What follows belongs to an exercise in optimizing a design on an open flow for small area and a short achievable clock period; a production flow would make more cautious choices.
At most, simulation tests tie the RTL to the original design; equivalence was not proved.
Not every run is shown, and edits may drop behaviour that the tests do not exercise.
For runs 3, 4 and 10, only the layout was checked, not whether the RTL still works.
No activity file was given, so power comes from the tool's default toggle rates.

==> flow/design.v <==
`timescale 1ns / 1ps
module gen_clk #(
  parameter CNT_100HZ_MAX = 1_000_000,
  parameter CNT_1KHZ_MAX  = 100_000,
  parameter CNT_1US_MAX   = 100
) (
  input  iClk,
  input  iRst,
  output reg oClk100hz,
  output reg oClk1khz,
  output reg oTick1us
);
  reg [31:0] rCnt100hz;
  always @(posedge iClk or posedge iRst) begin
    if (iRst) begin
      rCnt100hz <= 0;
      oClk100hz <= 0;
    end
    else begin
      if (rCnt100hz >= CNT_100HZ_MAX - 1) begin
        rCnt100hz <= 0;
        oClk100hz <= 1'b1;
      end
      else begin
        rCnt100hz <= rCnt100hz + 1;
        oClk100hz <= 1'b0;
      end
    end
  end
  reg [31:0] rCnt1khz;
  always @(posedge iClk or posedge iRst) begin
    if (iRst) begin
      rCnt1khz <= 0;
      oClk1khz <= 0;
    end
    else begin
      if (rCnt1khz >= CNT_1KHZ_MAX - 1) begin
        rCnt1khz <= 0;
        oClk1khz <= 1'b1;
      end
      else begin
        rCnt1khz <= rCnt1khz + 1;
        oClk1khz <= 1'b0;
      end
    end
  end
  reg [31:0] rCnt1us;
  always @(posedge iClk or posedge iRst) begin
    if (iRst) begin
      rCnt1us <= 0;
      oTick1us <= 0;
    end
    else begin
      if (rCnt1us >= CNT_1US_MAX - 1) begin
        rCnt1us <= 0;
        oTick1us <= 1'b1;
      end
      else begin
        rCnt1us <= rCnt1us + 1;
        oTick1us <= 1'b0;
      end
    end
  end
endmodule
`timescale 1ns / 1ps
module baud_rate_gen #(
  parameter CLK_FREQ = 100_000_000,
  parameter BAUD_RATE = 9600
)(
  input  wire iClk,
  input  wire iRst,
  output wire oTick16x
);
  localparam CNT_MAX = CLK_FREQ / (BAUD_RATE * 16);
  localparam CNT_WIDTH = ($clog2(CNT_MAX) > 0) ? $clog2(CNT_MAX) : 1;
  reg [CNT_WIDTH-1:0] rCnt;
  reg rTick16x;
  always @(posedge iClk or posedge iRst) begin
    if (iRst) begin
      rCnt <= 0;
      rTick16x <= 0;
    end else begin
      if (rCnt >= (CNT_MAX - 1)) begin
        rCnt <= 0;
        rTick16x <= 1;
      end else begin
        rCnt <= rCnt + 1;
        rTick16x <= 0;
      end
    end
  end
  assign oTick16x = rTick16x;
endmodule
`timescale 1ns / 1ps
module uart_rx (
  input  wire       iClk,
  input  wire       iRst,  
  input  wire       iTick16x,  
  input  wire       iRx,
  output wire [7:0] oData,
  output wire       oValid
);
  localparam [1:0] IDLE  = 2'b00;
  localparam [1:0] START = 2'b01;
  localparam [1:0] DATA  = 2'b10;
  localparam [1:0] STOP  = 2'b11;
  reg [1:0] rCurState, rNxtState;
  reg [7:0] rData;
  reg [2:0] rBitCnt;
  reg [3:0] rTickCnt;
  reg       rValid;
  reg  rRxSync1, rRxSync2;
  wire wRxSynced;
  always @(posedge iClk or posedge iRst) begin
    if (iRst) begin
      rRxSync1 <= 1'b1;
      rRxSync2 <= 1'b1;
    end else begin
      rRxSync1 <= iRx;
      rRxSync2 <= rRxSync1;
    end
  end
  always @(posedge iClk or posedge iRst) begin
    if (iRst)   rCurState <= IDLE;
    else        rCurState <= rNxtState;
  end
  always @(*) begin
    rNxtState = rCurState;  
    case (rCurState)
      IDLE: begin
        if (wRxSynced == 1'b0) begin 
          rNxtState = START;
        end
      end
      START: begin
        if (iTick16x) begin
          if (rTickCnt == 7) begin
            if (wRxSynced == 1'b0) rNxtState = DATA;
            else                   rNxtState = IDLE;  
          end
        end
      end
      DATA: begin
        if (iTick16x && (rTickCnt == 15)) begin
          if (rBitCnt == 7) rNxtState = STOP;
        end
      end
      STOP: begin
        if (iTick16x && (rTickCnt == 15)) begin
          rNxtState = IDLE;
        end
      end
      default: rNxtState = IDLE;
    endcase
  end
  always @(posedge iClk or posedge iRst) begin
    if (iRst) begin
      rData    <= 0;
      rBitCnt  <= 0;
      rTickCnt <= 0;
      rValid   <= 1'b0;
    end 
    else begin
      rValid <= 1'b0; 
      case (rCurState)
        IDLE: begin
          rTickCnt <= 0;
          rBitCnt  <= 0;
        end
        START: begin
          if (iTick16x) begin
            if (rTickCnt == 7) begin
              rTickCnt <= 0;  
            end else begin
              rTickCnt <= rTickCnt + 1;
            end
          end
        end
        DATA: begin
          if (iTick16x) begin
            if (rTickCnt == 15) begin
              rTickCnt <= 0;
              rData    <= {wRxSynced, rData[7:1]};  
              if (rBitCnt != 7) begin
                rBitCnt <= rBitCnt + 1;
              end
            end else begin
              rTickCnt <= rTickCnt + 1;
            end
          end
        end
        STOP: begin
          if (iTick16x) begin
            if (rTickCnt == 15) begin
              rTickCnt <= 0;
              if (wRxSynced == 1'b1) begin
                rValid <= 1'b1;  
              end
            end else begin
              rTickCnt <= rTickCnt + 1;
            end
          end
        end
      endcase
    end
  end
  assign oData     = rData;
  assign oValid    = rValid;
  assign wRxSynced = rRxSync2;
endmodule
`timescale 1ns / 1ps
module uart_tx (
  input  wire       iClk,
  input  wire       iRst,  
  input  wire       iTick16x,  
  input  wire [7:0] iData,
  input  wire       iValid,
  output wire       oTx,
  output wire       oBusy
);
  localparam [1:0] IDLE  = 2'b00;
  localparam [1:0] START = 2'b01;
  localparam [1:0] DATA  = 2'b10;
  localparam [1:0] STOP  = 2'b11;
  reg [1:0] rCurState, rNxtState;
  reg [7:0] rShiftReg;  
  reg [2:0] rBitCnt;
  reg [3:0] rTickCnt;
  reg       rTx;
  always @(posedge iClk or posedge iRst) begin
    if (iRst)   rCurState <= IDLE;
    else        rCurState <= rNxtState;
  end
  always @(*) begin
    rNxtState = rCurState;  
    case (rCurState)
      IDLE: begin
        if (iValid) rNxtState = START;
      end
      START: begin
        if (iTick16x && (rTickCnt == 15)) begin
          rNxtState = DATA;
        end
      end
      DATA: begin
        if (iTick16x && (rTickCnt == 15)) begin
          if (rBitCnt == 7) rNxtState = STOP;
        end
      end
      STOP: begin
        if (iTick16x && (rTickCnt == 15)) begin
          rNxtState = IDLE;
        end
      end
      default: rNxtState = IDLE;
    endcase
  end
  always @(posedge iClk or posedge iRst) begin
    if (iRst) begin
      rShiftReg <= 0;
      rBitCnt   <= 0;
      rTickCnt  <= 0;
      rTx       <= 1'b1;  
    end else begin
      if (iTick16x) rTickCnt <= rTickCnt + 1;
      case (rCurState)
        IDLE: begin
          rTx <= 1'b1;
          rTickCnt <= 0;
          rBitCnt  <= 0;
          if (iValid) begin
            rShiftReg <= iData;  
          end
        end
        START: begin
          rTx <= 1'b0;  
          if (iTick16x && (rTickCnt == 15)) begin
             rTickCnt <= 0;  
          end
        end
        DATA: begin
          rTx <= rShiftReg[0]; 
          if (iTick16x && (rTickCnt == 15)) begin
            rTickCnt <= 0;
            rShiftReg <= {1'b0, rShiftReg[7:1]};
            if (rBitCnt != 7) begin
              rBitCnt <= rBitCnt + 1;
            end
          end
        end
        STOP: begin
          rTx <= 1'b1;  
          if (iTick16x && (rTickCnt == 15)) begin
             rTickCnt <= 0;
          end
        end
      endcase
    end
  end
  assign oTx   = rTx;
  assign oBusy = (rCurState != IDLE);
endmodule
`timescale 1ns / 1ps
module Fifo #(
  parameter integer P_DATA_WIDTH = 8,
  parameter integer P_FIFO_DEPTH = 16
)(
  input  wire                    iClk,
  input  wire                    iRst,
  input  wire                    iPush,
  input  wire [P_DATA_WIDTH-1:0] iPushData,
  output wire                    oFull,
  input  wire                    iPop,
  output wire [P_DATA_WIDTH-1:0] oPopData,
  output wire                    oEmpty
);
  localparam integer LP_ADDR_WIDTH = (P_FIFO_DEPTH <= 2) ? 1 : $clog2(P_FIFO_DEPTH);
  localparam integer LP_CNT_WIDTH  = $clog2(P_FIFO_DEPTH + 1);
  localparam [1:0] IDLE     = 2'd0;
  localparam [1:0] PUSH_ONLY = 2'd1;
  localparam [1:0] POP_ONLY  = 2'd2;
  localparam [1:0] PUSH_POP  = 2'd3;
  reg [1:0] rCurState;
  reg [1:0] rNxtState;
  reg [P_DATA_WIDTH-1:0] rMem [0:P_FIFO_DEPTH-1];
  reg [LP_ADDR_WIDTH-1:0] rWrPtr;
  reg [LP_ADDR_WIDTH-1:0] rRdPtr;
  reg [LP_CNT_WIDTH-1:0]  rCount;
  wire wPushReq;
  wire wPopReq;
  function [LP_ADDR_WIDTH-1:0] f_inc_ptr;
    input [LP_ADDR_WIDTH-1:0] ptr;
    begin
      if (ptr == (P_FIFO_DEPTH - 1)) f_inc_ptr = {LP_ADDR_WIDTH{1'b0}};
      else                           f_inc_ptr = ptr + 1'b1;
    end
  endfunction
  assign oEmpty   = (rCount == {LP_CNT_WIDTH{1'b0}});
  assign oFull    = (rCount == P_FIFO_DEPTH[LP_CNT_WIDTH-1:0]);
  assign wPushReq = iPush && !oFull;
  assign wPopReq  = iPop && !oEmpty;
  assign oPopData = rMem[rRdPtr];
  always @(*) begin
    rNxtState = IDLE;
    case (rCurState)
      IDLE, PUSH_ONLY, POP_ONLY, PUSH_POP: begin
        case ({wPushReq, wPopReq})
          2'b10: rNxtState = PUSH_ONLY;
          2'b01: rNxtState = POP_ONLY;
          2'b11: rNxtState = PUSH_POP;
          default: rNxtState = IDLE;
        endcase
      end
      default: rNxtState = IDLE;
    endcase
  end
  always @(posedge iClk or posedge iRst) begin
    if (iRst) begin
      rCurState <= IDLE;
      rWrPtr    <= {LP_ADDR_WIDTH{1'b0}};
      rRdPtr    <= {LP_ADDR_WIDTH{1'b0}};
      rCount    <= {LP_CNT_WIDTH{1'b0}};
    end else begin
      rCurState <= rNxtState;
      case (rNxtState)
        PUSH_ONLY: begin
          rMem[rWrPtr] <= iPushData;
          rWrPtr       <= f_inc_ptr(rWrPtr);
          rCount       <= rCount + 1'b1;
        end
        POP_ONLY: begin
          rRdPtr <= f_inc_ptr(rRdPtr);
          rCount <= rCount - 1'b1;
        end
        PUSH_POP: begin
          rMem[rWrPtr] <= iPushData;
          rWrPtr       <= f_inc_ptr(rWrPtr);
          rRdPtr       <= f_inc_ptr(rRdPtr);
        end
        default: begin
        end
      endcase
    end
  end
endmodule
`timescale 1ns / 1ps
module button_sync #(
  parameter P_BUTTON_WIDTH = 5
) (
  input wire                      iClk,
  input wire                      iRst,
  input wire [P_BUTTON_WIDTH-1:0] iButtonRaw,
  output wire [P_BUTTON_WIDTH-1:0] oButtonEdge
);
  reg [P_BUTTON_WIDTH-1:0] rSync1;
  reg [P_BUTTON_WIDTH-1:0] rSync2;
  reg [P_BUTTON_WIDTH-1:0] rPrev;
  always @(posedge iClk or posedge iRst) begin
    if (iRst) begin
      rSync1 <= {P_BUTTON_WIDTH{1'b0}};
      rSync2 <= {P_BUTTON_WIDTH{1'b0}};
      rPrev  <= {P_BUTTON_WIDTH{1'b0}};
    end else begin
      rSync1 <= iButtonRaw;
      rSync2 <= rSync1;
      rPrev  <= rSync2;
    end
  end
  assign oButtonEdge = rSync2 & ~rPrev;
endmodule
`timescale 1ns / 1ps
module uart_ascii_decoder (
  input  wire       iClk,
  input  wire       iRst,
  input  wire [7:0] iRxData,    
  input  wire       iRxValid,   
  output reg        oBtnC,      
  output reg        oBtnU,      
  output reg        oBtnD,      
  output reg        oBtnL,      
  output reg        oBtnR,      
  output reg        oTglSw0,    
  output reg        oTglSw1,    
  output reg        oTglSw2,    
  output reg        oTglSw3,    
  output reg        oClrSwTgl,  
  output reg        oReqWatchRpt,   
  output reg        oReqSr04Rpt,    
  output reg        oReqTempRpt,    
  output reg        oReqHumRpt,     
  output reg [7:0]  oLoopData,              
  output reg        oLoopValid              
);
  always @(posedge iClk or posedge iRst) begin
    if (iRst) begin
      oBtnC <= 1'b0;
      oBtnU <= 1'b0;
      oBtnD <= 1'b0;
      oBtnL <= 1'b0;
      oBtnR <= 1'b0;
      oTglSw0     <= 1'b0;
      oTglSw1     <= 1'b0;
      oTglSw2     <= 1'b0;
      oTglSw3     <= 1'b0;
      oClrSwTgl   <= 1'b0;
      oReqWatchRpt <= 1'b0;
      oReqSr04Rpt  <= 1'b0;
      oReqTempRpt  <= 1'b0;
      oReqHumRpt   <= 1'b0;
      oLoopData  <= 8'd0;
      oLoopValid <= 1'b0;
    end else begin
      oBtnC <= 1'b0;
      oBtnU <= 1'b0;
      oBtnD <= 1'b0;
      oBtnL <= 1'b0;
      oBtnR <= 1'b0;
      oTglSw0 <= 1'b0;
      oTglSw1 <= 1'b0;
      oTglSw2 <= 1'b0;
      oTglSw3 <= 1'b0;
      oClrSwTgl <= 1'b0;
      oReqWatchRpt <= 1'b0;
      oReqSr04Rpt  <= 1'b0;
      oReqTempRpt  <= 1'b0;
      oReqHumRpt   <= 1'b0;
      oLoopValid <= 1'b0;
      if (iRxValid) begin
        oLoopData  <= iRxData;
        oLoopValid <= 1'b1;
        case (iRxData)
          "c", "C": oBtnC <= 1'b1;
          "u", "U": oBtnU <= 1'b1;
          "d", "D": oBtnD <= 1'b1;
          "l", "L": oBtnL <= 1'b1;
          "r", "R": oBtnR <= 1'b1;
          "0", "1": oTglSw0 <= 1'b1;
          "2", "3": oTglSw1 <= 1'b1;
          "4", "5": oTglSw2 <= 1'b1;
          "6":      oTglSw3 <= 1'b1;
          "x", "X": oClrSwTgl <= 1'b1;
          "w", "W": oReqWatchRpt <= 1'b1;
          "s", "S": oReqSr04Rpt  <= 1'b1;
          "t", "T": oReqTempRpt  <= 1'b1;
          "h", "H": oReqHumRpt   <= 1'b1;
          default: ;
        endcase
      end
    end
  end
endmodule
`timescale 1ns / 1ps
module control_unit (
  input  wire      iClk,
  input  wire      iRst,
  input  wire      iSw0,
  input  wire      iSw1,
  input  wire      iSw2,
  input  wire      iSw3,
  input  wire      iPhysBtnC,
  input  wire      iPhysBtnU,
  input  wire      iPhysBtnD,
  input  wire      iPhysBtnL,
  input  wire      iPhysBtnR,
  input  wire      iDecBtnC,
  input  wire      iDecBtnU,
  input  wire      iDecBtnD,
  input  wire      iDecBtnL,
  input  wire      iDecBtnR,
  input  wire      iDecTglSw0,    
  input  wire      iDecTglSw1,    
  input  wire      iDecTglSw2,    
  input  wire      iDecTglSw3,    
  input  wire      iDecClrSwTgl,  
  input  wire      iDecReqWatchRpt,   
  input  wire      iDecReqSr04Rpt,    
  input  wire      iDecReqTempRpt,    
  input  wire      iDecReqHumRpt,     
  output wire      oWatchMode,                 
  output wire      oWatchDisplay,              
  output wire [1:0] oDisplaySelect,            
  output wire      oBtnC,
  output wire      oBtnU,
  output wire      oBtnD,
  output wire      oBtnL,
  output wire      oBtnR,
  output wire      oReqWatchRpt,               
  output wire      oReqSr04Rpt,                
  output wire      oReqTempRpt,                
  output wire      oReqHumRpt,                 
  output wire      oSr04Start,                 
  output wire      oDht11Start                 
);
  reg  [3:0] rSwTgl;
  wire [3:0] wSwEff;
  wire      wSw2Eff;
  wire      wSw3Eff;
  always @(posedge iClk or posedge iRst) begin
    if (iRst) begin
      rSwTgl <= 4'b0000;
    end else begin
      if (iDecClrSwTgl) rSwTgl <= 4'b0000;
      else begin
        if (iDecTglSw0) rSwTgl[0] <= ~rSwTgl[0];
        if (iDecTglSw1) rSwTgl[1] <= ~rSwTgl[1];
        if (iDecTglSw2) rSwTgl[2] <= ~rSwTgl[2];
        if (iDecTglSw3) rSwTgl[3] <= ~rSwTgl[3];
      end
    end
  end
  assign wSwEff = {iSw3, iSw2, iSw1, iSw0} ^ rSwTgl;
  assign oWatchMode    = wSwEff[0];
  assign oWatchDisplay = wSwEff[1];
  assign wSw2Eff       = wSwEff[2];
  assign wSw3Eff       = wSwEff[3];
  assign oDisplaySelect = (!wSw2Eff) ? 2'b00 :
                          (!wSw3Eff) ? 2'b01 : 2'b10;
  assign oBtnC = iPhysBtnC | iDecBtnC;
  assign oBtnU = iPhysBtnU | iDecBtnU;
  assign oBtnD = iPhysBtnD | iDecBtnD;
  assign oBtnL = iPhysBtnL | iDecBtnL;
  assign oBtnR = iPhysBtnR | iDecBtnR;
  assign oReqWatchRpt = iDecReqWatchRpt;
  assign oReqSr04Rpt  = iDecReqSr04Rpt;
  assign oReqTempRpt  = iDecReqTempRpt;
  assign oReqHumRpt   = iDecReqHumRpt;
  assign oSr04Start  = (iPhysBtnC | iDecBtnC) && (oDisplaySelect == 2'b01);
  assign oDht11Start = (iPhysBtnC | iDecBtnC) && (oDisplaySelect == 2'b10);
endmodule
`timescale 1ns / 1ps
module clock_core (
  input iClk,         
  input iRst,         
  input iTick,        
  input iBtnRunStop,  
  input iBtnInc,      
  input iBtnDec,      
  input iBtnLeft,     
  input iBtnRight,    
  output reg [6:0] oSec,
  output reg [6:0] oMin,
  output reg [6:0] oHour,
  output reg [6:0] oCentisec,
  output reg [1:0] oEditState  
);
  localparam RUN       = 2'd0;
  localparam EDIT_SEC  = 2'd1;
  localparam EDIT_MIN  = 2'd2;
  localparam EDIT_HOUR = 2'd3;
  always @(posedge iClk or posedge iRst) begin
    if (iRst) begin
      oCentisec  <= 0;
      oSec       <= 0;
      oMin       <= 0;
      oHour      <= 12;  
      oEditState <= RUN;
    end
    else begin
      if (iBtnRunStop) begin
        if (oEditState == RUN)
          oEditState <= EDIT_SEC;  
        else
          oEditState <= RUN;       
      end
      if (oEditState == RUN) begin
        if (iTick) begin
          if (oCentisec >= 99) begin
            oCentisec <= 0;
            if (oSec >= 59) begin
              oSec <= 0;
              if (oMin >= 59) begin
                oMin <= 0;
                if (oHour >= 12) oHour <= 1;
                else oHour <= oHour + 1;
              end
              else oMin <= oMin + 1;
            end
            else oSec <= oSec + 1;
          end
          else oCentisec <= oCentisec + 1;
        end
      end
      else begin
        if (iBtnLeft) begin
          case (oEditState)
            EDIT_SEC:  oEditState <= EDIT_MIN;
            EDIT_MIN:  oEditState <= EDIT_HOUR;
            EDIT_HOUR: oEditState <= EDIT_SEC;  
          endcase
        end
        else if (iBtnRight) begin
          case (oEditState)
            EDIT_SEC:  oEditState <= EDIT_HOUR;  
            EDIT_MIN:  oEditState <= EDIT_SEC;
            EDIT_HOUR: oEditState <= EDIT_MIN;
          endcase
        end
        if (iBtnInc) begin
          case (oEditState)
            EDIT_SEC: begin
              oCentisec <= 0;  
              if (oSec >= 59) oSec <= 0; else oSec <= oSec + 1;
            end
            EDIT_MIN: begin
              if (oMin >= 59) oMin <= 0; else oMin <= oMin + 1;
            end
            EDIT_HOUR: begin
              if (oHour >= 12) oHour <= 1; else oHour <= oHour + 1;
            end
          endcase
        end
        else if (iBtnDec) begin
          case (oEditState)
            EDIT_SEC: begin
              oCentisec <= 0;
              if (oSec == 0) oSec <= 59; else oSec <= oSec - 1;
            end
            EDIT_MIN: begin
              if (oMin == 0) oMin <= 59; else oMin <= oMin - 1;
            end
            EDIT_HOUR: begin
              if (oHour == 1) oHour <= 12; else oHour <= oHour - 1;
            end
          endcase
        end
      end
    end
  end
endmodule
`timescale 1ns / 1ps
module stopwatch (
  input        iClk,
  input        iClk100HzEn,
  input        iRst,
  input        iRunStop,
  input        iClear,
  input        iRecordNext,
  input        iRecordPrev,
  output reg [6:0] oHour,
  output reg [6:0] oMin,
  output reg [6:0] oSec,
  output reg [6:0] oCentisec,
  output            oMemWE,
  output [4:0]      oMemAddr,
  output [27:0]     oMemWData,
  input  [27:0]     iMemRData,
  output            oMemEn
);
  localparam [1:0] IDLE  = 2'b00;
  localparam [1:0] RUN   = 2'b01;
  localparam [1:0] STOP  = 2'b10;
  localparam [1:0] CLEAR = 2'b11;
  localparam integer LP_MEM_DEPTH = 30;
  reg [1:0] rCurState;
  reg [1:0] rNxtState;
  reg [6:0] rHour;
  reg [6:0] rMin;
  reg [6:0] rSec;
  reg [6:0] rCentisec;
  reg [27:0] rMemWData;
  reg        rMemWE;
  reg [4:0]  rMemAddr;
  reg [4:0] rRecordWrAddr;
  reg [4:0] rRecordRdAddr;
  reg [5:0] rRecordCount;  
  reg       rViewingRecord;
  reg [5:0] rClearCnt;
  always @(posedge iClk or posedge iRst) begin
    if (iRst) rCurState <= IDLE;
    else      rCurState <= rNxtState;
  end
  always @(*) begin
    case (rCurState)
      IDLE: begin
        if (iClear)         rNxtState = CLEAR;
        else if (iRunStop)  rNxtState = RUN;
        else                rNxtState = IDLE;
      end
      RUN: begin
        if (iClear)         rNxtState = CLEAR;
        else if (iRunStop)  rNxtState = STOP;
        else                rNxtState = RUN;
      end
      STOP: begin
        if (iClear)         rNxtState = CLEAR;
        else if (iRunStop)  rNxtState = RUN;
        else                rNxtState = STOP;
      end
      CLEAR: begin
        if (rClearCnt >= LP_MEM_DEPTH) rNxtState = IDLE;
        else                           rNxtState = CLEAR;
      end
      default: rNxtState = IDLE;
    endcase
  end
  always @(posedge iClk or posedge iRst) begin
    if (iRst) begin
      rHour     <= 7'd0;
      rMin      <= 7'd0;
      rSec      <= 7'd0;
      rCentisec <= 7'd0;
    end else if (iClk100HzEn) begin
      case (rCurState)
        IDLE: begin
          rHour     <= 7'd0;
          rMin      <= 7'd0;
          rSec      <= 7'd0;
          rCentisec <= 7'd0;
        end
        RUN: begin
          if (rCentisec >= 99) begin
            rCentisec <= 0;
            if (rSec >= 59) begin
              rSec <= 0;
              if (rMin >= 59) begin
                rMin <= 0;
                if (rHour >= 99) rHour <= 0;
                else             rHour <= rHour + 1'b1;
              end else begin
                rMin <= rMin + 1'b1;
              end
            end else begin
              rSec <= rSec + 1'b1;
            end
          end else begin
            rCentisec <= rCentisec + 1'b1;
          end
        end
        CLEAR: begin
          rHour     <= 7'd0;
          rMin      <= 7'd0;
          rSec      <= 7'd0;
          rCentisec <= 7'd0;
        end
        default: begin
          rHour     <= rHour;
          rMin      <= rMin;
          rSec      <= rSec;
          rCentisec <= rCentisec;
        end
      endcase
    end
  end
  always @(*) begin
    rMemWE    = 1'b0;
    rMemAddr  = rRecordRdAddr;
    rMemWData = 28'd0;
    if ((rCurState == RUN) && (rNxtState == STOP) && (rRecordCount < LP_MEM_DEPTH)) begin
      rMemWE    = 1'b1;
      rMemAddr  = rRecordWrAddr;
      rMemWData = {rHour, rMin, rSec, rCentisec};
    end
    else if ((rCurState == CLEAR) && (rClearCnt < LP_MEM_DEPTH)) begin
      rMemWE    = 1'b1;
      rMemAddr  = rClearCnt[4:0];
      rMemWData = 28'd0;
    end
  end
  always @(posedge iClk or posedge iRst) begin
    if (iRst) begin
      rRecordWrAddr <= 5'd0;
      rRecordCount  <= 6'd0;
    end else if ((rCurState == CLEAR) || iClear) begin
      rRecordWrAddr <= 5'd0;
      rRecordCount  <= 6'd0;
    end else if ((rCurState == RUN) && (rNxtState == STOP) && (rRecordCount < LP_MEM_DEPTH)) begin
      if (rRecordWrAddr < LP_MEM_DEPTH - 1) rRecordWrAddr <= rRecordWrAddr + 1'b1;
      else                                  rRecordWrAddr <= rRecordWrAddr;
      rRecordCount <= rRecordCount + 1'b1;
    end
  end
  always @(posedge iClk or posedge iRst) begin
    if (iRst) begin
      rRecordRdAddr  <= 5'd0;
      rViewingRecord <= 1'b0;
    end else if (rCurState == CLEAR) begin
      rRecordRdAddr  <= 5'd0;
      rViewingRecord <= 1'b0;
    end else if ((rCurState == RUN) || iRunStop) begin
      rViewingRecord <= 1'b0;
    end else if (rCurState == STOP) begin
      if (iRecordNext) begin
        if (!rViewingRecord && (rRecordCount > 0)) begin
          rRecordRdAddr  <= 5'd0;
          rViewingRecord <= 1'b1;
        end else if (rViewingRecord && (rRecordRdAddr + 1 < rRecordCount)) begin
          rRecordRdAddr <= rRecordRdAddr + 1'b1;
        end
      end else if (iRecordPrev && rViewingRecord) begin
        if (rRecordRdAddr > 0) rRecordRdAddr <= rRecordRdAddr - 1'b1;
        else                   rViewingRecord <= 1'b0;
      end
    end
  end
  always @(posedge iClk or posedge iRst) begin
    if (iRst) begin
      rClearCnt <= 6'd0;
    end else if (rCurState == CLEAR) begin
      if (rClearCnt < LP_MEM_DEPTH) rClearCnt <= rClearCnt + 1'b1;
      else                          rClearCnt <= rClearCnt;
    end else begin
      rClearCnt <= 6'd0;
    end
  end
  wire [27:0] wRecordData = iMemRData;
  always @(*) begin
    if (rCurState == CLEAR) begin
      oHour     = 7'd99;
      oMin      = 7'd99;
      oSec      = 7'd99;
      oCentisec = 7'd99;
    end else if (rViewingRecord && (rRecordCount > 0)) begin
      oHour     = wRecordData[27:21];
      oMin      = wRecordData[20:14];
      oSec      = wRecordData[13:7];
      oCentisec = wRecordData[6:0];
    end else begin
      oHour     = rHour;
      oMin      = rMin;
      oSec      = rSec;
      oCentisec = rCentisec;
    end
  end
  assign oMemWE    = rMemWE;
  assign oMemAddr  = rMemAddr;
  assign oMemWData = rMemWData;
  assign oMemEn    = (rCurState == RUN) || (rCurState == STOP) || (rCurState == CLEAR);
endmodule
`timescale 1ns / 1ps
module stopwatch_mem (
  input  wire        iClk,
  input  wire        iWE,       
  input  wire [4:0]  iAddr,     
  input  wire [27:0] iWData,    
  output wire [27:0] oRData
);
  reg [27:0] rMem [0:29];
  always @(posedge iClk) begin
    if (iWE) begin
      if (iAddr < 30) begin
        rMem[iAddr] <= iWData;
      end
    end
  end
  assign oRData = (iAddr < 30) ? rMem[iAddr] : 28'd0;
endmodule
`timescale 1ns / 1ps
module watch_top #(
  parameter integer BLINK_BIT = 25
) (
  input        iClk,
  input        iRst,
  input        iTick100Hz,
  input        iSw0,  
  input        iSw1,  
  input        iBtnCEdge,
  input        iBtnREdge,
  input        iBtnLEdge,
  input        iBtnUEdge,
  input        iBtnDEdge,
  output [13:0] oDispData,
  output [3:0]  oBlinkMask,
  output [6:0] oCurrentHour,
  output [6:0] oCurrentMin,
  output [6:0] oCurrentSec,
  output [6:0] oCurrentCenti
);
  wire [6:0] wClockHour;
  wire [6:0] wClockMin;
  wire [6:0] wClockSec;
  wire [6:0] wClockCenti;
  wire [6:0] wStopHour;
  wire [6:0] wStopMin;
  wire [6:0] wStopSec;
  wire [6:0] wStopCenti;
  wire [6:0] wDispHour;
  wire [6:0] wDispMin;
  wire [6:0] wDispSec;
  wire [6:0] wDispCenti;
  wire [1:0] wEditState;
  clock_core u_clock_core (
    .iClk(iClk),
    .iRst(iRst),
    .iTick(iTick100Hz),
    .iBtnRunStop(iSw0 ? iBtnCEdge : 1'b0),
    .iBtnInc(iSw0 ? iBtnUEdge : 1'b0),
    .iBtnDec(iSw0 ? iBtnDEdge : 1'b0),
    .iBtnLeft(iSw0 ? iBtnLEdge : 1'b0),
    .iBtnRight(iSw0 ? iBtnREdge : 1'b0),
    .oHour(wClockHour),
    .oMin(wClockMin),
    .oSec(wClockSec),
    .oCentisec(wClockCenti),
    .oEditState(wEditState)
  );
  wire        wMemWE;
  wire [4:0]  wMemAddr;
  wire [27:0] wMemWData;
  wire [27:0] wMemRData;
  wire        wStopwatchMemEn;
  stopwatch u_stopwatch (
    .iClk(iClk),
    .iClk100HzEn(iTick100Hz),
    .iRst(iRst),
    .iRunStop(!iSw0 ? iBtnCEdge : 1'b0),
    .iClear(!iSw0 ? iBtnUEdge : 1'b0),
    .iRecordNext(!iSw0 ? iBtnREdge : 1'b0),
    .iRecordPrev(!iSw0 ? iBtnLEdge : 1'b0),
    .oHour(wStopHour),
    .oMin(wStopMin),
    .oSec(wStopSec),
    .oCentisec(wStopCenti),
    .oMemWE(wMemWE),
    .oMemAddr(wMemAddr),
    .oMemWData(wMemWData),
    .iMemRData(wMemRData),
    .oMemEn(wStopwatchMemEn)
  );
  stopwatch_mem u_stopwatch_mem (
    .iClk(iClk),
    .iWE(wMemWE & wStopwatchMemEn),
    .iAddr(wMemAddr),
    .iWData(wMemWData),
    .oRData(wMemRData)
  );
  assign wDispHour  = iSw0 ? wClockHour  : wStopHour;
  assign wDispMin   = iSw0 ? wClockMin   : wStopMin;
  assign wDispSec   = iSw0 ? wClockSec   : wStopSec;
  assign wDispCenti = iSw0 ? wClockCenti : wStopCenti;
  assign oDispData = iSw1 ? {wDispHour, wDispMin} : {wDispSec, wDispCenti};
  reg [25:0] rBlinkCnt;
  wire wBlinkState = rBlinkCnt[BLINK_BIT];
  always @(posedge iClk or posedge iRst) begin
    if (iRst) rBlinkCnt <= 26'd0;
    else      rBlinkCnt <= rBlinkCnt + 1'b1;
  end
  reg [3:0] rBlinkMask;
  always @(*) begin
    rBlinkMask = 4'b0000;
    if (iSw0 && wBlinkState) begin
      case (wEditState)
        2'd1: if (!iSw1) rBlinkMask = 4'b1100;  
        2'd2: if ( iSw1) rBlinkMask = 4'b0011;  
        2'd3: if ( iSw1) rBlinkMask = 4'b1100;  
        default: rBlinkMask = 4'b0000;
      endcase
    end
  end
  assign oBlinkMask = rBlinkMask;
  assign oCurrentHour  = iSw0 ? wClockHour  : wStopHour;
  assign oCurrentMin   = iSw0 ? wClockMin   : wStopMin;
  assign oCurrentSec   = iSw0 ? wClockSec   : wStopSec;
  assign oCurrentCenti = iSw0 ? wClockCenti : wStopCenti;
endmodule
`timescale 1ns / 1ps
module sr04_controller #(
  parameter integer TRIG_US               = 10,
  parameter integer WAIT_ECHO_TIMEOUT_US  = 30_000, 
  parameter integer MEASURE_TIMEOUT_US    = 30_000
) (
  input  wire       iClk,
  input  wire       iRst,
  input  wire       iTickUs,
  input  wire       iEcho,
  input  wire       iStart,
  output reg        oTrig,
  output reg [9:0]  oDistanceCm,
  output reg        oDistanceValid
);
  localparam US_PER_CM       = 58;  
  localparam [2:0] IDLE      = 3'd0;
  localparam [2:0] START     = 3'd1;
  localparam [2:0] WAIT_ECHO = 3'd2;
  localparam [2:0] MEASURE   = 3'd3;
  localparam [2:0] DONE      = 3'd4;
  reg [2:0]  rCurState;
  reg [2:0]  rNxtState;
  reg [31:0] rTrigCnt;
  reg [31:0] rStepUsCnt;
  reg [31:0] rEchoUsCnt;
  reg [5:0]  rCnt58us;
  reg [9:0]  rDist;
  reg rEchoSync1;
  reg rEchoSync2;
  always @(posedge iClk or posedge iRst) begin
    if (iRst) begin
      rEchoSync1 <= 1'b0;
      rEchoSync2 <= 1'b0;
    end else begin
      rEchoSync1 <= iEcho;
      rEchoSync2 <= rEchoSync1;
    end
  end
  always @(*) begin
    rNxtState = rCurState;
    case (rCurState)
      IDLE: begin
        if (iStart) rNxtState = START;
        else        rNxtState = IDLE;
      end
      START: begin
        if (rTrigCnt > TRIG_US ) rNxtState = WAIT_ECHO;  
        else                           rNxtState = START;
      end
      WAIT_ECHO: begin
        if (rEchoSync2)                             rNxtState = MEASURE;
        else if (rStepUsCnt >= WAIT_ECHO_TIMEOUT_US) rNxtState = IDLE;  
        else                                        rNxtState = WAIT_ECHO;
      end
      MEASURE: begin
        if (!rEchoSync2)                          rNxtState = DONE;
        else if (rStepUsCnt >= MEASURE_TIMEOUT_US) rNxtState = IDLE;
        else                                      rNxtState = MEASURE;
      end
      DONE: rNxtState = IDLE;
      default: rNxtState = IDLE;
    endcase
  end
  always @(posedge iClk or posedge iRst) begin
    if (iRst) rCurState <= IDLE;
    else      rCurState <= rNxtState;
  end
  always @(posedge iClk or posedge iRst) begin
    if (iRst) begin
      rTrigCnt <= 32'd0;
      rStepUsCnt <= 32'd0;
      rEchoUsCnt <= 32'd0;
      rCnt58us <= 6'd0;
      rDist <= 10'd0;
      oTrig          <= 1'b0;
      oDistanceCm    <= 10'd0;
      oDistanceValid <= 1'b0;
    end else begin
      case (rCurState)
        IDLE: begin
          oTrig <= 1'b0;
          rStepUsCnt <= 32'd0;
          if (rNxtState == START) begin
            rTrigCnt <= 32'd0;
            oDistanceValid <= 1'b0;
          end
        end
        START: begin
          oTrig <= 1'b1;
          rStepUsCnt <= 32'd0;
          if (rNxtState == WAIT_ECHO) begin
            oTrig          <= 1'b0;
            rStepUsCnt <= 32'd0;
            rEchoUsCnt <= 32'd0;
            rCnt58us <= 6'd0;
            rDist <= 10'd0;
            rTrigCnt<=1'b0;
          end 
          else if (iTickUs) begin
            rTrigCnt <= rTrigCnt + 1'b1;
          end
        end
        WAIT_ECHO: begin
          oTrig <= 1'b0;
          if (rNxtState == MEASURE) begin
            rStepUsCnt <= 32'd0;
            rEchoUsCnt <= 32'd0;
            rCnt58us <= 6'd0;
            rDist <= 10'd0;
          end else if (rNxtState == WAIT_ECHO && iTickUs) begin
            rStepUsCnt <= rStepUsCnt + 1'b1;
          end
        end
        MEASURE: begin
          oTrig <= 1'b0;
          if ((rNxtState == MEASURE) && rEchoSync2 && iTickUs) begin
            rStepUsCnt <= rStepUsCnt + 1'b1;
            rEchoUsCnt <= rEchoUsCnt + 1'b1;
            if (rCnt58us == (US_PER_CM - 1)) begin
              rCnt58us <= 6'd0;
              rDist <= rDist + 1'b1;
            end 
            else begin
              rCnt58us <= rCnt58us + 1'b1;
            end
          end
        end
        DONE: begin
          oTrig <= 1'b0;
          if (rEchoUsCnt > 0) begin
            oDistanceCm    <= rDist;
            oDistanceValid <= 1'b1;
          end
        end
        default: begin
          oTrig <= 1'b0;
        end
      endcase
    end
  end
endmodule
`timescale 1ns / 1ps
module dht11_controller #(
  parameter integer START_LOW_MS      = 19,
  parameter integer START_RELEASE_US  = 30,
  parameter integer RESP_TIMEOUT_US   = 200,
  parameter integer BIT_TIMEOUT_US    = 120,
  parameter integer BIT_LOW_US        = 50,
  parameter integer BIT_HIGH_THRESHOLD_US = 40
)(
  input  wire      iClk,
  input  wire      iRst,
  input  wire      iTickUs,
  input  wire      iStart,
  input  wire      iData,
  output wire      oDataLow,
  output reg [7:0] oHumInt,
  output reg [7:0] oTempInt,
  output reg       oDataValid
);
  localparam integer START_LOW_US         = START_LOW_MS * 1000;
  localparam [3:0] IDLE       = 4'd0;
  localparam [3:0] START_LOW  = 4'd1;
  localparam [3:0] START_HIGH = 4'd2;
  localparam [3:0] WAIT_LOW   = 4'd3;
  localparam [3:0] WAIT_HIGH  = 4'd4;
  localparam [3:0] LOW_BIT    = 4'd5;
  localparam [3:0] HIGH_BIT   = 4'd6;
  localparam [3:0] DONE       = 4'd7;
  reg [3:0]  rCurState;       
  reg [3:0]  rNxtState;       
  reg [31:0] rStepUsCnt;      
  reg [31:0] rHighUsCnt;      
  reg [5:0]  rBitIdx;         
  reg [39:0] rDataShift;      
  reg        rHighSeen;       
  reg        rRespHighSeen;   
  reg rDataSync1;             
  reg rDataSync2;             
  wire wDataIn;               
  wire [7:0] wHumIntField;    
  wire [7:0] wHumDecField;    
  wire [7:0] wTempIntField;   
  wire [7:0] wTempDecField;   
  wire [7:0] wChecksumField;  
  wire [7:0] wChecksumCalc;   
  wire       wBitValue;       
  assign oDataLow = (rCurState == START_LOW);
  assign wDataIn = iData;
  assign wHumIntField   = rDataShift[39:32];
  assign wHumDecField   = rDataShift[31:24];
  assign wTempIntField  = rDataShift[23:16];
  assign wTempDecField  = rDataShift[15:8];
  assign wChecksumField = rDataShift[7:0];
  assign wChecksumCalc  = wHumIntField + wHumDecField + wTempIntField + wTempDecField;
  assign wBitValue = (rHighUsCnt >= BIT_HIGH_THRESHOLD_US);
  always @(posedge iClk or posedge iRst) begin
    if (iRst) begin
      rDataSync1 <= 1'b1;
      rDataSync2 <= 1'b1;
    end else begin
      rDataSync1 <= wDataIn;
      rDataSync2 <= rDataSync1;
    end
  end
  always @(*) begin
    rNxtState = rCurState;
    case (rCurState)
      IDLE: begin  
        if (iStart) rNxtState = START_LOW;
        else        rNxtState = IDLE;
      end
      START_LOW: begin  
        if (rStepUsCnt >= START_LOW_US) rNxtState = START_HIGH;
        else                            rNxtState = START_LOW;
      end
      START_HIGH: begin  
        if (rStepUsCnt >= START_RELEASE_US) rNxtState = WAIT_LOW;
        else                                rNxtState = START_HIGH;
      end
      WAIT_LOW: begin  
        if (!rDataSync2)                    rNxtState = WAIT_HIGH;
        else if (rStepUsCnt >= RESP_TIMEOUT_US) rNxtState = IDLE;
        else                                rNxtState = WAIT_LOW;
      end
      WAIT_HIGH: begin  
        if (!rRespHighSeen) begin
          if (rDataSync2)                      rNxtState = WAIT_HIGH;
          else if (rStepUsCnt >= RESP_TIMEOUT_US) rNxtState = IDLE;
          else                                 rNxtState = WAIT_HIGH;
        end else begin
          if (!rDataSync2)                     rNxtState = LOW_BIT;
          else if (rStepUsCnt >= RESP_TIMEOUT_US) rNxtState = IDLE;
          else                                 rNxtState = WAIT_HIGH;
        end
      end
      LOW_BIT: begin  
        if (rStepUsCnt >= BIT_LOW_US)       rNxtState = HIGH_BIT;
        else                                rNxtState = LOW_BIT;
      end
      HIGH_BIT: begin  
        if (rHighSeen && !rDataSync2) begin
          if (rBitIdx >= 39) rNxtState = DONE;
          else               rNxtState = LOW_BIT;
        end else if (rStepUsCnt >= BIT_TIMEOUT_US) begin
          rNxtState = IDLE;
        end else begin
          rNxtState = HIGH_BIT;
        end
      end
      DONE: rNxtState = IDLE;
      default: rNxtState = IDLE;
    endcase
  end
  always @(posedge iClk or posedge iRst) begin
    if (iRst) rCurState <= IDLE;
    else      rCurState <= rNxtState;
  end
  always @(posedge iClk or posedge iRst) begin
    if (iRst) begin
      rStepUsCnt   <= 32'd0;
      rHighUsCnt   <= 32'd0;
      rBitIdx      <= 6'd0;
      rDataShift   <= 40'd0;
      rHighSeen    <= 1'b0;
      rRespHighSeen <= 1'b0;
      oHumInt      <= 8'd0;
      oTempInt     <= 8'd0;
      oDataValid   <= 1'b0;
    end 
    else begin
      if (rNxtState != rCurState) rStepUsCnt <= 32'd0; 
      else if (iTickUs)           rStepUsCnt <= rStepUsCnt + 1'b1;
      if ((rCurState == WAIT_HIGH) && (rNxtState == LOW_BIT)) begin
        rBitIdx       <= 6'd0;
        rDataShift    <= 40'd0;
        rRespHighSeen <= 1'b0;
      end
      if ((rCurState == WAIT_LOW) && (rNxtState == WAIT_HIGH)) begin
        rRespHighSeen <= 1'b0;
      end
      if ((rCurState == WAIT_HIGH) && (rNxtState == WAIT_HIGH) && rDataSync2) begin
        rRespHighSeen <= 1'b1;
      end
      if ((rCurState == LOW_BIT) && (rNxtState == HIGH_BIT)) begin
        rHighUsCnt <= 32'd0;
        rHighSeen  <= 1'b0;
      end
      if ((rCurState == HIGH_BIT) && (rNxtState == HIGH_BIT)) begin
        if (rDataSync2) rHighSeen <= 1'b1;
        if (iTickUs && rDataSync2) rHighUsCnt <= rHighUsCnt + 1'b1;
      end
      if ((rCurState == HIGH_BIT) && ((rNxtState == LOW_BIT) || (rNxtState == DONE))) begin
        rDataShift <= {rDataShift[38:0], wBitValue};
      end
      if ((rCurState == HIGH_BIT) && (rNxtState == LOW_BIT)) begin
        rBitIdx <= rBitIdx + 1'b1;
      end
      if (rCurState == DONE) begin
        if (wChecksumCalc == wChecksumField) begin
          oHumInt    <= wHumIntField;
          oTempInt   <= wTempIntField;
          oDataValid <= 1'b1;
        end
      end
    end
  end
endmodule
`timescale 1ns / 1ps
module uart_ascii_sender (
  input  wire       iClk,
  input  wire       iRst,
  input  wire       iTxFifoFull,  
  output reg  [7:0] oTxData,
  output reg        oTxPushValid,
  input  wire [7:0] iLoopData,
  input  wire       iLoopValid,
  input  wire       iReqWatchReport,
  input  wire       iReqSr04Report,
  input  wire       iReqTempReport,
  input  wire       iReqHumReport,
  input  wire [6:0] iWatchHour,
  input  wire [6:0] iWatchMin,
  input  wire [6:0] iWatchSec,
  input  wire [9:0] iSr04DistanceCm,
  input  wire       iSr04DistanceValid,
  input  wire [7:0] iDhtHumInt,
  input  wire [7:0] iDhtTempInt,
  input  wire       iDhtDataValid
);
  localparam [2:0] ST_IDLE      = 3'd0;
  localparam [2:0] ST_LOAD_DATA = 3'd1;
  localparam [2:0] ST_ASSERT    = 3'd2;
  localparam [2:0] SRC_LOOP  = 3'd0;
  localparam [2:0] SRC_WATCH = 3'd1;
  localparam [2:0] SRC_SR04  = 3'd2;
  localparam [2:0] SRC_TEMP  = 3'd3;
  localparam [2:0] SRC_HUM   = 3'd4;
  reg [2:0] rCurState;
  reg [2:0] rNxtState;
  reg [2:0] rActiveSrc;
  reg [5:0] rCharIdx;
  reg [5:0] rLastIdx;
  reg       rLoopPending;
  reg [7:0] rLoopBuf;
  reg       rWatchPending;
  reg       rSr04Pending;
  reg       rTempPending;
  reg       rHumPending;
  reg [6:0] rSnapHour;
  reg [6:0] rSnapMin;
  reg [6:0] rSnapSec;
  reg [9:0] rSnapSr04Cm;
  reg       rSnapSr04Valid;
  reg [7:0] rSnapDhtHum;
  reg [7:0] rSnapDhtTemp;
  reg       rSnapDhtValid;
  function [7:0] f_ascii_digit; 
    input [3:0] val;
    begin
      f_ascii_digit = 8'h30 + val;
    end
  endfunction
  function [7:0] f_watch_char;
    input [5:0] idx;
    input [6:0] hh;
    input [6:0] mm;
    input [6:0] ss;
    begin
      case (idx)
        0:  f_watch_char = 8'h0D;
        1:  f_watch_char = 8'h0A;
        2:  f_watch_char = "W";
        3:  f_watch_char = "A";
        4:  f_watch_char = "T";
        5:  f_watch_char = "C";
        6:  f_watch_char = "H";
        7:  f_watch_char = " ";
        8:  f_watch_char = f_ascii_digit((hh / 10) % 10);
        9:  f_watch_char = f_ascii_digit(hh % 10);
        10: f_watch_char = ":";
        11: f_watch_char = f_ascii_digit((mm / 10) % 10);
        12: f_watch_char = f_ascii_digit(mm % 10);
        13: f_watch_char = ":";
        14: f_watch_char = f_ascii_digit((ss / 10) % 10);
        15: f_watch_char = f_ascii_digit(ss % 10);
        16: f_watch_char = 8'h0D;
        17: f_watch_char = 8'h0A;
        default: f_watch_char = " ";
      endcase
    end
  endfunction
  function [7:0] f_sr04_char;
    input [5:0] idx;
    input [9:0] cm;
    input       valid;
    reg [3:0] h;
    reg [3:0] t;
    reg [3:0] o;
    begin
      h = (cm / 100) % 10;
      t = (cm / 10) % 10;
      o = cm % 10;
      case (idx)
        0:  f_sr04_char = 8'h0D;
        1:  f_sr04_char = 8'h0A;
        2:  f_sr04_char = "S";
        3:  f_sr04_char = "R";
        4:  f_sr04_char = "0";
        5:  f_sr04_char = "4";
        6:  f_sr04_char = " ";
        7:  f_sr04_char = valid ? f_ascii_digit(h) : "-";
        8:  f_sr04_char = valid ? f_ascii_digit(t) : "-";
        9:  f_sr04_char = valid ? f_ascii_digit(o) : "-";
        10: f_sr04_char = "c";
        11: f_sr04_char = "m";
        12: f_sr04_char = 8'h0D;
        13: f_sr04_char = 8'h0A;
        default: f_sr04_char = " ";
      endcase
    end
  endfunction
  function [7:0] f_temp_char;
    input [5:0] idx;
    input [7:0] temp;
    input       valid;
    reg [3:0] t;
    reg [3:0] o;
    begin
      t = (temp / 10) % 10;
      o = temp % 10;
      case (idx)
        0:  f_temp_char = 8'h0D;
        1:  f_temp_char = 8'h0A;
        2:  f_temp_char = "T";
        3:  f_temp_char = "E";
        4:  f_temp_char = "M";
        5:  f_temp_char = "P";
        6:  f_temp_char = " ";
        7:  f_temp_char = valid ? f_ascii_digit(t) : "-";
        8:  f_temp_char = valid ? f_ascii_digit(o) : "-";
        9:  f_temp_char = "C";
        10: f_temp_char = 8'h0D;
        11: f_temp_char = 8'h0A;
        default: f_temp_char = " ";
      endcase
    end
  endfunction
  function [7:0] f_hum_char;
    input [5:0] idx;
    input [7:0] hum;
    input       valid;
    reg [3:0] t;
    reg [3:0] o;
    begin
      t = (hum / 10) % 10;
      o = hum % 10;
      case (idx)
        0:  f_hum_char = 8'h0D;
        1:  f_hum_char = 8'h0A;
        2:  f_hum_char = "H";
        3:  f_hum_char = "U";
        4:  f_hum_char = "M";
        5:  f_hum_char = " ";
        6:  f_hum_char = valid ? f_ascii_digit(t) : "-";
        7:  f_hum_char = valid ? f_ascii_digit(o) : "-";
        8:  f_hum_char = "%";
        9:  f_hum_char = 8'h0D;
        10: f_hum_char = 8'h0A;
        default: f_hum_char = " ";
      endcase
    end
  endfunction
  always @(*) begin
    rNxtState = rCurState;
    case (rCurState)
      ST_IDLE: begin
        if (rLoopPending || rWatchPending || rSr04Pending || rTempPending || rHumPending) rNxtState = ST_LOAD_DATA;
        else                                                                                rNxtState = ST_IDLE;
      end
      ST_LOAD_DATA: rNxtState = ST_ASSERT;
      ST_ASSERT: begin
        if (!iTxFifoFull) begin
          if (rCharIdx < rLastIdx) rNxtState = ST_LOAD_DATA;
          else                     rNxtState = ST_IDLE;
        end else begin
          rNxtState = ST_ASSERT;
        end
      end
      default: rNxtState = ST_IDLE;
    endcase
  end
  always @(posedge iClk or posedge iRst) begin
    if (iRst) rCurState <= ST_IDLE;
    else      rCurState <= rNxtState;
  end
  always @(posedge iClk or posedge iRst) begin
    if (iRst) begin
      rActiveSrc     <= SRC_LOOP;
      rCharIdx       <= 6'd0;
      rLastIdx       <= 6'd0;
      rLoopPending   <= 1'b0;
      rLoopBuf       <= 8'd0;
      rWatchPending  <= 1'b0;
      rSr04Pending   <= 1'b0;
      rTempPending   <= 1'b0;
      rHumPending    <= 1'b0;
      rSnapHour      <= 7'd0;
      rSnapMin       <= 7'd0;
      rSnapSec       <= 7'd0;
      rSnapSr04Cm    <= 10'd0;
      rSnapSr04Valid <= 1'b0;
      rSnapDhtHum    <= 8'd0;
      rSnapDhtTemp   <= 8'd0;
      rSnapDhtValid  <= 1'b0;
      oTxData        <= 8'd0;
      oTxPushValid   <= 1'b0;
    end else begin
      oTxPushValid <= 1'b0;
      if (iLoopValid) begin
        rLoopPending <= 1'b1;
        rLoopBuf     <= iLoopData;
      end
      if (iReqWatchReport) rWatchPending <= 1'b1;
      if (iReqSr04Report)  rSr04Pending  <= 1'b1;
      if (iReqTempReport)  rTempPending  <= 1'b1;
      if (iReqHumReport)   rHumPending   <= 1'b1;
      case (rCurState)
        ST_IDLE: begin
          if (rLoopPending) begin
            rActiveSrc   <= SRC_LOOP;
            rCharIdx     <= 6'd0;
            rLastIdx     <= 6'd0;
            rLoopPending <= 1'b0;
          end else if (rWatchPending) begin
            rActiveSrc    <= SRC_WATCH;
            rCharIdx      <= 6'd0;
            rLastIdx      <= 6'd17;
            rWatchPending <= 1'b0;
            rSnapHour     <= iWatchHour;
            rSnapMin      <= iWatchMin;
            rSnapSec      <= iWatchSec;
          end else if (rSr04Pending) begin
            rActiveSrc     <= SRC_SR04;
            rCharIdx       <= 6'd0;
            rLastIdx       <= 6'd13;
            rSr04Pending   <= 1'b0;
            rSnapSr04Cm    <= iSr04DistanceCm;
            rSnapSr04Valid <= iSr04DistanceValid;
          end else if (rTempPending) begin
            rActiveSrc    <= SRC_TEMP;
            rCharIdx      <= 6'd0;
            rLastIdx      <= 6'd11;
            rTempPending  <= 1'b0;
            rSnapDhtTemp  <= iDhtTempInt;
            rSnapDhtValid <= iDhtDataValid;
          end else if (rHumPending) begin
            rActiveSrc    <= SRC_HUM;
            rCharIdx      <= 6'd0;
            rLastIdx      <= 6'd10;
            rHumPending   <= 1'b0;
            rSnapDhtHum   <= iDhtHumInt;
            rSnapDhtValid <= iDhtDataValid;
          end
        end
        ST_LOAD_DATA: begin
          case (rActiveSrc)
            SRC_LOOP:  oTxData <= rLoopBuf;
            SRC_WATCH: oTxData <= f_watch_char(rCharIdx, rSnapHour, rSnapMin, rSnapSec);
            SRC_SR04:  oTxData <= f_sr04_char(rCharIdx, rSnapSr04Cm, rSnapSr04Valid);
            SRC_TEMP:  oTxData <= f_temp_char(rCharIdx, rSnapDhtTemp, rSnapDhtValid);
            default:   oTxData <= f_hum_char(rCharIdx, rSnapDhtHum, rSnapDhtValid);
          endcase
        end
        ST_ASSERT: begin
          if (!iTxFifoFull) begin
            oTxPushValid <= 1'b1;
          end
          if (!iTxFifoFull && (rCharIdx < rLastIdx)) begin
            rCharIdx <= rCharIdx + 1'b1;
          end
        end
        default: ;
      endcase
    end
  end
endmodule
`timescale 1ns / 1ps
module fnd_controller (
  input        iClk,
  input        iRst,
  input        iScanTick,
  input  [13:0] iDigit,
  output [ 7:0] oFndFont,
  output [ 3:0] oFndCom
);
reg  [1:0] rFndSel;
wire [3:0] wDigit1, wDigit10, wDigit100, wDigit1000;
wire [3:0] wSelectedDigit;
reg  [3:0] rFndCom;
reg  [3:0] rMuxOut;
reg  [7:0] rFndFont;
always @(posedge iClk, posedge iRst) begin
  if (iRst) begin
    rFndSel <= 2'b00;
  end
  else if (iScanTick) begin
    rFndSel <= rFndSel + 1;
  end
end
assign wDigit1    = iDigit[6:0] % 10;
assign wDigit10   = iDigit[6:0] / 10;
assign wDigit100  = iDigit[13:7] % 10;
assign wDigit1000 = iDigit[13:7] / 10;
always @(rFndSel) begin
  case (rFndSel)
    2'b00:
      rFndCom = 4'b1110;
    2'b01:
      rFndCom = 4'b1101;
    2'b10:
      rFndCom = 4'b1011;
    2'b11:
      rFndCom = 4'b0111;
    default:
      rFndCom = 4'b1111;
  endcase
end
always @(*) begin
  case (rFndSel)
    2'b00:
      rMuxOut <= wDigit1;
    2'b01:
      rMuxOut <= wDigit10;
    2'b10:
      rMuxOut <= wDigit100;
    2'b11:
      rMuxOut <= wDigit1000;
    default:
      rMuxOut <= wDigit1;
  endcase
end
assign wSelectedDigit = rMuxOut;
always @(wSelectedDigit) begin
  case (wSelectedDigit)
    4'd0:
      rFndFont = 8'hC0;
    4'd1:
      rFndFont = 8'hf9;
    4'd2:
      rFndFont = 8'ha4;
    4'd3:
      rFndFont = 8'hB0;
    4'd4:
      rFndFont = 8'h99;
    4'd5:
      rFndFont = 8'h92;
    4'd6:
      rFndFont = 8'h82;
    4'd7:
      rFndFont = 8'hf8;
    4'd8:
      rFndFont = 8'h80;
    4'd9:
      rFndFont = 8'h90;
    default:
      rFndFont = 8'hFF;
  endcase
end
assign oFndCom  = rFndCom;
assign oFndFont = (rFndSel == 2'b10) ? (rFndFont & 8'h7F) : rFndFont;
endmodule
`timescale 1ns / 1ps
module Top (
  input        iClk,
  input        iRst,
  input        iRx,
  output       oTx,
  input        iSw0,
  input        iSw1,
  input        iSw2,
  input        iSw3,
  input        iBtnC,
  input        iBtnU,
  input        iBtnD,
  input        iBtnL,
  input        iBtnR,
  input        iSr04Echo,
  output       oSr04Trig,
  input        iDht11Data,
  output       oDht11DataLow,
  output [3:0] oFndCom,
  output [7:0] oFndFont
);
  wire wTick100Hz;   
  wire wTick1kHz;    
  wire wTick1us;     
  wire wTick16x;     
  gen_clk #(
    .CNT_100HZ_MAX(10),
    .CNT_1KHZ_MAX(32),
    .CNT_1US_MAX(2)
  ) u_gen_clk (
    .iClk(iClk),
    .iRst(iRst),
    .oClk100hz(wTick100Hz),
    .oClk1khz(wTick1kHz),
    .oTick1us(wTick1us)
  );
  baud_rate_gen #(
    .CLK_FREQ(100_000_000),
    .BAUD_RATE(1_562_500)
  ) u_baud_gen (
    .iClk(iClk),
    .iRst(iRst),
    .oTick16x(wTick16x)
  );
  wire [7:0] wRxData;       
  wire       wRxValid;      
  wire [7:0] wRxFifoData;   
  wire       wRxFifoPop;    
  wire       wRxFifoEmpty;  
  wire       wRxFifoFull;   
  wire [7:0] wTxData;       
  wire       wTxPushValid;  
  wire       wTxBusy;       
  wire       wTxPathBusy;   
  wire [7:0] wTxFifoData;   
  wire       wTxFifoPop;    
  wire       wTxFifoEmpty;  
  wire       wTxFifoFull;   
  uart_rx u_uart_rx (
    .iClk(iClk),
    .iRst(iRst),
    .iTick16x(wTick16x),
    .iRx(iRx),
    .oData(wRxData),
    .oValid(wRxValid)
  );
  Fifo #(
    .P_DATA_WIDTH(8),
    .P_FIFO_DEPTH(16)
  ) u_uart_rx_fifo (
    .iClk(iClk),
    .iRst(iRst),
    .iPush(wRxValid && !wRxFifoFull),
    .iPushData(wRxData),
    .oFull(wRxFifoFull),
    .iPop(wRxFifoPop),
    .oPopData(wRxFifoData),
    .oEmpty(wRxFifoEmpty)
  );
  assign wRxFifoPop = !wRxFifoEmpty;
  Fifo #(
    .P_DATA_WIDTH(8),
    .P_FIFO_DEPTH(16)
  ) u_uart_tx_fifo (
    .iClk(iClk),
    .iRst(iRst),
    .iPush(wTxPushValid && !wTxFifoFull),
    .iPushData(wTxData),
    .oFull(wTxFifoFull),
    .iPop(wTxFifoPop),
    .oPopData(wTxFifoData),
    .oEmpty(wTxFifoEmpty)
  );
  assign wTxFifoPop = (!wTxFifoEmpty) && (!wTxBusy);
  uart_tx u_uart_tx (
    .iClk(iClk),
    .iRst(iRst),
    .iTick16x(wTick16x),
    .iData(wTxFifoData),
    .iValid(wTxFifoPop),
    .oTx(oTx),
    .oBusy(wTxBusy)
  );
  wire wPhysBtnC;  
  wire wPhysBtnU;  
  wire wPhysBtnD;  
  wire wPhysBtnL;  
  wire wPhysBtnR;  
  button_sync #(
    .P_BUTTON_WIDTH(5)
  ) u_button_sync (
    .iClk(iClk),
    .iRst(iRst),
    .iButtonRaw({iBtnC, iBtnU, iBtnD, iBtnL, iBtnR}),
    .oButtonEdge({wPhysBtnC, wPhysBtnU, wPhysBtnD, wPhysBtnL, wPhysBtnR})
  );
  wire wDecBtnC;                
  wire wDecBtnU;                
  wire wDecBtnD;                
  wire wDecBtnL;                
  wire wDecBtnR;                
  wire wDecTglSw0;              
  wire wDecTglSw1;              
  wire wDecTglSw2;              
  wire wDecTglSw3;              
  wire wDecClrSwTgl;            
  wire wDecReqWatchRpt;         
  wire wDecReqSr04Rpt;          
  wire wDecReqTempRpt;          
  wire wDecReqHumRpt;           
  wire [7:0] wDecLoopData;      
  wire wDecLoopValid;           
  uart_ascii_decoder u_uart_ascii_decoder (
    .iClk(iClk),
    .iRst(iRst),
    .iRxData(wRxFifoData),
    .iRxValid(wRxFifoPop),
    .oBtnC(wDecBtnC),
    .oBtnU(wDecBtnU),
    .oBtnD(wDecBtnD),
    .oBtnL(wDecBtnL),
    .oBtnR(wDecBtnR),
    .oTglSw0(wDecTglSw0),
    .oTglSw1(wDecTglSw1),
    .oTglSw2(wDecTglSw2),
    .oTglSw3(wDecTglSw3),
    .oClrSwTgl(wDecClrSwTgl),
    .oReqWatchRpt(wDecReqWatchRpt),
    .oReqSr04Rpt(wDecReqSr04Rpt),
    .oReqTempRpt(wDecReqTempRpt),
    .oReqHumRpt(wDecReqHumRpt),
    .oLoopData(wDecLoopData),
    .oLoopValid(wDecLoopValid)
  );
  wire wBtnC;                 
  wire wBtnU;                 
  wire wBtnD;                 
  wire wBtnL;                 
  wire wBtnR;                 
  wire wWatchMode;            
  wire wWatchDisplay;         
  wire [1:0] wDisplaySelect;  
  wire wReqWatchRpt;          
  wire wReqSr04Rpt;           
  wire wReqTempRpt;           
  wire wReqHumRpt;            
  wire wSr04Start;            
  wire wDht11Start;           
  control_unit u_control_unit (
    .iClk(iClk),
    .iRst(iRst),
    .iSw0(iSw0),
    .iSw1(iSw1),
    .iSw2(iSw2),
    .iSw3(iSw3),
    .iPhysBtnC(wPhysBtnC),
    .iPhysBtnU(wPhysBtnU),
    .iPhysBtnD(wPhysBtnD),
    .iPhysBtnL(wPhysBtnL),
    .iPhysBtnR(wPhysBtnR),
    .iDecBtnC(wDecBtnC),
    .iDecBtnU(wDecBtnU),
    .iDecBtnD(wDecBtnD),
    .iDecBtnL(wDecBtnL),
    .iDecBtnR(wDecBtnR),
    .iDecTglSw0(wDecTglSw0),
    .iDecTglSw1(wDecTglSw1),
    .iDecTglSw2(wDecTglSw2),
    .iDecTglSw3(wDecTglSw3),
    .iDecClrSwTgl(wDecClrSwTgl),
    .iDecReqWatchRpt(wDecReqWatchRpt),
    .iDecReqSr04Rpt(wDecReqSr04Rpt),
    .iDecReqTempRpt(wDecReqTempRpt),
    .iDecReqHumRpt(wDecReqHumRpt),
    .oWatchMode(wWatchMode),
    .oWatchDisplay(wWatchDisplay),
    .oDisplaySelect(wDisplaySelect),
    .oBtnC(wBtnC),
    .oBtnU(wBtnU),
    .oBtnD(wBtnD),
    .oBtnL(wBtnL),
    .oBtnR(wBtnR),
    .oReqWatchRpt(wReqWatchRpt),
    .oReqSr04Rpt(wReqSr04Rpt),
    .oReqTempRpt(wReqTempRpt),
    .oReqHumRpt(wReqHumRpt),
    .oSr04Start(wSr04Start),
    .oDht11Start(wDht11Start)
  );
  wire [13:0] wWatchDispData;    
  wire [3:0]  wWatchBlinkMask;   
  wire [6:0]  wWatchCurHour;     
  wire [6:0]  wWatchCurMin;      
  wire [6:0]  wWatchCurSec;      
  wire [6:0]  wWatchCurCenti;    
  watch_top #(
    .BLINK_BIT(9)
  ) u_watch_top (
    .iClk(iClk),
    .iRst(iRst),
    .iTick100Hz(wTick100Hz),
    .iSw0(wWatchMode),
    .iSw1(wWatchDisplay),
    .iBtnCEdge(wBtnC),
    .iBtnREdge(wBtnR),
    .iBtnLEdge(wBtnL),
    .iBtnUEdge(wBtnU),
    .iBtnDEdge(wBtnD),
    .oDispData(wWatchDispData),  
    .oBlinkMask(wWatchBlinkMask), 
    .oCurrentHour(wWatchCurHour),
    .oCurrentMin(wWatchCurMin),
    .oCurrentSec(wWatchCurSec),
    .oCurrentCenti(wWatchCurCenti)
  );
  wire [9:0] wSr04DistanceCm;    
  wire       wSr04DistanceValid; 
  sr04_controller u_sr04_controller (
    .iClk(iClk),
    .iRst(iRst),
    .iTickUs(wTick1us),
    .iEcho(iSr04Echo),
    .iStart(wSr04Start),
    .oTrig(oSr04Trig),
    .oDistanceCm(wSr04DistanceCm),
    .oDistanceValid(wSr04DistanceValid)
  );
  wire [7:0] wDhtHumInt;       
  wire [7:0] wDhtTempInt;      
  wire       wDhtDataValid;    
  dht11_controller #(
    .START_LOW_MS(1)
  ) u_dht11_controller (
    .iClk(iClk),
    .iRst(iRst),
    .iTickUs(wTick1us),
    .iStart(wDht11Start),
    .iData(iDht11Data),
    .oDataLow(oDht11DataLow),
    .oHumInt(wDhtHumInt),
    .oTempInt(wDhtTempInt),
    .oDataValid(wDhtDataValid)
  );
  assign wTxPathBusy = wTxFifoFull;
  uart_ascii_sender u_uart_ascii_sender (
    .iClk(iClk),
    .iRst(iRst),
    .iTxFifoFull(wTxPathBusy),
    .oTxData(wTxData),
    .oTxPushValid(wTxPushValid),
    .iLoopData(wDecLoopData),
    .iLoopValid(wDecLoopValid),
    .iReqWatchReport(wReqWatchRpt),
    .iReqSr04Report(wReqSr04Rpt),
    .iReqTempReport(wReqTempRpt),
    .iReqHumReport(wReqHumRpt),
    .iWatchHour(wWatchCurHour),
    .iWatchMin(wWatchCurMin),
    .iWatchSec(wWatchCurSec),
    .iSr04DistanceCm(wSr04DistanceCm),
    .iSr04DistanceValid(wSr04DistanceValid),
    .iDhtHumInt(wDhtHumInt),
    .iDhtTempInt(wDhtTempInt),
    .iDhtDataValid(wDhtDataValid)
  );
  wire [6:0] wSr04High = wSr04DistanceCm / 100; 
  wire [6:0] wSr04Low  = wSr04DistanceCm % 100; 
  wire [13:0] wSr04DispData = wSr04DistanceValid ? {wSr04High, wSr04Low} : 14'd0;
  wire [13:0] wDht11DispData = wDhtDataValid ? {wDhtTempInt[6:0], wDhtHumInt[6:0]} : 14'd0;
  reg [13:0] rSelectedDispData;  
  reg [3:0]  rSelectedBlinkMask;   
  always @(*) begin
    case (wDisplaySelect)
      2'b00: begin
        rSelectedDispData = wWatchDispData;
        rSelectedBlinkMask  = wWatchBlinkMask;
      end
      2'b01: begin
        rSelectedDispData = wSr04DispData;
        rSelectedBlinkMask  = 4'b0000;
      end
      2'b10: begin
        rSelectedDispData = wDht11DispData;
        rSelectedBlinkMask  = 4'b0000;
      end
      default: begin
        rSelectedDispData = 14'd0;
        rSelectedBlinkMask  = 4'b1111;
      end
    endcase
  end
  wire [3:0] wFndCom;   
  wire [7:0] wFndFont;  
  fnd_controller u_fnd_controller (
    .iClk(iClk),
    .iRst(iRst),
    .iScanTick(wTick1kHz),
    .iDigit(rSelectedDispData),
    .oFndFont(wFndFont),
    .oFndCom(wFndCom)
  );
  assign oFndCom  = wFndCom | rSelectedBlinkMask;
  assign oFndFont = wFndFont;
endmodule
==> flow/run.sh <==
#!/bin/bash
# synth_recipe.tcl (not shown) runs the flow's synth.tcl, then flattens the netlist and writes it again
# the make line also repeats each setting of config.mk as NAME=value (left out here)
make -C /OpenROAD-flow-scripts/flow DESIGN_CONFIG=/design/flow/config.mk WORK_HOME=/design/flow/orfs CLKGATE_MAP_FILE= SYNTH_SCRIPT=/design/flow/synth_recipe.tcl finish
==> flow/config.mk <==
export PLATFORM = sky130hd
export DESIGN_NAME = Top
export DESIGN_NICKNAME = Top
export VERILOG_FILES = /design/flow/design.v
export SDC_FILE = /design/flow/constraint.sdc
export NUM_CORES = 4
export LEC_CHECK = 0
export CAP_MARGIN = 20
export CORE_MARGIN = 2
export CORE_UTILIZATION = 40
export SLEW_MARGIN = 20
==> flow/constraint.sdc <==
create_clock -name core_clock -period 70.0 [get_ports {iClk}]
set_input_delay 14.0000 -clock core_clock [delete_from_list [all_inputs] [get_ports {iClk}]]
set_output_delay 14.0000 -clock core_clock [all_outputs]
set_load 0.01 [all_outputs]
==> results.env, run 1 <==
RUN_STATUS='timing/DRC/antenna clean'
FIN_AREA_SQ_UM=91500
CHIPHEIGHT_UM=456
ASYNC_RESET_FF_SHARE_PCT=37.3
WORST_HOLD_PATH_TYPE='flop to flop'
POST_ROUTE_CELLS_DRIVE_ABOVE_1_SHARE_PCT=9.46
DRT-INITIAL-DRC-COUNT=6755
FRACTION_OF_AREA_IN_MULTI_INPUT_GATES_PCT=33.6
RSZ0062_AT_GRT='no'
ROOT_BUFFER='sky130_fd_sc_hd__clkbuf_16'
R2R_CELLS=28
MAX_SLEW.WORST_PIN.SLEW_NS=1.21
MAXIMUM_CAPACITANCE_VIOLATIONS=0
SYNTHDOMINANTCELLAREASHARE_PCT=40.3
NFILLCELLS=18300
FINALCRITICALPERIOD_NS=38.53
TIMING.FMAX_MHz=26.0
SYNTH_SEQ_CELLS=1749
NETLIST_AREA_SQ_UM=81600
POST_CTS_RESIZE_COUNT=0
FINALSETUPVIOLCOUNT=0
FINAL_CORE_UTIL_PCT=45.2
SYNTH-ADDER-AREA-SHARE_PCT=2.87
FINALSETUPTNS_NS=0
CTS_TREE='built'
CRITICAL_PATH_ARRIVAL_NS=24.53
MEAN_NUMBER_OF_VIAS_PER_CELL=5.93
POSTSYNTHAREAPERCELL_SQ_UM=11.6
SYNTH-MAIN-FF-CELL='sky130_fd_sc_hd__edfxtp_1'
STARTING_DENSITY_PCT=40.3
ESTIMATED_WIRELENGTH_OF_THE_DETAIL_PLACED_DESIGN_UM=148000
CRITICAL_PATH_CELL_COUNT=29
LAYOUT.NETS=7259
NUMBER_OF_GLOBAL_ROUTE_VIAS_BEFORE_REPAIR=55900
CPPEAKSTAGEDELAY_NS=0.91
DIE-AREA_SQ_UM=208000
DPL-INSTANCE-AREA_SQ_UM=85400
PATH_COMMON_CELL='sky130_fd_sc_hd__buf_4'
CLOCK-SINKS=1749
FLOPS_AND_LATCHES=1749
PORT_BUFFERS=28
WORST_EP_REQUIRED_TIME_NS=56.00
R2R_SLACK_NS=61.21
CRITPATHLAUNCHTYPE='primary input'
FAMILY_OF_CELLS_WITH_THE_GREATEST_SUMMED_DELAY_ON_THE_CRITICAL_PATH='buffers and inverters'
TIMING.HOLD.WORST_PATH_DEPTH=0
CLOCKNETWORKAREASHARE_PCT=6.61
WORSTSKEWPAIRLATENCY_NS=0.87
GRT_START_MAX_NET_PINS=132
SEQ_AREA_SQ_UM=49300
GRT_OVERFLOW_TOTAL=0
POSTCTSSETUPREPAIRBUFS=0
FINAL-MAX-SLEW-VIOLATION-COUNT=0
FINALCLOCKSKEW_NS=0.0505
YOSYS_WARNINGS=18
TOTAL_OF_HOLD_BUFFERS_INSERTED_AFTER_CLOCK_TREE_SYNTHESIS=0
FIRSTDRTPASSITERS=8
LARGEST_REG_FLOPS=840
SYNTH_COMPOUND_AREA_SHARE_PCT=14.2
DRT-WIRELENGTH-PER-CELL_UM=24.0
POWER.LEAKAGE_uW=0.0356
WORSTPATHBUFFERINVERTERCOUNT=6
REG_TOP3='u_watch_top.u_stopwatch_mem.rMem (840), u_uart_rx_fifo.rMem (128), u_uart_tx_fifo.rMem (128)'
ANT_NETS=0
SYNTH_LARGEST_AREA_CELL='sky130_fd_sc_hd__edfxtp_1'
FINAL_HOLD_VIOL_COUNT=0
CTS_INSERTED_BUFFERS=184
CTSHTREEMAXLEVEL=4
CLOCK_BUFFERS=241
SYNTH.LIB_CELLS_USED.DISTINCT=120
PRECTSSETUPSLACK_NS=31.58
IR_WORST_VDD_uV=29.2
ANTENNA_CELLS=4
LARGEST_FAMILY_OF_LOGIC_CELLS_BY_SYNTHESIZED_AREA='compound AO/OA/AOI/OAI gates'
FINALHOLDWORSTSLACK_NS=0.342
REMAINING_DRC_ERRORS=0
PLACE.DETAILED.INSTANCES=9561
FINALPOWER_uW=2700
CLK_PIN_SLEW_NS=0.06
## run 1: layer usage
metal / vias to the layer above / share of wire (%) / track usage, %
li1: 26500 / - / -
met1: 29400 / 42 / 30.1
met2: 2372 / 47 / 35.9
met3: 486 / 7.7 / 4.02
met4: 6 / 3.9 / 8.70
met5: - / 0.015 / 0
## run 1: power breakdown
part / switching (uW) / internal, uW
clock network: 425 / 554
logic: 406 / 172
registers: 32.4 / 1110
total: 863 / 1840
## run 1: worst paths after layout
check,startpoint,to
worst max-delay path,iSw0,oFndFont[5]
worst max register to register,u_uart_ascii_sender.rSnapSr04Cm[8],u_uart_ascii_sender.oTxData[2]
min in group asynchronous,iRst,u_uart_ascii_sender.rLoopBuf[1]
max in group asynchronous,iRst,u_watch_top.rBlinkCnt[3]
worst min-delay path,u_button_sync.rSync1[1],u_button_sync.rSync2[1]
worst min register to register,u_button_sync.rSync1[1],u_button_sync.rSync2[1]
**Run 1: signal wires on met1**

Supply wires on this layer in gray.
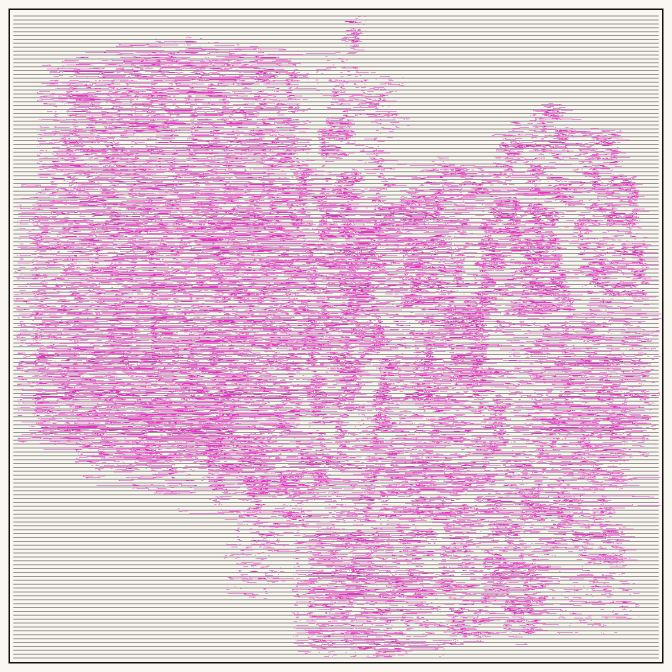
- longest straight run: 104 um
- wire length on this layer: 99.2 mm
- nets with wire on the layer: 6882
- share of all routed wire: 42%

**Run 1: M4 wires**

Supply wires on this layer in gray. Cells faint in the background.
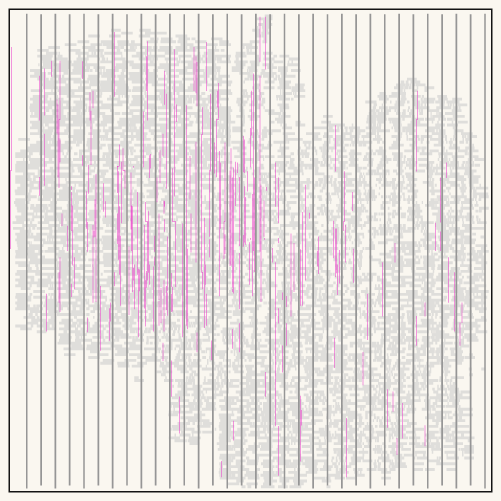
- wire length on this layer: 9360 um
- share of all routed wire: 3.9%
- main direction: vertical
DRT Wirelength: 238000 um
DR vias: 58.7k

**Run 1: congestion heat map**

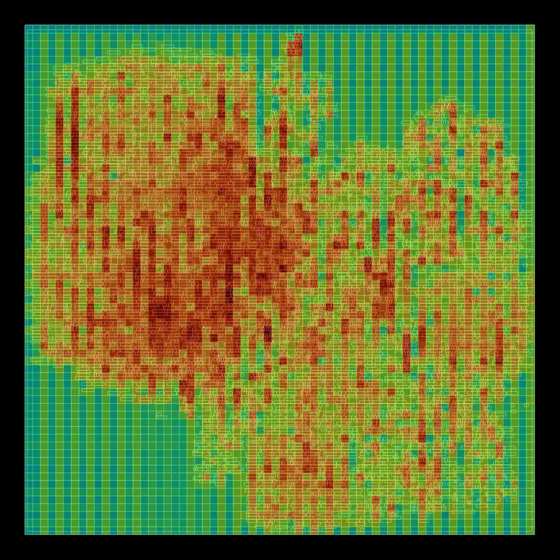
met2 capacity usage during global routing: 35.9%
overall global routing resource usage: 22.4%
M1 GR Usage: 30.1%
met3 usage: 4.02%

**Run 1: I/O nets highlighted**

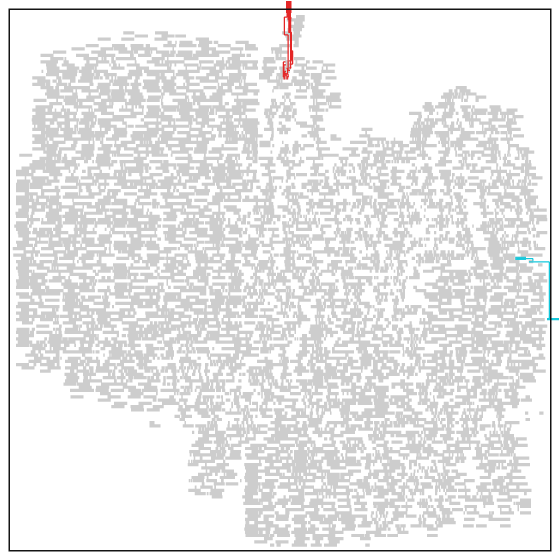

## Run 2: files that changed since run 1, shown whole
==> flow/design.v <==
`timescale 1ns / 1ps
module gen_clk (
  input        iClk,
  input        iRst,
  output       oTick100Hz,
  output       oTick1us,
  output       oTick16x,
  output [1:0] oPhase,      
  output [1:0] oFndSel,     
  output       oBlink       
);
  reg [9:0] rCnt;       
  reg       rStarted;   
  reg [3:0] rCnt10;     
  wire wTick10 = rCnt10[3] & rCnt10[1];
  always @(posedge iClk or posedge iRst) begin
    if (iRst) begin
      rCnt     <= 10'd0;
      rStarted <= 1'b0;
      rCnt10   <= 4'd0;
    end else begin
      rCnt     <= rCnt + 1'b1;
      rStarted <= 1'b1;
      rCnt10   <= wTick10 ? 4'd1 : rCnt10 + 1'b1;
    end
  end
  assign oTick100Hz = wTick10;
  assign oTick1us   = rStarted & ~rCnt[0];
  assign oTick16x   = rStarted & (rCnt[1:0] == 2'd0);
  assign oPhase     = rCnt[1:0];
  assign oFndSel    = rStarted ? (rCnt[6:5] - {1'b0, (rCnt[4:0] == 5'd0)}) : 2'd0;
  assign oBlink     = rCnt[9];
endmodule
`timescale 1ns / 1ps
module baud_rate_gen (
  input  wire iClk,
  input  wire iRst,
  output wire oTick16x
);
  assign oTick16x = 1'b0;
endmodule
`timescale 1ns / 1ps
module uart_rx (
  input  wire       iClk,
  input  wire       iRst,
  input  wire       iTick16x,
  input  wire [1:0] iPhase,    
  input  wire       iRx,
  output wire [7:0] oData,
  output wire       oValid
);
  localparam [1:0] IDLE  = 2'b00;
  localparam [1:0] START = 2'b01;
  localparam [1:0] DATA  = 2'b10;
  localparam [1:0] STOP  = 2'b11;
  reg [1:0] rState;
  reg [7:0] rData;
  reg [6:0] rCnt;      
  reg       rPend;     
  reg       rRxSync1, rRxSync2;
  wire wRx = rRxSync2;
  always @(posedge iClk or posedge iRst) begin
    if (iRst) begin
      rRxSync1 <= 1'b1;
      rRxSync2 <= 1'b1;
    end else begin
      rRxSync1 <= iRx;
      rRxSync2 <= rRxSync1;
    end
  end
  always @(posedge iClk or posedge iRst) begin
    if (iRst) begin
      rState <= IDLE;
      rData  <= 8'd0;
      rCnt   <= 7'd0;
      rPend  <= 1'b0;
    end else begin
      if (iPhase == 2'd3) rPend <= 1'b0;
      case (rState)
        IDLE: begin
          rCnt <= 7'd0;
          if (!wRx) rState <= START;
        end
        START: begin
          if (iTick16x) begin
            if (rCnt[2:0] == 3'd7) begin
              rCnt   <= 7'd0;
              rState <= wRx ? IDLE : DATA;
            end else begin
              rCnt <= rCnt + 1'b1;
            end
          end
        end
        DATA: begin
          if (iTick16x) begin
            rCnt <= rCnt + 1'b1;
            if (rCnt[3:0] == 4'd15) begin
              rData <= {wRx, rData[7:1]};
              if (rCnt[6:4] == 3'd7) rState <= STOP;
            end
          end
        end
        STOP: begin
          if (iTick16x) begin
            rCnt <= rCnt + 1'b1;
            if (rCnt[3:0] == 4'd15) begin
              rState <= IDLE;
              if (wRx) rPend <= 1'b1;
            end
          end
        end
      endcase
    end
  end
  assign oData  = rData;
  assign oValid = rPend & (iPhase == 2'd3);
endmodule
`timescale 1ns / 1ps
module uart_tx (
  input  wire       iClk,
  input  wire       iRst,
  input  wire       iTick16x,
  input  wire [7:0] iData,
  input  wire       iValid,
  output wire       oTx,
  output wire       oBusy
);
  localparam [1:0] IDLE  = 2'b00;
  localparam [1:0] START = 2'b01;
  localparam [1:0] DATA  = 2'b10;
  localparam [1:0] STOP  = 2'b11;
  reg [1:0] rState;
  reg [7:0] rShift;
  reg [6:0] rCnt;    
  reg       rTx;
  wire wBitEnd = iTick16x & (rCnt[3:0] == 4'd15);
  always @(posedge iClk or posedge iRst) begin
    if (iRst) begin
      rState <= IDLE;
      rShift <= 8'd0;
      rCnt   <= 7'd0;
      rTx    <= 1'b1;
    end else begin
      if (iTick16x) rCnt <= rCnt + 1'b1;
      case (rState)
        IDLE: begin
          rTx  <= 1'b1;
          rCnt <= 7'd0;
          if (iValid) begin
            rShift <= iData;
            rState <= START;
          end
        end
        START: begin
          rTx <= 1'b0;
          if (wBitEnd) begin
            rCnt   <= 7'd0;
            rState <= DATA;
          end
        end
        DATA: begin
          rTx <= rShift[0];
          if (wBitEnd) begin
            rShift <= {1'b0, rShift[7:1]};
            if (rCnt[6:4] == 3'd7) rState <= STOP;
          end
        end
        STOP: begin
          rTx <= 1'b1;
          if (wBitEnd) rState <= IDLE;
        end
      endcase
    end
  end
  assign oTx   = rTx;
  assign oBusy = (rState != IDLE);
endmodule
`timescale 1ns / 1ps
module Fifo (
  input  wire       iClk,
  input  wire       iRst,
  input  wire       iPush,
  input  wire [7:0] iPushData,
  output wire       oFull,
  input  wire       iPop,
  output wire [7:0] oPopData,
  output wire       oEmpty
);
  reg [7:0] rMem [0:15];
  reg [4:0] rWrPtr;
  reg [4:0] rRdPtr;
  assign oEmpty   = (rWrPtr == rRdPtr);
  assign oFull    = (rWrPtr == {~rRdPtr[4], rRdPtr[3:0]});
  assign oPopData = rMem[rRdPtr[3:0]];
  wire wPush = iPush & ~oFull;
  wire wPop  = iPop & ~oEmpty;
  always @(posedge iClk) begin
    if (wPush) rMem[rWrPtr[3:0]] <= iPushData;
  end
  always @(posedge iClk or posedge iRst) begin
    if (iRst) begin
      rWrPtr <= 5'd0;
      rRdPtr <= 5'd0;
    end else begin
      if (wPush) rWrPtr <= rWrPtr + 1'b1;
      if (wPop)  rRdPtr <= rRdPtr + 1'b1;
    end
  end
endmodule
`timescale 1ns / 1ps
module button_sync #(
  parameter P_BUTTON_WIDTH = 5
) (
  input wire                       iClk,
  input wire                       iRst,
  input wire  [P_BUTTON_WIDTH-1:0] iButtonRaw,
  output wire [P_BUTTON_WIDTH-1:0] oButtonEdge
);
  reg [P_BUTTON_WIDTH-1:0] rSync1;
  reg [P_BUTTON_WIDTH-1:0] rSync2;
  reg [P_BUTTON_WIDTH-1:0] rPrev;
  always @(posedge iClk or posedge iRst) begin
    if (iRst) begin
      rSync1 <= {P_BUTTON_WIDTH{1'b0}};
      rSync2 <= {P_BUTTON_WIDTH{1'b0}};
      rPrev  <= {P_BUTTON_WIDTH{1'b0}};
    end else begin
      rSync1 <= iButtonRaw;
      rSync2 <= rSync1;
      rPrev  <= rSync2;
    end
  end
  assign oButtonEdge = rSync2 & ~rPrev;
endmodule
`timescale 1ns / 1ps
module uart_ascii_decoder (
  input  wire [7:0] iRxData,
  input  wire       iRxValid,
  output wire       oBtnC,
  output wire       oBtnU,
  output wire       oBtnD,
  output wire       oBtnL,
  output wire       oBtnR,
  output wire       oTglSw0,
  output wire       oTglSw1,
  output wire       oTglSw2,
  output wire       oTglSw3,
  output wire       oClrSwTgl,
  output wire       oReqWatchRpt,
  output wire       oReqSr04Rpt,
  output wire       oReqTempRpt,
  output wire       oReqHumRpt
);
  wire       wLetter = iRxValid & (iRxData[7:6] == 2'b01);
  wire [4:0] wL      = iRxData[4:0];
  wire       wDigit  = iRxValid & (iRxData[7:3] == 5'b00110);  
  wire [2:0] wD      = iRxData[2:0];
  assign oBtnC        = wLetter & (wL == 5'h03);   
  assign oBtnU        = wLetter & (wL == 5'h15);   
  assign oBtnD        = wLetter & (wL == 5'h04);   
  assign oBtnL        = wLetter & (wL == 5'h0C);   
  assign oBtnR        = wLetter & (wL == 5'h12);   
  assign oClrSwTgl    = wLetter & (wL == 5'h18);   
  assign oReqWatchRpt = wLetter & (wL == 5'h17);   
  assign oReqSr04Rpt  = wLetter & (wL == 5'h13);   
  assign oReqTempRpt  = wLetter & (wL == 5'h14);   
  assign oReqHumRpt   = wLetter & (wL == 5'h08);   
  assign oTglSw0 = wDigit & (wD[2:1] == 2'd0);     
  assign oTglSw1 = wDigit & (wD[2:1] == 2'd1);     
  assign oTglSw2 = wDigit & (wD[2:1] == 2'd2);     
  assign oTglSw3 = wDigit & (wD == 3'd6);          
endmodule
`timescale 1ns / 1ps
module control_unit (
  input  wire       iClk,
  input  wire       iRst,
  input  wire [3:0] iSw,           
  input  wire [4:0] iPhysBtn,      
  input  wire [4:0] iDecBtn,       
  input  wire [3:0] iDecTglSw,
  input  wire       iDecClrSwTgl,
  output wire [3:0] oSwTgl,        
  output wire [3:0] oSwEff,        
  output wire [4:0] oBtn           
);
  reg [3:0] rSwTgl;
  always @(posedge iClk or posedge iRst) begin
    if (iRst)              rSwTgl <= 4'b0000;
    else if (iDecClrSwTgl) rSwTgl <= 4'b0000;
    else                   rSwTgl <= rSwTgl ^ iDecTglSw;
  end
  assign oSwTgl = rSwTgl;
  assign oSwEff = iSw ^ rSwTgl;
  assign oBtn   = iPhysBtn | iDecBtn;
endmodule
`timescale 1ns / 1ps
module clock_core (
  input            iClk,
  input            iRst,
  input            iTick,
  input            iBtnRunStop,
  input            iBtnInc,
  input            iBtnDec,
  input            iBtnLeft,
  input            iBtnRight,
  output reg       oHourT,      
  output reg [3:0] oHourO,      
  output reg [2:0] oMinT,
  output reg [3:0] oMinO,
  output reg [2:0] oSecT,
  output reg [3:0] oSecO,
  output reg [3:0] oCentiT,
  output reg [3:0] oCentiO,
  output reg [1:0] oEditState   
);
  localparam RUN       = 2'd0;
  localparam EDIT_SEC  = 2'd1;
  localparam EDIT_MIN  = 2'd2;
  localparam EDIT_HOUR = 2'd3;
  wire wCentiMax = (oCentiT == 4'd9) & (oCentiO == 4'd9);
  wire wSecMax   = (oSecT == 3'd5) & (oSecO == 4'd9);
  wire wMinMax   = (oMinT == 3'd5) & (oMinO == 4'd9);
  wire wSecZero  = (oSecT == 3'd0) & (oSecO == 4'd0);
  wire wMinZero  = (oMinT == 3'd0) & (oMinO == 4'd0);
  wire wHour12   = oHourT & (oHourO == 4'd2);
  wire wHour1    = ~oHourT & (oHourO == 4'd1);
  always @(posedge iClk or posedge iRst) begin
    if (iRst) begin
      oCentiT    <= 4'd0;
      oCentiO    <= 4'd0;
      oSecT      <= 3'd0;
      oSecO      <= 4'd0;
      oMinT      <= 3'd0;
      oMinO      <= 4'd0;
      oHourT     <= 1'b1;    
      oHourO     <= 4'd2;
      oEditState <= RUN;
    end else begin
      if (iBtnRunStop) oEditState <= (oEditState == RUN) ? EDIT_SEC : RUN;
      if (oEditState == RUN) begin
        if (iTick) begin
          if (oCentiO == 4'd9) begin
            oCentiO <= 4'd0;
            oCentiT <= (oCentiT == 4'd9) ? 4'd0 : oCentiT + 1'b1;
          end else begin
            oCentiO <= oCentiO + 1'b1;
          end
          if (wCentiMax) begin
            if (oSecO == 4'd9) begin
              oSecO <= 4'd0;
              oSecT <= (oSecT == 3'd5) ? 3'd0 : oSecT + 1'b1;
            end else begin
              oSecO <= oSecO + 1'b1;
            end
            if (wSecMax) begin
              if (oMinO == 4'd9) begin
                oMinO <= 4'd0;
                oMinT <= (oMinT == 3'd5) ? 3'd0 : oMinT + 1'b1;
              end else begin
                oMinO <= oMinO + 1'b1;
              end
              if (wMinMax) begin
                if (wHour12)                begin oHourT <= 1'b0; oHourO <= 4'd1; end
                else if (oHourO == 4'd9)    begin oHourT <= 1'b1; oHourO <= 4'd0; end
                else                        oHourO <= oHourO + 1'b1;
              end
            end
          end
        end
      end else begin
        if (iBtnLeft) begin
          case (oEditState)
            EDIT_SEC:  oEditState <= EDIT_MIN;
            EDIT_MIN:  oEditState <= EDIT_HOUR;
            default:   oEditState <= EDIT_SEC;
          endcase
        end else if (iBtnRight) begin
          case (oEditState)
            EDIT_SEC:  oEditState <= EDIT_HOUR;
            EDIT_MIN:  oEditState <= EDIT_SEC;
            default:   oEditState <= EDIT_MIN;
          endcase
        end
        if (iBtnInc) begin
          case (oEditState)
            EDIT_SEC: begin
              oCentiT <= 4'd0;
              oCentiO <= 4'd0;
              if (oSecO == 4'd9) begin
                oSecO <= 4'd0;
                oSecT <= (oSecT == 3'd5) ? 3'd0 : oSecT + 1'b1;
              end else begin
                oSecO <= oSecO + 1'b1;
              end
            end
            EDIT_MIN: begin
              if (oMinO == 4'd9) begin
                oMinO <= 4'd0;
                oMinT <= (oMinT == 3'd5) ? 3'd0 : oMinT + 1'b1;
              end else begin
                oMinO <= oMinO + 1'b1;
              end
            end
            default: begin
              if (wHour12)             begin oHourT <= 1'b0; oHourO <= 4'd1; end
              else if (oHourO == 4'd9) begin oHourT <= 1'b1; oHourO <= 4'd0; end
              else                     oHourO <= oHourO + 1'b1;
            end
          endcase
        end else if (iBtnDec) begin
          case (oEditState)
            EDIT_SEC: begin
              oCentiT <= 4'd0;
              oCentiO <= 4'd0;
              if (wSecZero) begin
                oSecT <= 3'd5;
                oSecO <= 4'd9;
              end else if (oSecO == 4'd0) begin
                oSecT <= oSecT - 1'b1;
                oSecO <= 4'd9;
              end else begin
                oSecO <= oSecO - 1'b1;
              end
            end
            EDIT_MIN: begin
              if (wMinZero) begin
                oMinT <= 3'd5;
                oMinO <= 4'd9;
              end else if (oMinO == 4'd0) begin
                oMinT <= oMinT - 1'b1;
                oMinO <= 4'd9;
              end else begin
                oMinO <= oMinO - 1'b1;
              end
            end
            default: begin
              if (wHour1)              begin oHourT <= 1'b1; oHourO <= 4'd2; end
              else if (oHourO == 4'd0) begin oHourT <= 1'b0; oHourO <= 4'd9; end
              else                     oHourO <= oHourO - 1'b1;
            end
          endcase
        end
      end
    end
  end
endmodule
`timescale 1ns / 1ps
module stopwatch (
  input            iClk,
  input            iRst,
  input            iTick,
  input            iRunStop,
  input            iClear,
  input            iRecordNext,
  input            iRecordPrev,
  output reg [6:0] oHour,
  output reg [6:0] oMin,
  output reg [6:0] oSec,
  output reg [6:0] oCentisec
);
  localparam [1:0] IDLE  = 2'b00;
  localparam [1:0] RUN   = 2'b01;
  localparam [1:0] STOP  = 2'b10;
  localparam [1:0] CLEAR = 2'b11;
  reg [1:0] rState;
  reg [6:0] rHour;
  reg [5:0] rMin;
  reg [5:0] rSec;
  reg [6:0] rCentisec;
  reg [4:0] rCount;      
  reg [4:0] rRdAddr;     
  reg       rViewing;
  wire wInClear  = (rState == CLEAR);
  wire wClearEnd = (rRdAddr == 5'd30);
  wire wLapWrite = (rState == RUN) & iRunStop & ~iClear & (rCount != 5'd30);
  always @(posedge iClk or posedge iRst) begin
    if (iRst) rState <= IDLE;
    else if (wInClear) begin
      if (wClearEnd) rState <= IDLE;
    end
    else if (iClear)   rState <= CLEAR;
    else if (iRunStop) rState <= (rState == RUN) ? STOP : RUN;
  end
  always @(posedge iClk or posedge iRst) begin
    if (iRst) begin
      rHour     <= 7'd0;
      rMin      <= 6'd0;
      rSec      <= 6'd0;
      rCentisec <= 7'd0;
    end else if (iTick) begin
      if (rState == RUN) begin
        if (rCentisec == 7'd99) begin
          rCentisec <= 7'd0;
          if (rSec == 6'd59) begin
            rSec <= 6'd0;
            if (rMin == 6'd59) begin
              rMin  <= 6'd0;
              rHour <= (rHour == 7'd99) ? 7'd0 : rHour + 1'b1;
            end else begin
              rMin <= rMin + 1'b1;
            end
          end else begin
            rSec <= rSec + 1'b1;
          end
        end else begin
          rCentisec <= rCentisec + 1'b1;
        end
      end else if (rState != STOP) begin
        rHour     <= 7'd0;
        rMin      <= 6'd0;
        rSec      <= 6'd0;
        rCentisec <= 7'd0;
      end
    end
  end
  always @(posedge iClk or posedge iRst) begin
    if (iRst)                     rCount <= 5'd0;
    else if (wInClear || iClear)  rCount <= 5'd0;
    else if (wLapWrite)           rCount <= rCount + 1'b1;
  end
  always @(posedge iClk or posedge iRst) begin
    if (iRst) begin
      rRdAddr  <= 5'd0;
      rViewing <= 1'b0;
    end else if (wInClear) begin
      rRdAddr  <= rRdAddr + 1'b1;
      rViewing <= 1'b0;
    end else if (iClear) begin
      rRdAddr  <= 5'd0;
      rViewing <= 1'b0;
    end else if ((rState == RUN) || iRunStop) begin
      rViewing <= 1'b0;
    end else if (rState == STOP) begin
      if (iRecordNext) begin
        if (!rViewing && (rCount != 5'd0)) begin
          rRdAddr  <= 5'd0;
          rViewing <= 1'b1;
        end else if (rViewing && (rRdAddr + 1'b1 != rCount)) begin
          rRdAddr <= rRdAddr + 1'b1;
        end
      end else if (iRecordPrev && rViewing) begin
        if (rRdAddr != 5'd0) rRdAddr  <= rRdAddr - 1'b1;
        else                 rViewing <= 1'b0;
      end
    end
  end
  wire [25:0] wMemRData;
  stopwatch_mem u_mem (
    .iClk  (iClk),
    .iWE   (wLapWrite),
    .iWAddr(rCount),
    .iWData({rHour, rMin, rSec, rCentisec}),
    .iRAddr(rRdAddr),
    .oRData(wMemRData)
  );
  always @(*) begin
    if (wInClear) begin
      oHour     = 7'd99;
      oMin      = 7'd99;
      oSec      = 7'd99;
      oCentisec = 7'd99;
    end else if (rViewing) begin
      oHour     = wMemRData[25:19];
      oMin      = {1'b0, wMemRData[18:13]};
      oSec      = {1'b0, wMemRData[12:7]};
      oCentisec = wMemRData[6:0];
    end else begin
      oHour     = rHour;
      oMin      = {1'b0, rMin};
      oSec      = {1'b0, rSec};
      oCentisec = rCentisec;
    end
  end
endmodule
`timescale 1ns / 1ps
module stopwatch_mem (
  input  wire        iClk,
  input  wire        iWE,
  input  wire [4:0]  iWAddr,
  input  wire [25:0] iWData,
  input  wire [4:0]  iRAddr,
  output wire [25:0] oRData
);
  reg [25:0] rMem [0:29];
  always @(posedge iClk) begin
    if (iWE) rMem[iWAddr] <= iWData;
  end
  assign oRData = rMem[iRAddr];
endmodule
`timescale 1ns / 1ps
module watch_top (
  input        iClk,
  input        iRst,
  input        iTick100Hz,
  input        iSw0,        
  input        iBtnCEdge,
  input        iBtnREdge,
  input        iBtnLEdge,
  input        iBtnUEdge,
  input        iBtnDEdge,
  output       oClkHourT,
  output [3:0] oClkHourO,
  output [2:0] oClkMinT,
  output [3:0] oClkMinO,
  output [2:0] oClkSecT,
  output [3:0] oClkSecO,
  output [3:0] oClkCentiT,
  output [3:0] oClkCentiO,
  output [1:0] oEditState,
  output [6:0] oSwHour,
  output [6:0] oSwMin,
  output [6:0] oSwSec,
  output [6:0] oSwCenti
);
  clock_core u_clock_core (
    .iClk       (iClk),
    .iRst       (iRst),
    .iTick      (iTick100Hz),
    .iBtnRunStop(iSw0 & iBtnCEdge),
    .iBtnInc    (iSw0 & iBtnUEdge),
    .iBtnDec    (iSw0 & iBtnDEdge),
    .iBtnLeft   (iSw0 & iBtnLEdge),
    .iBtnRight  (iSw0 & iBtnREdge),
    .oHourT     (oClkHourT),
    .oHourO     (oClkHourO),
    .oMinT      (oClkMinT),
    .oMinO      (oClkMinO),
    .oSecT      (oClkSecT),
    .oSecO      (oClkSecO),
    .oCentiT    (oClkCentiT),
    .oCentiO    (oClkCentiO),
    .oEditState (oEditState)
  );
  stopwatch u_stopwatch (
    .iClk       (iClk),
    .iRst       (iRst),
    .iTick      (iTick100Hz),
    .iRunStop   (~iSw0 & iBtnCEdge),
    .iClear     (~iSw0 & iBtnUEdge),
    .iRecordNext(~iSw0 & iBtnREdge),
    .iRecordPrev(~iSw0 & iBtnLEdge),
    .oHour      (oSwHour),
    .oMin       (oSwMin),
    .oSec       (oSwSec),
    .oCentisec  (oSwCenti)
  );
endmodule
`timescale 1ns / 1ps
module sr04_controller (
  input  wire        iClk,
  input  wire        iRst,
  input  wire        iTickUs,
  input  wire        iEcho,
  input  wire        iStart,
  output reg         oTrig,
  output wire [10:0] oDistBcd,    
  output reg         oDistanceValid
);
  localparam [2:0] IDLE      = 3'd0;
  localparam [2:0] START     = 3'd1;
  localparam [2:0] WAIT_ECHO = 3'd2;
  localparam [2:0] MEASURE   = 3'd3;
  localparam [2:0] DONE      = 3'd4;
  reg [2:0] rState;
  reg [5:0] rCnt58;    
  reg [2:0] rDistH;
  reg [3:0] rDistT;
  reg [3:0] rDistO;
  reg       rEchoSync1, rEchoSync2;
  always @(posedge iClk or posedge iRst) begin
    if (iRst) begin
      rEchoSync1 <= 1'b0;
      rEchoSync2 <= 1'b0;
    end else begin
      rEchoSync1 <= iEcho;
      rEchoSync2 <= rEchoSync1;
    end
  end
  wire wTimeout = (rDistH == 3'd5) & (rDistT == 4'd1) & (rDistO == 4'd7) & (rCnt58 == 6'd14);
  wire wTrigEnd = (rCnt58 == 6'd11);
  wire wNonZero = (rCnt58 != 6'd0) | (rDistH != 3'd0) | (rDistT != 4'd0) | (rDistO != 4'd0);
  reg wCount;    
  reg wClear;    
  always @(*) begin
    wCount = 1'b0;
    wClear = 1'b0;
    case (rState)
      START:     begin wClear = wTrigEnd; wCount = iTickUs; end
      WAIT_ECHO: begin wClear = rEchoSync2; wCount = iTickUs & ~wTimeout; end
      MEASURE:   wCount = iTickUs & rEchoSync2 & ~wTimeout;
      default:   ;
    endcase
  end
  always @(posedge iClk or posedge iRst) begin
    if (iRst) begin
      rState         <= IDLE;
      rCnt58         <= 6'd0;
      rDistH         <= 3'd0;
      rDistT         <= 4'd0;
      rDistO         <= 4'd0;
      oTrig          <= 1'b0;
      oDistanceValid <= 1'b0;
    end else begin
      oTrig <= 1'b0;
      case (rState)
        IDLE: begin
          if (iStart) begin
            rState         <= START;
            rCnt58         <= 6'd0;
            oDistanceValid <= 1'b0;
          end
        end
        START: begin
          if (wTrigEnd) rState <= WAIT_ECHO;
          else          oTrig  <= 1'b1;
        end
        WAIT_ECHO: begin
          if (rEchoSync2)    rState <= MEASURE;
          else if (wTimeout) rState <= IDLE;
        end
        MEASURE: begin
          if (!rEchoSync2)   rState <= DONE;
          else if (wTimeout) rState <= IDLE;
        end
        DONE: begin
          rState <= IDLE;
          if (wNonZero) oDistanceValid <= 1'b1;
        end
        default: rState <= IDLE;
      endcase
      if (wClear) begin
        rCnt58 <= 6'd0;
        rDistH <= 3'd0;
        rDistT <= 4'd0;
        rDistO <= 4'd0;
      end else if (wCount) begin
        if ((rState != START) && (rCnt58 == 6'd57)) begin
          rCnt58 <= 6'd0;
          if (rDistO == 4'd9) begin
            rDistO <= 4'd0;
            if (rDistT == 4'd9) begin
              rDistT <= 4'd0;
              rDistH <= rDistH + 1'b1;
            end else begin
              rDistT <= rDistT + 1'b1;
            end
          end else begin
            rDistO <= rDistO + 1'b1;
          end
        end else begin
          rCnt58 <= rCnt58 + 1'b1;
        end
      end
    end
  end
  assign oDistBcd = {rDistH, rDistT, rDistO};
endmodule
`timescale 1ns / 1ps
module dht11_controller #(
  parameter integer START_LOW_US          = 1000,
  parameter integer START_RELEASE_US      = 30,
  parameter integer RESP_TIMEOUT_US       = 200,
  parameter integer BIT_TIMEOUT_US        = 120,
  parameter integer BIT_LOW_US            = 50,
  parameter integer BIT_HIGH_THRESHOLD_US = 40
)(
  input  wire      iClk,
  input  wire      iRst,
  input  wire      iTickUs,
  input  wire      iStart,
  input  wire      iData,
  output wire      oDataLow,
  output reg [7:0] oHumInt,
  output reg [7:0] oTempInt,
  output reg       oDataValid
);
  localparam [2:0] IDLE       = 3'd0;
  localparam [2:0] START_LOW  = 3'd1;
  localparam [2:0] START_HIGH = 3'd2;
  localparam [2:0] WAIT_LOW   = 3'd3;
  localparam [2:0] WAIT_HIGH  = 3'd4;
  localparam [2:0] LOW_BIT    = 3'd5;
  localparam [2:0] HIGH_BIT   = 3'd6;
  localparam [2:0] DONE       = 3'd7;
  reg [2:0] rState;
  reg [2:0] rNxt;
  reg [9:0] rStepUsCnt;
  reg [5:0] rHighUsCnt;     
  reg [5:0] rBitIdx;
  reg [7:0] rShift;         
  reg [7:0] rRxHum;
  reg [7:0] rRxTemp;
  reg [7:0] rSum;           
  reg       rHighSeen;
  reg       rRespHighSeen;
  reg       rDataSync1, rDataSync2;
  wire wD        = rDataSync2;
  wire wBitValue = (rHighUsCnt == BIT_HIGH_THRESHOLD_US);
  wire wRespTo   = (rStepUsCnt >= RESP_TIMEOUT_US);
  assign oDataLow = (rState == START_LOW);
  always @(posedge iClk or posedge iRst) begin
    if (iRst) begin
      rDataSync1 <= 1'b1;
      rDataSync2 <= 1'b1;
    end else begin
      rDataSync1 <= iData;
      rDataSync2 <= rDataSync1;
    end
  end
  always @(*) begin
    rNxt = rState;
    case (rState)
      IDLE:       if (iStart) rNxt = START_LOW;
      START_LOW:  if (rStepUsCnt >= START_LOW_US) rNxt = START_HIGH;
      START_HIGH: if (rStepUsCnt >= START_RELEASE_US) rNxt = WAIT_LOW;
      WAIT_LOW: begin
        if (!wD)          rNxt = WAIT_HIGH;
        else if (wRespTo) rNxt = IDLE;
      end
      WAIT_HIGH: begin
        if (!rRespHighSeen) begin
          if (!wD && wRespTo) rNxt = IDLE;
        end else begin
          if (!wD)          rNxt = LOW_BIT;
          else if (wRespTo) rNxt = IDLE;
        end
      end
      LOW_BIT:    if (rStepUsCnt >= BIT_LOW_US) rNxt = HIGH_BIT;
      HIGH_BIT: begin
        if (rHighSeen && !wD)                 rNxt = (rBitIdx == 6'd39) ? DONE : LOW_BIT;
        else if (rStepUsCnt >= BIT_TIMEOUT_US) rNxt = IDLE;
      end
      default:    rNxt = IDLE;
    endcase
  end
  wire wStay    = (rNxt == rState);
  wire wCapture = (rState == HIGH_BIT) & rHighSeen & ~wD;    
  wire [7:0] wByte = {rShift[6:0], wBitValue};
  always @(posedge iClk or posedge iRst) begin
    if (iRst) begin
      rState        <= IDLE;
      rStepUsCnt    <= 10'd0;
      rHighUsCnt    <= 6'd0;
      rBitIdx       <= 6'd0;
      rShift        <= 8'd0;
      rRxHum        <= 8'd0;
      rRxTemp       <= 8'd0;
      rSum          <= 8'd0;
      rHighSeen     <= 1'b0;
      rRespHighSeen <= 1'b0;
      oHumInt       <= 8'd0;
      oTempInt      <= 8'd0;
      oDataValid    <= 1'b0;
    end else begin
      rState <= rNxt;
      if (!wStay)       rStepUsCnt <= 10'd0;
      else if (iTickUs) rStepUsCnt <= rStepUsCnt + 1'b1;
      if (rState == WAIT_LOW)  rRespHighSeen <= 1'b0;
      if ((rState == WAIT_HIGH) && wStay && wD) rRespHighSeen <= 1'b1;
      if (rState == WAIT_HIGH) rBitIdx <= 6'd0;
      if (rState == LOW_BIT) begin
        rHighUsCnt <= 6'd0;
        rHighSeen  <= 1'b0;
      end
      if ((rState == HIGH_BIT) && wStay && wD) begin
        rHighSeen <= 1'b1;
        if (iTickUs && !wBitValue) rHighUsCnt <= rHighUsCnt + 1'b1;
      end
      if (wCapture) begin
        rShift  <= wByte;
        rBitIdx <= rBitIdx + 1'b1;
        if (rBitIdx[2:0] == 3'd7) begin
          case (rBitIdx[5:3])
            3'd0: begin rRxHum <= wByte; rSum <= wByte; end
            3'd2: begin rRxTemp <= wByte; rSum <= rSum + wByte; end
            3'd4: ;                               
            default: rSum <= rSum + wByte;
          endcase
        end
      end
      if (rState == DONE) begin
        if (rSum == rShift) begin
          oHumInt    <= rRxHum;
          oTempInt   <= rRxTemp;
          oDataValid <= 1'b1;
        end
      end
    end
  end
endmodule
`timescale 1ns / 1ps
module uart_ascii_sender (
  input  wire       iClk,
  input  wire       iRst,
  input  wire       iTxFifoFull,
  output wire [7:0] oTxData,
  output wire       oTxPushValid,
  input  wire [7:0] iLoopData,
  input  wire       iLoopValid,
  input  wire       iReqWatchReport,
  input  wire       iReqSr04Report,
  input  wire       iReqTempReport,
  input  wire       iReqHumReport,
  input  wire       iWatchBcd,       
  input  wire [6:0] iWatchHour,
  input  wire [6:0] iWatchMin,
  input  wire [6:0] iWatchSec,
  input  wire [10:0] iSr04Bcd,       
  input  wire       iSr04Valid,
  input  wire [7:0] iDhtHumInt,
  input  wire [7:0] iDhtTempInt,
  input  wire       iDhtDataValid
);
  localparam [1:0] ST_IDLE   = 2'd0;
  localparam [1:0] ST_LOAD   = 2'd1;
  localparam [1:0] ST_ASSERT = 2'd2;
  localparam [2:0] SRC_LOOP  = 3'd0;
  localparam [2:0] SRC_WATCH = 3'd1;
  localparam [2:0] SRC_SR04  = 3'd2;
  localparam [2:0] SRC_TEMP  = 3'd3;
  localparam [2:0] SRC_HUM   = 3'd4;
  reg [1:0]  rState;
  reg [2:0]  rSrc;
  reg [4:0]  rIdx;
  reg        rPush;
  reg        rLoopPending, rWatchPending, rSr04Pending, rTempPending, rHumPending;
  reg [7:0]  rLoopBuf;
  reg [21:0] rSnap;
  reg [4:0] wLast;
  always @(*) begin
    case (rSrc)
      SRC_WATCH: wLast = 5'd17;
      SRC_SR04:  wLast = 5'd13;
      SRC_TEMP:  wLast = 5'd11;
      SRC_HUM:   wLast = 5'd10;
      default:   wLast = 5'd0;
    endcase
  end
  wire wMore = (rIdx != wLast);
  wire wAnyPending = rLoopPending | rWatchPending | rSr04Pending | rTempPending | rHumPending;
  always @(posedge iClk or posedge iRst) begin
    if (iRst) begin
      rState        <= ST_IDLE;
      rSrc          <= SRC_LOOP;
      rIdx          <= 5'd0;
      rPush         <= 1'b0;
      rLoopPending  <= 1'b0;
      rWatchPending <= 1'b0;
      rSr04Pending  <= 1'b0;
      rTempPending  <= 1'b0;
      rHumPending   <= 1'b0;
      rLoopBuf      <= 8'd0;
      rSnap         <= 22'd0;
    end else begin
      rPush <= 1'b0;
      if (rPush && wMore) rIdx <= rIdx + 1'b1;
      if (iLoopValid) begin
        rLoopPending <= 1'b1;
        rLoopBuf     <= iLoopData;
      end
      if (iReqWatchReport) rWatchPending <= 1'b1;
      if (iReqSr04Report)  rSr04Pending  <= 1'b1;
      if (iReqTempReport)  rTempPending  <= 1'b1;
      if (iReqHumReport)   rHumPending   <= 1'b1;
      case (rState)
        ST_IDLE: begin
          if (wAnyPending) begin
            rState <= ST_LOAD;
            rIdx   <= 5'd0;
          end
          if (rLoopPending) begin
            rSrc         <= SRC_LOOP;
            rLoopPending <= 1'b0;
            rSnap[7:0]   <= iLoopValid ? iLoopData : rLoopBuf;
          end else if (rWatchPending) begin
            rSrc          <= SRC_WATCH;
            rWatchPending <= 1'b0;
            rSnap         <= {iWatchBcd, iWatchHour, iWatchMin, iWatchSec};
          end else if (rSr04Pending) begin
            rSrc          <= SRC_SR04;
            rSr04Pending  <= 1'b0;
            rSnap[11:0]   <= {iSr04Valid, iSr04Bcd};
          end else if (rTempPending) begin
            rSrc          <= SRC_TEMP;
            rTempPending  <= 1'b0;
            rSnap[8:0]    <= {iDhtDataValid, iDhtTempInt};
          end else if (rHumPending) begin
            rSrc          <= SRC_HUM;
            rHumPending   <= 1'b0;
            rSnap[8:0]    <= {iDhtDataValid, iDhtHumInt};
          end
        end
        ST_LOAD: rState <= ST_ASSERT;
        default: begin
          if (!iTxFifoFull) begin
            rPush  <= 1'b1;
            rState <= wMore ? ST_LOAD : ST_IDLE;
          end
        end
      endcase
    end
  end
  reg [6:0] wWatchField;
  always @(*) begin
    case (rIdx)
      5'd8, 5'd9:   wWatchField = rSnap[20:14];
      5'd11, 5'd12: wWatchField = rSnap[13:7];
      default:      wWatchField = rSnap[6:0];
    endcase
  end
  wire [7:0] wConvIn = (rSrc == SRC_WATCH) ? {1'b0, wWatchField} : rSnap[7:0];
  wire [3:0] wConvT  = (wConvIn / 8'd10) % 8'd10;
  wire [3:0] wConvO  = wConvIn % 8'd10;
  reg wTens;
  always @(*) begin
    case (rSrc)
      SRC_WATCH: wTens = (rIdx == 5'd8) | (rIdx == 5'd11) | (rIdx == 5'd14);
      SRC_TEMP:  wTens = (rIdx == 5'd7);
      default:   wTens = (rIdx == 5'd6);
    endcase
  end
  wire       wBcd   = (rSrc == SRC_WATCH) & rSnap[21];
  wire [3:0] wDigit = wBcd  ? (wTens ? {1'b0, wWatchField[6:4]} : wWatchField[3:0])
                            : (wTens ? wConvT : wConvO);
  wire [7:0] wAsc   = {4'h3, wDigit};
  reg [7:0] rChar;
  always @(*) begin
    rChar = " ";
    case (rSrc)
      SRC_LOOP: rChar = rSnap[7:0];
      SRC_WATCH: begin
        case (rIdx)
          5'd0:  rChar = 8'h0D;
          5'd1:  rChar = 8'h0A;
          5'd2:  rChar = "W";
          5'd3:  rChar = "A";
          5'd4:  rChar = "T";
          5'd5:  rChar = "C";
          5'd6:  rChar = "H";
          5'd7:  rChar = " ";
          5'd10: rChar = ":";
          5'd13: rChar = ":";
          5'd16: rChar = 8'h0D;
          5'd17: rChar = 8'h0A;
          5'd8, 5'd9, 5'd11, 5'd12, 5'd14, 5'd15: rChar = wAsc;
          default: rChar = " ";
        endcase
      end
      SRC_SR04: begin
        case (rIdx)
          5'd0:  rChar = 8'h0D;
          5'd1:  rChar = 8'h0A;
          5'd2:  rChar = "S";
          5'd3:  rChar = "R";
          5'd4:  rChar = "0";
          5'd5:  rChar = "4";
          5'd6:  rChar = " ";
          5'd7:  rChar = rSnap[11] ? {5'b00110, rSnap[10:8]} : "-";
          5'd8:  rChar = rSnap[11] ? {4'h3, rSnap[7:4]} : "-";
          5'd9:  rChar = rSnap[11] ? {4'h3, rSnap[3:0]} : "-";
          5'd10: rChar = "c";
          5'd11: rChar = "m";
          5'd12: rChar = 8'h0D;
          5'd13: rChar = 8'h0A;
          default: rChar = " ";
        endcase
      end
      SRC_TEMP: begin
        case (rIdx)
          5'd0:  rChar = 8'h0D;
          5'd1:  rChar = 8'h0A;
          5'd2:  rChar = "T";
          5'd3:  rChar = "E";
          5'd4:  rChar = "M";
          5'd5:  rChar = "P";
          5'd6:  rChar = " ";
          5'd7, 5'd8: rChar = rSnap[8] ? wAsc : "-";
          5'd9:  rChar = "C";
          5'd10: rChar = 8'h0D;
          5'd11: rChar = 8'h0A;
          default: rChar = " ";
        endcase
      end
      default: begin
        case (rIdx)
          5'd0:  rChar = 8'h0D;
          5'd1:  rChar = 8'h0A;
          5'd2:  rChar = "H";
          5'd3:  rChar = "U";
          5'd4:  rChar = "M";
          5'd5:  rChar = " ";
          5'd6, 5'd7: rChar = rSnap[8] ? wAsc : "-";
          5'd8:  rChar = "%";
          5'd9:  rChar = 8'h0D;
          5'd10: rChar = 8'h0A;
          default: rChar = " ";
        endcase
      end
    endcase
  end
  assign oTxData      = rChar;
  assign oTxPushValid = rPush;
endmodule
`timescale 1ns / 1ps
module fnd_controller (
  input  [1:0] iSel,
  input  [3:0] iSwEff,        
  input        iBlink,
  input  [1:0] iEditState,
  input        iClkHourT,
  input  [3:0] iClkHourO,
  input  [2:0] iClkMinT,
  input  [3:0] iClkMinO,
  input  [2:0] iClkSecT,
  input  [3:0] iClkSecO,
  input  [3:0] iClkCentiT,
  input  [3:0] iClkCentiO,
  input  [6:0] iSwHour,
  input  [6:0] iSwMin,
  input  [6:0] iSwSec,
  input  [6:0] iSwCenti,
  input        iSr04Valid,
  input [10:0] iSr04Bcd,
  input        iDhtValid,
  input  [6:0] iDhtTemp,
  input  [6:0] iDhtHum,
  output [7:0] oFndFont,
  output [3:0] oFndCom
);
  function [3:0] f_digit;    
    input [6:0] v;
    input       tens;
    begin
      f_digit = tens ? (v / 7'd10) : (v % 7'd10);
    end
  endfunction
  function [6:0] f_seg;      
    input [3:0] d;
    begin
      case (d)
        4'd0: f_seg = 7'h40;
        4'd1: f_seg = 7'h79;
        4'd2: f_seg = 7'h24;
        4'd3: f_seg = 7'h30;
        4'd4: f_seg = 7'h19;
        4'd5: f_seg = 7'h12;
        4'd6: f_seg = 7'h02;
        4'd7: f_seg = 7'h78;
        4'd8: f_seg = 7'h00;
        4'd9: f_seg = 7'h10;
        default: f_seg = 7'h7F;
      endcase
    end
  endfunction
  reg [3:0] wClkHm, wClkSc, wSr04;
  always @(*) begin
    case (iSel)
      2'd0: begin wClkHm = iClkMinO;            wClkSc = iClkCentiO;          wSr04 = iSr04Bcd[3:0]; end
      2'd1: begin wClkHm = {1'b0, iClkMinT};    wClkSc = iClkCentiT;          wSr04 = iSr04Bcd[7:4]; end
      2'd2: begin wClkHm = iClkHourO;           wClkSc = iClkSecO;            wSr04 = {1'b0, iSr04Bcd[10:8]}; end
      default: begin wClkHm = {3'b0, iClkHourT}; wClkSc = {1'b0, iClkSecT};   wSr04 = 4'd0; end
    endcase
  end
  wire [3:0] wSwHm = f_digit(iSel[1] ? iSwHour : iSwMin,   iSel[0]);
  wire [3:0] wSwSc = f_digit(iSel[1] ? iSwSec  : iSwCenti, iSel[0]);
  wire [3:0] wDht  = iDhtValid ? f_digit(iSel[1] ? iDhtTemp : iDhtHum, iSel[0]) : 4'd0;
  wire [3:0] wSr   = iSr04Valid ? wSr04 : 4'd0;
  wire [3:0] wWatch = iSwEff[0] ? (iSwEff[1] ? wClkHm : wClkSc)
                                : (iSwEff[1] ? wSwHm  : wSwSc);
  wire [3:0] wSens  = iSwEff[3] ? wDht : wSr;
  wire [3:0] wDigit = iSwEff[2] ? wSens : wWatch;
  assign oFndFont = {(iSel != 2'd2), f_seg(wDigit)};
  wire wBlinkOn = ~iSwEff[2] & iSwEff[0] & iBlink;
  wire wHi = wBlinkOn & (((iEditState == 2'd1) & ~iSwEff[1]) | ((iEditState == 2'd3) & iSwEff[1]));
  wire wLo = wBlinkOn & (iEditState == 2'd2) & iSwEff[1];
  wire [3:0] wCom = ~(4'b0001 << iSel);
  assign oFndCom = wCom | {wHi, wHi, wLo, wLo};
endmodule
`timescale 1ns / 1ps
module Top (
  input        iClk,
  input        iRst,
  input        iRx,
  output       oTx,
  input        iSw0,
  input        iSw1,
  input        iSw2,
  input        iSw3,
  input        iBtnC,
  input        iBtnU,
  input        iBtnD,
  input        iBtnL,
  input        iBtnR,
  input        iSr04Echo,
  output       oSr04Trig,
  input        iDht11Data,
  output       oDht11DataLow,
  output [3:0] oFndCom,
  output [7:0] oFndFont
);
  wire       wTick100Hz, wTick1us, wTick16x, wBlink;
  wire [1:0] wPhase, wFndSel;
  gen_clk u_gen_clk (
    .iClk      (iClk),
    .iRst      (iRst),
    .oTick100Hz(wTick100Hz),
    .oTick1us  (wTick1us),
    .oTick16x  (wTick16x),
    .oPhase    (wPhase),
    .oFndSel   (wFndSel),
    .oBlink    (wBlink)
  );
  wire [7:0] wRxData;
  wire       wRxValid;
  uart_rx u_uart_rx (
    .iClk    (iClk),
    .iRst    (iRst),
    .iTick16x(wTick16x),
    .iPhase  (wPhase),
    .iRx     (iRx),
    .oData   (wRxData),
    .oValid  (wRxValid)
  );
  wire [4:0] wDecBtn;
  wire [3:0] wDecTgl;
  wire       wDecClr, wReqW, wReqS, wReqT, wReqH;
  uart_ascii_decoder u_dec (
    .iRxData     (wRxData),
    .iRxValid    (wRxValid),
    .oBtnC       (wDecBtn[4]),
    .oBtnU       (wDecBtn[3]),
    .oBtnD       (wDecBtn[2]),
    .oBtnL       (wDecBtn[1]),
    .oBtnR       (wDecBtn[0]),
    .oTglSw0     (wDecTgl[0]),
    .oTglSw1     (wDecTgl[1]),
    .oTglSw2     (wDecTgl[2]),
    .oTglSw3     (wDecTgl[3]),
    .oClrSwTgl   (wDecClr),
    .oReqWatchRpt(wReqW),
    .oReqSr04Rpt (wReqS),
    .oReqTempRpt (wReqT),
    .oReqHumRpt  (wReqH)
  );
  wire [4:0] wPhysBtn;
  button_sync #(.P_BUTTON_WIDTH(5)) u_button_sync (
    .iClk       (iClk),
    .iRst       (iRst),
    .iButtonRaw ({iBtnC, iBtnU, iBtnD, iBtnL, iBtnR}),
    .oButtonEdge(wPhysBtn)
  );
  wire [3:0] wSwTgl, wSwEff;
  wire [4:0] wBtn;    
  control_unit u_control_unit (
    .iClk        (iClk),
    .iRst        (iRst),
    .iSw         ({iSw3, iSw2, iSw1, iSw0}),
    .iPhysBtn    (wPhysBtn),
    .iDecBtn     (wDecBtn),
    .iDecTglSw   (wDecTgl),
    .iDecClrSwTgl(wDecClr),
    .oSwTgl      (wSwTgl),
    .oSwEff      (wSwEff),
    .oBtn        (wBtn)
  );
  wire wSr04Start  = wBtn[4] &  wSwEff[2] & ~wSwEff[3];
  wire wDht11Start = wBtn[4] &  wSwEff[2] &  wSwEff[3];
  wire       wClkHourT;
  wire [3:0] wClkHourO, wClkMinO, wClkSecO, wClkCentiT, wClkCentiO;
  wire [2:0] wClkMinT, wClkSecT;
  wire [1:0] wEditState;
  wire [6:0] wSwHour, wSwMin, wSwSec, wSwCenti;
  watch_top u_watch_top (
    .iClk      (iClk),
    .iRst      (iRst),
    .iTick100Hz(wTick100Hz),
    .iSw0      (wSwEff[0]),
    .iBtnCEdge (wBtn[4]),
    .iBtnUEdge (wBtn[3]),
    .iBtnDEdge (wBtn[2]),
    .iBtnLEdge (wBtn[1]),
    .iBtnREdge (wBtn[0]),
    .oClkHourT (wClkHourT),
    .oClkHourO (wClkHourO),
    .oClkMinT  (wClkMinT),
    .oClkMinO  (wClkMinO),
    .oClkSecT  (wClkSecT),
    .oClkSecO  (wClkSecO),
    .oClkCentiT(wClkCentiT),
    .oClkCentiO(wClkCentiO),
    .oEditState(wEditState),
    .oSwHour   (wSwHour),
    .oSwMin    (wSwMin),
    .oSwSec    (wSwSec),
    .oSwCenti  (wSwCenti)
  );
  wire [10:0] wSr04Bcd;
  wire        wSr04Valid;
  sr04_controller u_sr04_controller (
    .iClk          (iClk),
    .iRst          (iRst),
    .iTickUs       (wTick1us),
    .iEcho         (iSr04Echo),
    .iStart        (wSr04Start),
    .oTrig         (oSr04Trig),
    .oDistBcd      (wSr04Bcd),
    .oDistanceValid(wSr04Valid)
  );
  wire [7:0] wDhtHumInt, wDhtTempInt;
  wire       wDhtDataValid;
  dht11_controller #(.START_LOW_US(1000)) u_dht11_controller (
    .iClk      (iClk),
    .iRst      (iRst),
    .iTickUs   (wTick1us),
    .iStart    (wDht11Start),
    .iData     (iDht11Data),
    .oDataLow  (oDht11DataLow),
    .oHumInt   (wDhtHumInt),
    .oTempInt  (wDhtTempInt),
    .oDataValid(wDhtDataValid)
  );
  wire [7:0] wTxData, wTxFifoData;
  wire       wTxPush, wTxFifoFull, wTxFifoEmpty, wTxBusy;
  wire       wTxFifoPop = ~wTxFifoEmpty & ~wTxBusy;
  uart_ascii_sender u_sender (
    .iClk           (iClk),
    .iRst           (iRst),
    .iTxFifoFull    (wTxFifoFull),
    .oTxData        (wTxData),
    .oTxPushValid   (wTxPush),
    .iLoopData      (wRxData),
    .iLoopValid     (wRxValid),
    .iReqWatchReport(wReqW),
    .iReqSr04Report (wReqS),
    .iReqTempReport (wReqT),
    .iReqHumReport  (wReqH),
    .iWatchBcd      (wSwEff[0]),
    .iWatchHour     (wSwEff[0] ? {2'b00, wClkHourT, wClkHourO} : wSwHour),
    .iWatchMin      (wSwEff[0] ? {wClkMinT, wClkMinO} : wSwMin),
    .iWatchSec      (wSwEff[0] ? {wClkSecT, wClkSecO} : wSwSec),
    .iSr04Bcd       (wSr04Bcd),
    .iSr04Valid     (wSr04Valid),
    .iDhtHumInt     (wDhtHumInt),
    .iDhtTempInt    (wDhtTempInt),
    .iDhtDataValid  (wDhtDataValid)
  );
  Fifo u_uart_tx_fifo (
    .iClk     (iClk),
    .iRst     (iRst),
    .iPush    (wTxPush),
    .iPushData(wTxData),
    .oFull    (wTxFifoFull),
    .iPop     (wTxFifoPop),
    .oPopData (wTxFifoData),
    .oEmpty   (wTxFifoEmpty)
  );
  uart_tx u_uart_tx (
    .iClk    (iClk),
    .iRst    (iRst),
    .iTick16x(wTick16x),
    .iData   (wTxFifoData),
    .iValid  (wTxFifoPop),
    .oTx     (oTx),
    .oBusy   (wTxBusy)
  );
  fnd_controller u_fnd_controller (
    .iSel      (wFndSel),
    .iSwEff    (wSwEff),
    .iBlink    (wBlink),
    .iEditState(wEditState),
    .iClkHourT (wClkHourT),
    .iClkHourO (wClkHourO),
    .iClkMinT  (wClkMinT),
    .iClkMinO  (wClkMinO),
    .iClkSecT  (wClkSecT),
    .iClkSecO  (wClkSecO),
    .iClkCentiT(wClkCentiT),
    .iClkCentiO(wClkCentiO),
    .iSwHour   (wSwHour),
    .iSwMin    (wSwMin),
    .iSwSec    (wSwSec),
    .iSwCenti  (wSwCenti),
    .iSr04Valid(wSr04Valid),
    .iSr04Bcd  (wSr04Bcd),
    .iDhtValid (wDhtDataValid),
    .iDhtTemp  (wDhtTempInt[6:0]),
    .iDhtHum   (wDhtHumInt[6:0]),
    .oFndFont  (oFndFont),
    .oFndCom   (oFndCom)
  );
endmodule
**Run 2: I/O nets highlighted**

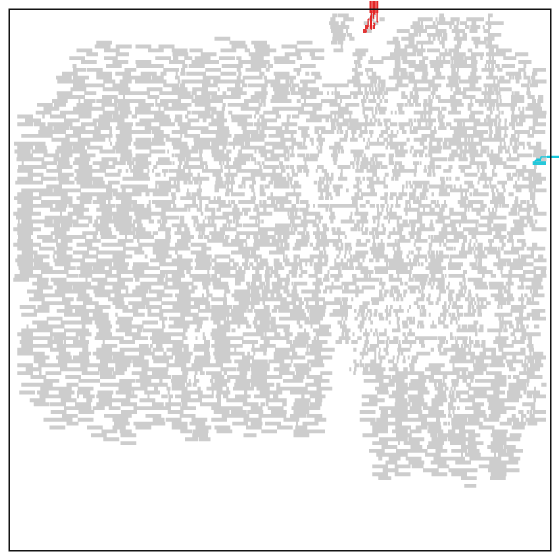
- cyan: `iSr04Echo` (bits 1; direction input; end cells 1; wire 16.5 um)
- red: `oFndCom` (bits 4; direction output; end cells 4; wire 49.5 um)

**Run 2: congestion heat map**

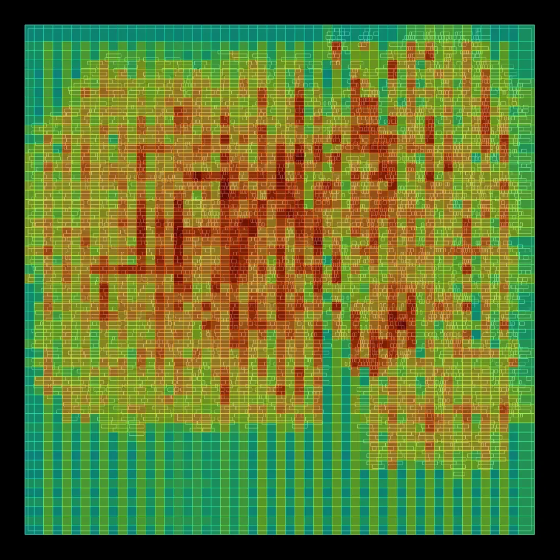
busiest grt layer: met2
met3 usage: 4.28%

==> results.env, run 2 <==
RUN_STATUS='timing/DRC/antenna clean'
CP_SLOWEST_CELL='sky130_fd_sc_hd__xor2_1'
LARGEST_REGISTER='u_watch_top.u_stopwatch.u_mem.rMem'
WORST_HOLD_PATH_TYPE='flop to flop'
SYNTHCELLS=4128
POWER.COMBINATIONAL.FRACTION_PCT=22.8  # +1.4 points
CLOCK_POWER_SHARE_PCT=34.3  # -1.9 points
TOTAL_OF_HOLD_BUFFERS_INSERTED_AFTER_CLOCK_TREE_SYNTHESIS=0  # unchanged
SYNTH.YOSYS.SEQ_AREA_SHARE_PCT=62.2
FIRST_PASS_GRT_WIRE_LENGTH_UM=223000
MAXIMUM_CAPACITANCE_VIOLATIONS=0  # unchanged
GROUTE.LAYER.MET1.USAGE_PCT=28.5  # -1.6 points
CPPEAKSTAGEDELAY_NS=0.77  # -0.14 ns
CTS_TREE='built'
P_SW_SHARE_PCT=30.5  # -1.4 points
PG_SEQ_uW=825  # -28%
TIMING.FMAX_MHz=31.4  # +21%
WORSTPATHBUFFERINVERTERCOUNT=3  # -3
WORSTSKEWPAIRLATENCY_NS=0.77  # -0.10 ns
CRITICAL_PATH_CELL_COUNT=11  # -62%
R2R_CELLS=18  # -36%
PATH_MAX_FANOUT=12
WL_MET3_UM=10400  # -44%
LARGEST_REG_FLOPS=780  # -7.1%
NETLIST_TOP_CELLS_COUNT='sky130_fd_sc_hd__edfxtp_1, sky130_fd_sc_hd__nand2_1, sky130_fd_sc_hd__nor2_1, sky130_fd_sc_hd__dfrtp_1, sky130_fd_sc_hd__o21ai_0'
SYNTH_COMPOUND_AREA_SHARE_PCT=10.4  # -3.9 points
TIMING.HOLD.WORST_PATH_DEPTH=0  # unchanged
NUM_VIAS=35500  # -40%
CRITICAL_PATH_ARRIVAL_NS=17.90  # -6.63 ns
MEAN_NUMBER_OF_VIAS_PER_CELL=5.76  # -2.9%
CRITPATHLAUNCHTYPE='primary input'
LAYOUT_COMMONEST_CELL='sky130_fd_sc_hd__edfxtp_1'
FINALPOWER_uW=1930  # -29%
YOSYS_WARNINGS=13  # -5
NFILLCELLS=12300  # -33%
PATH_COMMON_CELL='sky130_fd_sc_hd__clkdlybuf4s50_1'
CTS-ROOT-TO-SINK-BUFFERS=3
DESIGN.CORE.AREA_SQ_UM=139000
WORST_SLEW_MARGIN_REL_PCT=19.9
ANTENNA_CELLS=0  # -4
SYNTH_LARGEST_AREA_CELL='sky130_fd_sc_hd__edfxtp_1'
SETUP_CRIT_START='iSw1'
INITIAL_ANTENNA_VIOLATION_COUNT=1
MAX_SLEW.WORST_PIN.SLEW_NS=1.19  # -0.0187 ns
CTS_INSERTED_BUFFERS=120  # -35%
CHIPHEIGHT_UM=378  # -17%
POST_SYNTH_MUX_AREA_SHARE_PCT=11.7
REG_TOP3='u_watch_top.u_stopwatch.u_mem.rMem (780), u_uart_tx_fifo.rMem (128), u_sender.rSnap (22)'
FINALSETUPVIOLCOUNT=0  # unchanged
WORSTPATHCELLLIST='clkdlybuf4s50_1 > xor2_1 > o221ai_1 > o311ai_0 > nand3b_1 > a211oi_1 > inv_1 > ha_1 > nor2b_1 > a21oi_1 > clkdlybuf4s50_1'
ANT_NETS=0  # unchanged
LAYOUT.NETS=4285  # -41%
WL_ON_MET1_UM=64300  # -35%
PLACE.DETAILED.INSTANCES=5929  # -38%
POWER_SWITCHING_uW=588  # -32%
SEQ_POWER_SHARE_PCT=42.8  # +0.4 points
FIN_AREA_SQ_UM=62800  # -31%
INTPOWER_uW=1340  # -27%
MET2ROUTEDLENGTH_UM=68600  # -38%
TOP_POWER_GROUP='sequential cells'
POWER.LEAKAGE_uW=0.0230  # -36%
END_KIND='output pin'
GRT_START_MAX_NET_PINS=86  # -35%
DRT-INITIAL-DRC-COUNT=3488  # -48%
PORT_BUFFERS=28  # unchanged
WL_UM=149000  # -37%
POSTCTSSETUPREPAIRBUFS=0  # unchanged
R2R_SLACK_NS=63.54  # +2.33 ns
SETUP.WORST_PATH.END='oFndFont[1]'
ROOT_BUFFER='sky130_fd_sc_hd__clkbuf_16'
DIE-WIDTH_UM=378
NETLIST_AREA_SQ_UM=55900  # -32%
STARTING_DENSITY_PCT=40.2  # -0.11 points
NUMBER_OF_GLOBAL_ROUTE_VIAS_BEFORE_REPAIR=34400  # -38%
POSTLAYOUTSETUPSLACKWORST_NS=38.10
POWERDENSITY_nW_PER_UM2=30.7
GRT_USE_TOTAL_PCT=20.8  # -1.6 points
FINAL-MAX-SLEW-VIOLATION-COUNT=0  # unchanged
POST_CTS_RESIZE_COUNT=0  # unchanged
POWER.COMBINATIONAL.TOTAL_uW=440  # -24%
FINAL_MIN_PERIOD_OVER_CLOCK_PERIOD_PCT=45.6
DPL-INSTANCE-AREA_SQ_UM=58500  # -31%
REGTOREGENDPOINT='u_uart_tx_fifo.rMem[4][1]'
USE_MET2_PCT=32.7  # -3.2 points
REMAINING_DRC_ERRORS=0  # unchanged
SYNTH.LIB_CELLS_USED.DISTINCT=111  # -7.5%
HOLD_PATH_END='u_button_sync.rSync2[0]'
FINALHOLDWORSTSLACK_NS=0.353  # +0.0115 ns
RSZ0062_AT_GRT='no'
POST_SYNTH_MAIN_AREA_CONTRIBUTORS='sky130_fd_sc_hd__edfxtp_1, sky130_fd_sc_hd__dfrtp_1, sky130_fd_sc_hd__mux4_2'
SYNTH-MAIN-FF-CELL='sky130_fd_sc_hd__edfxtp_1'
ESTIMATED_WIRELENGTH_OF_THE_DETAIL_PLACED_DESIGN_UM=93500  # -37%
FINALCRITICALPERIOD_NS=31.90  # -6.63 ns
SIMPLE_LOGIC_CELL_FRACTION_OF_THE_SYNTHESIZED_AREA_PCT=9.59
SYNTH.MOST_COMMON_CELL='sky130_fd_sc_hd__edfxtp_1'
CTSHTREEMAXLEVEL=3  # -1
SYNTH_SEQ_CELLS=1206  # -31%
GRT_OVERFLOW_TOTAL=0  # unchanged
FINALCLOCKSKEW_NS=0.0428  # -0.00764 ns
GP_ROUTABILITY_CONGESTION=0.905
POST_ROUTE_CELLS_DRIVE_ABOVE_1_SHARE_PCT=15.4  # +5.9 points
STD_CELL_ROWS=137
WORST_EP_REQUIRED_TIME_NS=56.00  # about the same
POWER.CLOCK.TOTAL_uW=662  # -32%
CLK_PIN_SLEW_NS=0.06  # about the same
LARGEST_FAMILY_OF_LOGIC_CELLS_BY_SYNTHESIZED_AREA='multiplexers'
CLOCK-SINKS=1206  # -31%
DR.MAX_LAYER_USED='met4'
WORST_HOLD_STARTPOINT='u_button_sync.rSync1[0]'
FAMILY_OF_CELLS_WITH_THE_GREATEST_SUMMED_DELAY_ON_THE_CRITICAL_PATH='buffers and inverters'
MOST-COMMON-LAYOUT-CELLS='sky130_fd_sc_hd__edfxtp_1, sky130_fd_sc_hd__nand2_1, sky130_fd_sc_hd__dfrtp_1'
DRT-WIRELENGTH-PER-CELL_UM=24.2  # +0.56%
IOS=29
PRECTSSETUPSLACK_NS=38.11  # +6.53 ns
FINALSETUPTNS_NS=0  # unchanged
SYNTH-ADDER-AREA-SHARE_PCT=2.10  # -0.76 points
REGTOREGSTARTPOINT='u_sender.rIdx[4]'
SYNTH-EDFF-COUNT=908
FINAL_HOLD_VIOL_COUNT=0  # unchanged
SYNTHDOMINANTCELLAREASHARE_PCT=48.8  # +8.5 points
POSTSYNTHAREAPERCELL_SQ_UM=13.5  # +16%
FIRSTDRTPASSITERS=8  # unchanged
FINAL_CORE_UTIL_PCT=45.2  # about the same
IR_WORST_VDD_uV=22.3  # -24%
LAYOUT-AREA-OVERHEAD-VS-SYNTH_PCT=12.3
DIE-AREA_SQ_UM=143000  # -31%
ASYNC_RESET_FF_SHARE_PCT=24.7  # -13 points
**Run 2: close-up of the layout**

Region (179, 179) to (199, 199) um. Cells in gray, sequential cells in the stronger gray; small squares are vias.
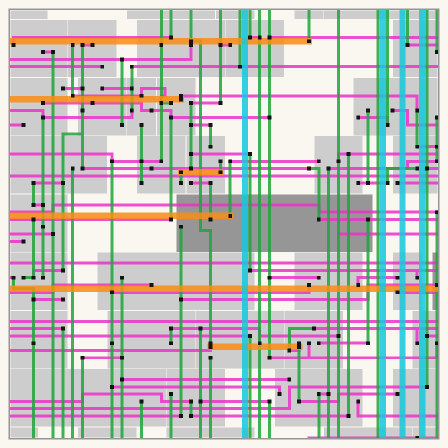
- green: met2
- orange: met3
- cyan: met4
- magenta: met1
- netlist names of flops here include: `u_watch_top.u_stopwatch.rCount` (1)
- cells with their middle in the window: 29
- sequential cells in the window: 1
- most frequent: nor2_4 (6), buf_4 (3)

**Run 2: M4 wires**

Supply wires on this layer in gray. Cells faint in the background.
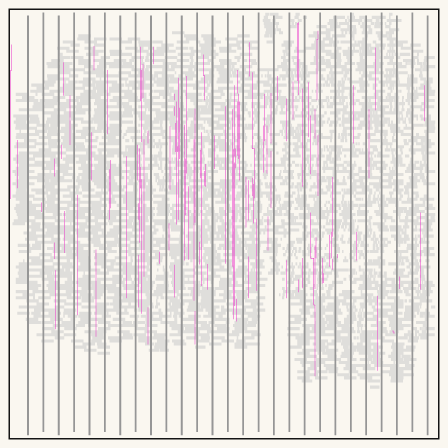
- wire length on this layer: 5670 um
- share of all routed wire: 3.8%

==> run 2: cell types whose count changed in the layout (fill, tap and decap cells not counted), sizes merged, moves of 73 or more <==
cell | previous run | this run
nand2 | 761 | 358
dfrtp | 646 | 291
nor2 | 538 | 293
edfxtp | 1096 | 908
and3 | 212 | 36
mux4 | 5 | 177
o21ai | 413 | 246
nand3 | 240 | 107
inv | 197 | 102
clkbuf | 241 | 153
a211oi | 122 | 37
a31oi | 124 | 40
conb | 83 | 1
a21oi | 260 | 187
==> run 2: area by class of cell <==
| cell class | count | area [sq um] | area share, % |
|---|---|---|---|
| timing repair buffer | 132 | 1190 | 1.90 |
| clock inverter | 76 | 791 | 1.26 |
| multi-input combinational | 2615 | 20000 | 31.9 |
| sequential | 1206 | 34700 | 55.4 |
| clock buffer | 153 | 3290 | 5.24 |
| tap | 1876 | 2350 | 3.74 |
| inverter | 105 | 404 | 0.644 |
==> run 2: cells by family after synthesis <==
logic type                 Yosys count
xor gates and xnor gates            98
DFF                               1206
muxes                              420
AOI/OAI and AO/OA                  870
other                                1
buffers and inverters              307
and+or+nand+nor                   1132
adders and majority gates           94
**Run 2: signal wires on met1**

Supply wires on this layer in gray.
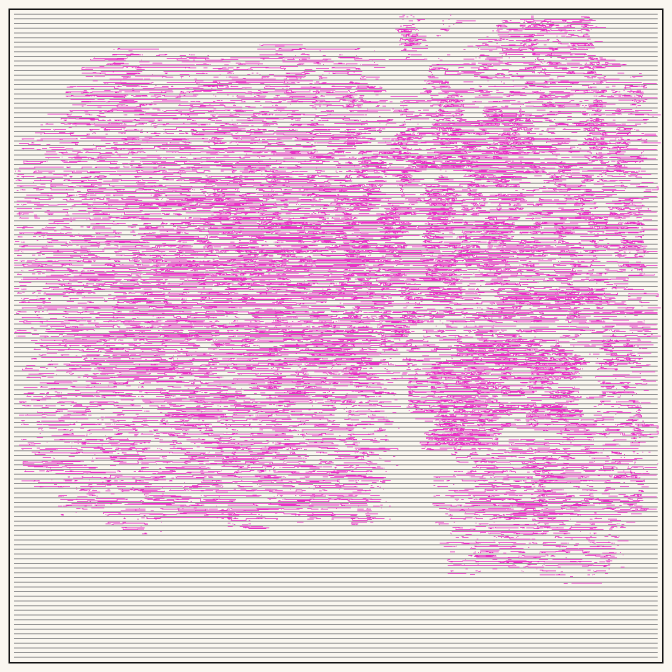

## Run 3: what changed since run 2
--- a/flow/design.v
+++ b/flow/design.v
@@ -71,47 +71,39 @@
   always @(posedge iClk or posedge iRst) begin
     if (iRst) begin
       rState <= IDLE;
-      rData  <= 8'd0;
-      rCnt   <= 7'd0;
       rPend  <= 1'b0;
     end else begin
       if (iPhase == 2'd3) rPend <= 1'b0;
       case (rState)
-        IDLE: begin
-          rCnt <= 7'd0;
-          if (!wRx) rState <= START;
-        end
-        START: begin
-          if (iTick16x) begin
-            if (rCnt[2:0] == 3'd7) begin
-              rCnt   <= 7'd0;
-              rState <= wRx ? IDLE : DATA;
-            end else begin
-              rCnt <= rCnt + 1'b1;
-            end
-          end
-        end
-        DATA: begin
-          if (iTick16x) begin
-            rCnt <= rCnt + 1'b1;
-            if (rCnt[3:0] == 4'd15) begin
-              rData <= {wRx, rData[7:1]};
-              if (rCnt[6:4] == 3'd7) rState <= STOP;
-            end
-          end
-        end
+        IDLE:  if (!wRx) rState <= START;
+        START: if (iTick16x && (rCnt[2:0] == 3'd7)) rState <= wRx ? IDLE : DATA;
+        DATA:  if (iTick16x && (rCnt == 7'd127)) rState <= STOP;
         STOP: begin
-          if (iTick16x) begin
-            rCnt <= rCnt + 1'b1;
-            if (rCnt[3:0] == 4'd15) begin
-              rState <= IDLE;
-              if (wRx) rPend <= 1'b1;
-            end
+          if (iTick16x && (rCnt[3:0] == 4'd15)) begin
+            rState <= IDLE;
+            if (wRx) rPend <= 1'b1;
           end
         end
       endcase
     end
   end
+  always @(posedge iClk) begin
+    case (rState)
+      IDLE: rCnt <= 7'd0;
+      START: begin
+        if (iTick16x) begin
+          if (rCnt[2:0] == 3'd7) rCnt <= 7'd0;
+          else                   rCnt <= rCnt + 1'b1;
+        end
+      end
+      default: begin
+        if (iTick16x) begin
+          rCnt <= rCnt + 1'b1;
+          if ((rState == DATA) && (rCnt[3:0] == 4'd15)) rData <= {wRx, rData[7:1]};
+        end
+      end
+    endcase
+  end
   assign oData  = rData;
   assign oValid = rPend & (iPhase == 2'd3);
 endmodule
@@ -137,33 +129,20 @@
   always @(posedge iClk or posedge iRst) begin
     if (iRst) begin
       rState <= IDLE;
-      rShift <= 8'd0;
-      rCnt   <= 7'd0;
       rTx    <= 1'b1;
     end else begin
-      if (iTick16x) rCnt <= rCnt + 1'b1;
       case (rState)
         IDLE: begin
-          rTx  <= 1'b1;
-          rCnt <= 7'd0;
-          if (iValid) begin
-            rShift <= iData;
-            rState <= START;
-          end
+          rTx <= 1'b1;
+          if (iValid) rState <= START;
         end
         START: begin
           rTx <= 1'b0;
-          if (wBitEnd) begin
-            rCnt   <= 7'd0;
-            rState <= DATA;
-          end
+          if (wBitEnd) rState <= DATA;
         end
         DATA: begin
           rTx <= rShift[0];
-          if (wBitEnd) begin
-            rShift <= {1'b0, rShift[7:1]};
-            if (rCnt[6:4] == 3'd7) rState <= STOP;
-          end
+          if (wBitEnd && (rCnt[6:4] == 3'd7)) rState <= STOP;
         end
         STOP: begin
           rTx <= 1'b1;
@@ -172,6 +151,18 @@
       endcase
     end
   end
+  always @(posedge iClk) begin
+    if (iTick16x) rCnt <= rCnt + 1'b1;
+    case (rState)
+      IDLE: begin
+        rCnt <= 7'd0;
+        if (iValid) rShift <= iData;
+      end
+      START: if (wBitEnd) rCnt <= 7'd0;
+      DATA:  if (wBitEnd) rShift <= {1'b0, rShift[7:1]};
+      default: ;
+    endcase
+  end
   assign oTx   = rTx;
   assign oBusy = (rState != IDLE);
 endmodule
@@ -519,28 +510,26 @@
     else if (wLapWrite)           rCount <= rCount + 1'b1;
   end
   always @(posedge iClk or posedge iRst) begin
-    if (iRst) begin
-      rRdAddr  <= 5'd0;
-      rViewing <= 1'b0;
-    end else if (wInClear) begin
-      rRdAddr  <= rRdAddr + 1'b1;
-      rViewing <= 1'b0;
-    end else if (iClear) begin
-      rRdAddr  <= 5'd0;
-      rViewing <= 1'b0;
-    end else if ((rState == RUN) || iRunStop) begin
-      rViewing <= 1'b0;
-    end else if (rState == STOP) begin
+    if (iRst)                               rViewing <= 1'b0;
+    else if (wInClear || iClear)            rViewing <= 1'b0;
+    else if ((rState == RUN) || iRunStop)   rViewing <= 1'b0;
+    else if (rState == STOP) begin
       if (iRecordNext) begin
-        if (!rViewing && (rCount != 5'd0)) begin
-          rRdAddr  <= 5'd0;
-          rViewing <= 1'b1;
-        end else if (rViewing && (rRdAddr + 1'b1 != rCount)) begin
-          rRdAddr <= rRdAddr + 1'b1;
-        end
-      end else if (iRecordPrev && rViewing) begin
-        if (rRdAddr != 5'd0) rRdAddr  <= rRdAddr - 1'b1;
-        else                 rViewing <= 1'b0;
+        if (!rViewing && (rCount != 5'd0)) rViewing <= 1'b1;
+      end else if (iRecordPrev && rViewing && (rRdAddr == 5'd0)) begin
+        rViewing <= 1'b0;
+      end
+    end
+  end
+  always @(posedge iClk) begin
+    if (wInClear)        rRdAddr <= rRdAddr + 1'b1;
+    else if (iClear)     rRdAddr <= 5'd0;
+    else if ((rState == STOP) && !iRunStop) begin
+      if (iRecordNext) begin
+        if (!rViewing)                             rRdAddr <= 5'd0;
+        else if (rRdAddr + 1'b1 != rCount)         rRdAddr <= rRdAddr + 1'b1;
+      end else if (iRecordPrev && rViewing && (rRdAddr != 5'd0)) begin
+        rRdAddr <= rRdAddr - 1'b1;
       end
     end
   end
@@ -579,13 +568,18 @@
   input  wire [4:0]  iWAddr,
   input  wire [25:0] iWData,
   input  wire [4:0]  iRAddr,
-  output wire [25:0] oRData
+  output reg  [25:0] oRData
 );
   reg [25:0] rMem [0:29];
   always @(posedge iClk) begin
     if (iWE) rMem[iWAddr] <= iWData;
   end
-  assign oRData = rMem[iRAddr];
+  integer i;
+  always @(*) begin
+    oRData = 26'd0;
+    for (i = 0; i < 30; i = i + 1)
+      oRData = oRData | (rMem[i] & {26{iRAddr == i}});
+  end
 endmodule
 `timescale 1ns / 1ps
 module watch_top (
@@ -694,10 +688,6 @@
   always @(posedge iClk or posedge iRst) begin
     if (iRst) begin
       rState         <= IDLE;
-      rCnt58         <= 6'd0;
-      rDistH         <= 3'd0;
-      rDistT         <= 4'd0;
-      rDistO         <= 4'd0;
       oTrig          <= 1'b0;
       oDistanceValid <= 1'b0;
     end else begin
@@ -706,7 +696,6 @@
         IDLE: begin
           if (iStart) begin
             rState         <= START;
-            rCnt58         <= 6'd0;
             oDistanceValid <= 1'b0;
           end
         end
@@ -728,28 +717,32 @@
         end
         default: rState <= IDLE;
       endcase
+    end
+  end
+  always @(posedge iClk) begin
+    if ((rState == IDLE) || wClear) begin
+      rCnt58 <= 6'd0;
       if (wClear) begin
-        rCnt58 <= 6'd0;
         rDistH <= 3'd0;
         rDistT <= 4'd0;
         rDistO <= 4'd0;
-      end else if (wCount) begin
-        if ((rState != START) && (rCnt58 == 6'd57)) begin
-          rCnt58 <= 6'd0;
-          if (rDistO == 4'd9) begin
-            rDistO <= 4'd0;
-            if (rDistT == 4'd9) begin
-              rDistT <= 4'd0;
-              rDistH <= rDistH + 1'b1;
-            end else begin
-              rDistT <= rDistT + 1'b1;
-            end
+      end
+    end else if (wCount) begin
+      if ((rState != START) && (rCnt58 == 6'd57)) begin
+        rCnt58 <= 6'd0;
+        if (rDistO == 4'd9) begin
+          rDistO <= 4'd0;
+          if (rDistT == 4'd9) begin
+            rDistT <= 4'd0;
+            rDistH <= rDistH + 1'b1;
           end else begin
-            rDistO <= rDistO + 1'b1;
+            rDistT <= rDistT + 1'b1;
           end
         end else begin
-          rCnt58 <= rCnt58 + 1'b1;
+          rDistO <= rDistO + 1'b1;
         end
+      end else begin
+        rCnt58 <= rCnt58 + 1'b1;
       end
     end
   end
@@ -838,54 +831,43 @@
   wire [7:0] wByte = {rShift[6:0], wBitValue};
   always @(posedge iClk or posedge iRst) begin
     if (iRst) begin
-      rState        <= IDLE;
-      rStepUsCnt    <= 10'd0;
-      rHighUsCnt    <= 6'd0;
-      rBitIdx       <= 6'd0;
-      rShift        <= 8'd0;
-      rRxHum        <= 8'd0;
-      rRxTemp       <= 8'd0;
-      rSum          <= 8'd0;
-      rHighSeen     <= 1'b0;
-      rRespHighSeen <= 1'b0;
-      oHumInt       <= 8'd0;
-      oTempInt      <= 8'd0;
-      oDataValid    <= 1'b0;
+      rState     <= IDLE;
+      oDataValid <= 1'b0;
     end else begin
       rState <= rNxt;
-      if (!wStay)       rStepUsCnt <= 10'd0;
-      else if (iTickUs) rStepUsCnt <= rStepUsCnt + 1'b1;
-      if (rState == WAIT_LOW)  rRespHighSeen <= 1'b0;
-      if ((rState == WAIT_HIGH) && wStay && wD) rRespHighSeen <= 1'b1;
-      if (rState == WAIT_HIGH) rBitIdx <= 6'd0;
-      if (rState == LOW_BIT) begin
-        rHighUsCnt <= 6'd0;
-        rHighSeen  <= 1'b0;
-      end
-      if ((rState == HIGH_BIT) && wStay && wD) begin
-        rHighSeen <= 1'b1;
-        if (iTickUs && !wBitValue) rHighUsCnt <= rHighUsCnt + 1'b1;
-      end
-      if (wCapture) begin
-        rShift  <= wByte;
-        rBitIdx <= rBitIdx + 1'b1;
-        if (rBitIdx[2:0] == 3'd7) begin
-          case (rBitIdx[5:3])
-            3'd0: begin rRxHum <= wByte; rSum <= wByte; end
-            3'd2: begin rRxTemp <= wByte; rSum <= rSum + wByte; end
-            3'd4: ;                               
-            default: rSum <= rSum + wByte;
-          endcase
-        end
-      end
-      if (rState == DONE) begin
-        if (rSum == rShift) begin
-          oHumInt    <= rRxHum;
-          oTempInt   <= rRxTemp;
-          oDataValid <= 1'b1;
-        end
+      if ((rState == DONE) && (rSum == rShift)) oDataValid <= 1'b1;
+    end
+  end
+  always @(posedge iClk) begin
+    if (!wStay)       rStepUsCnt <= 10'd0;
+    else if (iTickUs) rStepUsCnt <= rStepUsCnt + 1'b1;
+    if (rState == WAIT_LOW)  rRespHighSeen <= 1'b0;
+    if ((rState == WAIT_HIGH) && wStay && wD) rRespHighSeen <= 1'b1;
+    if (rState == WAIT_HIGH) rBitIdx <= 6'd0;
+    if (rState == LOW_BIT) begin
+      rHighUsCnt <= 6'd0;
+      rHighSeen  <= 1'b0;
+    end
+    if ((rState == HIGH_BIT) && wStay && wD) begin
+      rHighSeen <= 1'b1;
+      if (iTickUs && !wBitValue) rHighUsCnt <= rHighUsCnt + 1'b1;
+    end
+    if (wCapture) begin
+      rShift  <= wByte;
+      rBitIdx <= rBitIdx + 1'b1;
+      if (rBitIdx[2:0] == 3'd7) begin
+        case (rBitIdx[5:3])
+          3'd0: begin rRxHum <= wByte; rSum <= wByte; end
+          3'd2: begin rRxTemp <= wByte; rSum <= rSum + wByte; end
+          3'd4: ;                               
+          default: rSum <= rSum + wByte;
+        endcase
       end
     end
+    if ((rState == DONE) && (rSum == rShift)) begin
+      oHumInt  <= rRxHum;
+      oTempInt <= rRxTemp;
+    end
   end
 endmodule
 `timescale 1ns / 1ps
@@ -941,54 +923,27 @@
   always @(posedge iClk or posedge iRst) begin
     if (iRst) begin
       rState        <= ST_IDLE;
-      rSrc          <= SRC_LOOP;
-      rIdx          <= 5'd0;
       rPush         <= 1'b0;
       rLoopPending  <= 1'b0;
       rWatchPending <= 1'b0;
       rSr04Pending  <= 1'b0;
       rTempPending  <= 1'b0;
       rHumPending   <= 1'b0;
-      rLoopBuf      <= 8'd0;
-      rSnap         <= 22'd0;
     end else begin
       rPush <= 1'b0;
-      if (rPush && wMore) rIdx <= rIdx + 1'b1;
-      if (iLoopValid) begin
-        rLoopPending <= 1'b1;
-        rLoopBuf     <= iLoopData;
-      end
+      if (iLoopValid)      rLoopPending  <= 1'b1;
       if (iReqWatchReport) rWatchPending <= 1'b1;
       if (iReqSr04Report)  rSr04Pending  <= 1'b1;
       if (iReqTempReport)  rTempPending  <= 1'b1;
       if (iReqHumReport)   rHumPending   <= 1'b1;
       case (rState)
         ST_IDLE: begin
-          if (wAnyPending) begin
-            rState <= ST_LOAD;
-            rIdx   <= 5'd0;
-          end
-          if (rLoopPending) begin
-            rSrc         <= SRC_LOOP;
-            rLoopPending <= 1'b0;
-            rSnap[7:0]   <= iLoopValid ? iLoopData : rLoopBuf;
-          end else if (rWatchPending) begin
-            rSrc          <= SRC_WATCH;
-            rWatchPending <= 1'b0;
-            rSnap         <= {iWatchBcd, iWatchHour, iWatchMin, iWatchSec};
-          end else if (rSr04Pending) begin
-            rSrc          <= SRC_SR04;
-            rSr04Pending  <= 1'b0;
-            rSnap[11:0]   <= {iSr04Valid, iSr04Bcd};
-          end else if (rTempPending) begin
-            rSrc          <= SRC_TEMP;
-            rTempPending  <= 1'b0;
-            rSnap[8:0]    <= {iDhtDataValid, iDhtTempInt};
-          end else if (rHumPending) begin
-            rSrc          <= SRC_HUM;
-            rHumPending   <= 1'b0;
-            rSnap[8:0]    <= {iDhtDataValid, iDhtHumInt};
-          end
+          if (wAnyPending) rState <= ST_LOAD;
+          if (rLoopPending)       rLoopPending  <= 1'b0;
+          else if (rWatchPending) rWatchPending <= 1'b0;
+          else if (rSr04Pending)  rSr04Pending  <= 1'b0;
+          else if (rTempPending)  rTempPending  <= 1'b0;
+          else if (rHumPending)   rHumPending   <= 1'b0;
         end
         ST_LOAD: rState <= ST_ASSERT;
         default: begin
@@ -1000,6 +955,29 @@
       endcase
     end
   end
+  always @(posedge iClk) begin
+    if (iLoopValid) rLoopBuf <= iLoopData;
+    if (rPush && wMore) rIdx <= rIdx + 1'b1;
+    if (rState == ST_IDLE) begin
+      if (wAnyPending) rIdx <= 5'd0;
+      if (rLoopPending) begin
+        rSrc       <= SRC_LOOP;
+        rSnap[7:0] <= iLoopValid ? iLoopData : rLoopBuf;
+      end else if (rWatchPending) begin
+        rSrc  <= SRC_WATCH;
+        rSnap <= {iWatchBcd, iWatchHour, iWatchMin, iWatchSec};
+      end else if (rSr04Pending) begin
+        rSrc        <= SRC_SR04;
+        rSnap[11:0] <= {iSr04Valid, iSr04Bcd};
+      end else if (rTempPending) begin
+        rSrc       <= SRC_TEMP;
+        rSnap[8:0] <= {iDhtDataValid, iDhtTempInt};
+      end else if (rHumPending) begin
+        rSrc       <= SRC_HUM;
+        rSnap[8:0] <= {iDhtDataValid, iDhtHumInt};
+      end
+    end
+  end
   reg [6:0] wWatchField;
   always @(*) begin
     case (rIdx)
@@ -1165,11 +1143,17 @@
   wire [3:0] wSwSc = f_digit(iSel[1] ? iSwSec  : iSwCenti, iSel[0]);
   wire [3:0] wDht  = iDhtValid ? f_digit(iSel[1] ? iDhtTemp : iDhtHum, iSel[0]) : 4'd0;
   wire [3:0] wSr   = iSr04Valid ? wSr04 : 4'd0;
-  wire [3:0] wWatch = iSwEff[0] ? (iSwEff[1] ? wClkHm : wClkSc)
-                                : (iSwEff[1] ? wSwHm  : wSwSc);
-  wire [3:0] wSens  = iSwEff[3] ? wDht : wSr;
-  wire [3:0] wDigit = iSwEff[2] ? wSens : wWatch;
-  assign oFndFont = {(iSel != 2'd2), f_seg(wDigit)};
+  wire [6:0] wSegClkHm = f_seg(wClkHm);
+  wire [6:0] wSegClkSc = f_seg(wClkSc);
+  wire [6:0] wSegSwHm  = f_seg(wSwHm);
+  wire [6:0] wSegSwSc  = f_seg(wSwSc);
+  wire [6:0] wSegDht   = f_seg(wDht);
+  wire [6:0] wSegSr    = f_seg(wSr);
+  wire [6:0] wSegClk   = iSwEff[1] ? wSegClkHm : wSegClkSc;
+  wire [6:0] wSegSw    = iSwEff[1] ? wSegSwHm  : wSegSwSc;
+  wire [6:0] wSegWatch = iSwEff[0] ? wSegClk   : wSegSw;
+  wire [6:0] wSegSens  = iSwEff[3] ? wSegDht   : wSegSr;
+  assign oFndFont = {(iSel != 2'd2), (iSwEff[2] ? wSegSens : wSegWatch)};
   wire wBlinkOn = ~iSwEff[2] & iSwEff[0] & iBlink;
   wire wHi = wBlinkOn & (((iEditState == 2'd1) & ~iSwEff[1]) | ((iEditState == 2'd3) & iSwEff[1]));
   wire wLo = wBlinkOn & (iEditState == 2'd2) & iSwEff[1];
--- a/flow/config.mk
+++ b/flow/config.mk
@@ -5,6 +5,7 @@
 export SDC_FILE = /design/flow/constraint.sdc
 export NUM_CORES = 4
 export LEC_CHECK = 0
+export ABC_AREA = 1
 export CAP_MARGIN = 20
 export CORE_MARGIN = 2
 export CORE_UTILIZATION = 40
**Run 3: signal wires on met1**

Supply wires on this layer in gray.
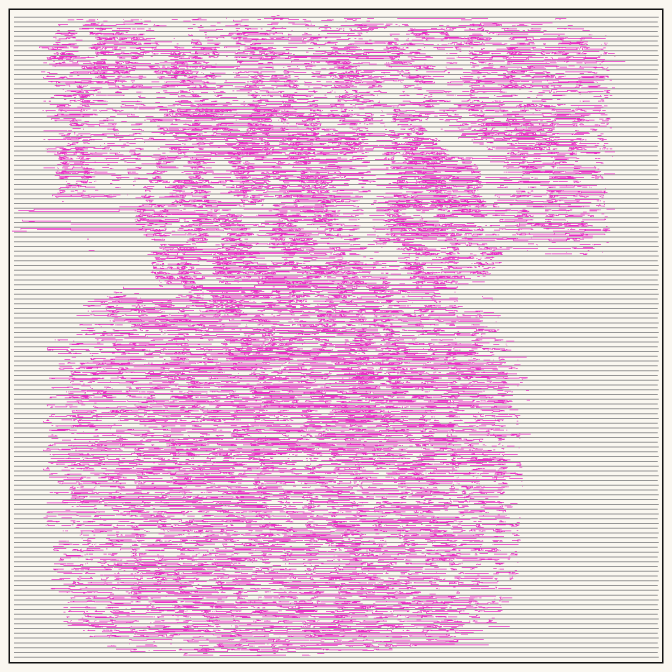
- share of all routed wire: 42%
- nets with wire on the layer: 4850

**Run 3: I/O nets highlighted**

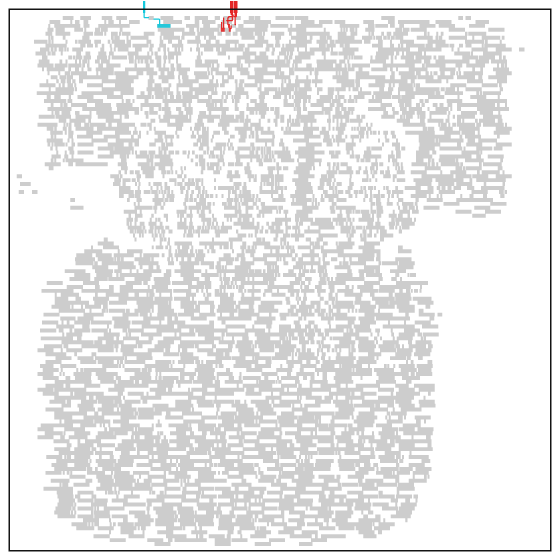
- red: `oFndCom` (bits 4; direction output; end cells 4; wire 57.7 um)
- cyan: `iSr04Echo` (bits 1; direction input; end cells 1; wire 17.1 um)
I/O Buffers: 28
boundary pin count: 29

==> results.env, run 3 <==
RUN_STATUS='timing/DRC/antenna clean'
CLK_PIN_SLEW_NS=0.07  # about the same
NETLIST_TOP_CELLS_COUNT='sky130_fd_sc_hd__edfxtp_1, sky130_fd_sc_hd__nand2_1, sky130_fd_sc_hd__nor2_1, sky130_fd_sc_hd__inv_1, sky130_fd_sc_hd__o21ai_0'
MOST-COMMON-LAYOUT-CELLS='sky130_fd_sc_hd__edfxtp_1, sky130_fd_sc_hd__nand2_1, sky130_fd_sc_hd__nor2_1'
FINAL_HOLD_VIOL_COUNT=0  # unchanged
CRITPATHLAUNCHTYPE='primary input'
POST_CTS_RESIZE_COUNT=0  # unchanged
FIRSTDRTPASSITERS=8  # unchanged
NUMBER_OF_GLOBAL_ROUTE_VIAS_BEFORE_REPAIR=36200  # +5.0%
WORST_EP_REQUIRED_TIME_NS=56.00  # about the same
NETLIST_AREA_SQ_UM=54000  # -3.4%
SYNTH.LIB_CELLS_USED.DISTINCT=75  # -32%
DESIGN.CORE.AREA_SQ_UM=134000  # -3.9%
SYNTH-MAIN-FF-CELL='sky130_fd_sc_hd__edfxtp_1'
R2R_CELLS=33  # +15
DIE-AREA_SQ_UM=138000  # -3.4%
PLACE.DETAILED.INSTANCES=6637  # +12%
CLOCK-SINKS=1206  # unchanged
STD_CELL_ROWS=134  # -2.2%
FINALCRITICALPERIOD_NS=30.93  # -0.967 ns
DRT-WIRELENGTH-PER-CELL_UM=23.1  # -4.5%
MAX_SLEW.WORST_PIN.SLEW_NS=1.08  # -0.114 ns
POST_ROUTE_CELLS_DRIVE_ABOVE_1_SHARE_PCT=8.75  # -6.7 points
LARGEST_REGISTER='u_watch_top.u_stopwatch.u_mem.rMem'
FINALSETUPTNS_NS=0  # unchanged
LAYOUT.NETS=5129  # +20%
SETUP_CRIT_START='iSw2'
USE_MET2_PCT=36.5  # +3.8 points
REG_TOP3='u_watch_top.u_stopwatch.u_mem.rMem (780), u_uart_tx_fifo.rMem (128), u_sender.rSnap (22)'
CTS_INSERTED_BUFFERS=120  # unchanged
ANTENNA_CELLS=0  # unchanged
CTS_TREE='built'
DRT-INITIAL-DRC-COUNT=4381  # +26%
HOLD_PATH_END='u_button_sync.rSync2[3]'
REGTOREGENDPOINT='u_uart_tx_fifo.rMem[3][1]'
WORSTPATHCELLLIST='clkdlybuf4s50_1 > xnor2_1 > inv_1 > nor3_1 > o211ai_1 > nand2_1 > clkdlybuf4s50_1'
POSTLAYOUTSETUPSLACKWORST_NS=39.07  # +0.967 ns
R2R_SLACK_NS=64.46  # +0.92 ns
LARGEST_REG_FLOPS=780  # unchanged
FINAL-MAX-SLEW-VIOLATION-COUNT=0  # unchanged
REMAINING_DRC_ERRORS=0  # unchanged
INITIAL_ANTENNA_VIOLATION_COUNT=0  # -1
SYNTHCELLS=4883  # +18%
REGTOREGSTARTPOINT='u_sender.rSrc[2]'
PRECTSSETUPSLACK_NS=39.11  # +1.00 ns
POSTSYNTHAREAPERCELL_SQ_UM=11.1  # -18%
IR_WORST_VDD_uV=25.6  # +15%
WORSTPATHBUFFERINVERTERCOUNT=3  # unchanged
CTSHTREEMAXLEVEL=3  # unchanged
GROUTE.LAYER.MET1.USAGE_PCT=31.3  # +2.8 points
LAYOUT_COMMONEST_CELL='sky130_fd_sc_hd__edfxtp_1'
FIN_AREA_SQ_UM=60800  # -3.2%
ASYNC_RESET_FF_SHARE_PCT=11.3  # -13 points
ESTIMATED_WIRELENGTH_OF_THE_DETAIL_PLACED_DESIGN_UM=97500  # +4.3%
FINALSETUPVIOLCOUNT=0  # unchanged
ANT_NETS=0  # unchanged
SYNTH_LARGEST_AREA_CELL='sky130_fd_sc_hd__edfxtp_1'
GRT.MET3_USAGE_PCT=3.33  # -0.96 points
DPL-INSTANCE-AREA_SQ_UM=56800  # -3.1%
CHIPHEIGHT_UM=371  # -1.7%
CRITICAL_PATH_CELL_COUNT=7  # -4
SYNTH.YOSYS.SEQ_AREA_SHARE_PCT=65.0  # +2.9 points
CPPEAKSTAGEDELAY_NS=0.86  # +0.09 ns
**Run 3: M4 wires**

Supply wires on this layer in gray. Cells faint in the background.
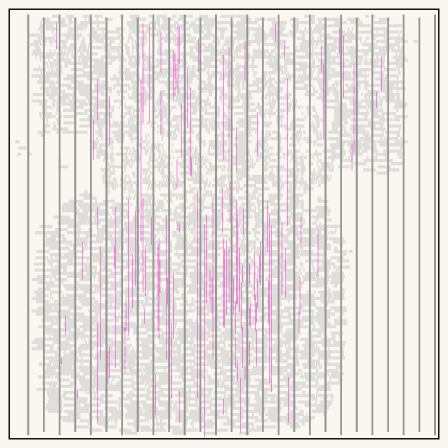
- longest straight run: 185 um
- share of all routed wire: 3.5%
- nets with wire on the layer: 74
- wire length on this layer: 5580 um
- main direction: vertical
DRT Wirelength: 158000 um
DR vias: 38.3k

**Run 3: close-up of the layout**

Region (176, 176) to (196, 196) um. Cells in gray, sequential cells in the stronger gray; small squares are vias.
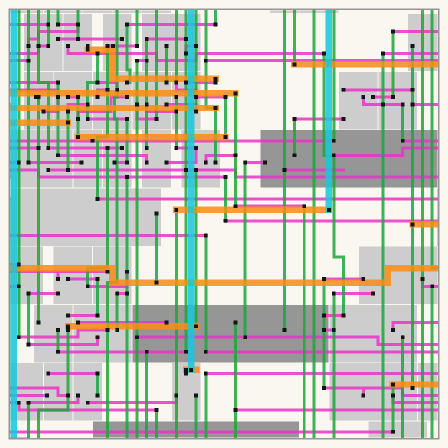
- orange: met3
- cyan: met4
- magenta: met1
- green: met2
- cells with their middle in the window: 32
- netlist names of flops here include: `u_watch_top.u_stopwatch.rCount` (1), `u_watch_top.u_stopwatch.rMin` (1)
- sequential cells in the window: 2

run 3: cell type report:
| cell class | instances | area [sq um] | area share (%) |
|---|---|---|---|
| inverter | 483 | 1830 | 3.00 |
| sequential | 1206 | 35100 | 57.8 |
| clock inverter | 87 | 872 | 1.43 |
| timing repair buffer | 119 | 998 | 1.64 |
| clock buffer | 142 | 3130 | 5.14 |
| tap | 1768 | 2210 | 3.64 |
| multi-input combinational | 3063 | 16600 | 27.4 |
run 3: cells by family (layout without fill, tap and decap cells):
logic type               Yosys count  after routing  share of synthesized area, %
AO/OA/AOI/OAI                    876            876                          10.5
XOR/XNOR                          71             71                          1.15
adder cells (fa/ha/maj)          122            122                          2.84
buffers and inverters            614            831                          4.54
flip-flops                      1206           1206                          65.0
multiplexers                       5              5                        0.0927
other                              1              1                       0.00695
AND/OR/NAND/NOR                 1988           1988                          15.8
run 3: power breakdown:
group / internal [uW] / switching (uW)
sequential: 839 / 42.3
clock: 365 / 286
combinational: 189 / 430
run 3: metal layers:
| layer | up-vias | wire length (um) |
|---|---|---|
| met4 | 0 | 5580 |
| met5 | - | 0 |
| met3 | 273 | 13400 |
| li1 | 17600 | - |
| met1 | 18800 | 66300 |
| met2 | 1612 | 73200 |
**Run 3: congestion heat map**

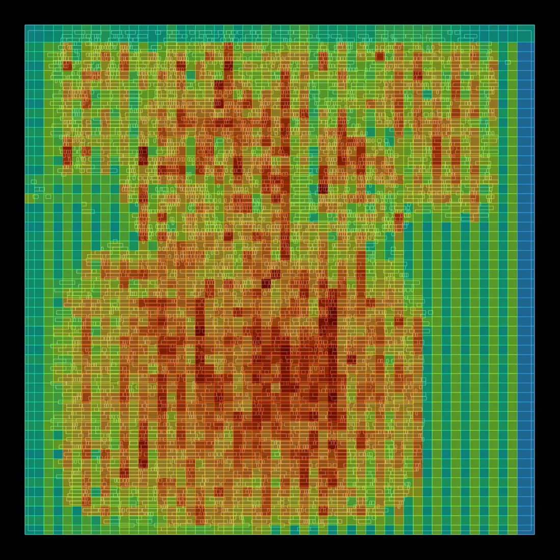

## Run 4: what changed since run 3
--- a/flow/config.mk
+++ b/flow/config.mk
@@ -9,4 +9,7 @@
 export CAP_MARGIN = 20
 export CORE_MARGIN = 2
 export CORE_UTILIZATION = 40
+export CTS_BUF_LIST = sky130_fd_sc_hd__clkbuf_16
+export CTS_CLUSTER_DIAMETER = 100
+export CTS_CLUSTER_SIZE = 30
 export SLEW_MARGIN = 20
**Run 4: congestion heat map**

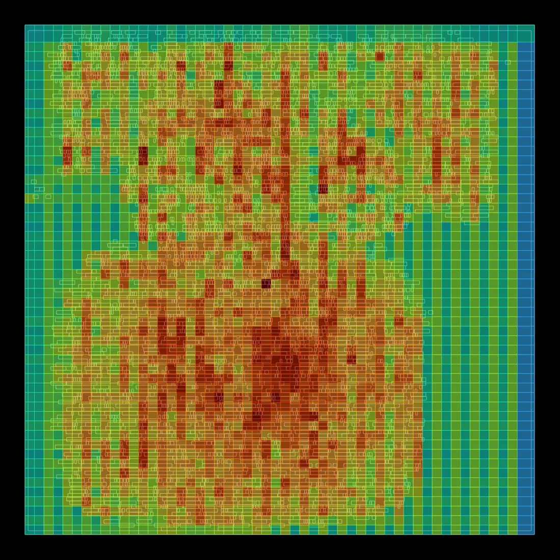
met2 capacity usage during global routing: 36.3%
average routed wire per standard cell: 23.2 um

**Run 4: close-up of the layout**

Region (176, 176) to (196, 196) um. Cells in gray, sequential cells in the stronger gray; small squares are vias.
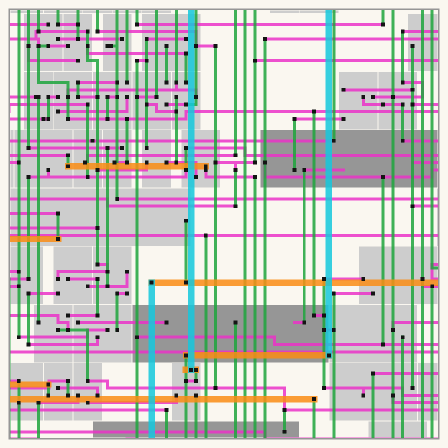
- green: met2
- magenta: met1
- orange: met3
- cyan: met4
- netlist names of flops here include: `u_watch_top.u_stopwatch.rCount` (1), `u_watch_top.u_stopwatch.rMin` (1)
- cells with their middle in the window: 32
- sequential cells in the window: 2

==> results.env, run 4 <==
SYNTH.YOSYS.SEQ_AREA_SHARE_PCT=65.0  # unchanged
FINALSETUPVIOLCOUNT=0  # unchanged
YOSYS_WARNINGS=13
FIRSTDRTPASSITERS=6  # -2
GP_ROUTABILITY_CONGESTION=0.910
POWERDENSITY_nW_PER_UM2=32.0
CATEGORY_OF_THE_MOST_CRITICAL_SETUP_PATH='primary input to output pin'
ROOT_BUFFER='sky130_fd_sc_hd__clkbuf_16'
PATH_MAX_FANOUT=10
PRECTSSETUPSLACK_NS=39.11  # unchanged
WORST_SLEW_MARGIN_REL_PCT=24.9
SEQAREAFRACTION_PCT=60.2  # +2.5 points
CTS_INSERTED_BUFFERS=48  # -60%
COMB.MULTI_INPUT.COUNT=3063  # unchanged
END_KIND='output pin'
SYNTHCELLS=4883  # unchanged
MET2ROUTEDLENGTH_UM=72500  # -0.99%
FINAL-NONCLK-BUF-SHARE_PCT=1.66  # +0.018 points
IR_WORST_VDD_uV=22.2  # -13%
POSTCTSSETUPREPAIRBUFS=0
CRITPATHLAUNCHTYPE='primary input'
FINISH.CELL_COUNT_WITHOUT_FILLERS=6727
FINALCLOCKSKEW_NS=0.0717
R2R_SLACK_NS=64.51  # +0.05 ns
WORST_HOLD_STARTPOINT='u_uart_rx.rRxSync1'
POWER.LEAKAGE_uW=0.0215
SETUP.WORST_PATH.END='oFndCom[2]'
SYNTH-XOR-AREA-SHARE_PCT=1.15  # unchanged
NFILLCELLS=12400
ESTIMATED_WIRELENGTH_OF_THE_DETAIL_PLACED_DESIGN_UM=97500  # unchanged
MOST-COMMON-LAYOUT-CELLS='sky130_fd_sc_hd__edfxtp_1, sky130_fd_sc_hd__nand2_1, sky130_fd_sc_hd__inv_1'
GRT.MET3_USAGE_PCT=2.70  # -0.62 points
FLOPS_AND_LATCHES=1206  # unchanged
SYNTH-ADDER-AREA-SHARE_PCT=2.84  # unchanged
CRITICAL_PATH_CELL_COUNT=7  # unchanged
CLOCKNETWORKAREASHARE_PCT=2.66  # -3.9 points
GRT_USE_TOTAL_PCT=22.3
MEAN_NUMBER_OF_VIAS_PER_CELL=5.56
RSZ0062_AT_GRT='no'
SIGNAL_BUFFERS=117  # -1.7%
FINALSETUPTNS_NS=0  # unchanged
SYNTH-MAIN-FF-CELL='sky130_fd_sc_hd__edfxtp_1'
CPPEAKSTAGEDELAY_NS=0.83  # -0.03 ns
POWER.COMBINATIONAL.TOTAL_uW=617  # about the same
CTSHTREEMAXLEVEL=2  # -1
FINAL_HOLD_VIOL_COUNT=0  # unchanged
WORST_EP_REQUIRED_TIME_NS=56.00  # about the same
ASYNC_RESET_FF_SHARE_PCT=11.3  # unchanged
POWER.CLOCK.TOTAL_uW=365  # -44%
R2R_CELLS=35  # +6.1%
IOS=29  # unchanged
MULTIINPUTGATEAREA_SQ_UM=16600  # unchanged
WL_ON_MET1_UM=66800  # +0.71%
INITIAL_ANTENNA_VIOLATION_COUNT=0  # unchanged
NETLIST_AREA_SQ_UM=54000  # unchanged
MAXIMUM_CAPACITANCE_VIOLATIONS=0
PORT_BUFFERS=28  # unchanged
NUMBER_OF_ORDINARY_INVERTERS_IN_THE_FINAL_LAYOUT=483  # unchanged
N_TAPS=1768  # unchanged
WORST_HOLD_PATH_TYPE='flop to flop'
FINALPOWER_uW=1860
WORSTPATHCELLLIST='clkdlybuf4s50_1 > xnor2_1 > inv_1 > nor3_1 > o211ai_1 > nand2_1 > clkdlybuf4s50_1'
CHIPHEIGHT_UM=371  # unchanged
CTS_TREE='built'
LAYOUT.NETS=5055  # -1.4%
FINAL-MAX-SLEW-VIOLATION-COUNT=0  # unchanged
SEQ_POWER_SHARE_PCT=47.3  # +6.3 points
CRITICAL_PATH_ARRIVAL_NS=16.89
GRT_START_MAX_NET_PINS=74
TOTAL_OF_HOLD_BUFFERS_INSERTED_AFTER_CLOCK_TREE_SYNTHESIS=0
FIN_AREA_SQ_UM=58300  # -4.1%
POSTLAYOUTSETUPSLACKWORST_NS=39.11  # +0.0446 ns
CLK_PIN_SLEW_NS=0.12  # +0.05 ns
SYNTH-EDFF-COUNT=1026
DRT-INITIAL-DRC-COUNT=4577  # +4.5%
DR.MAX_LAYER_USED='met4'
REMAINING_DRC_ERRORS=0  # unchanged
FINAL_MIN_PERIOD_OVER_CLOCK_PERIOD_PCT=44.1
POSTSYNTHAREAPERCELL_SQ_UM=11.1  # unchanged
CLOCK-SINKS=1206  # unchanged
REGTOREGSTARTPOINT='u_sender.rSrc[2]'
WORSTSKEWPAIRLATENCY_NS=0.71
SETUP_CRIT_START='iSw2'
POST_SYNTH_MAIN_AREA_CONTRIBUTORS='sky130_fd_sc_hd__edfxtp_1, sky130_fd_sc_hd__nand2_1, sky130_fd_sc_hd__dfrtp_1'
SYNTH_SEQ_CELLS=1206
DPL-INSTANCE-AREA_SQ_UM=56800  # unchanged
LARGEST_REGISTER='u_watch_top.u_stopwatch.u_mem.rMem'
STARTING_DENSITY_PCT=40.4
INTPOWER_uW=1160  # -16%
REG_TOP3='u_watch_top.u_stopwatch.u_mem.rMem (780), u_uart_tx_fifo.rMem (128), u_sender.rSnap (22)'
SYNTH_LARGEST_AREA_CELL='sky130_fd_sc_hd__edfxtp_1'
POWER_SWITCHING_uW=700  # -7.8%
POST_SYNTH_MUX_AREA_SHARE_PCT=0.0927  # unchanged
LARGEST_CELL_CLASS='flip-flops and latches'
MAX_SLEW.WORST_PIN.SLEW_NS=1.13  # +0.0466 ns
NETLIST_TOP_CELLS_COUNT='sky130_fd_sc_hd__edfxtp_1, sky130_fd_sc_hd__nand2_1, sky130_fd_sc_hd__nor2_1, sky130_fd_sc_hd__inv_1, sky130_fd_sc_hd__o21ai_0'
POWER.COMBINATIONAL.FRACTION_PCT=33.1  # +4.3 points
SEQ_AREA_SQ_UM=35100  # unchanged
LARGEST_REG_FLOPS=780  # unchanged
CP_SLOWEST_CELL='sky130_fd_sc_hd__xnor2_1'
ANT_NETS=0  # unchanged
FRACTION_OF_AREA_IN_MULTI_INPUT_GATES_PCT=28.5  # +1.2 points
PATH_COMMON_CELL='sky130_fd_sc_hd__clkdlybuf4s50_1'
CLOCK_POWER_SHARE_PCT=19.6  # -11 points
BUSIEST_GRT_LAYER='met2'
SYNTH.LIB_CELLS_USED.DISTINCT=75  # unchanged
POST_CTS_RESIZE_COUNT=0  # unchanged
RUN_STATUS='timing/DRC/antenna clean'
FINAL_CORE_UTIL_PCT=43.6
PLACE.DETAILED.INSTANCES=6637  # unchanged
POST_ROUTE_CELLS_DRIVE_ABOVE_1_SHARE_PCT=6.39  # -2.4 points
WORSTPATHBUFFERINVERTERCOUNT=3  # unchanged
FINALCRITICALPERIOD_NS=30.89  # -0.0446 ns
LARGEST_FAMILY_OF_LOGIC_CELLS_BY_SYNTHESIZED_AREA='simple AND/OR/NAND/NOR gates'
SYNTH.MOST_COMMON_CELL='sky130_fd_sc_hd__edfxtp_1'
ANTENNA_CELLS=0  # unchanged
REGTOREGENDPOINT='u_uart_tx_fifo.rMem[6][2]'
WL_MET3_UM=12300  # -8.0%
FIRST_PASS_GRT_WIRE_LENGTH_UM=230000
SYNTHDOMINANTCELLAREASHARE_PCT=57.1
P_SW_SHARE_PCT=37.6  # +2.3 points
CTS-ROOT-TO-SINK-BUFFERS=3
TOP_POWER_GROUP='sequential cells'
SIMPLE_LOGIC_CELL_FRACTION_OF_THE_SYNTHESIZED_AREA_PCT=15.8  # unchanged
STD_CELL_ROWS=134  # unchanged
NUMBER_OF_GLOBAL_ROUTE_VIAS_BEFORE_REPAIR=35200  # -2.8%
CLOCK_BUFFERS=49  # -65%
PG_SEQ_uW=881  # about the same
SYNTH_COMPOUND_AREA_SHARE_PCT=10.5  # unchanged
LAYOUT_COMMONEST_CELL='sky130_fd_sc_hd__edfxtp_1'
GRT_OVERFLOW_TOTAL=0
LAYOUT-AREA-OVERHEAD-VS-SYNTH_PCT=8.05
TIMING.FMAX_MHz=32.4
FINALHOLDWORSTSLACK_NS=0.321
DESIGN.CORE.AREA_SQ_UM=134000  # unchanged
DIE-WIDTH_UM=371
DIE-AREA_SQ_UM=138000  # unchanged
FAMILY_OF_CELLS_WITH_THE_GREATEST_SUMMED_DELAY_ON_THE_CRITICAL_PATH='buffers and inverters'
**Run 4: signal wires on met1**

Supply wires on this layer in gray.
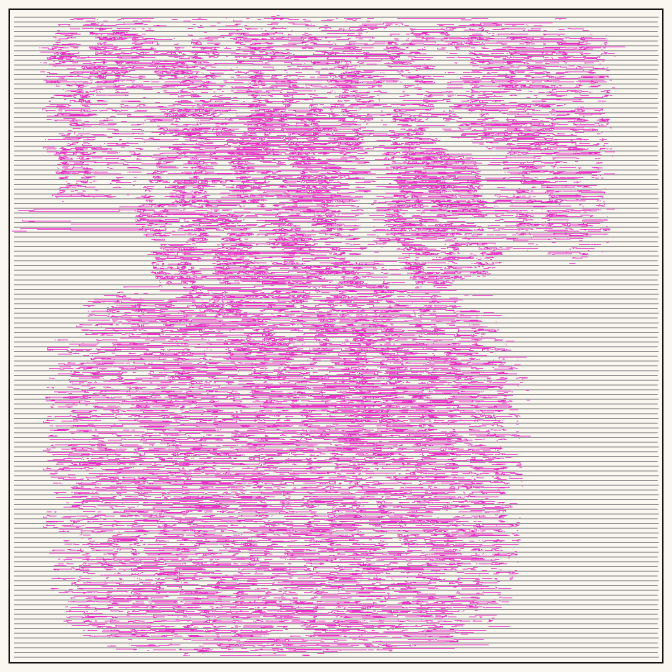
- longest straight run: 77.3 um
- wire length on this layer: 66.8 mm
DR vias: 37.4k
M1 GR Usage: 31.4%
DRT Wirelength: 156000 um

**Run 4: I/O nets highlighted**

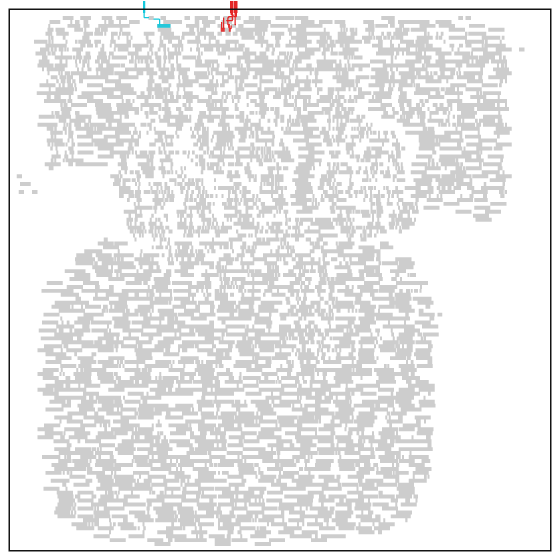
- cyan: `iSr04Echo` (bits 1; direction input; end cells 1; wire 17.1 um)
- red: `oFndCom` (bits 4; direction output; end cells 4; wire 57.7 um)

run 4: changes by cell type in the layout (fill, tap and decap cells not counted), moves of 8 or more:
cell | previous run | this run
sky130_fd_sc_hd__clkbuf_16 | 120 | 49
sky130_fd_sc_hd__inv_1 | 429 | 461
sky130_fd_sc_hd__clkinv_2 | 27 | 0
sky130_fd_sc_hd__clkinv_1 | 35 | 9
sky130_fd_sc_hd__clkbuf_1 | 18 | 0
sky130_fd_sc_hd__bufinv_16 | 12 | 1
sky130_fd_sc_hd__clkinvlp_4 | 9 | 1
run 4: how the worst min path moves through the flow:
stage,cells past startpoint,slack [ns],endpoint
finish,0,0.32,u_uart_rx.rRxSync2
CTS,0,0.32,u_uart_rx.rRxSync2
global placement,0,0.33,u_sr04_controller.rEchoSync2
global route,0,0.34,u_uart_rx.rRxSync2
floorplan,0,0.33,u_button_sync.rSync2[0]
detailed placement,0,0.33,u_button_sync.rSync2[4]
run 4: worst register-to-register path, delay by kind of cell (launching register included):
kind / cells / cell delay [ns]
and+or+nand+nor: 27 / 3.17
buffers and inverters: 5 / 0.62
DFF: 1 / 0.58
AOI/OAI and AO/OA: 2 / 0.44
adders and majority gates: 1 / 0.21
**Run 4: M4 wires**

Supply wires on this layer in gray. Cells faint in the background.
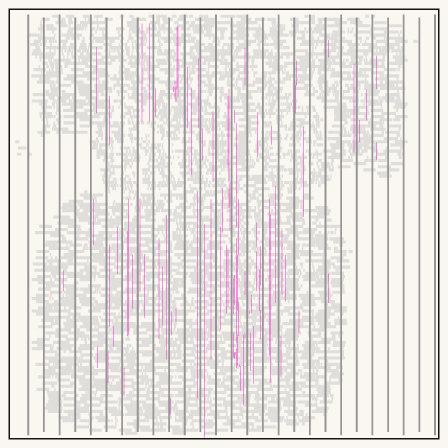

## Run 5: what changed since run 4
--- a/flow/design.v
+++ b/flow/design.v
@@ -458,16 +458,23 @@
   reg [5:0] rMin;
   reg [5:0] rSec;
   reg [6:0] rCentisec;
-  reg [4:0] rCount;      
-  reg [4:0] rRdAddr;     
+  reg [5:0] rCntRow;
+  reg [5:0] rCntCol;
+  reg [4:0] rRdRow;
+  reg [5:0] rRdCol;
   reg       rViewing;
   wire wInClear  = (rState == CLEAR);
-  wire wClearEnd = (rRdAddr == 5'd30);
-  wire wLapWrite = (rState == RUN) & iRunStop & ~iClear & (rCount != 5'd30);
+  wire wCntFull  = rCntRow[5];                     
+  wire wCntZero  = rCntRow[0] & rCntCol[0];
+  wire wRdZero   = rRdRow[0] & rRdCol[0];
+  wire wLapWrite = (rState == RUN) & iRunStop & ~iClear & ~wCntFull;
+  wire [5:0] wRdIncCol = {rRdCol[4:0], rRdCol[5]};
+  wire [5:0] wRdIncRow = rRdCol[5] ? {rRdRow, 1'b0} : {1'b0, rRdRow};
+  wire       wRdLast   = (|(wRdIncRow & rCntRow)) & (|(wRdIncCol & rCntCol));
   always @(posedge iClk or posedge iRst) begin
     if (iRst) rState <= IDLE;
     else if (wInClear) begin
-      if (wClearEnd) rState <= IDLE;
+      if (wCntFull) rState <= IDLE;
     end
     else if (iClear)   rState <= CLEAR;
     else if (iRunStop) rState <= (rState == RUN) ? STOP : RUN;
@@ -505,9 +512,16 @@
     end
   end
   always @(posedge iClk or posedge iRst) begin
-    if (iRst)                     rCount <= 5'd0;
-    else if (wInClear || iClear)  rCount <= 5'd0;
-    else if (wLapWrite)           rCount <= rCount + 1'b1;
+    if (iRst) begin
+      rCntRow <= 6'b000001;
+      rCntCol <= 6'b000001;
+    end else if ((wInClear && wCntFull) || (!wInClear && iClear)) begin
+      rCntRow <= 6'b000001;
+      rCntCol <= 6'b000001;
+    end else if (wInClear || wLapWrite) begin
+      rCntCol <= {rCntCol[4:0], rCntCol[5]};
+      if (rCntCol[5]) rCntRow <= {rCntRow[4:0], 1'b0};
+    end
   end
   always @(posedge iClk or posedge iRst) begin
     if (iRst)                               rViewing <= 1'b0;
@@ -515,21 +529,25 @@
     else if ((rState == RUN) || iRunStop)   rViewing <= 1'b0;
     else if (rState == STOP) begin
       if (iRecordNext) begin
-        if (!rViewing && (rCount != 5'd0)) rViewing <= 1'b1;
-      end else if (iRecordPrev && rViewing && (rRdAddr == 5'd0)) begin
+        if (!rViewing && !wCntZero) rViewing <= 1'b1;
+      end else if (iRecordPrev && rViewing && wRdZero) begin
         rViewing <= 1'b0;
       end
     end
   end
   always @(posedge iClk) begin
-    if (wInClear)        rRdAddr <= rRdAddr + 1'b1;
-    else if (iClear)     rRdAddr <= 5'd0;
-    else if ((rState == STOP) && !iRunStop) begin
+    if ((rState == STOP) && !iClear && !iRunStop) begin
       if (iRecordNext) begin
-        if (!rViewing)                             rRdAddr <= 5'd0;
-        else if (rRdAddr + 1'b1 != rCount)         rRdAddr <= rRdAddr + 1'b1;
-      end else if (iRecordPrev && rViewing && (rRdAddr != 5'd0)) begin
-        rRdAddr <= rRdAddr - 1'b1;
+        if (!rViewing) begin
+          rRdRow <= 5'b00001;
+          rRdCol <= 6'b000001;
+        end else if (!wRdLast) begin
+          rRdCol <= wRdIncCol;
+          rRdRow <= wRdIncRow[4:0];
+        end
+      end else if (iRecordPrev && rViewing && !wRdZero) begin
+        rRdCol <= {rRdCol[0], rRdCol[5:1]};
+        if (rRdCol[0]) rRdRow <= {1'b0, rRdRow[4:1]};
       end
     end
   end
@@ -537,9 +555,11 @@
   stopwatch_mem u_mem (
     .iClk  (iClk),
     .iWE   (wLapWrite),
-    .iWAddr(rCount),
+    .iWRow (rCntRow[4:0]),
+    .iWCol (rCntCol),
     .iWData({rHour, rMin, rSec, rCentisec}),
-    .iRAddr(rRdAddr),
+    .iRRow (rRdRow),
+    .iRCol (rRdCol),
     .oRData(wMemRData)
   );
   always @(*) begin
@@ -565,20 +585,28 @@
 module stopwatch_mem (
   input  wire        iClk,
   input  wire        iWE,
-  input  wire [4:0]  iWAddr,
+  input  wire [4:0]  iWRow,     
+  input  wire [5:0]  iWCol,     
   input  wire [25:0] iWData,
-  input  wire [4:0]  iRAddr,
+  input  wire [4:0]  iRRow,     
+  input  wire [5:0]  iRCol,     
   output reg  [25:0] oRData
 );
   reg [25:0] rMem [0:29];
+  integer i, a, b;
   always @(posedge iClk) begin
-    if (iWE) rMem[iWAddr] <= iWData;
+    for (i = 0; i < 30; i = i + 1)
+      if (iWE && iWRow[i / 6] && iWCol[i % 6]) rMem[i] <= iWData;
   end
-  integer i;
+  reg [25:0] wRow;
   always @(*) begin
     oRData = 26'd0;
-    for (i = 0; i < 30; i = i + 1)
-      oRData = oRData | (rMem[i] & {26{iRAddr == i}});
+    for (a = 0; a < 5; a = a + 1) begin
+      wRow = 26'd0;
+      for (b = 0; b < 6; b = b + 1)
+        wRow = wRow | (rMem[a * 6 + b] & {26{iRCol[b]}});
+      oRData = oRData | (wRow & {26{iRRow[a]}});
+    end
   end
 endmodule
 `timescale 1ns / 1ps
==> flow/flow/run.sh (new file) <==
#!/bin/bash
set -euo pipefail
bash standard.sh SETUP_SLACK_MARGIN=41 finish > standard.log 2>&1
==> flow/standard.sh (new file) <==
#!/bin/bash
# synth_recipe.tcl (not shown) runs the flow's synth.tcl, then flattens the netlist and writes it again
# the make line also repeats each setting of config.mk as NAME=value (left out here)
make -C /OpenROAD-flow-scripts/flow DESIGN_CONFIG=/design/flow/config.mk WORK_HOME=/design/flow/orfs CLKGATE_MAP_FILE= SYNTH_SCRIPT=/design/flow/synth_recipe.tcl "${@:-finish}"
--- a/flow/config.mk
+++ b/flow/config.mk
@@ -11,5 +11,5 @@
 export CORE_UTILIZATION = 40
 export CTS_BUF_LIST = sky130_fd_sc_hd__clkbuf_16
 export CTS_CLUSTER_DIAMETER = 100
-export CTS_CLUSTER_SIZE = 30
+export CTS_CLUSTER_SIZE = 25
 export SLEW_MARGIN = 20
removed: flow/run.sh
**Run 5: M4 wires**

Supply wires on this layer in gray. Cells faint in the background.
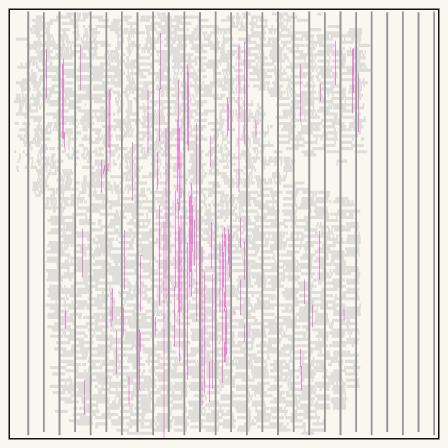
- wire length on this layer: 4610 um
- longest straight run: 188 um
- share of all routed wire: 3.1%
DR vias: 37.2k
DRT Wirelength: 148000 um

**Run 5: close-up of the layout**

Region (176, 176) to (196, 196) um. Cells in gray, sequential cells in the stronger gray; small squares are vias.
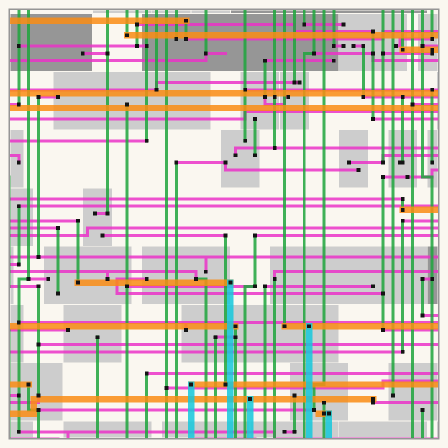
- cyan: met4
- magenta: met1
- orange: met3
- green: met2
- netlist names of flops here include: `u_watch_top.u_stopwatch.rCntCol` (1)
- cells with their middle in the window: 17
- most frequent: inv_1 (4), nor2_4 (4), buf_12 (3)
- sequential cells in the window: 1

==> results.env, run 5 <==
RUN_STATUS='timing/DRC/antenna clean'
SYNTHDOMINANTCELLAREASHARE_PCT=57.2  # +0.097 points
PORT_BUFFERS=28  # unchanged
IOS=29  # unchanged
POWER.COMBINATIONAL.FRACTION_PCT=22.9  # -10 points
ANT_NETS=0  # unchanged
SYNTH_LARGEST_AREA_CELL='sky130_fd_sc_hd__edfxtp_1'
GRT_USE_TOTAL_PCT=21.0  # -1.2 points
POST_ROUTE_CELLS_DRIVE_ABOVE_1_SHARE_PCT=7.02  # +0.63 points
STD_CELL_ROWS=135  # +0.75%
DESIGN.CORE.AREA_SQ_UM=135000  # +1.0%
SYNTH_COMPOUND_AREA_SHARE_PCT=11.4  # +0.91 points
DRT-INITIAL-DRC-COUNT=4277  # -6.6%
PATH_COMMON_CELL='sky130_fd_sc_hd__nand2_1'
CRITPATHLAUNCHTYPE='primary input'
FAMILY_OF_CELLS_WITH_THE_GREATEST_SUMMED_DELAY_ON_THE_CRITICAL_PATH='buffers and inverters'
GRT.MET3_USAGE_PCT=2.33  # -0.38 points
INTPOWER_uW=1100  # -5.2%
NETLIST_AREA_SQ_UM=54200  # +0.42%
SETUP_CRIT_START='iSw1'
GRT_START_MAX_NET_PINS=103  # +39%
REMAINING_DRC_ERRORS=0  # unchanged
SETUP.WORST_PATH.END='oFndFont[6]'
POWER.COMBINATIONAL.TOTAL_uW=374  # -39%
END_KIND='output pin'
CHIPHEIGHT_UM=372  # +0.20%
RSZ0062_AT_GRT='yes'
LAYOUT_COMMONEST_CELL='sky130_fd_sc_hd__edfxtp_1'
CLK_PIN_SLEW_NS=0.10  # -0.02 ns
FIRSTDRTPASSITERS=5  # -1
CTS-ROOT-TO-SINK-BUFFERS=3  # unchanged
POWER.LEAKAGE_uW=0.0218  # +0.96%
POST_SYNTH_MAIN_AREA_CONTRIBUTORS='sky130_fd_sc_hd__edfxtp_1, sky130_fd_sc_hd__nand2_1, sky130_fd_sc_hd__dfrtp_1'
NUMBER_OF_GLOBAL_ROUTE_VIAS_BEFORE_REPAIR=35000  # -0.40%
HOLD_PATH_END='u_button_sync.rSync2[3]'
P_SW_SHARE_PCT=32.5  # -5.1 points
FINALSETUPTNS_NS=0  # unchanged
SYNTH-EDFF-COUNT=1032  # +0.58%
SEQ_POWER_SHARE_PCT=53.8  # +6.5 points
SYNTH.LIB_CELLS_USED.DISTINCT=80  # +6.7%
BUSIEST_GRT_LAYER='met2'
GP_ROUTABILITY_CONGESTION=0.902  # -0.86%
WORST_HOLD_PATH_TYPE='flop to flop'
CATEGORY_OF_THE_MOST_CRITICAL_SETUP_PATH='primary input to output pin'
LAYOUT.NETS=4994  # -1.2%
SYNTH.MOST_COMMON_CELL='sky130_fd_sc_hd__edfxtp_1'
POWER_SWITCHING_uW=531  # -24%
SYNTH-MAIN-FF-CELL='sky130_fd_sc_hd__edfxtp_1'
PLACE.DETAILED.INSTANCES=6576  # -0.92%
FIRST_PASS_GRT_WIRE_LENGTH_UM=221000  # -3.9%
WORSTPATHCELLLIST='buf_8 > xnor2_4 > buf_12 > clkinvlp_4 > a21oi_4 > nand2_1 > nand3_1 > nand2_1 > nand2_1 > nand2_1 > buf_2'
CLOCK-SINKS=1219  # +1.1%
MAX_SLEW.WORST_PIN.SLEW_NS=1.14  # +0.0112 ns
STARTING_DENSITY_PCT=40.2  # -0.23 points
NETLIST_TOP_CELLS_COUNT='sky130_fd_sc_hd__edfxtp_1, sky130_fd_sc_hd__nand2_1, sky130_fd_sc_hd__inv_1, sky130_fd_sc_hd__nor2_1, sky130_fd_sc_hd__o21ai_0'
GROUTE.LAYER.MET1.USAGE_PCT=30.2  # -1.2 points
CPPEAKSTAGEDELAY_NS=0.20  # -0.63 ns
LARGEST_FAMILY_OF_LOGIC_CELLS_BY_SYNTHESIZED_AREA='simple AND/OR/NAND/NOR gates'
ASYNC_RESET_FF_SHARE_PCT=11.7  # +0.45 points
FINAL_HOLD_VIOL_COUNT=0  # unchanged
LARGEST_REGISTER='u_watch_top.u_stopwatch.u_mem.rMem'
WORSTSKEWPAIRLATENCY_NS=0.70  # about the same
CRITICAL_PATH_ARRIVAL_NS=15.31  # -1.58 ns
LAYOUT-AREA-OVERHEAD-VS-SYNTH_PCT=8.73
FINAL_MIN_PERIOD_OVER_CLOCK_PERIOD_PCT=41.9  # -2.3 points
POWER.CLOCK.TOTAL_uW=380  # +4%
POSTSYNTHAREAPERCELL_SQ_UM=11.2  # +1.2%
WORSTPATHBUFFERINVERTERCOUNT=4  # +1
FINALCRITICALPERIOD_NS=29.31  # -1.58 ns
REG_TOP3='u_watch_top.u_stopwatch.u_mem.rMem (780), u_uart_tx_fifo.rMem (128), u_sender.rSnap (22)'
CRITICAL_PATH_CELL_COUNT=11  # +4
WORST_SLEW_MARGIN_REL_PCT=23.4  # -1.5 points
DRT-WIRELENGTH-PER-CELL_UM=22.1  # -4.5%
POWERDENSITY_nW_PER_UM2=27.7  # -13%
REGTOREGSTARTPOINT='u_sender.rIdx[1]'
FINALHOLDWORSTSLACK_NS=0.324  # +0.00304 ns
YOSYS_WARNINGS=14  # +1
SYNTH-XOR-AREA-SHARE_PCT=1.08  # -0.069 points
FINALSETUPVIOLCOUNT=0  # unchanged
CP_SLOWEST_CELL='sky130_fd_sc_hd__a21oi_4'
R2R_CELLS=35  # unchanged
POST_SYNTH_MUX_AREA_SHARE_PCT=0.0924  # -0.00038 points
CTSHTREEMAXLEVEL=2  # unchanged
IR_WORST_VDD_uV=22.3  # +0.75%
ESTIMATED_WIRELENGTH_OF_THE_DETAIL_PLACED_DESIGN_UM=90600  # -7.1%
SYNTHCELLS=4846  # -0.76%
SYNTH.YOSYS.SEQ_AREA_SHARE_PCT=65.4  # +0.39 points
LARGEST_REG_FLOPS=780  # unchanged
R2R_SLACK_NS=64.31  # -0.20 ns
FINISH.CELL_COUNT_WITHOUT_FILLERS=6698  # -0.43%
PATH_MAX_FANOUT=6  # -4
TIMING.FMAX_MHz=34.1  # +5.4%
SYNTH_SEQ_CELLS=1219  # +1.1%
MOST-COMMON-LAYOUT-CELLS='sky130_fd_sc_hd__edfxtp_1, sky130_fd_sc_hd__nand2_1, sky130_fd_sc_hd__inv_1'
DIE-WIDTH_UM=372  # +0.20%
CTS_INSERTED_BUFFERS=56  # +17%
INITIAL_ANTENNA_VIOLATION_COUNT=1  # +1
REGTOREGENDPOINT='u_uart_tx_fifo.rMem[6][1]'
PG_SEQ_uW=879  # about the same
FINALCLOCKSKEW_NS=0.0469  # -0.0248 ns
WORST_HOLD_STARTPOINT='u_button_sync.rSync1[3]'
FINAL-MAX-SLEW-VIOLATION-COUNT=0  # unchanged
USE_MET2_PCT=33.6  # -2.7 points
GRT_OVERFLOW_TOTAL=0  # unchanged
MEAN_NUMBER_OF_VIAS_PER_CELL=5.56  # -0.18%
CLOCK_POWER_SHARE_PCT=23.2  # +3.6 points
SIMPLE_LOGIC_CELL_FRACTION_OF_THE_SYNTHESIZED_AREA_PCT=14.9  # -0.90 points
ROOT_BUFFER='sky130_fd_sc_hd__clkbuf_16'
CTS_TREE='built'
TIMING.HOLD.WORST_PATH_DEPTH=0  # unchanged
DIE-AREA_SQ_UM=138000  # +0.41%
SYNTH-ADDER-AREA-SHARE_PCT=2.60  # -0.24 points
TOP_POWER_GROUP='sequential cells'
WORST_EP_REQUIRED_TIME_NS=56.00  # about the same
MAXIMUM_CAPACITANCE_VIOLATIONS=0  # unchanged
**Run 5: signal wires on met1**

Supply wires on this layer in gray.
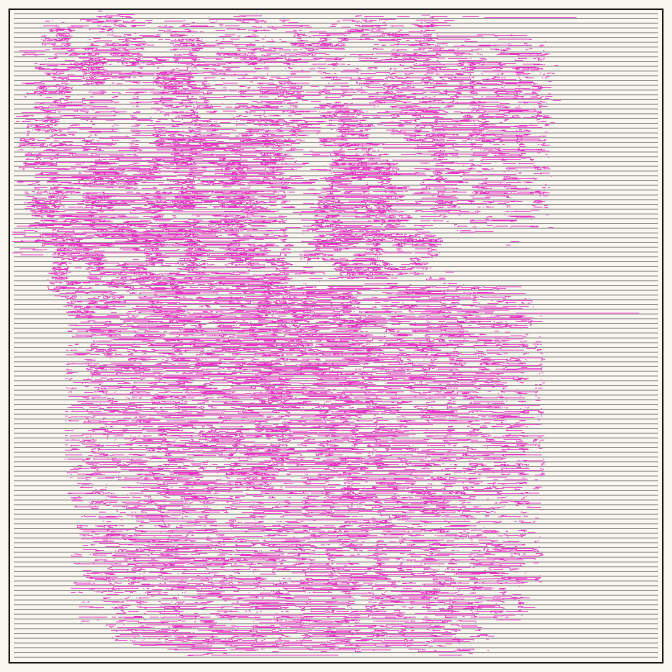
- share of all routed wire: 44%
- main direction: horizontal
- wire length on this layer: 65.0 mm
- longest straight run: 78.7 um

**Run 5: I/O nets highlighted**

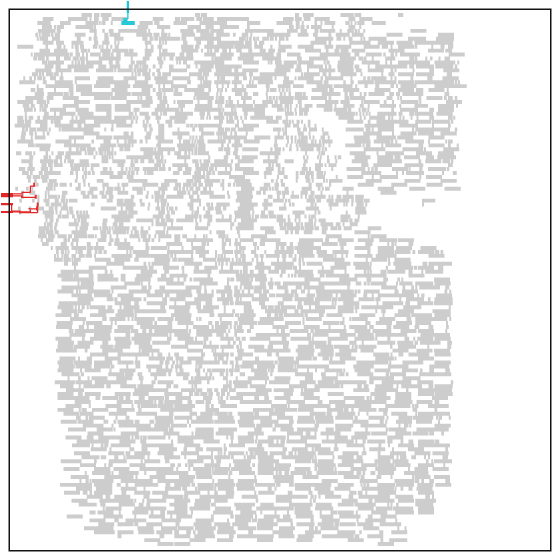
- cyan: `iSr04Echo` (bits 1; direction input; end cells 1; wire 13.3 um)
- red: `oFndCom` (bits 4; direction output; end cells 4; wire 90.7 um)

==> run 5: per-layer routing <==
layer | share of wire (%) | up-vias | routed length [um]
met5 | 0 | - | 0
met4 | 3.1 | 0 | 4610
met3 | 7.3 | 193 | 10800
met2 | 46 | 1394 | 67900
met1 | 44 | 18300 | 65000
li1 | - | 17300 | -
==> run 5: per-stage QoR <==
step / area [sq um] / worst slack (ns) / utilization, % / power [uW]
floorplan: 54200 / 40.99 / - / 1140
global placement: 56900 / 39.17 / 42.1 / 1260
detailed placement: 57000 / 39.18 / 42.2 / 1260
CTS: 58900 / 40.72 / 43.6 / 1640
global route: 58900 / 40.63 / 43.7 / 1720
finish: 58900 / 40.69 / 43.7 / 1630
==> run 5: area by class of cell <==
class	instances	area, sq um
diodes	1	2.50
clock buffers	56	1400
clock inverters	50	283
fillers	12400	76000
inverters	437	1660
multi-input cells	3029	16700
flip-flops and latches	1219	35500
well taps	1781	2230
repair buffers	124	1140
repair inverters	1	5.00
==> run 5: repair_timing <==
action,in CTS,in global routing
pin swaps,16,16
setup buffers,10,1
endpoints found under the setup margin,11,11
gates cloned,3,0
gates resized for setup,86,16
hold buffers,0,0
**Run 5: congestion heat map**

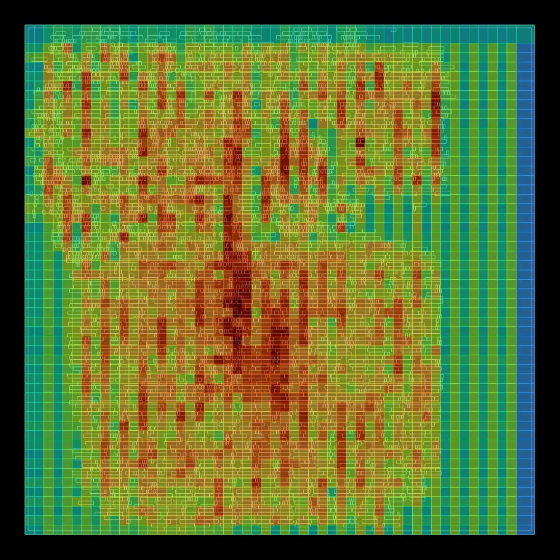

## Run 6: what changed since run 5
==> flow/flow/run.sh (replaced) <==
#!/bin/bash
# Layout flow:
#  1. the standard synthesis (standard.sh synth), unchanged.
#  2. Area re-mapping of the combinational logic only: the synthesized
#     netlist's flip-flops are kept as they are (same instances, names and
#     cell types); all other cells are flattened to their logic functions and
#     mapped again with ABC (flow/abc_resynth.script), avoiding the
#     platform's don't-use cells; then tie cells and pass-through buffers as
#     in ORFS synthesis.
set -euo pipefail
WD=$(pwd)
RES=$WD/orfs/results/$FLOW_PLATFORM/Top/base
LIB=$FLOW_HOME/platforms/$FLOW_PLATFORM/lib/sky130_fd_sc_hd__tt_025C_1v80.lib

bash standard.sh synth > standard_synth.log 2>&1

cp $RES/1_2_yosys.v $WD/standard_synth_netlist.v
DONT_USE=$(sed -n '/^export DONT_USE_CELLS += \\/,/^#/p' $FLOW_HOME/platforms/$FLOW_PLATFORM/config.mk \
  | grep -o 'sky130_fd_sc_hd__[a-z0-9_]*' | sed 's/^/-dont_use /' | tr '\n' ' ')
cat > $WD/resynth.ys <<EOT
read_liberty -ignore_miss_func $LIB
blackbox sky130_fd_sc_hd__df* sky130_fd_sc_hd__edf* sky130_fd_sc_hd__sdf* sky130_fd_sc_hd__sedf* sky130_fd_sc_hd__dl* sky130_fd_sc_hd__sdl*
read_verilog $WD/standard_synth_netlist.v
hierarchy -top $FLOW_TOP
flatten
opt_clean
abc -liberty $LIB -script $WD/flow/abc_resynth.script $DONT_USE
opt_clean -purge
setundef -zero
hilomap -singleton -hicell sky130_fd_sc_hd__conb_1 HI -locell sky130_fd_sc_hd__conb_1 LO
splitnets
opt_clean -purge
insbuf -buf sky130_fd_sc_hd__buf_4 A X
stat -liberty $LIB
write_verilog -noattr -noexpr -nohex -nodec $WD/resynth_netlist.v
EOT
yosys -l $WD/resynth.log -q $WD/resynth.ys > /dev/null 2>&1
cp $WD/resynth_netlist.v $RES/1_2_yosys.v
touch $RES/1_2_yosys.v

bash standard.sh SETUP_SLACK_MARGIN=41 finish > standard.log 2>&1
==> flow/flow/abc_resynth.script (new file) <==
strash
&get -n
&fraig -x
&put
scorr
dc2
strash
&get -n
&dch -f
&nf
&put
strash
&get -n
&dch -f
&nf
&put
--- a/flow/config.mk
+++ b/flow/config.mk
@@ -6,10 +6,10 @@
 export NUM_CORES = 4
 export LEC_CHECK = 0
 export ABC_AREA = 1
-export CAP_MARGIN = 20
+export CAP_MARGIN = 0
 export CORE_MARGIN = 2
 export CORE_UTILIZATION = 40
 export CTS_BUF_LIST = sky130_fd_sc_hd__clkbuf_16
 export CTS_CLUSTER_DIAMETER = 100
 export CTS_CLUSTER_SIZE = 25
-export SLEW_MARGIN = 20
+export SLEW_MARGIN = 0
**Run 6: congestion heat map**

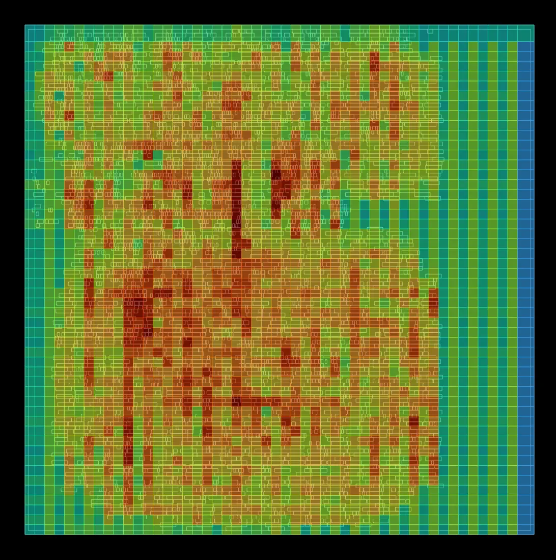
final core area utilization: 44.5%
met3 usage: 2.61%
M1 GR Usage: 31.6%
average routed wire per standard cell: 25.6 um
met2 capacity usage during global routing: 34.0%

**Run 6: close-up of the layout**

Region (168, 168) to (188, 188) um. Cells in gray, sequential cells in the stronger gray; small squares are vias.
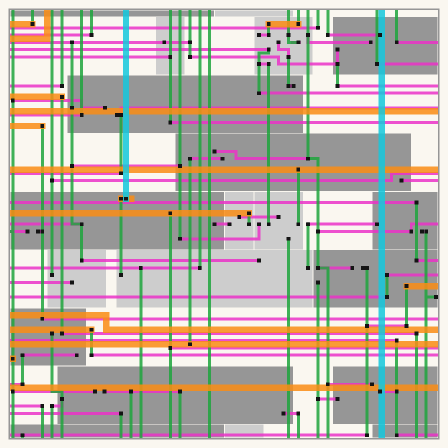
- green: met2
- magenta: met1
- orange: met3
- cyan: met4
- netlist names of flops here include: `u_watch_top.u_stopwatch.u_mem.rMem` (5)
- sequential cells in the window: 5
- cells with their middle in the window: 11
- most frequent: edfxtp_1 (5)

**Run 6: I/O nets highlighted**

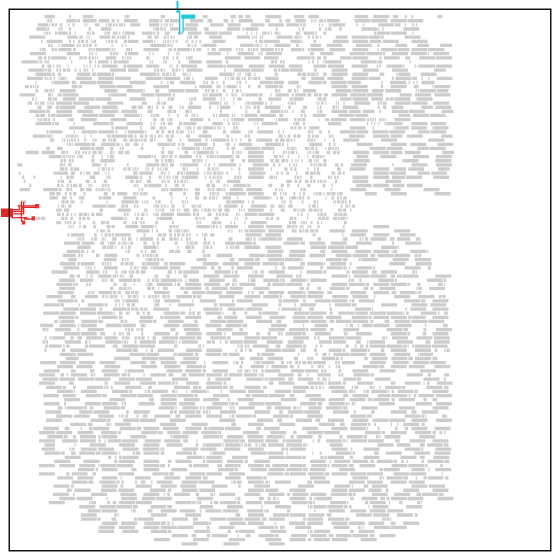
- cyan: `iSr04Echo` (bits 1; direction input; end cells 1; wire 27.8 um)
- red: `oFndCom` (bits 4; direction output; end cells 4; wire 88.7 um)

**Run 6: signal wires on met1**

Supply wires on this layer in gray.
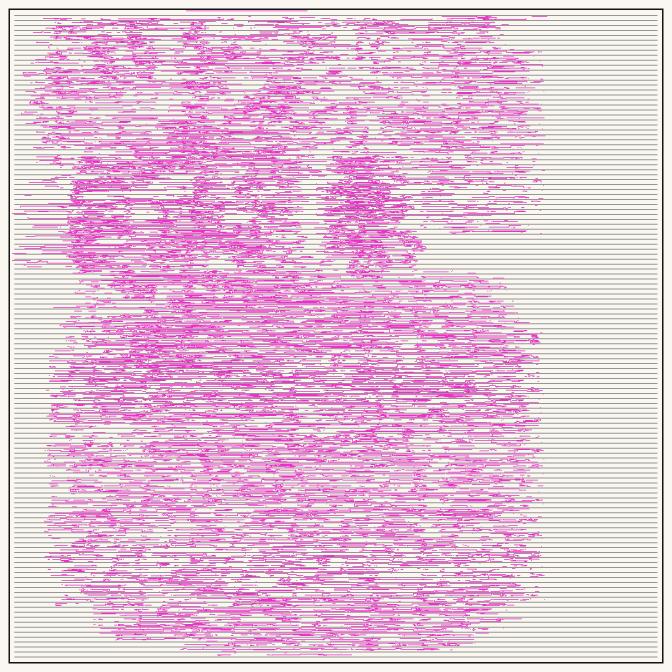
- longest straight run: 83.7 um
- main direction: horizontal

==> results.env, run 6 <==
RUN_STATUS='timing/DRC/antenna clean'
NUM_VIAS=32800  # -12%
WORST_HOLD_STARTPOINT='u_button_sync.rSync1[3]'
FINAL_MIN_PERIOD_OVER_CLOCK_PERIOD_PCT=41.9  # +0.077 points
IOS=29  # unchanged
STD_CELL_ROWS=129  # -4.4%
WORST_HOLD_PATH_TYPE='flop to flop'
CLK_PIN_SLEW_NS=0.09  # about the same
ANT_NETS=0  # unchanged
END_KIND='output pin'
CLOCK_POWER_SHARE_PCT=23.1  # about the same
CTS_TREE='built'
FINAL-MAX-SLEW-VIOLATION-COUNT=0  # unchanged
CLOCK-SINKS=1219  # unchanged
MAXIMUM_CAPACITANCE_VIOLATIONS=0  # unchanged
FINALCLOCKSKEW_NS=0.0516  # +0.00468 ns
STARTING_DENSITY_PCT=40.3  # +0.13 points
PG_SEQ_uW=909  # +3.4%
R2R_CELLS=18  # -49%
LAYOUT_COMMONEST_CELL='sky130_fd_sc_hd__edfxtp_1'
BUSIEST_GRT_LAYER='met2'
CTSHTREEMAXLEVEL=2  # unchanged
TIMING.HOLD.WORST_PATH_DEPTH=0  # unchanged
CTS-ROOT-TO-SINK-BUFFERS=3  # unchanged
CATEGORY_OF_THE_MOST_CRITICAL_SETUP_PATH='primary input to output pin'
POWER.LEAKAGE_uW=0.0176  # -19%
NETLIST_AREA_SQ_UM=49700  # -8.2%
SETUP.WORST_PATH.END='oFndFont[2]'
GP_ROUTABILITY_CONGESTION=0.869  # -3.7%
R2R_SLACK_NS=62.96  # -1.35 ns
REGTOREGSTARTPOINT='u_sender.rIdx[2]'
POWERDENSITY_nW_PER_UM2=29.3  # +5.5%
PATH_MAX_FANOUT=5  # -1
REGTOREGENDPOINT='u_uart_tx_fifo.rMem[2][2]'
IR_WORST_VDD_uV=24.3  # +8.6%
REMAINING_DRC_ERRORS=0  # unchanged
FINALSETUPVIOLCOUNT=0  # unchanged
FINALSETUPTNS_NS=0  # unchanged
DR.MAX_LAYER_USED='met4'
FIRST_PASS_GRT_WIRE_LENGTH_UM=206000  # -6.9%
GRT_OVERFLOW_TOTAL=0  # unchanged
MET2ROUTEDLENGTH_UM=64100  # -5.5%
SEQ_POWER_SHARE_PCT=56.6  # +2.8 points
POSTLAYOUTSETUPSLACKWORST_NS=40.64  # -0.0537 ns
YOSYS_WARNINGS=14  # unchanged
HOLD_PATH_END='u_button_sync.rSync2[3]'
MOST-COMMON-LAYOUT-CELLS='sky130_fd_sc_hd__edfxtp_1, sky130_fd_sc_hd__nand2_1, sky130_fd_sc_hd__nor2_1'
WL_MET3_UM=10700  # -1.2%
FINALHOLDWORSTSLACK_NS=0.360  # +0.0357 ns
POSTSYNTHAREAPERCELL_SQ_UM=14.0  # +26%
FIRSTDRTPASSITERS=8  # +3
FIN_AREA_SQ_UM=54900  # -6.8%
SYNTHCELLS=3543  # -27%
WORSTSKEWPAIRLATENCY_NS=0.69  # about the same
WL_ON_MET1_UM=60300  # -7.3%
GRT_USE_TOTAL_PCT=21.4  # +0.36 points
NUMBER_OF_GLOBAL_ROUTE_VIAS_BEFORE_REPAIR=31300  # -11%
GRT_START_MAX_NET_PINS=94  # -8.7%
PRECTSSETUPSLACK_NS=38.86  # -0.324 ns
DESIGN.CORE.AREA_SQ_UM=123000  # -8.5%
RSZ0062_AT_GRT='yes'
TOP_POWER_GROUP='sequential cells'
POWER.COMBINATIONAL.FRACTION_PCT=20.3  # -2.6 points
FINALCRITICALPERIOD_NS=29.36  # +0.0537 ns
MEAN_NUMBER_OF_VIAS_PER_CELL=6.07  # +9.3%
TIMING.FMAX_MHz=34.1  # -0.18%
PORT_BUFFERS=28  # unchanged
POWER_SWITCHING_uW=487  # -8.2%
ROOT_BUFFER='sky130_fd_sc_hd__clkbuf_16'
POWER.CLOCK.TOTAL_uW=372  # -2%
P_SW_SHARE_PCT=30.3  # -2.2 points
FINAL_HOLD_VIOL_COUNT=0  # unchanged
CHIPHEIGHT_UM=357  # -4.2%
CTS_INSERTED_BUFFERS=55  # -1.8%
POWER.COMBINATIONAL.TOTAL_uW=326  # -13%
INTPOWER_uW=1120  # +1.5%
WL_UM=138000  # -6.7%
REG_TOP3='u_watch_top.u_stopwatch.u_mem.rMem (780), u_uart_tx_fifo.rMem (128), u_sender.rSnap (22)'
POST_ROUTE_CELLS_DRIVE_ABOVE_1_SHARE_PCT=7.38  # +0.36 points
DIE-WIDTH_UM=357  # -4.2%
LAYOUT.NETS=3735  # -25%
CRITPATHLAUNCHTYPE='primary input'
SETUP_CRIT_START='iSw1'
MAX_SLEW.WORST_PIN.SLEW_NS=1.27  # +0.131 ns
DPL-INSTANCE-AREA_SQ_UM=52700  # -7.4%
ESTIMATED_WIRELENGTH_OF_THE_DETAIL_PLACED_DESIGN_UM=79600  # -12%
DRT-INITIAL-DRC-COUNT=4566  # +6.8%
WORST_SLEW_MARGIN_REL_PCT=15.0  # -8.4 points
DIE-AREA_SQ_UM=127000  # -8.1%
INITIAL_ANTENNA_VIOLATION_COUNT=2  # +1
CRITICAL_PATH_ARRIVAL_NS=15.36  # +0.05 ns
WORST_EP_REQUIRED_TIME_NS=56.00  # about the same
LAYOUT-AREA-OVERHEAD-VS-SYNTH_PCT=10.4
LARGEST_REGISTER='u_watch_top.u_stopwatch.u_mem.rMem'
LARGEST_REG_FLOPS=780  # unchanged
==> run 6: timing repair <==
item | in CTS | in global routing
hold buffers | 0 | 0
hold endpoints to repair | 0 | 0
pin swaps | 15 | 14
gates resized for setup | 103 | 25
endpoints found under the setup margin | 11 | 11
gates cloned | 3 | 0
setup buffers | 17 | 6
==> run 6: final cells by class <==
class                           instances  area (sq um)
Multi-Input combinational cell       2267         14400
Fill cell                           11100         68600
Antenna cell                            1          2.50
Clock buffer                           55          1380
Timing Repair Buffer                  120          1110
Inverter                               57           245
Timing Repair inverter                  1          16.3
Sequential cell                      1219         35500
Clock inverter                         48           251
Tap cell                             1637          2050
==> run 6: critical path, stage by stage <==
cell	delay (ns)
sky130_fd_sc_hd__buf_12	0.11
sky130_fd_sc_hd__xnor2_4	0.16
sky130_fd_sc_hd__o21a_1	0.20
sky130_fd_sc_hd__o31a_1	0.13
sky130_fd_sc_hd__o31a_1	0.34
sky130_fd_sc_hd__o22ai_4	0.25
sky130_fd_sc_hd__buf_6	0.16
==> run 6: through the flow <==
stage	utilization (%)	power, uW	std cells
finish	44.5	1610	5405
global route	44.5	1680	5404
CTS	44.4	1610	5398
detailed placement	42.7	1240	5275
global placement	42.7	1240	5275
floorplan	-	1120	3543
**Run 6: M4 wires**

Supply wires on this layer in gray. Cells faint in the background.
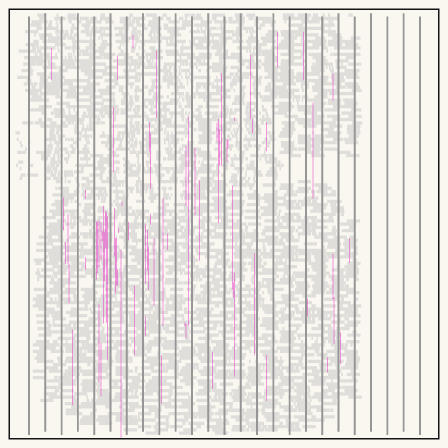

## Run 7: what changed since run 6
--- a/flow/config.mk
+++ b/flow/config.mk
@@ -6,10 +6,10 @@
 export NUM_CORES = 4
 export LEC_CHECK = 0
 export ABC_AREA = 1
-export CAP_MARGIN = 0
+export CAP_MARGIN = 20
 export CORE_MARGIN = 2
 export CORE_UTILIZATION = 40
 export CTS_BUF_LIST = sky130_fd_sc_hd__clkbuf_16
 export CTS_CLUSTER_DIAMETER = 100
 export CTS_CLUSTER_SIZE = 25
-export SLEW_MARGIN = 0
+export SLEW_MARGIN = 20
**Run 7: M4 wires**

Supply wires on this layer in gray. Cells faint in the background.
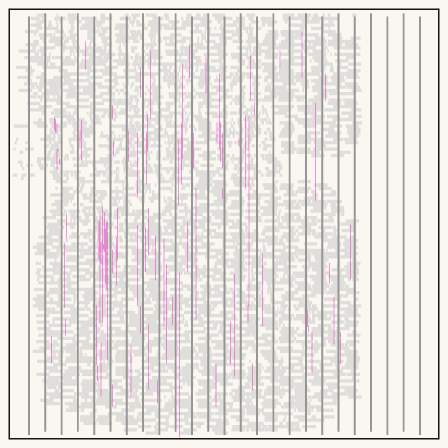
- main direction: vertical
- wire length on this layer: 3270 um
- longest straight run: 157 um

**Run 7: signal wires on met1**

Supply wires on this layer in gray.
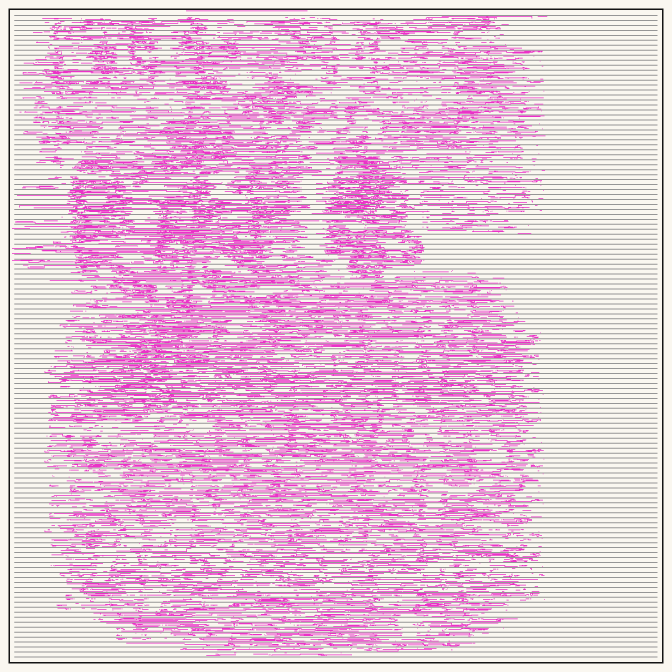
- longest straight run: 85.4 um
- wire length on this layer: 59.6 mm
- nets with wire on the layer: 3595
M1 GR Usage: 31.5%
DR vias: 32.9k
DRT Wirelength: 138000 um

==> results.env, run 7 <==
GRT.MET3_USAGE_PCT=2.75  # +0.14 points
REMAINING_DRC_ERRORS=0  # unchanged
POWER.CLOCK.TOTAL_uW=372  # about the same
LARGEST_REGISTER='u_watch_top.u_stopwatch.u_mem.rMem'
CTS_INSERTED_BUFFERS=55  # unchanged
CTS_TREE='built'
WORST_HOLD_PATH_TYPE='flop to flop'
POSTSYNTHAREAPERCELL_SQ_UM=14.0  # unchanged
POWER.COMBINATIONAL.TOTAL_uW=325  # about the same
IOS=29  # unchanged
ANTENNA_CELLS=0  # -1
END_KIND='output pin'
FINALSETUPTNS_NS=0  # unchanged
FINAL_HOLD_VIOL_COUNT=0  # unchanged
WL_MET3_UM=12200  # +14%
MAX_SLEW.WORST_PIN.SLEW_NS=1.18  # -0.0866 ns
CRITPATHLAUNCHTYPE='primary input'
FINAL_MIN_PERIOD_OVER_CLOCK_PERIOD_PCT=41.9  # about the same
DR.MAX_LAYER_USED='met4'
R2R_SLACK_NS=63.13  # +0.17 ns
DRT-INITIAL-DRC-COUNT=4658  # +2.0%
FINISH.CELL_COUNT_WITHOUT_FILLERS=5404  # -0.019%
YOSYS_WARNINGS=14  # unchanged
FAMILY_OF_CELLS_WITH_THE_GREATEST_SUMMED_DELAY_ON_THE_CRITICAL_PATH='compound AO/OA/AOI/OAI gates'
INITIAL_ANTENNA_VIOLATION_COUNT=2  # unchanged
CTSHTREEMAXLEVEL=2  # unchanged
NFILLCELLS=11100  # -0.37%
FINALCRITICALPERIOD_NS=29.34  # -0.0165 ns
STARTING_DENSITY_PCT=40.3  # unchanged
GRT_START_MAX_NET_PINS=94  # unchanged
LAYOUT_COMMONEST_CELL='sky130_fd_sc_hd__edfxtp_1'
CHIPHEIGHT_UM=357  # unchanged
WORST_SLEW_MARGIN_REL_PCT=21.3  # +6.2 points
GRT_OVERFLOW_TOTAL=0  # unchanged
FIN_AREA_SQ_UM=54900  # about the same
WORSTSKEWPAIRLATENCY_NS=0.71  # +0.02 ns
MEAN_NUMBER_OF_VIAS_PER_CELL=6.09  # +0.34%
CLK_PIN_SLEW_NS=0.10  # about the same
INTPOWER_uW=1120  # about the same
DIE-AREA_SQ_UM=127000  # unchanged
IR_WORST_VDD_uV=21.9  # -9.6%
PORT_BUFFERS=28  # unchanged
LAYOUT.NETS=3735  # unchanged
REG_TOP3='u_watch_top.u_stopwatch.u_mem.rMem (780), u_uart_tx_fifo.rMem (128), u_sender.rSnap (22)'
TOTAL_OF_HOLD_BUFFERS_INSERTED_AFTER_CLOCK_TREE_SYNTHESIS=0  # unchanged
LAYOUT-AREA-OVERHEAD-VS-SYNTH_PCT=10.5  # about the same
PLACE.DETAILED.INSTANCES=5275  # unchanged
RUN_STATUS='timing/DRC/antenna clean'
GP_ROUTABILITY_CONGESTION=0.869  # unchanged
NETLIST_AREA_SQ_UM=49700  # unchanged
DIE-WIDTH_UM=357  # unchanged
WORST_EP_REQUIRED_TIME_NS=56.00  # about the same
WORSTPATHCELLLIST='buf_8 > xnor2_4 > buf_12 > clkinv_16 > o31a_1 > o22ai_4 > buf_6'
BUSIEST_GRT_LAYER='met2'
POWER_SWITCHING_uW=487  # about the same
LARGEST_REG_FLOPS=780  # unchanged
TOP_POWER_GROUP='sequential cells'
CLOCK_POWER_SHARE_PCT=23.2  # about the same
SEQ_POWER_SHARE_PCT=56.6  # about the same
CP_SLOWEST_CELL='sky130_fd_sc_hd__o31a_1'
ROOT_BUFFER='sky130_fd_sc_hd__clkbuf_16'
FINALHOLDWORSTSLACK_NS=0.360  # +0.0000490 ns
FIRSTDRTPASSITERS=7  # -1
FINALCLOCKSKEW_NS=0.0436  # -0.00801 ns
CPPEAKSTAGEDELAY_NS=0.34  # about the same
CLOCK-SINKS=1219  # unchanged
POST_CTS_RESIZE_COUNT=107  # +3.9%
DESIGN.CORE.AREA_SQ_UM=123000  # unchanged
WL_ON_MET1_UM=59600  # -1.2%
POWER.COMBINATIONAL.FRACTION_PCT=20.2  # about the same
PATH_MAX_FANOUT=5  # unchanged
FINAL-MAX-SLEW-VIOLATION-COUNT=0  # unchanged
STD_CELL_ROWS=129  # unchanged
DPL-INSTANCE-AREA_SQ_UM=52700  # about the same
POST_ROUTE_CELLS_DRIVE_ABOVE_1_SHARE_PCT=7.30  # -0.080 points
RSZ0062_AT_GRT='yes'
MET2ROUTEDLENGTH_UM=63400  # -1.2%
NUMBER_OF_GLOBAL_ROUTE_VIAS_BEFORE_REPAIR=31400  # +0.27%
POSTCTSSETUPREPAIRBUFS=15  # -2
P_SW_SHARE_PCT=30.3  # about the same
MOST-COMMON-LAYOUT-CELLS='sky130_fd_sc_hd__edfxtp_1, sky130_fd_sc_hd__nand2_1, sky130_fd_sc_hd__nor2_1'
WORSTPATHBUFFERINVERTERCOUNT=4  # +2
CRITICAL_PATH_ARRIVAL_NS=15.34  # -0.02 ns
ESTIMATED_WIRELENGTH_OF_THE_DETAIL_PLACED_DESIGN_UM=79500  # -0.11%
PG_SEQ_uW=909  # about the same
FINALSETUPVIOLCOUNT=0  # unchanged
POWER.LEAKAGE_uW=0.0176  # about the same
FIRST_PASS_GRT_WIRE_LENGTH_UM=206000  # about the same
ANT_NETS=0  # unchanged
CATEGORY_OF_THE_MOST_CRITICAL_SETUP_PATH='primary input to output pin'
CTS-ROOT-TO-SINK-BUFFERS=3  # unchanged
SYNTHCELLS=3543  # unchanged
POWERDENSITY_nW_PER_UM2=29.2  # about the same
MAXIMUM_CAPACITANCE_VIOLATIONS=0  # unchanged
TIMING.FMAX_MHz=34.1  # about the same
**Run 7: close-up of the layout**

Region (168, 168) to (188, 188) um. Cells in gray, sequential cells in the stronger gray; small squares are vias.
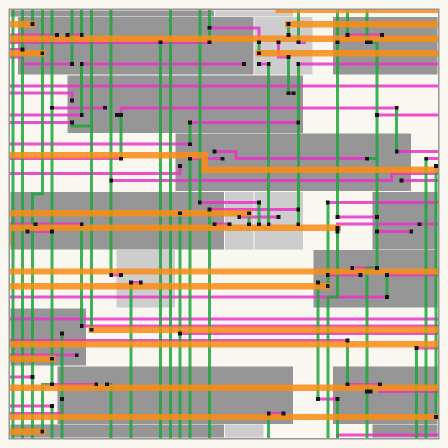
- magenta: met1
- orange: met3
- green: met2
- cells with their middle in the window: 10
- sequential cells in the window: 6
- most frequent: edfxtp_1 (6)
- netlist names of flops here include: `u_watch_top.u_stopwatch.u_mem.rMem` (6)

**Run 7: congestion heat map**

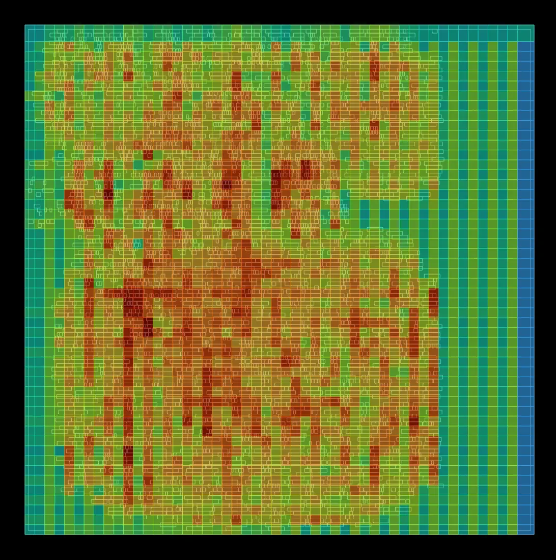
met2 capacity usage during global routing: 33.8%
overall global routing resource usage: 21.4%
average routed wire per standard cell: 25.6 um

==> run 7: area by class of cell <==
class	count	area, sq um	area share, %
Clock buffer	55	1380	2.51
Timing Repair inverter	2	32.5	0.0592
Sequential cell	1219	35500	64.6
Timing Repair Buffer	119	1120	2.05
Multi-Input combinational cell	2267	14400	26.2
Clock inverter	48	251	0.458
Inverter	57	245	0.446
Tap cell	1637	2050	3.73
==> run 7: final timing paths <==
| check | depth (start not counted) | from | endpoint |
|---|---|---|---|
| worst max-delay path | 7 | iSw0 | oFndFont[2] |
| worst min-delay path | 0 | u_button_sync.rSync1[3] | u_button_sync.rSync2[3] |
| worst max register to register | 18 | u_sender.rIdx[2] | u_uart_tx_fifo.rMem[12][2] |
| worst min register to register | 0 | u_button_sync.rSync1[3] | u_button_sync.rSync2[3] |
| max in group asynchronous | 3 | iRst | u_uart_tx_fifo.rRdPtr[1] |
| min in group asynchronous | 2 | iRst | u_watch_top.u_stopwatch.rCntCol[1] |
==> run 7: through the flow <==
stage	util [%]	worst slack [ns]	total power (uW)
after CTS	44.4	40.64	1610
after floorplan	-	40.50	1120
after detailed placement	42.7	38.85	1240
after global placement	42.7	38.90	1240
after global routing	44.5	40.58	1680
final	44.5	40.66	1610
**Run 7: I/O nets highlighted**

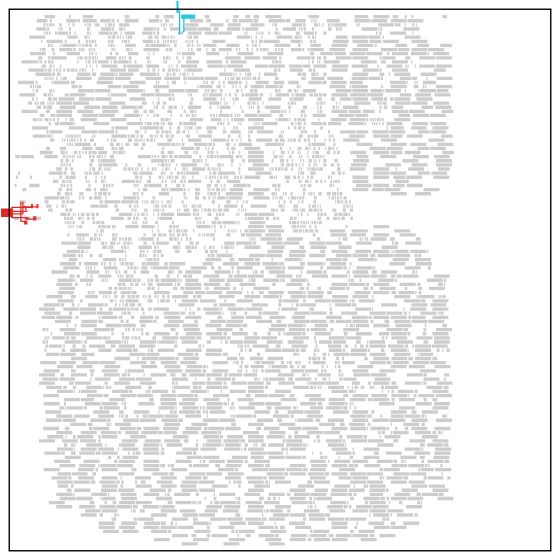

## Run 8: what changed since run 7
--- a/flow/config.mk
+++ b/flow/config.mk
@@ -8,8 +8,9 @@
 export ABC_AREA = 1
 export CAP_MARGIN = 20
 export CORE_MARGIN = 2
-export CORE_UTILIZATION = 40
+export CORE_UTILIZATION = 60
 export CTS_BUF_LIST = sky130_fd_sc_hd__clkbuf_16
 export CTS_CLUSTER_DIAMETER = 100
 export CTS_CLUSTER_SIZE = 25
+export PLACE_DENSITY = 0.7
 export SLEW_MARGIN = 20
**Run 8: I/O nets highlighted**

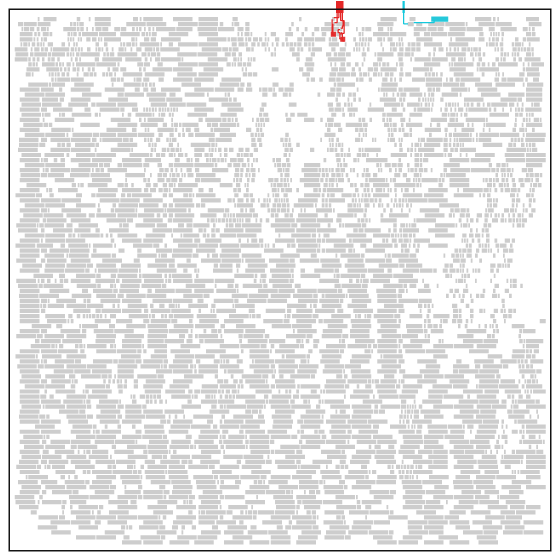
- cyan: `iSr04Echo` (bits 1; direction input; end cells 1; wire 21.9 um)
- red: `oFndCom` (bits 4; direction output; end cells 4; wire 70.6 um)

**Run 8: congestion heat map**

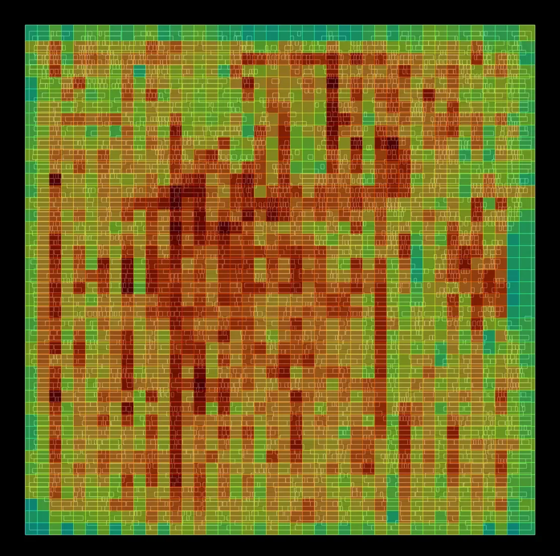
average routed wire per standard cell: 28.6 um
overall global routing resource usage: 32.2%
M1 GR Usage: 43.6%
met3 usage: 5.77%
met2 capacity usage during global routing: 52.7%

==> results.env, run 8 <==
RUN_STATUS='timing/DRC/antenna clean'
WORST_HOLD_PATH_TYPE='flop to flop'
IR_WORST_VDD_uV=26.7  # +22%
LAYOUT_COMMONEST_CELL='sky130_fd_sc_hd__edfxtp_1'
CATEGORY_OF_THE_MOST_CRITICAL_SETUP_PATH='primary input to output pin'
POWER.COMBINATIONAL.FRACTION_PCT=20.7  # +0.5 points
LAYOUT.NETS=3734  # -0.027%
CTS_TREE='built'
POWERDENSITY_nW_PER_UM2=29.6  # +1.4%
LAYOUT-AREA-OVERHEAD-VS-SYNTH_PCT=9.00
SEQ_POWER_SHARE_PCT=56.6  # about the same
FINALSETUPVIOLCOUNT=0  # unchanged
CRITPATHLAUNCHTYPE='primary input'
MAX_SLEW.WORST_PIN.SLEW_NS=1.21  # +0.0261 ns
TIMING.HOLD.WORST_PATH_DEPTH=0  # unchanged
FINALHOLDWORSTSLACK_NS=0.360  # -0.000154 ns
FINAL-MAX-SLEW-VIOLATION-COUNT=0  # unchanged
NUMBER_OF_GLOBAL_ROUTE_VIAS_BEFORE_REPAIR=32500  # +3.4%
FINALCLOCKSKEW_NS=0.0614  # +0.0179 ns
SYNTHCELLS=3543  # unchanged
YOSYS_WARNINGS=14  # unchanged
DPL-INSTANCE-AREA_SQ_UM=52000  # -1.5%
FINALPOWER_uW=1610  # about the same
END_KIND='output pin'
POWER_SWITCHING_uW=487  # +0.12%
CP_SLOWEST_CELL='sky130_fd_sc_hd__a221oi_2'
WORSTPATHBUFFERINVERTERCOUNT=7  # +3
FINAL_MIN_PERIOD_OVER_CLOCK_PERIOD_PCT=41.9  # about the same
CLOCK_POWER_SHARE_PCT=22.7  # -0.5 points
FINALCRITICALPERIOD_NS=29.33  # -0.00990 ns
PRECTSSETUPSLACK_NS=39.26  # +0.409 ns
ANT_NETS=0  # unchanged
MET2ROUTEDLENGTH_UM=65700  # +3.7%
SEQ_AREA_SQ_UM=35500  # about the same
NFILLCELLS=5776  # -48%
LARGEST_REGISTER='u_watch_top.u_stopwatch.u_mem.rMem'
FIRSTDRTPASSITERS=9  # +2
CLOCK-SINKS=1219  # unchanged
P_SW_SHARE_PCT=30.3  # about the same
WORST_HOLD_STARTPOINT='u_button_sync.rSync1[1]'
STD_CELL_ROWS=105  # -19%
R2R_CELLS=18  # unchanged
REMAINING_DRC_ERRORS=0  # unchanged
DR.MAX_LAYER_USED='met5'
DIE-WIDTH_UM=292  # -18%
WORSTSKEWPAIRLATENCY_NS=0.69  # -0.02 ns
CTSHTREEMAXLEVEL=2  # unchanged
HOLD_PATH_END='u_button_sync.rSync2[1]'
INTPOWER_uW=1120  # about the same
CTS_INSERTED_BUFFERS=55  # unchanged
POSTSYNTHAREAPERCELL_SQ_UM=14.0  # unchanged
DESIGN.CORE.AREA_SQ_UM=82100  # -34%
TOTAL_OF_HOLD_BUFFERS_INSERTED_AFTER_CLOCK_TREE_SYNTHESIS=0  # unchanged
CRITICAL_PATH_ARRIVAL_NS=15.33  # about the same
FINALSETUPTNS_NS=0  # unchanged
WL_MET3_UM=13300  # +8.3%
CLK_PIN_SLEW_NS=0.10  # about the same
DRT-INITIAL-DRC-COUNT=4835  # +3.8%
PLACE.DETAILED.INSTANCES=4701  # -11%
ROOT_BUFFER='sky130_fd_sc_hd__clkbuf_16'
MAXIMUM_CAPACITANCE_VIOLATIONS=0  # unchanged
WORST_SLEW_MARGIN_REL_PCT=19.5  # -1.7 points
FINISH.CELL_COUNT_WITHOUT_FILLERS=4836  # -11%
MEAN_NUMBER_OF_VIAS_PER_CELL=6.95  # +14%
FIRST_PASS_GRT_WIRE_LENGTH_UM=205000  # -0.38%
LARGEST_REG_FLOPS=780  # unchanged
PATH_COMMON_CELL='sky130_fd_sc_hd__buf_6'
CPPEAKSTAGEDELAY_NS=0.25  # -0.09 ns
NETLIST_AREA_SQ_UM=49700  # unchanged
TIMING.FMAX_MHz=34.1  # about the same
WORST_EP_REQUIRED_TIME_NS=56.00  # about the same
STARTING_DENSITY_PCT=60.6  # +20 points
DIE-AREA_SQ_UM=85200  # -33%
PORT_BUFFERS=28  # unchanged
PATH_MAX_FANOUT=5  # unchanged
POSTLAYOUTSETUPSLACKWORST_NS=40.67  # +0.00990 ns
R2R_SLACK_NS=63.07  # -0.06 ns
FIN_AREA_SQ_UM=54200  # -1.3%
WORSTPATHCELLLIST='buf_8 > xnor2_4 > buf_12 > clkinv_16 > buf_6 > buf_6 > buf_6 > a221oi_2 > a21oi_1 > buf_2'
GP_ROUTABILITY_CONGESTION=0.921  # +6.0%
POST_ROUTE_CELLS_DRIVE_ABOVE_1_SHARE_PCT=7.70  # +0.40 points
INITIAL_ANTENNA_VIOLATION_COUNT=4  # +2
REG_TOP3='u_watch_top.u_stopwatch.u_mem.rMem (780), u_uart_tx_fifo.rMem (128), u_sender.rSnap (22)'
POWER.LEAKAGE_uW=0.0175  # -0.23%
MULTIINPUTGATEAREA_SQ_UM=14400  # +0.30%
ANTENNA_CELLS=0  # unchanged
GRT_START_MAX_NET_PINS=105  # +12%
MOST-COMMON-LAYOUT-CELLS='sky130_fd_sc_hd__edfxtp_1, sky130_fd_sc_hd__nand2_1, sky130_fd_sc_hd__nor2_1'
RSZ0062_AT_GRT='yes'
FAMILY_OF_CELLS_WITH_THE_GREATEST_SUMMED_DELAY_ON_THE_CRITICAL_PATH='buffers and inverters'
FINAL_CORE_UTIL_PCT=66.0  # +22 points
REGTOREGSTARTPOINT='u_sender.rIdx[2]'
ESTIMATED_WIRELENGTH_OF_THE_DETAIL_PLACED_DESIGN_UM=81500  # +2.6%
CHIPHEIGHT_UM=292  # -18%
GRT_OVERFLOW_TOTAL=0  # unchanged
IOS=29  # unchanged
FINAL_HOLD_VIOL_COUNT=0  # unchanged
REGTOREGENDPOINT='u_uart_tx_fifo.rMem[4][2]'
CTS-ROOT-TO-SINK-BUFFERS=3  # unchanged
WL_ON_MET1_UM=53100  # -11%
**Run 8: close-up of the layout**

Region (136, 136) to (156, 156) um. Cells in gray, sequential cells in the stronger gray; small squares are vias.
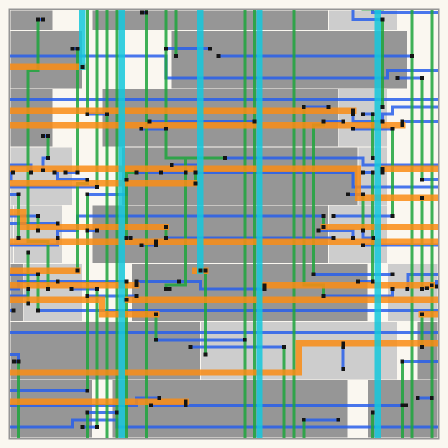
- orange: met3
- cyan: met4
- green: met2
- blue: met1
- netlist names of flops here include: `u_watch_top.u_stopwatch.u_mem.rMem` (7)
- most frequent: edfxtp_1 (7)
- cells with their middle in the window: 15
- sequential cells in the window: 7

**Run 8: M4 wires**

Supply wires on this layer in gray. Cells faint in the background.
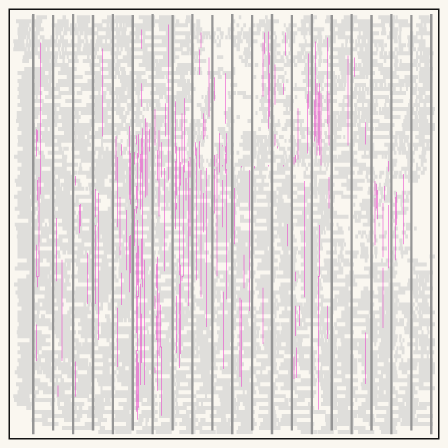
- main direction: vertical
- longest straight run: 108 um
DR vias: 33.6k
DRT Wirelength: 138000 um

-- run 8: final cells by class --
cell class                      count  area share (%)
Clock buffer                       55            2.54
Tap cell                         1070            2.47
Clock inverter                     48           0.487
Multi-Input combinational cell   2268            26.6
Timing Repair inverter              1          0.0300
Timing Repair Buffer              118            1.97
Inverter                           57           0.452
Sequential cell                  1219            65.4
-- run 8: repair_timing --
item                       CTS  global route
resized for setup          108            21
setup endpoints to repair   11            11
pin swaps                   18            13
setup buffers               20             7
cloned                       4             0
-- run 8: worst max-delay path by stage --
stage / from / endpoint / cells past startpoint
after global routing: iSw0 / oFndFont[3] / 11
after detailed placement: iSw0 / oFndFont[3] / 11
after global placement: iSw0 / oFndFont[3] / 11
after floorplan: iSw0 / oFndFont[3] / 8
final: iSw0 / oFndFont[4] / 10
after CTS: iSw0 / oFndFont[3] / 10
-- run 8: power groups by stage --
stage	Clock [uW]	Combinational [uW]	Sequential [uW]
after global routing	392	363	916
final	365	332	910
after floorplan	0	205	920
after detailed placement	0	319	924
after global placement	0	313	921
after CTS	366	325	908
-- run 8: layer usage --
metal  vias to the layer above  GRT usage, %
li1                      14700             -
met1                     16700          43.6
met2                      1850          52.7
met3                       381          5.77
met4                        12          12.1
met5                         -             0
**Run 8: signal wires on met1**

Supply wires on this layer in gray.
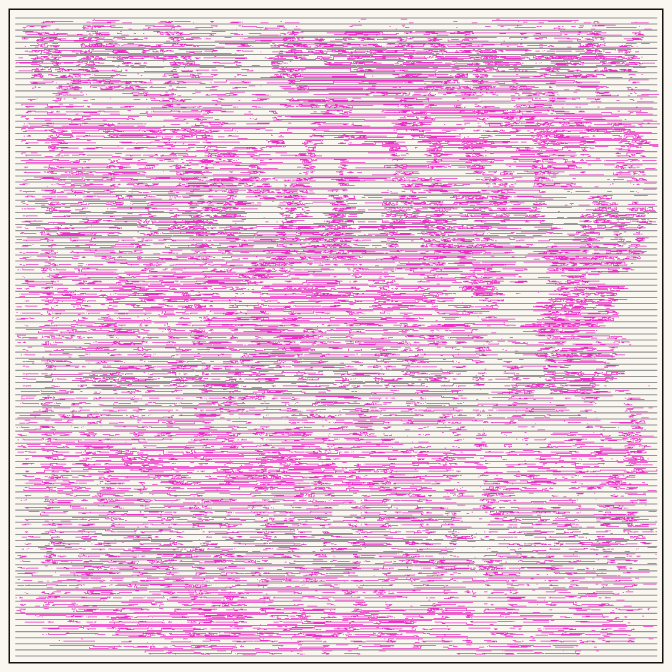

## Run 9: what changed since run 8
--- a/flow/flow/run.sh
+++ b/flow/flow/run.sh
@@ -38,4 +38,4 @@
 cp $WD/resynth_netlist.v $RES/1_2_yosys.v
 touch $RES/1_2_yosys.v
 
-bash standard.sh SETUP_SLACK_MARGIN=41 finish > standard.log 2>&1
+bash standard.sh SETUP_SLACK_MARGIN=42 MATCH_CELL_FOOTPRINT=0 finish > standard.log 2>&1
--- a/flow/config.mk
+++ b/flow/config.mk
@@ -8,9 +8,8 @@
 export ABC_AREA = 1
 export CAP_MARGIN = 20
 export CORE_MARGIN = 2
-export CORE_UTILIZATION = 60
+export CORE_UTILIZATION = 40
 export CTS_BUF_LIST = sky130_fd_sc_hd__clkbuf_16
 export CTS_CLUSTER_DIAMETER = 100
 export CTS_CLUSTER_SIZE = 25
-export PLACE_DENSITY = 0.7
 export SLEW_MARGIN = 20
**Run 9: signal wires on met1**

Supply wires on this layer in gray.
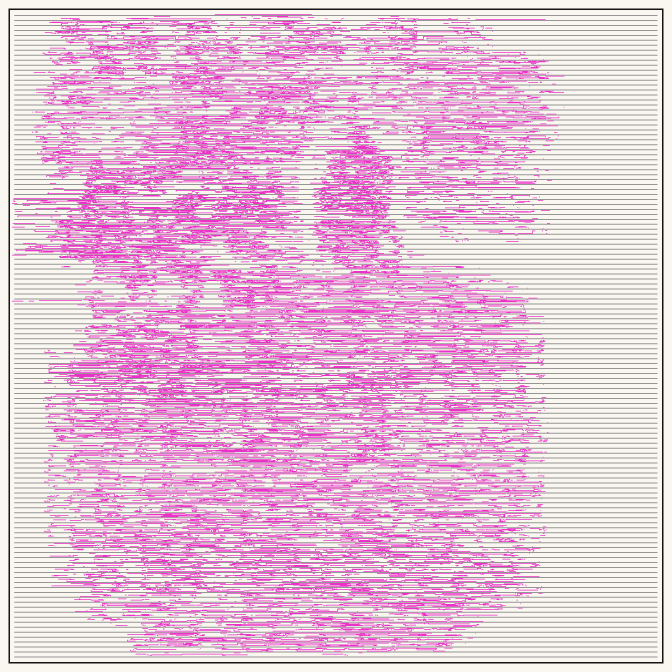
- wire length on this layer: 61.1 mm
- nets with wire on the layer: 3618
DRT Wirelength: 140000 um
M1 GR Usage: 31.9%

**Run 9: I/O nets highlighted**

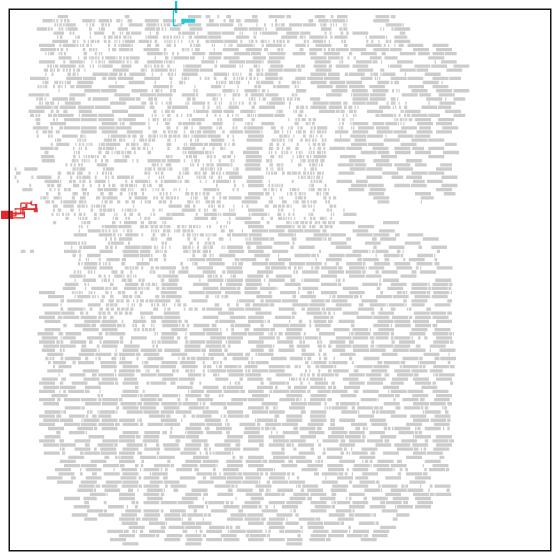
- red: `oFndCom` (bits 4; direction output; end cells 4; wire 85.0 um)
- cyan: `iSr04Echo` (bits 1; direction input; end cells 1; wire 17.6 um)

==> results.env, run 9 <==
CP_SLOWEST_CELL='sky130_fd_sc_hd__o31a_1'
P_SW_SHARE_PCT=30.5  # +0.21 points
CTSHTREEMAXLEVEL=2  # unchanged
FAMILY_OF_CELLS_WITH_THE_GREATEST_SUMMED_DELAY_ON_THE_CRITICAL_PATH='buffers and inverters'
POSTLAYOUTSETUPSLACKWORST_NS=40.51  # -0.161 ns
PORT_BUFFERS=28  # unchanged
REGTOREGSTARTPOINT='u_sender.rIdx[2]'
POWER_SWITCHING_uW=494  # +1.3%
MOST-COMMON-LAYOUT-CELLS='sky130_fd_sc_hd__edfxtp_1, sky130_fd_sc_hd__nand2_1, sky130_fd_sc_hd__nor2_1'
TOTAL_OF_HOLD_BUFFERS_INSERTED_AFTER_CLOCK_TREE_SYNTHESIS=0  # unchanged
FIRSTDRTPASSITERS=6  # -3
LAYOUT_COMMONEST_CELL='sky130_fd_sc_hd__edfxtp_1'
POWERDENSITY_nW_PER_UM2=29.4  # -0.81%
FINAL-MAX-SLEW-VIOLATION-COUNT=0  # unchanged
R2R_SLACK_NS=62.97  # -0.10 ns
LAYOUT.NETS=3752  # +0.48%
ANTENNA_CELLS=0  # unchanged
FINISH.CELL_COUNT_WITHOUT_FILLERS=5421  # +12%
WORSTSKEWPAIRLATENCY_NS=0.70  # about the same
FINALSETUPTNS_NS=0  # unchanged
FIN_AREA_SQ_UM=55000  # +1.4%
MAX_SLEW.WORST_PIN.SLEW_NS=1.18  # -0.0321 ns
FINAL_HOLD_VIOL_COUNT=0  # unchanged
CTS_INSERTED_BUFFERS=55  # unchanged
DIE-WIDTH_UM=357  # +22%
NETLIST_AREA_SQ_UM=49700  # unchanged
CLOCK_POWER_SHARE_PCT=23.2  # +0.5 points
DRT-INITIAL-DRC-COUNT=4960  # +2.6%
CTS_TREE='built'
CPPEAKSTAGEDELAY_NS=0.28  # +0.03 ns
DESIGN.CORE.AREA_SQ_UM=123000  # +50%
WORST_HOLD_PATH_TYPE='flop to flop'
FINALCRITICALPERIOD_NS=29.49  # +0.161 ns
POST_ROUTE_CELLS_DRIVE_ABOVE_1_SHARE_PCT=7.72  # +0.016 points
MAXIMUM_CAPACITANCE_VIOLATIONS=0  # unchanged
PATH_MAX_FANOUT=4  # -1
WORSTPATHBUFFERINVERTERCOUNT=5  # -2
FINALHOLDWORSTSLACK_NS=0.334  # -0.0260 ns
LARGEST_REG_FLOPS=780  # unchanged
NUM_VIAS=33200  # -1.3%
SETUP_CRIT_START='iSw0'
WORST_HOLD_STARTPOINT='u_uart_rx.rRxSync1'
WORST_EP_REQUIRED_TIME_NS=56.00  # about the same
FINALSETUPVIOLCOUNT=0  # unchanged
ANT_NETS=0  # unchanged
CLOCK-SINKS=1219  # unchanged
CLK_PIN_SLEW_NS=0.10  # about the same
CATEGORY_OF_THE_MOST_CRITICAL_SETUP_PATH='primary input to output pin'
POWER.CLOCK.TOTAL_uW=376  # +3%
GP_ROUTABILITY_CONGESTION=0.903  # -2.0%
STD_CELL_ROWS=129  # +23%
LARGEST_REGISTER='u_watch_top.u_stopwatch.u_mem.rMem'
IR_WORST_VDD_uV=25.9  # -2.9%
PATH_COMMON_CELL='sky130_fd_sc_hd__buf_6'
DPL-INSTANCE-AREA_SQ_UM=52800  # +1.7%
RUN_STATUS='timing/DRC/antenna clean'
POWER.COMBINATIONAL.FRACTION_PCT=20.5  # -0.2 points
WORSTPATHCELLLIST='buf_8 > xnor2_4 > buf_12 > clkinvlp_4 > buf_6 > o31a_1 > o22ai_4 > buf_6'
WORST_SLEW_MARGIN_REL_PCT=21.7  # +2.1 points
FINAL_MIN_PERIOD_OVER_CLOCK_PERIOD_PCT=42.1  # +0.23 points
POSTSYNTHAREAPERCELL_SQ_UM=14.0  # unchanged
INTPOWER_uW=1120  # +0.26%
FINALCLOCKSKEW_NS=0.0435  # -0.0179 ns
MEAN_NUMBER_OF_VIAS_PER_CELL=6.12  # -12%
CRITPATHLAUNCHTYPE='primary input'
YOSYS_WARNINGS=14  # unchanged
CTS-ROOT-TO-SINK-BUFFERS=3  # unchanged
CHIPHEIGHT_UM=357  # +22%
INITIAL_ANTENNA_VIOLATION_COUNT=1  # -3
LAYOUT-AREA-OVERHEAD-VS-SYNTH_PCT=10.5
FINALPOWER_uW=1620  # +0.57%
SYNTHCELLS=3543  # unchanged
PG_SEQ_uW=910  # about the same
END_KIND='output pin'
IOS=29  # unchanged
POWER.LEAKAGE_uW=0.0176  # +0.46%
POWER.COMBINATIONAL.TOTAL_uW=331  # about the same
CRITICAL_PATH_ARRIVAL_NS=15.49  # +0.16 ns
SEQ_POWER_SHARE_PCT=56.3  # -0.3 points
NUMBER_OF_GLOBAL_ROUTE_VIAS_BEFORE_REPAIR=31700  # -2.5%
PLACE.DETAILED.INSTANCES=5291  # +13%
DIE-AREA_SQ_UM=127000  # +49%
TIMING.FMAX_MHz=33.9  # -0.55%
ROOT_BUFFER='sky130_fd_sc_hd__clkbuf_16'
STARTING_DENSITY_PCT=40.3  # -20 points
REG_TOP3='u_watch_top.u_stopwatch.u_mem.rMem (780), u_uart_tx_fifo.rMem (128), u_sender.rSnap (22)'
REMAINING_DRC_ERRORS=0  # unchanged
GRT_OVERFLOW_TOTAL=0  # unchanged
FIRST_PASS_GRT_WIRE_LENGTH_UM=208000  # +1.5%
GRT_START_MAX_NET_PINS=116  # +10%
ESTIMATED_WIRELENGTH_OF_THE_DETAIL_PLACED_DESIGN_UM=80300  # -1.5%
RSZ0062_AT_GRT='yes'
TOP_POWER_GROUP='sequential cells'
PRECTSSETUPSLACK_NS=38.56  # -0.695 ns
**Run 9: close-up of the layout**

Region (168, 168) to (188, 188) um. Cells in gray, sequential cells in the stronger gray; small squares are vias.
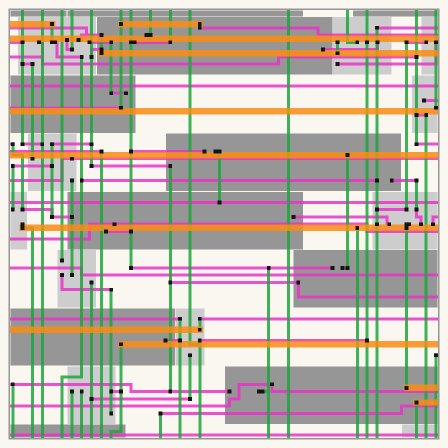
- orange: met3
- green: met2
- magenta: met1
- most frequent: edfxtp_1 (7)
- cells with their middle in the window: 16
- netlist names of flops here include: `u_watch_top.u_stopwatch.u_mem.rMem` (7)
- sequential cells in the window: 7

**Run 9: congestion heat map**

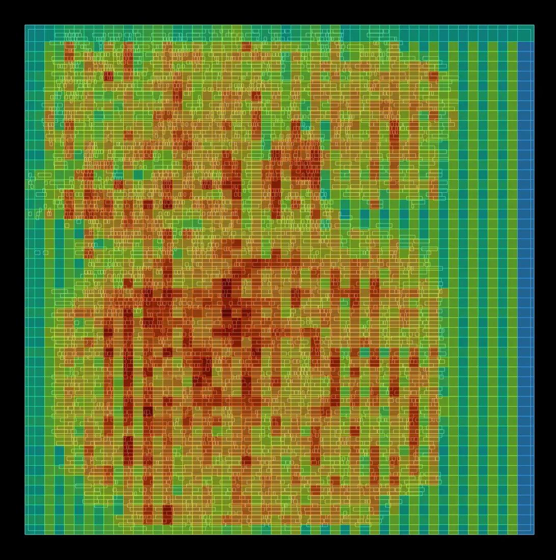
average routed wire per standard cell: 25.9 um
met3 usage: 2.94%
met2 capacity usage during global routing: 34.1%
overall global routing resource usage: 21.7%
final core area utilization: 44.5%

run 9: timing repair:
item,CTS,global route
endpoints found under the setup margin,11,11
buffers inserted,21,2
resized for setup,79,14
cloned,3,0
pin swaps,13,7
run 9: worst paths after layout:
check | endpoint | cells after the start
worst max-delay path | oFndFont[2] | 8
worst min-delay path | u_uart_rx.rRxSync2 | 0
worst max register to register | u_uart_tx_fifo.rMem[10][3] | 18
worst min register to register | u_uart_rx.rRxSync2 | 0
max in group asynchronous | u_watch_top.u_clock_core.oHourT | 4
min in group asynchronous | u_watch_top.u_stopwatch.rCentisec[5] | 2
run 9: cell type report:
| class | count | area, sq um |
|---|---|---|
| Fill cell | 11000 | 68500 |
| Sequential cell | 1219 | 35500 |
| Multi-Input combinational cell | 2267 | 14400 |
| Tap cell | 1637 | 2050 |
| Clock buffer | 56 | 1400 |
| Timing Repair Buffer | 137 | 1210 |
| Clock inverter | 47 | 240 |
| Inverter | 57 | 223 |
| Timing Repair inverter | 1 | 5.00 |
run 9: layer usage:
metal  vias up  global-route usage, %  part of all wire [%]
met5         -                      0                     0
met4         0                   5.38                   2.4
met3       198                   2.94                   8.0
met2      1453                   34.1                    46
met1     16800                   31.9                    44
li1      14700                      -                     -
**Run 9: M4 wires**

Supply wires on this layer in gray. Cells faint in the background.
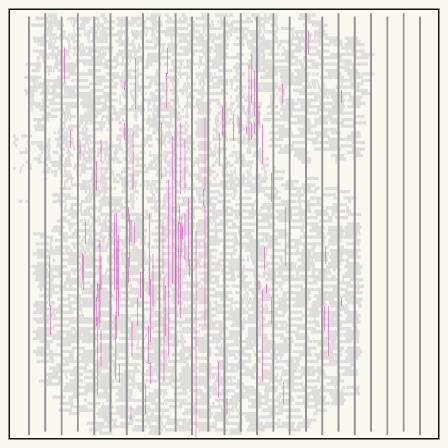

## Run 10: what changed since run 9
--- a/flow/design.v
+++ b/flow/design.v
@@ -1171,17 +1171,10 @@
   wire [3:0] wSwSc = f_digit(iSel[1] ? iSwSec  : iSwCenti, iSel[0]);
   wire [3:0] wDht  = iDhtValid ? f_digit(iSel[1] ? iDhtTemp : iDhtHum, iSel[0]) : 4'd0;
   wire [3:0] wSr   = iSr04Valid ? wSr04 : 4'd0;
-  wire [6:0] wSegClkHm = f_seg(wClkHm);
-  wire [6:0] wSegClkSc = f_seg(wClkSc);
-  wire [6:0] wSegSwHm  = f_seg(wSwHm);
-  wire [6:0] wSegSwSc  = f_seg(wSwSc);
-  wire [6:0] wSegDht   = f_seg(wDht);
-  wire [6:0] wSegSr    = f_seg(wSr);
-  wire [6:0] wSegClk   = iSwEff[1] ? wSegClkHm : wSegClkSc;
-  wire [6:0] wSegSw    = iSwEff[1] ? wSegSwHm  : wSegSwSc;
-  wire [6:0] wSegWatch = iSwEff[0] ? wSegClk   : wSegSw;
-  wire [6:0] wSegSens  = iSwEff[3] ? wSegDht   : wSegSr;
-  assign oFndFont = {(iSel != 2'd2), (iSwEff[2] ? wSegSens : wSegWatch)};
+  wire [3:0] wWatch = iSwEff[0] ? (iSwEff[1] ? wClkHm : wClkSc)
+                                : (iSwEff[1] ? wSwHm  : wSwSc);
+  wire [3:0] wSens  = iSwEff[3] ? wDht : wSr;
+  assign oFndFont = {(iSel != 2'd2), f_seg(iSwEff[2] ? wSens : wWatch)};
   wire wBlinkOn = ~iSwEff[2] & iSwEff[0] & iBlink;
   wire wHi = wBlinkOn & (((iEditState == 2'd1) & ~iSwEff[1]) | ((iEditState == 2'd3) & iSwEff[1]));
   wire wLo = wBlinkOn & (iEditState == 2'd2) & iSwEff[1];
--- a/flow/flow/run.sh
+++ b/flow/flow/run.sh
@@ -38,4 +38,4 @@
 cp $WD/resynth_netlist.v $RES/1_2_yosys.v
 touch $RES/1_2_yosys.v
 
-bash standard.sh SETUP_SLACK_MARGIN=42 MATCH_CELL_FOOTPRINT=0 finish > standard.log 2>&1
+bash standard.sh SETUP_SLACK_MARGIN=41 finish > standard.log 2>&1
**Run 10: M4 wires**

Supply wires on this layer in gray. Cells faint in the background.
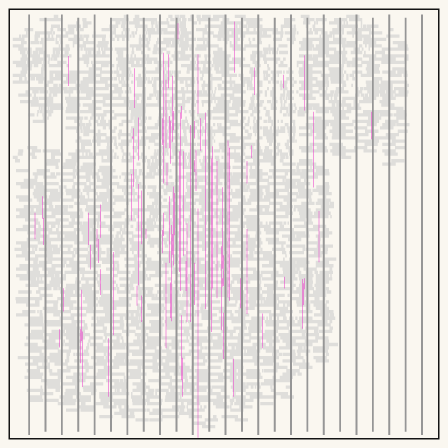
- wire length on this layer: 4140 um
- longest straight run: 190 um

**Run 10: close-up of the layout**

Region (167, 167) to (187, 187) um. Cells in gray, sequential cells in the stronger gray; small squares are vias.
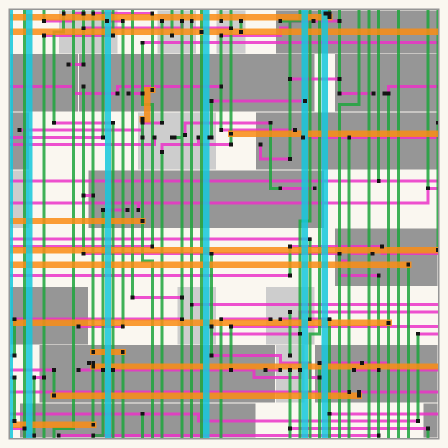
- magenta: met1
- green: met2
- cyan: met4
- orange: met3
- most frequent: edfxtp_1 (7), nand2_1 (2)
- netlist names of flops here include: `u_watch_top.u_stopwatch.u_mem.rMem` (7)
- cells with their middle in the window: 14
- sequential cells in the window: 7

==> results.env, run 10 <==
FINALCRITICALPERIOD_NS=29.94  # +0.447 ns
REG_TOP3='u_watch_top.u_stopwatch.u_mem.rMem (780), u_uart_tx_fifo.rMem (128), u_sender.rSnap (22)'
FINAL_HOLD_VIOL_COUNT=0  # unchanged
BUSIEST_GRT_LAYER='met2'
LAYOUT_COMMONEST_CELL='sky130_fd_sc_hd__edfxtp_1'
PRECTSSETUPSLACK_NS=38.55  # -0.0170 ns
LAYOUT-AREA-OVERHEAD-VS-SYNTH_PCT=10.7
CTS_INSERTED_BUFFERS=55  # unchanged
STD_CELL_ROWS=128  # -0.78%
CHIPHEIGHT_UM=355  # -0.50%
ANT_NETS=0  # unchanged
NUMBER_OF_ORDINARY_INVERTERS_IN_THE_FINAL_LAYOUT=41  # -29%
MULTIINPUTGATEAREA_SQ_UM=14000  # -2.8%
SEQ_POWER_SHARE_PCT=57.0  # +0.7 points
CRITICAL_PATH_ARRIVAL_NS=15.94  # +0.45 ns
POST_ROUTE_CELLS_DRIVE_ABOVE_1_SHARE_PCT=8.00  # +0.28 points
WL_UM=137000  # -2.2%
GRT.MET3_USAGE_PCT=2.79  # -0.15 points
YOSYS_WARNINGS=14  # unchanged
P_SW_SHARE_PCT=30.0  # -0.51 points
FAMILY_OF_CELLS_WITH_THE_GREATEST_SUMMED_DELAY_ON_THE_CRITICAL_PATH='compound AO/OA/AOI/OAI gates'
WORST_HOLD_PATH_TYPE='flop to flop'
SEQ_AREA_SQ_UM=35500  # about the same
CLOCK-SINKS=1219  # unchanged
FINALCLOCKSKEW_NS=0.0602  # +0.0168 ns
FINAL-NONCLK-BUF-SHARE_PCT=2.15  # -0.047 points
CP_SLOWEST_CELL='sky130_fd_sc_hd__a221o_1'
ROOT_BUFFER='sky130_fd_sc_hd__clkbuf_16'
FLOPS_AND_LATCHES=1219  # unchanged
TOTAL_OF_HOLD_BUFFERS_INSERTED_AFTER_CLOCK_TREE_SYNTHESIS=0  # unchanged
WORSTPATHBUFFERINVERTERCOUNT=4  # -1
RUN_STATUS='timing/DRC/antenna clean'
POWER_SWITCHING_uW=481  # -2.6%
ANTENNA_CELLS=0  # unchanged
NUMBER_OF_GLOBAL_ROUTE_VIAS_BEFORE_REPAIR=30400  # -4.1%
CRITPATHLAUNCHTYPE='primary input'
LARGEST_REG_FLOPS=780  # unchanged
DIE-AREA_SQ_UM=126000  # -0.99%
POSTCTSSETUPREPAIRBUFS=17  # -19%
RSZ0062_AT_GRT='yes'
DR.MAX_LAYER_USED='met4'
COMB.MULTI_INPUT.COUNT=2183  # -3.7%
LAYOUT.NETS=3644  # -2.9%
SYNTHCELLS=3442  # -2.9%
REMAINING_DRC_ERRORS=0  # unchanged
POWER.LEAKAGE_uW=0.0179  # +1.8%
FIRST_PASS_GRT_WIRE_LENGTH_UM=203000  # -2.4%
PATH_COMMON_CELL='sky130_fd_sc_hd__buf_8'
INTPOWER_uW=1120  # -0.24%
FINAL_MIN_PERIOD_OVER_CLOCK_PERIOD_PCT=42.8  # +0.64 points
POST_CTS_RESIZE_COUNT=109  # +38%
NETLIST_AREA_SQ_UM=49200  # -1.0%
FINALPOWER_uW=1600  # -0.97%
CLOCKNETWORKAREASHARE_PCT=3.02  # +0.036 points
DESIGN.CORE.AREA_SQ_UM=122000  # -1.2%
MOST-COMMON-LAYOUT-CELLS='sky130_fd_sc_hd__edfxtp_1, sky130_fd_sc_hd__nand2_1, sky130_fd_sc_hd__nor2_1'
FIRSTDRTPASSITERS=7  # +1
POSTLAYOUTSETUPSLACKWORST_NS=40.06  # -0.447 ns
CTS-ROOT-TO-SINK-BUFFERS=3  # unchanged
NUM_VIAS=32200  # -2.8%
FINALSETUPVIOLCOUNT=0  # unchanged
INITIAL_ANTENNA_VIOLATION_COUNT=0  # -1
POSTSYNTHAREAPERCELL_SQ_UM=14.3  # +1.9%
POWER.COMBINATIONAL.FRACTION_PCT=19.6  # -0.9 points
MAX_SLEW.WORST_PIN.SLEW_NS=1.22  # +0.0418 ns
SIGNAL_BUFFERS=130  # -5.1%
END_KIND='output pin'
MEAN_NUMBER_OF_VIAS_PER_CELL=6.08  # -0.66%
CATEGORY_OF_THE_MOST_CRITICAL_SETUP_PATH='primary input to output pin'
WL_ON_MET1_UM=59200  # -3.2%
IR_WORST_VDD_uV=19.4  # -25%
PATH_MAX_FANOUT=17  # +13
DIE-WIDTH_UM=355  # -0.50%
WORSTPATHCELLLIST='buf_8 > xnor2_4 > buf_12 > buf_8 > a221o_1 > a31o_4 > o21ai_4 > a21o_1 > nand3_2 > a31o_1 > buf_2'
CTSHTREEMAXLEVEL=2  # unchanged
GRT_START_MAX_NET_PINS=108  # -6.9%
WORSTSKEWPAIRLATENCY_NS=0.72  # +0.02 ns
FINAL-MAX-SLEW-VIOLATION-COUNT=0  # unchanged
N_TAPS=1625  # -0.73%
PORT_BUFFERS=28  # unchanged
STARTING_DENSITY_PCT=40.3  # +0.064 points
LARGEST_REGISTER='u_watch_top.u_stopwatch.u_mem.rMem'
IOS=29  # unchanged
WORST_EP_REQUIRED_TIME_NS=56.00  # about the same
CTS_TREE='built'
TIMING.FMAX_MHz=33.4  # -1.5%
CLK_PIN_SLEW_NS=0.10  # about the same
DRT-INITIAL-DRC-COUNT=4111  # -17%
CLOCK_POWER_SHARE_PCT=23.4  # +0.2 points
CPPEAKSTAGEDELAY_NS=0.33  # +0.05 ns
GP_ROUTABILITY_CONGESTION=0.884  # -2.1%
R2R_SLACK_NS=63.15  # +0.18 ns
LARGEST_CELL_CLASS='flip-flops and latches'
WL_MET3_UM=10800  # -4.3%
WORST_SLEW_MARGIN_REL_PCT=18.9  # -2.8 points
GROUTE.LAYER.MET1.USAGE_PCT=31.1  # -0.75 points
POWERDENSITY_nW_PER_UM2=29.4  # about the same
GRT_OVERFLOW_TOTAL=0  # unchanged
MAXIMUM_CAPACITANCE_VIOLATIONS=0  # unchanged
FINALSETUPTNS_NS=0  # unchanged
MET2ROUTEDLENGTH_UM=63200  # -2.1%
ESTIMATED_WIRELENGTH_OF_THE_DETAIL_PLACED_DESIGN_UM=78200  # -2.6%
FRACTION_OF_AREA_IN_MULTI_INPUT_GATES_PCT=25.6  # -0.52 points
CLOCK_BUFFERS=56  # unchanged
NFILLCELLS=10900  # -0.78%
SEQAREAFRACTION_PCT=65.1  # +0.57 points
**Run 10: congestion heat map**

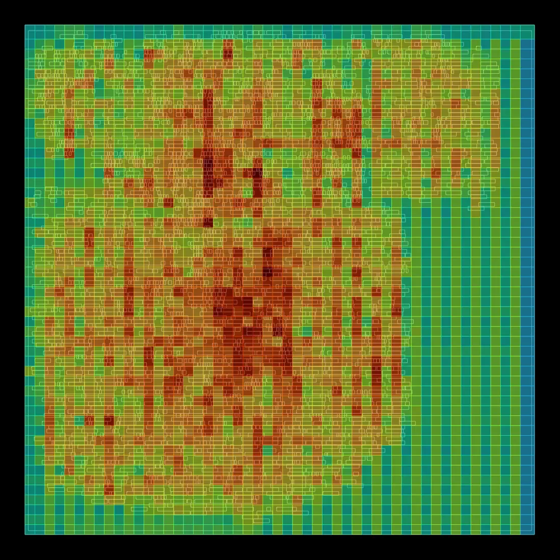
met2 capacity usage during global routing: 33.5%
average routed wire per standard cell: 25.9 um
overall global routing resource usage: 21.3%
final core area utilization: 44.6%

**Run 10: I/O nets highlighted**

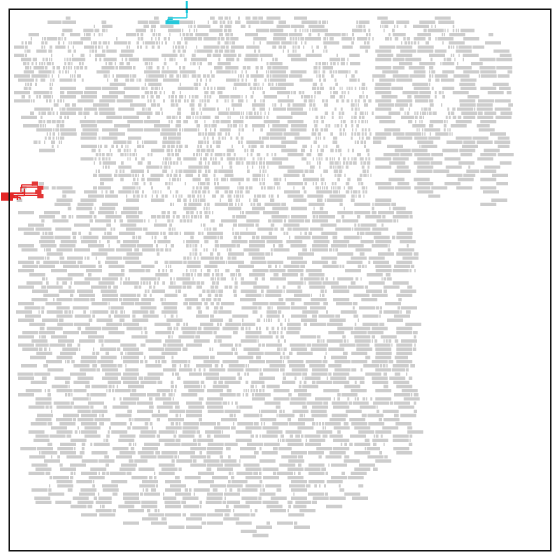
- cyan: `iSr04Echo` (bits 1; direction input; end cells 1; wire 23.0 um)
- red: `oFndCom` (bits 4; direction output; end cells 4; wire 95.1 um)

-- run 10: worst paths after layout --
kind	start	to	cells past startpoint
max in group asynchronous	iRst	u_uart_tx_fifo.rRdPtr[1]	3
min in group asynchronous	iRst	u_watch_top.u_clock_core.oCentiO[1]	2
max	iSw0	oFndFont[3]	11
min reg2reg	u_button_sync.rSync1[4]	u_button_sync.rSync2[4]	0
max reg2reg	u_sender.rIdx[2]	u_uart_tx_fifo.rMem[4][1]	19
min	u_button_sync.rSync1[4]	u_button_sync.rSync2[4]	0
-- run 10: power groups by stage --
stage / registers [uW] / logic (uW) / clock network (uW)
2_1_floorplan: 923 / 194 / 0
3_3_place_gp: 926 / 302 / 0
3_5_place_dp: 927 / 305 / 0
4_1_cts: 911 / 309 / 381
5_1_grt: 919 / 343 / 406
6_report: 912 / 313 / 375
-- run 10: stage by stage --
stage	instance area [sq um]	std cells	hold slack (ns)	utilization (%)
after floorplan	49300	3442	0.331	-
after global placement	52300	5171	0.332	42.9
after detailed placement	52300	5171	0.335	42.9
after CTS	54300	5294	0.339	44.5
after global routing	54500	5302	0.352	44.6
final	54500	5302	0.348	44.6

afterwards: timing with drivers on the ports:
The results above use ideal ports. As a check the final layouts listed here were re-extracted and re-timed, cells and wires unchanged. Step 1: set_driving_cell puts a clkbuf_16 on iClk and a buf_2 on each other input, an assumption about the parent block. Step 2 also shifts input and output timing later by t, the mid clock arrival at the registers, as if the neighbouring blocks saw the same clock. Three values: ideal, step 1, step 2; two values: the first two.
| run | t (ns) | setup slack, ns | slew at the worst register clock pin (ns) | worst slew at a driven data input, ns |
|---|---|---|---|---|
| run 1 | 0.923 | 31.468 / 31.438 / 31.438 | 0.07 / 0.07 | 0.09 |
| run 2 | 0.815 | 38.103 / 38.073 / 38.073 | 0.07 / 0.07 | 0.03 |
| run 3 | 0.815 | 39.070 / 39.048 / 39.048 | 0.07 / 0.07 | 0.04 |
| run 4 | 0.760 | 39.114 / 39.093 / 39.093 | 0.12 / 0.12 | 0.04 |
| run 5 | 0.744 | 40.694 / 40.651 / 40.651 | 0.11 / 0.11 | 0.09 |
| run 6 | 0.735 | 40.641 / 40.593 / 40.593 | 0.11 / 0.11 | 0.08 |
| run 7 | 0.752 | 40.657 / 40.599 / 40.599 | 0.12 / 0.12 | 0.08 |
| run 8 | 0.721 | 40.667 / 40.627 / 40.627 | 0.11 / 0.11 | 0.06 |
| run 9 | 0.748 | 40.506 / 40.457 / 40.457 | 0.11 / 0.11 | 0.09 |
| run 10 | 0.764 | 40.060 / 40.013 / 40.013 | 0.11 / 0.11 | 0.13 |
After both steps every run listed still meets setup and hold. The setup slack of run 7, which loses most, moves by -0.058 ns with the drivers and by -0.058 ns with both steps.
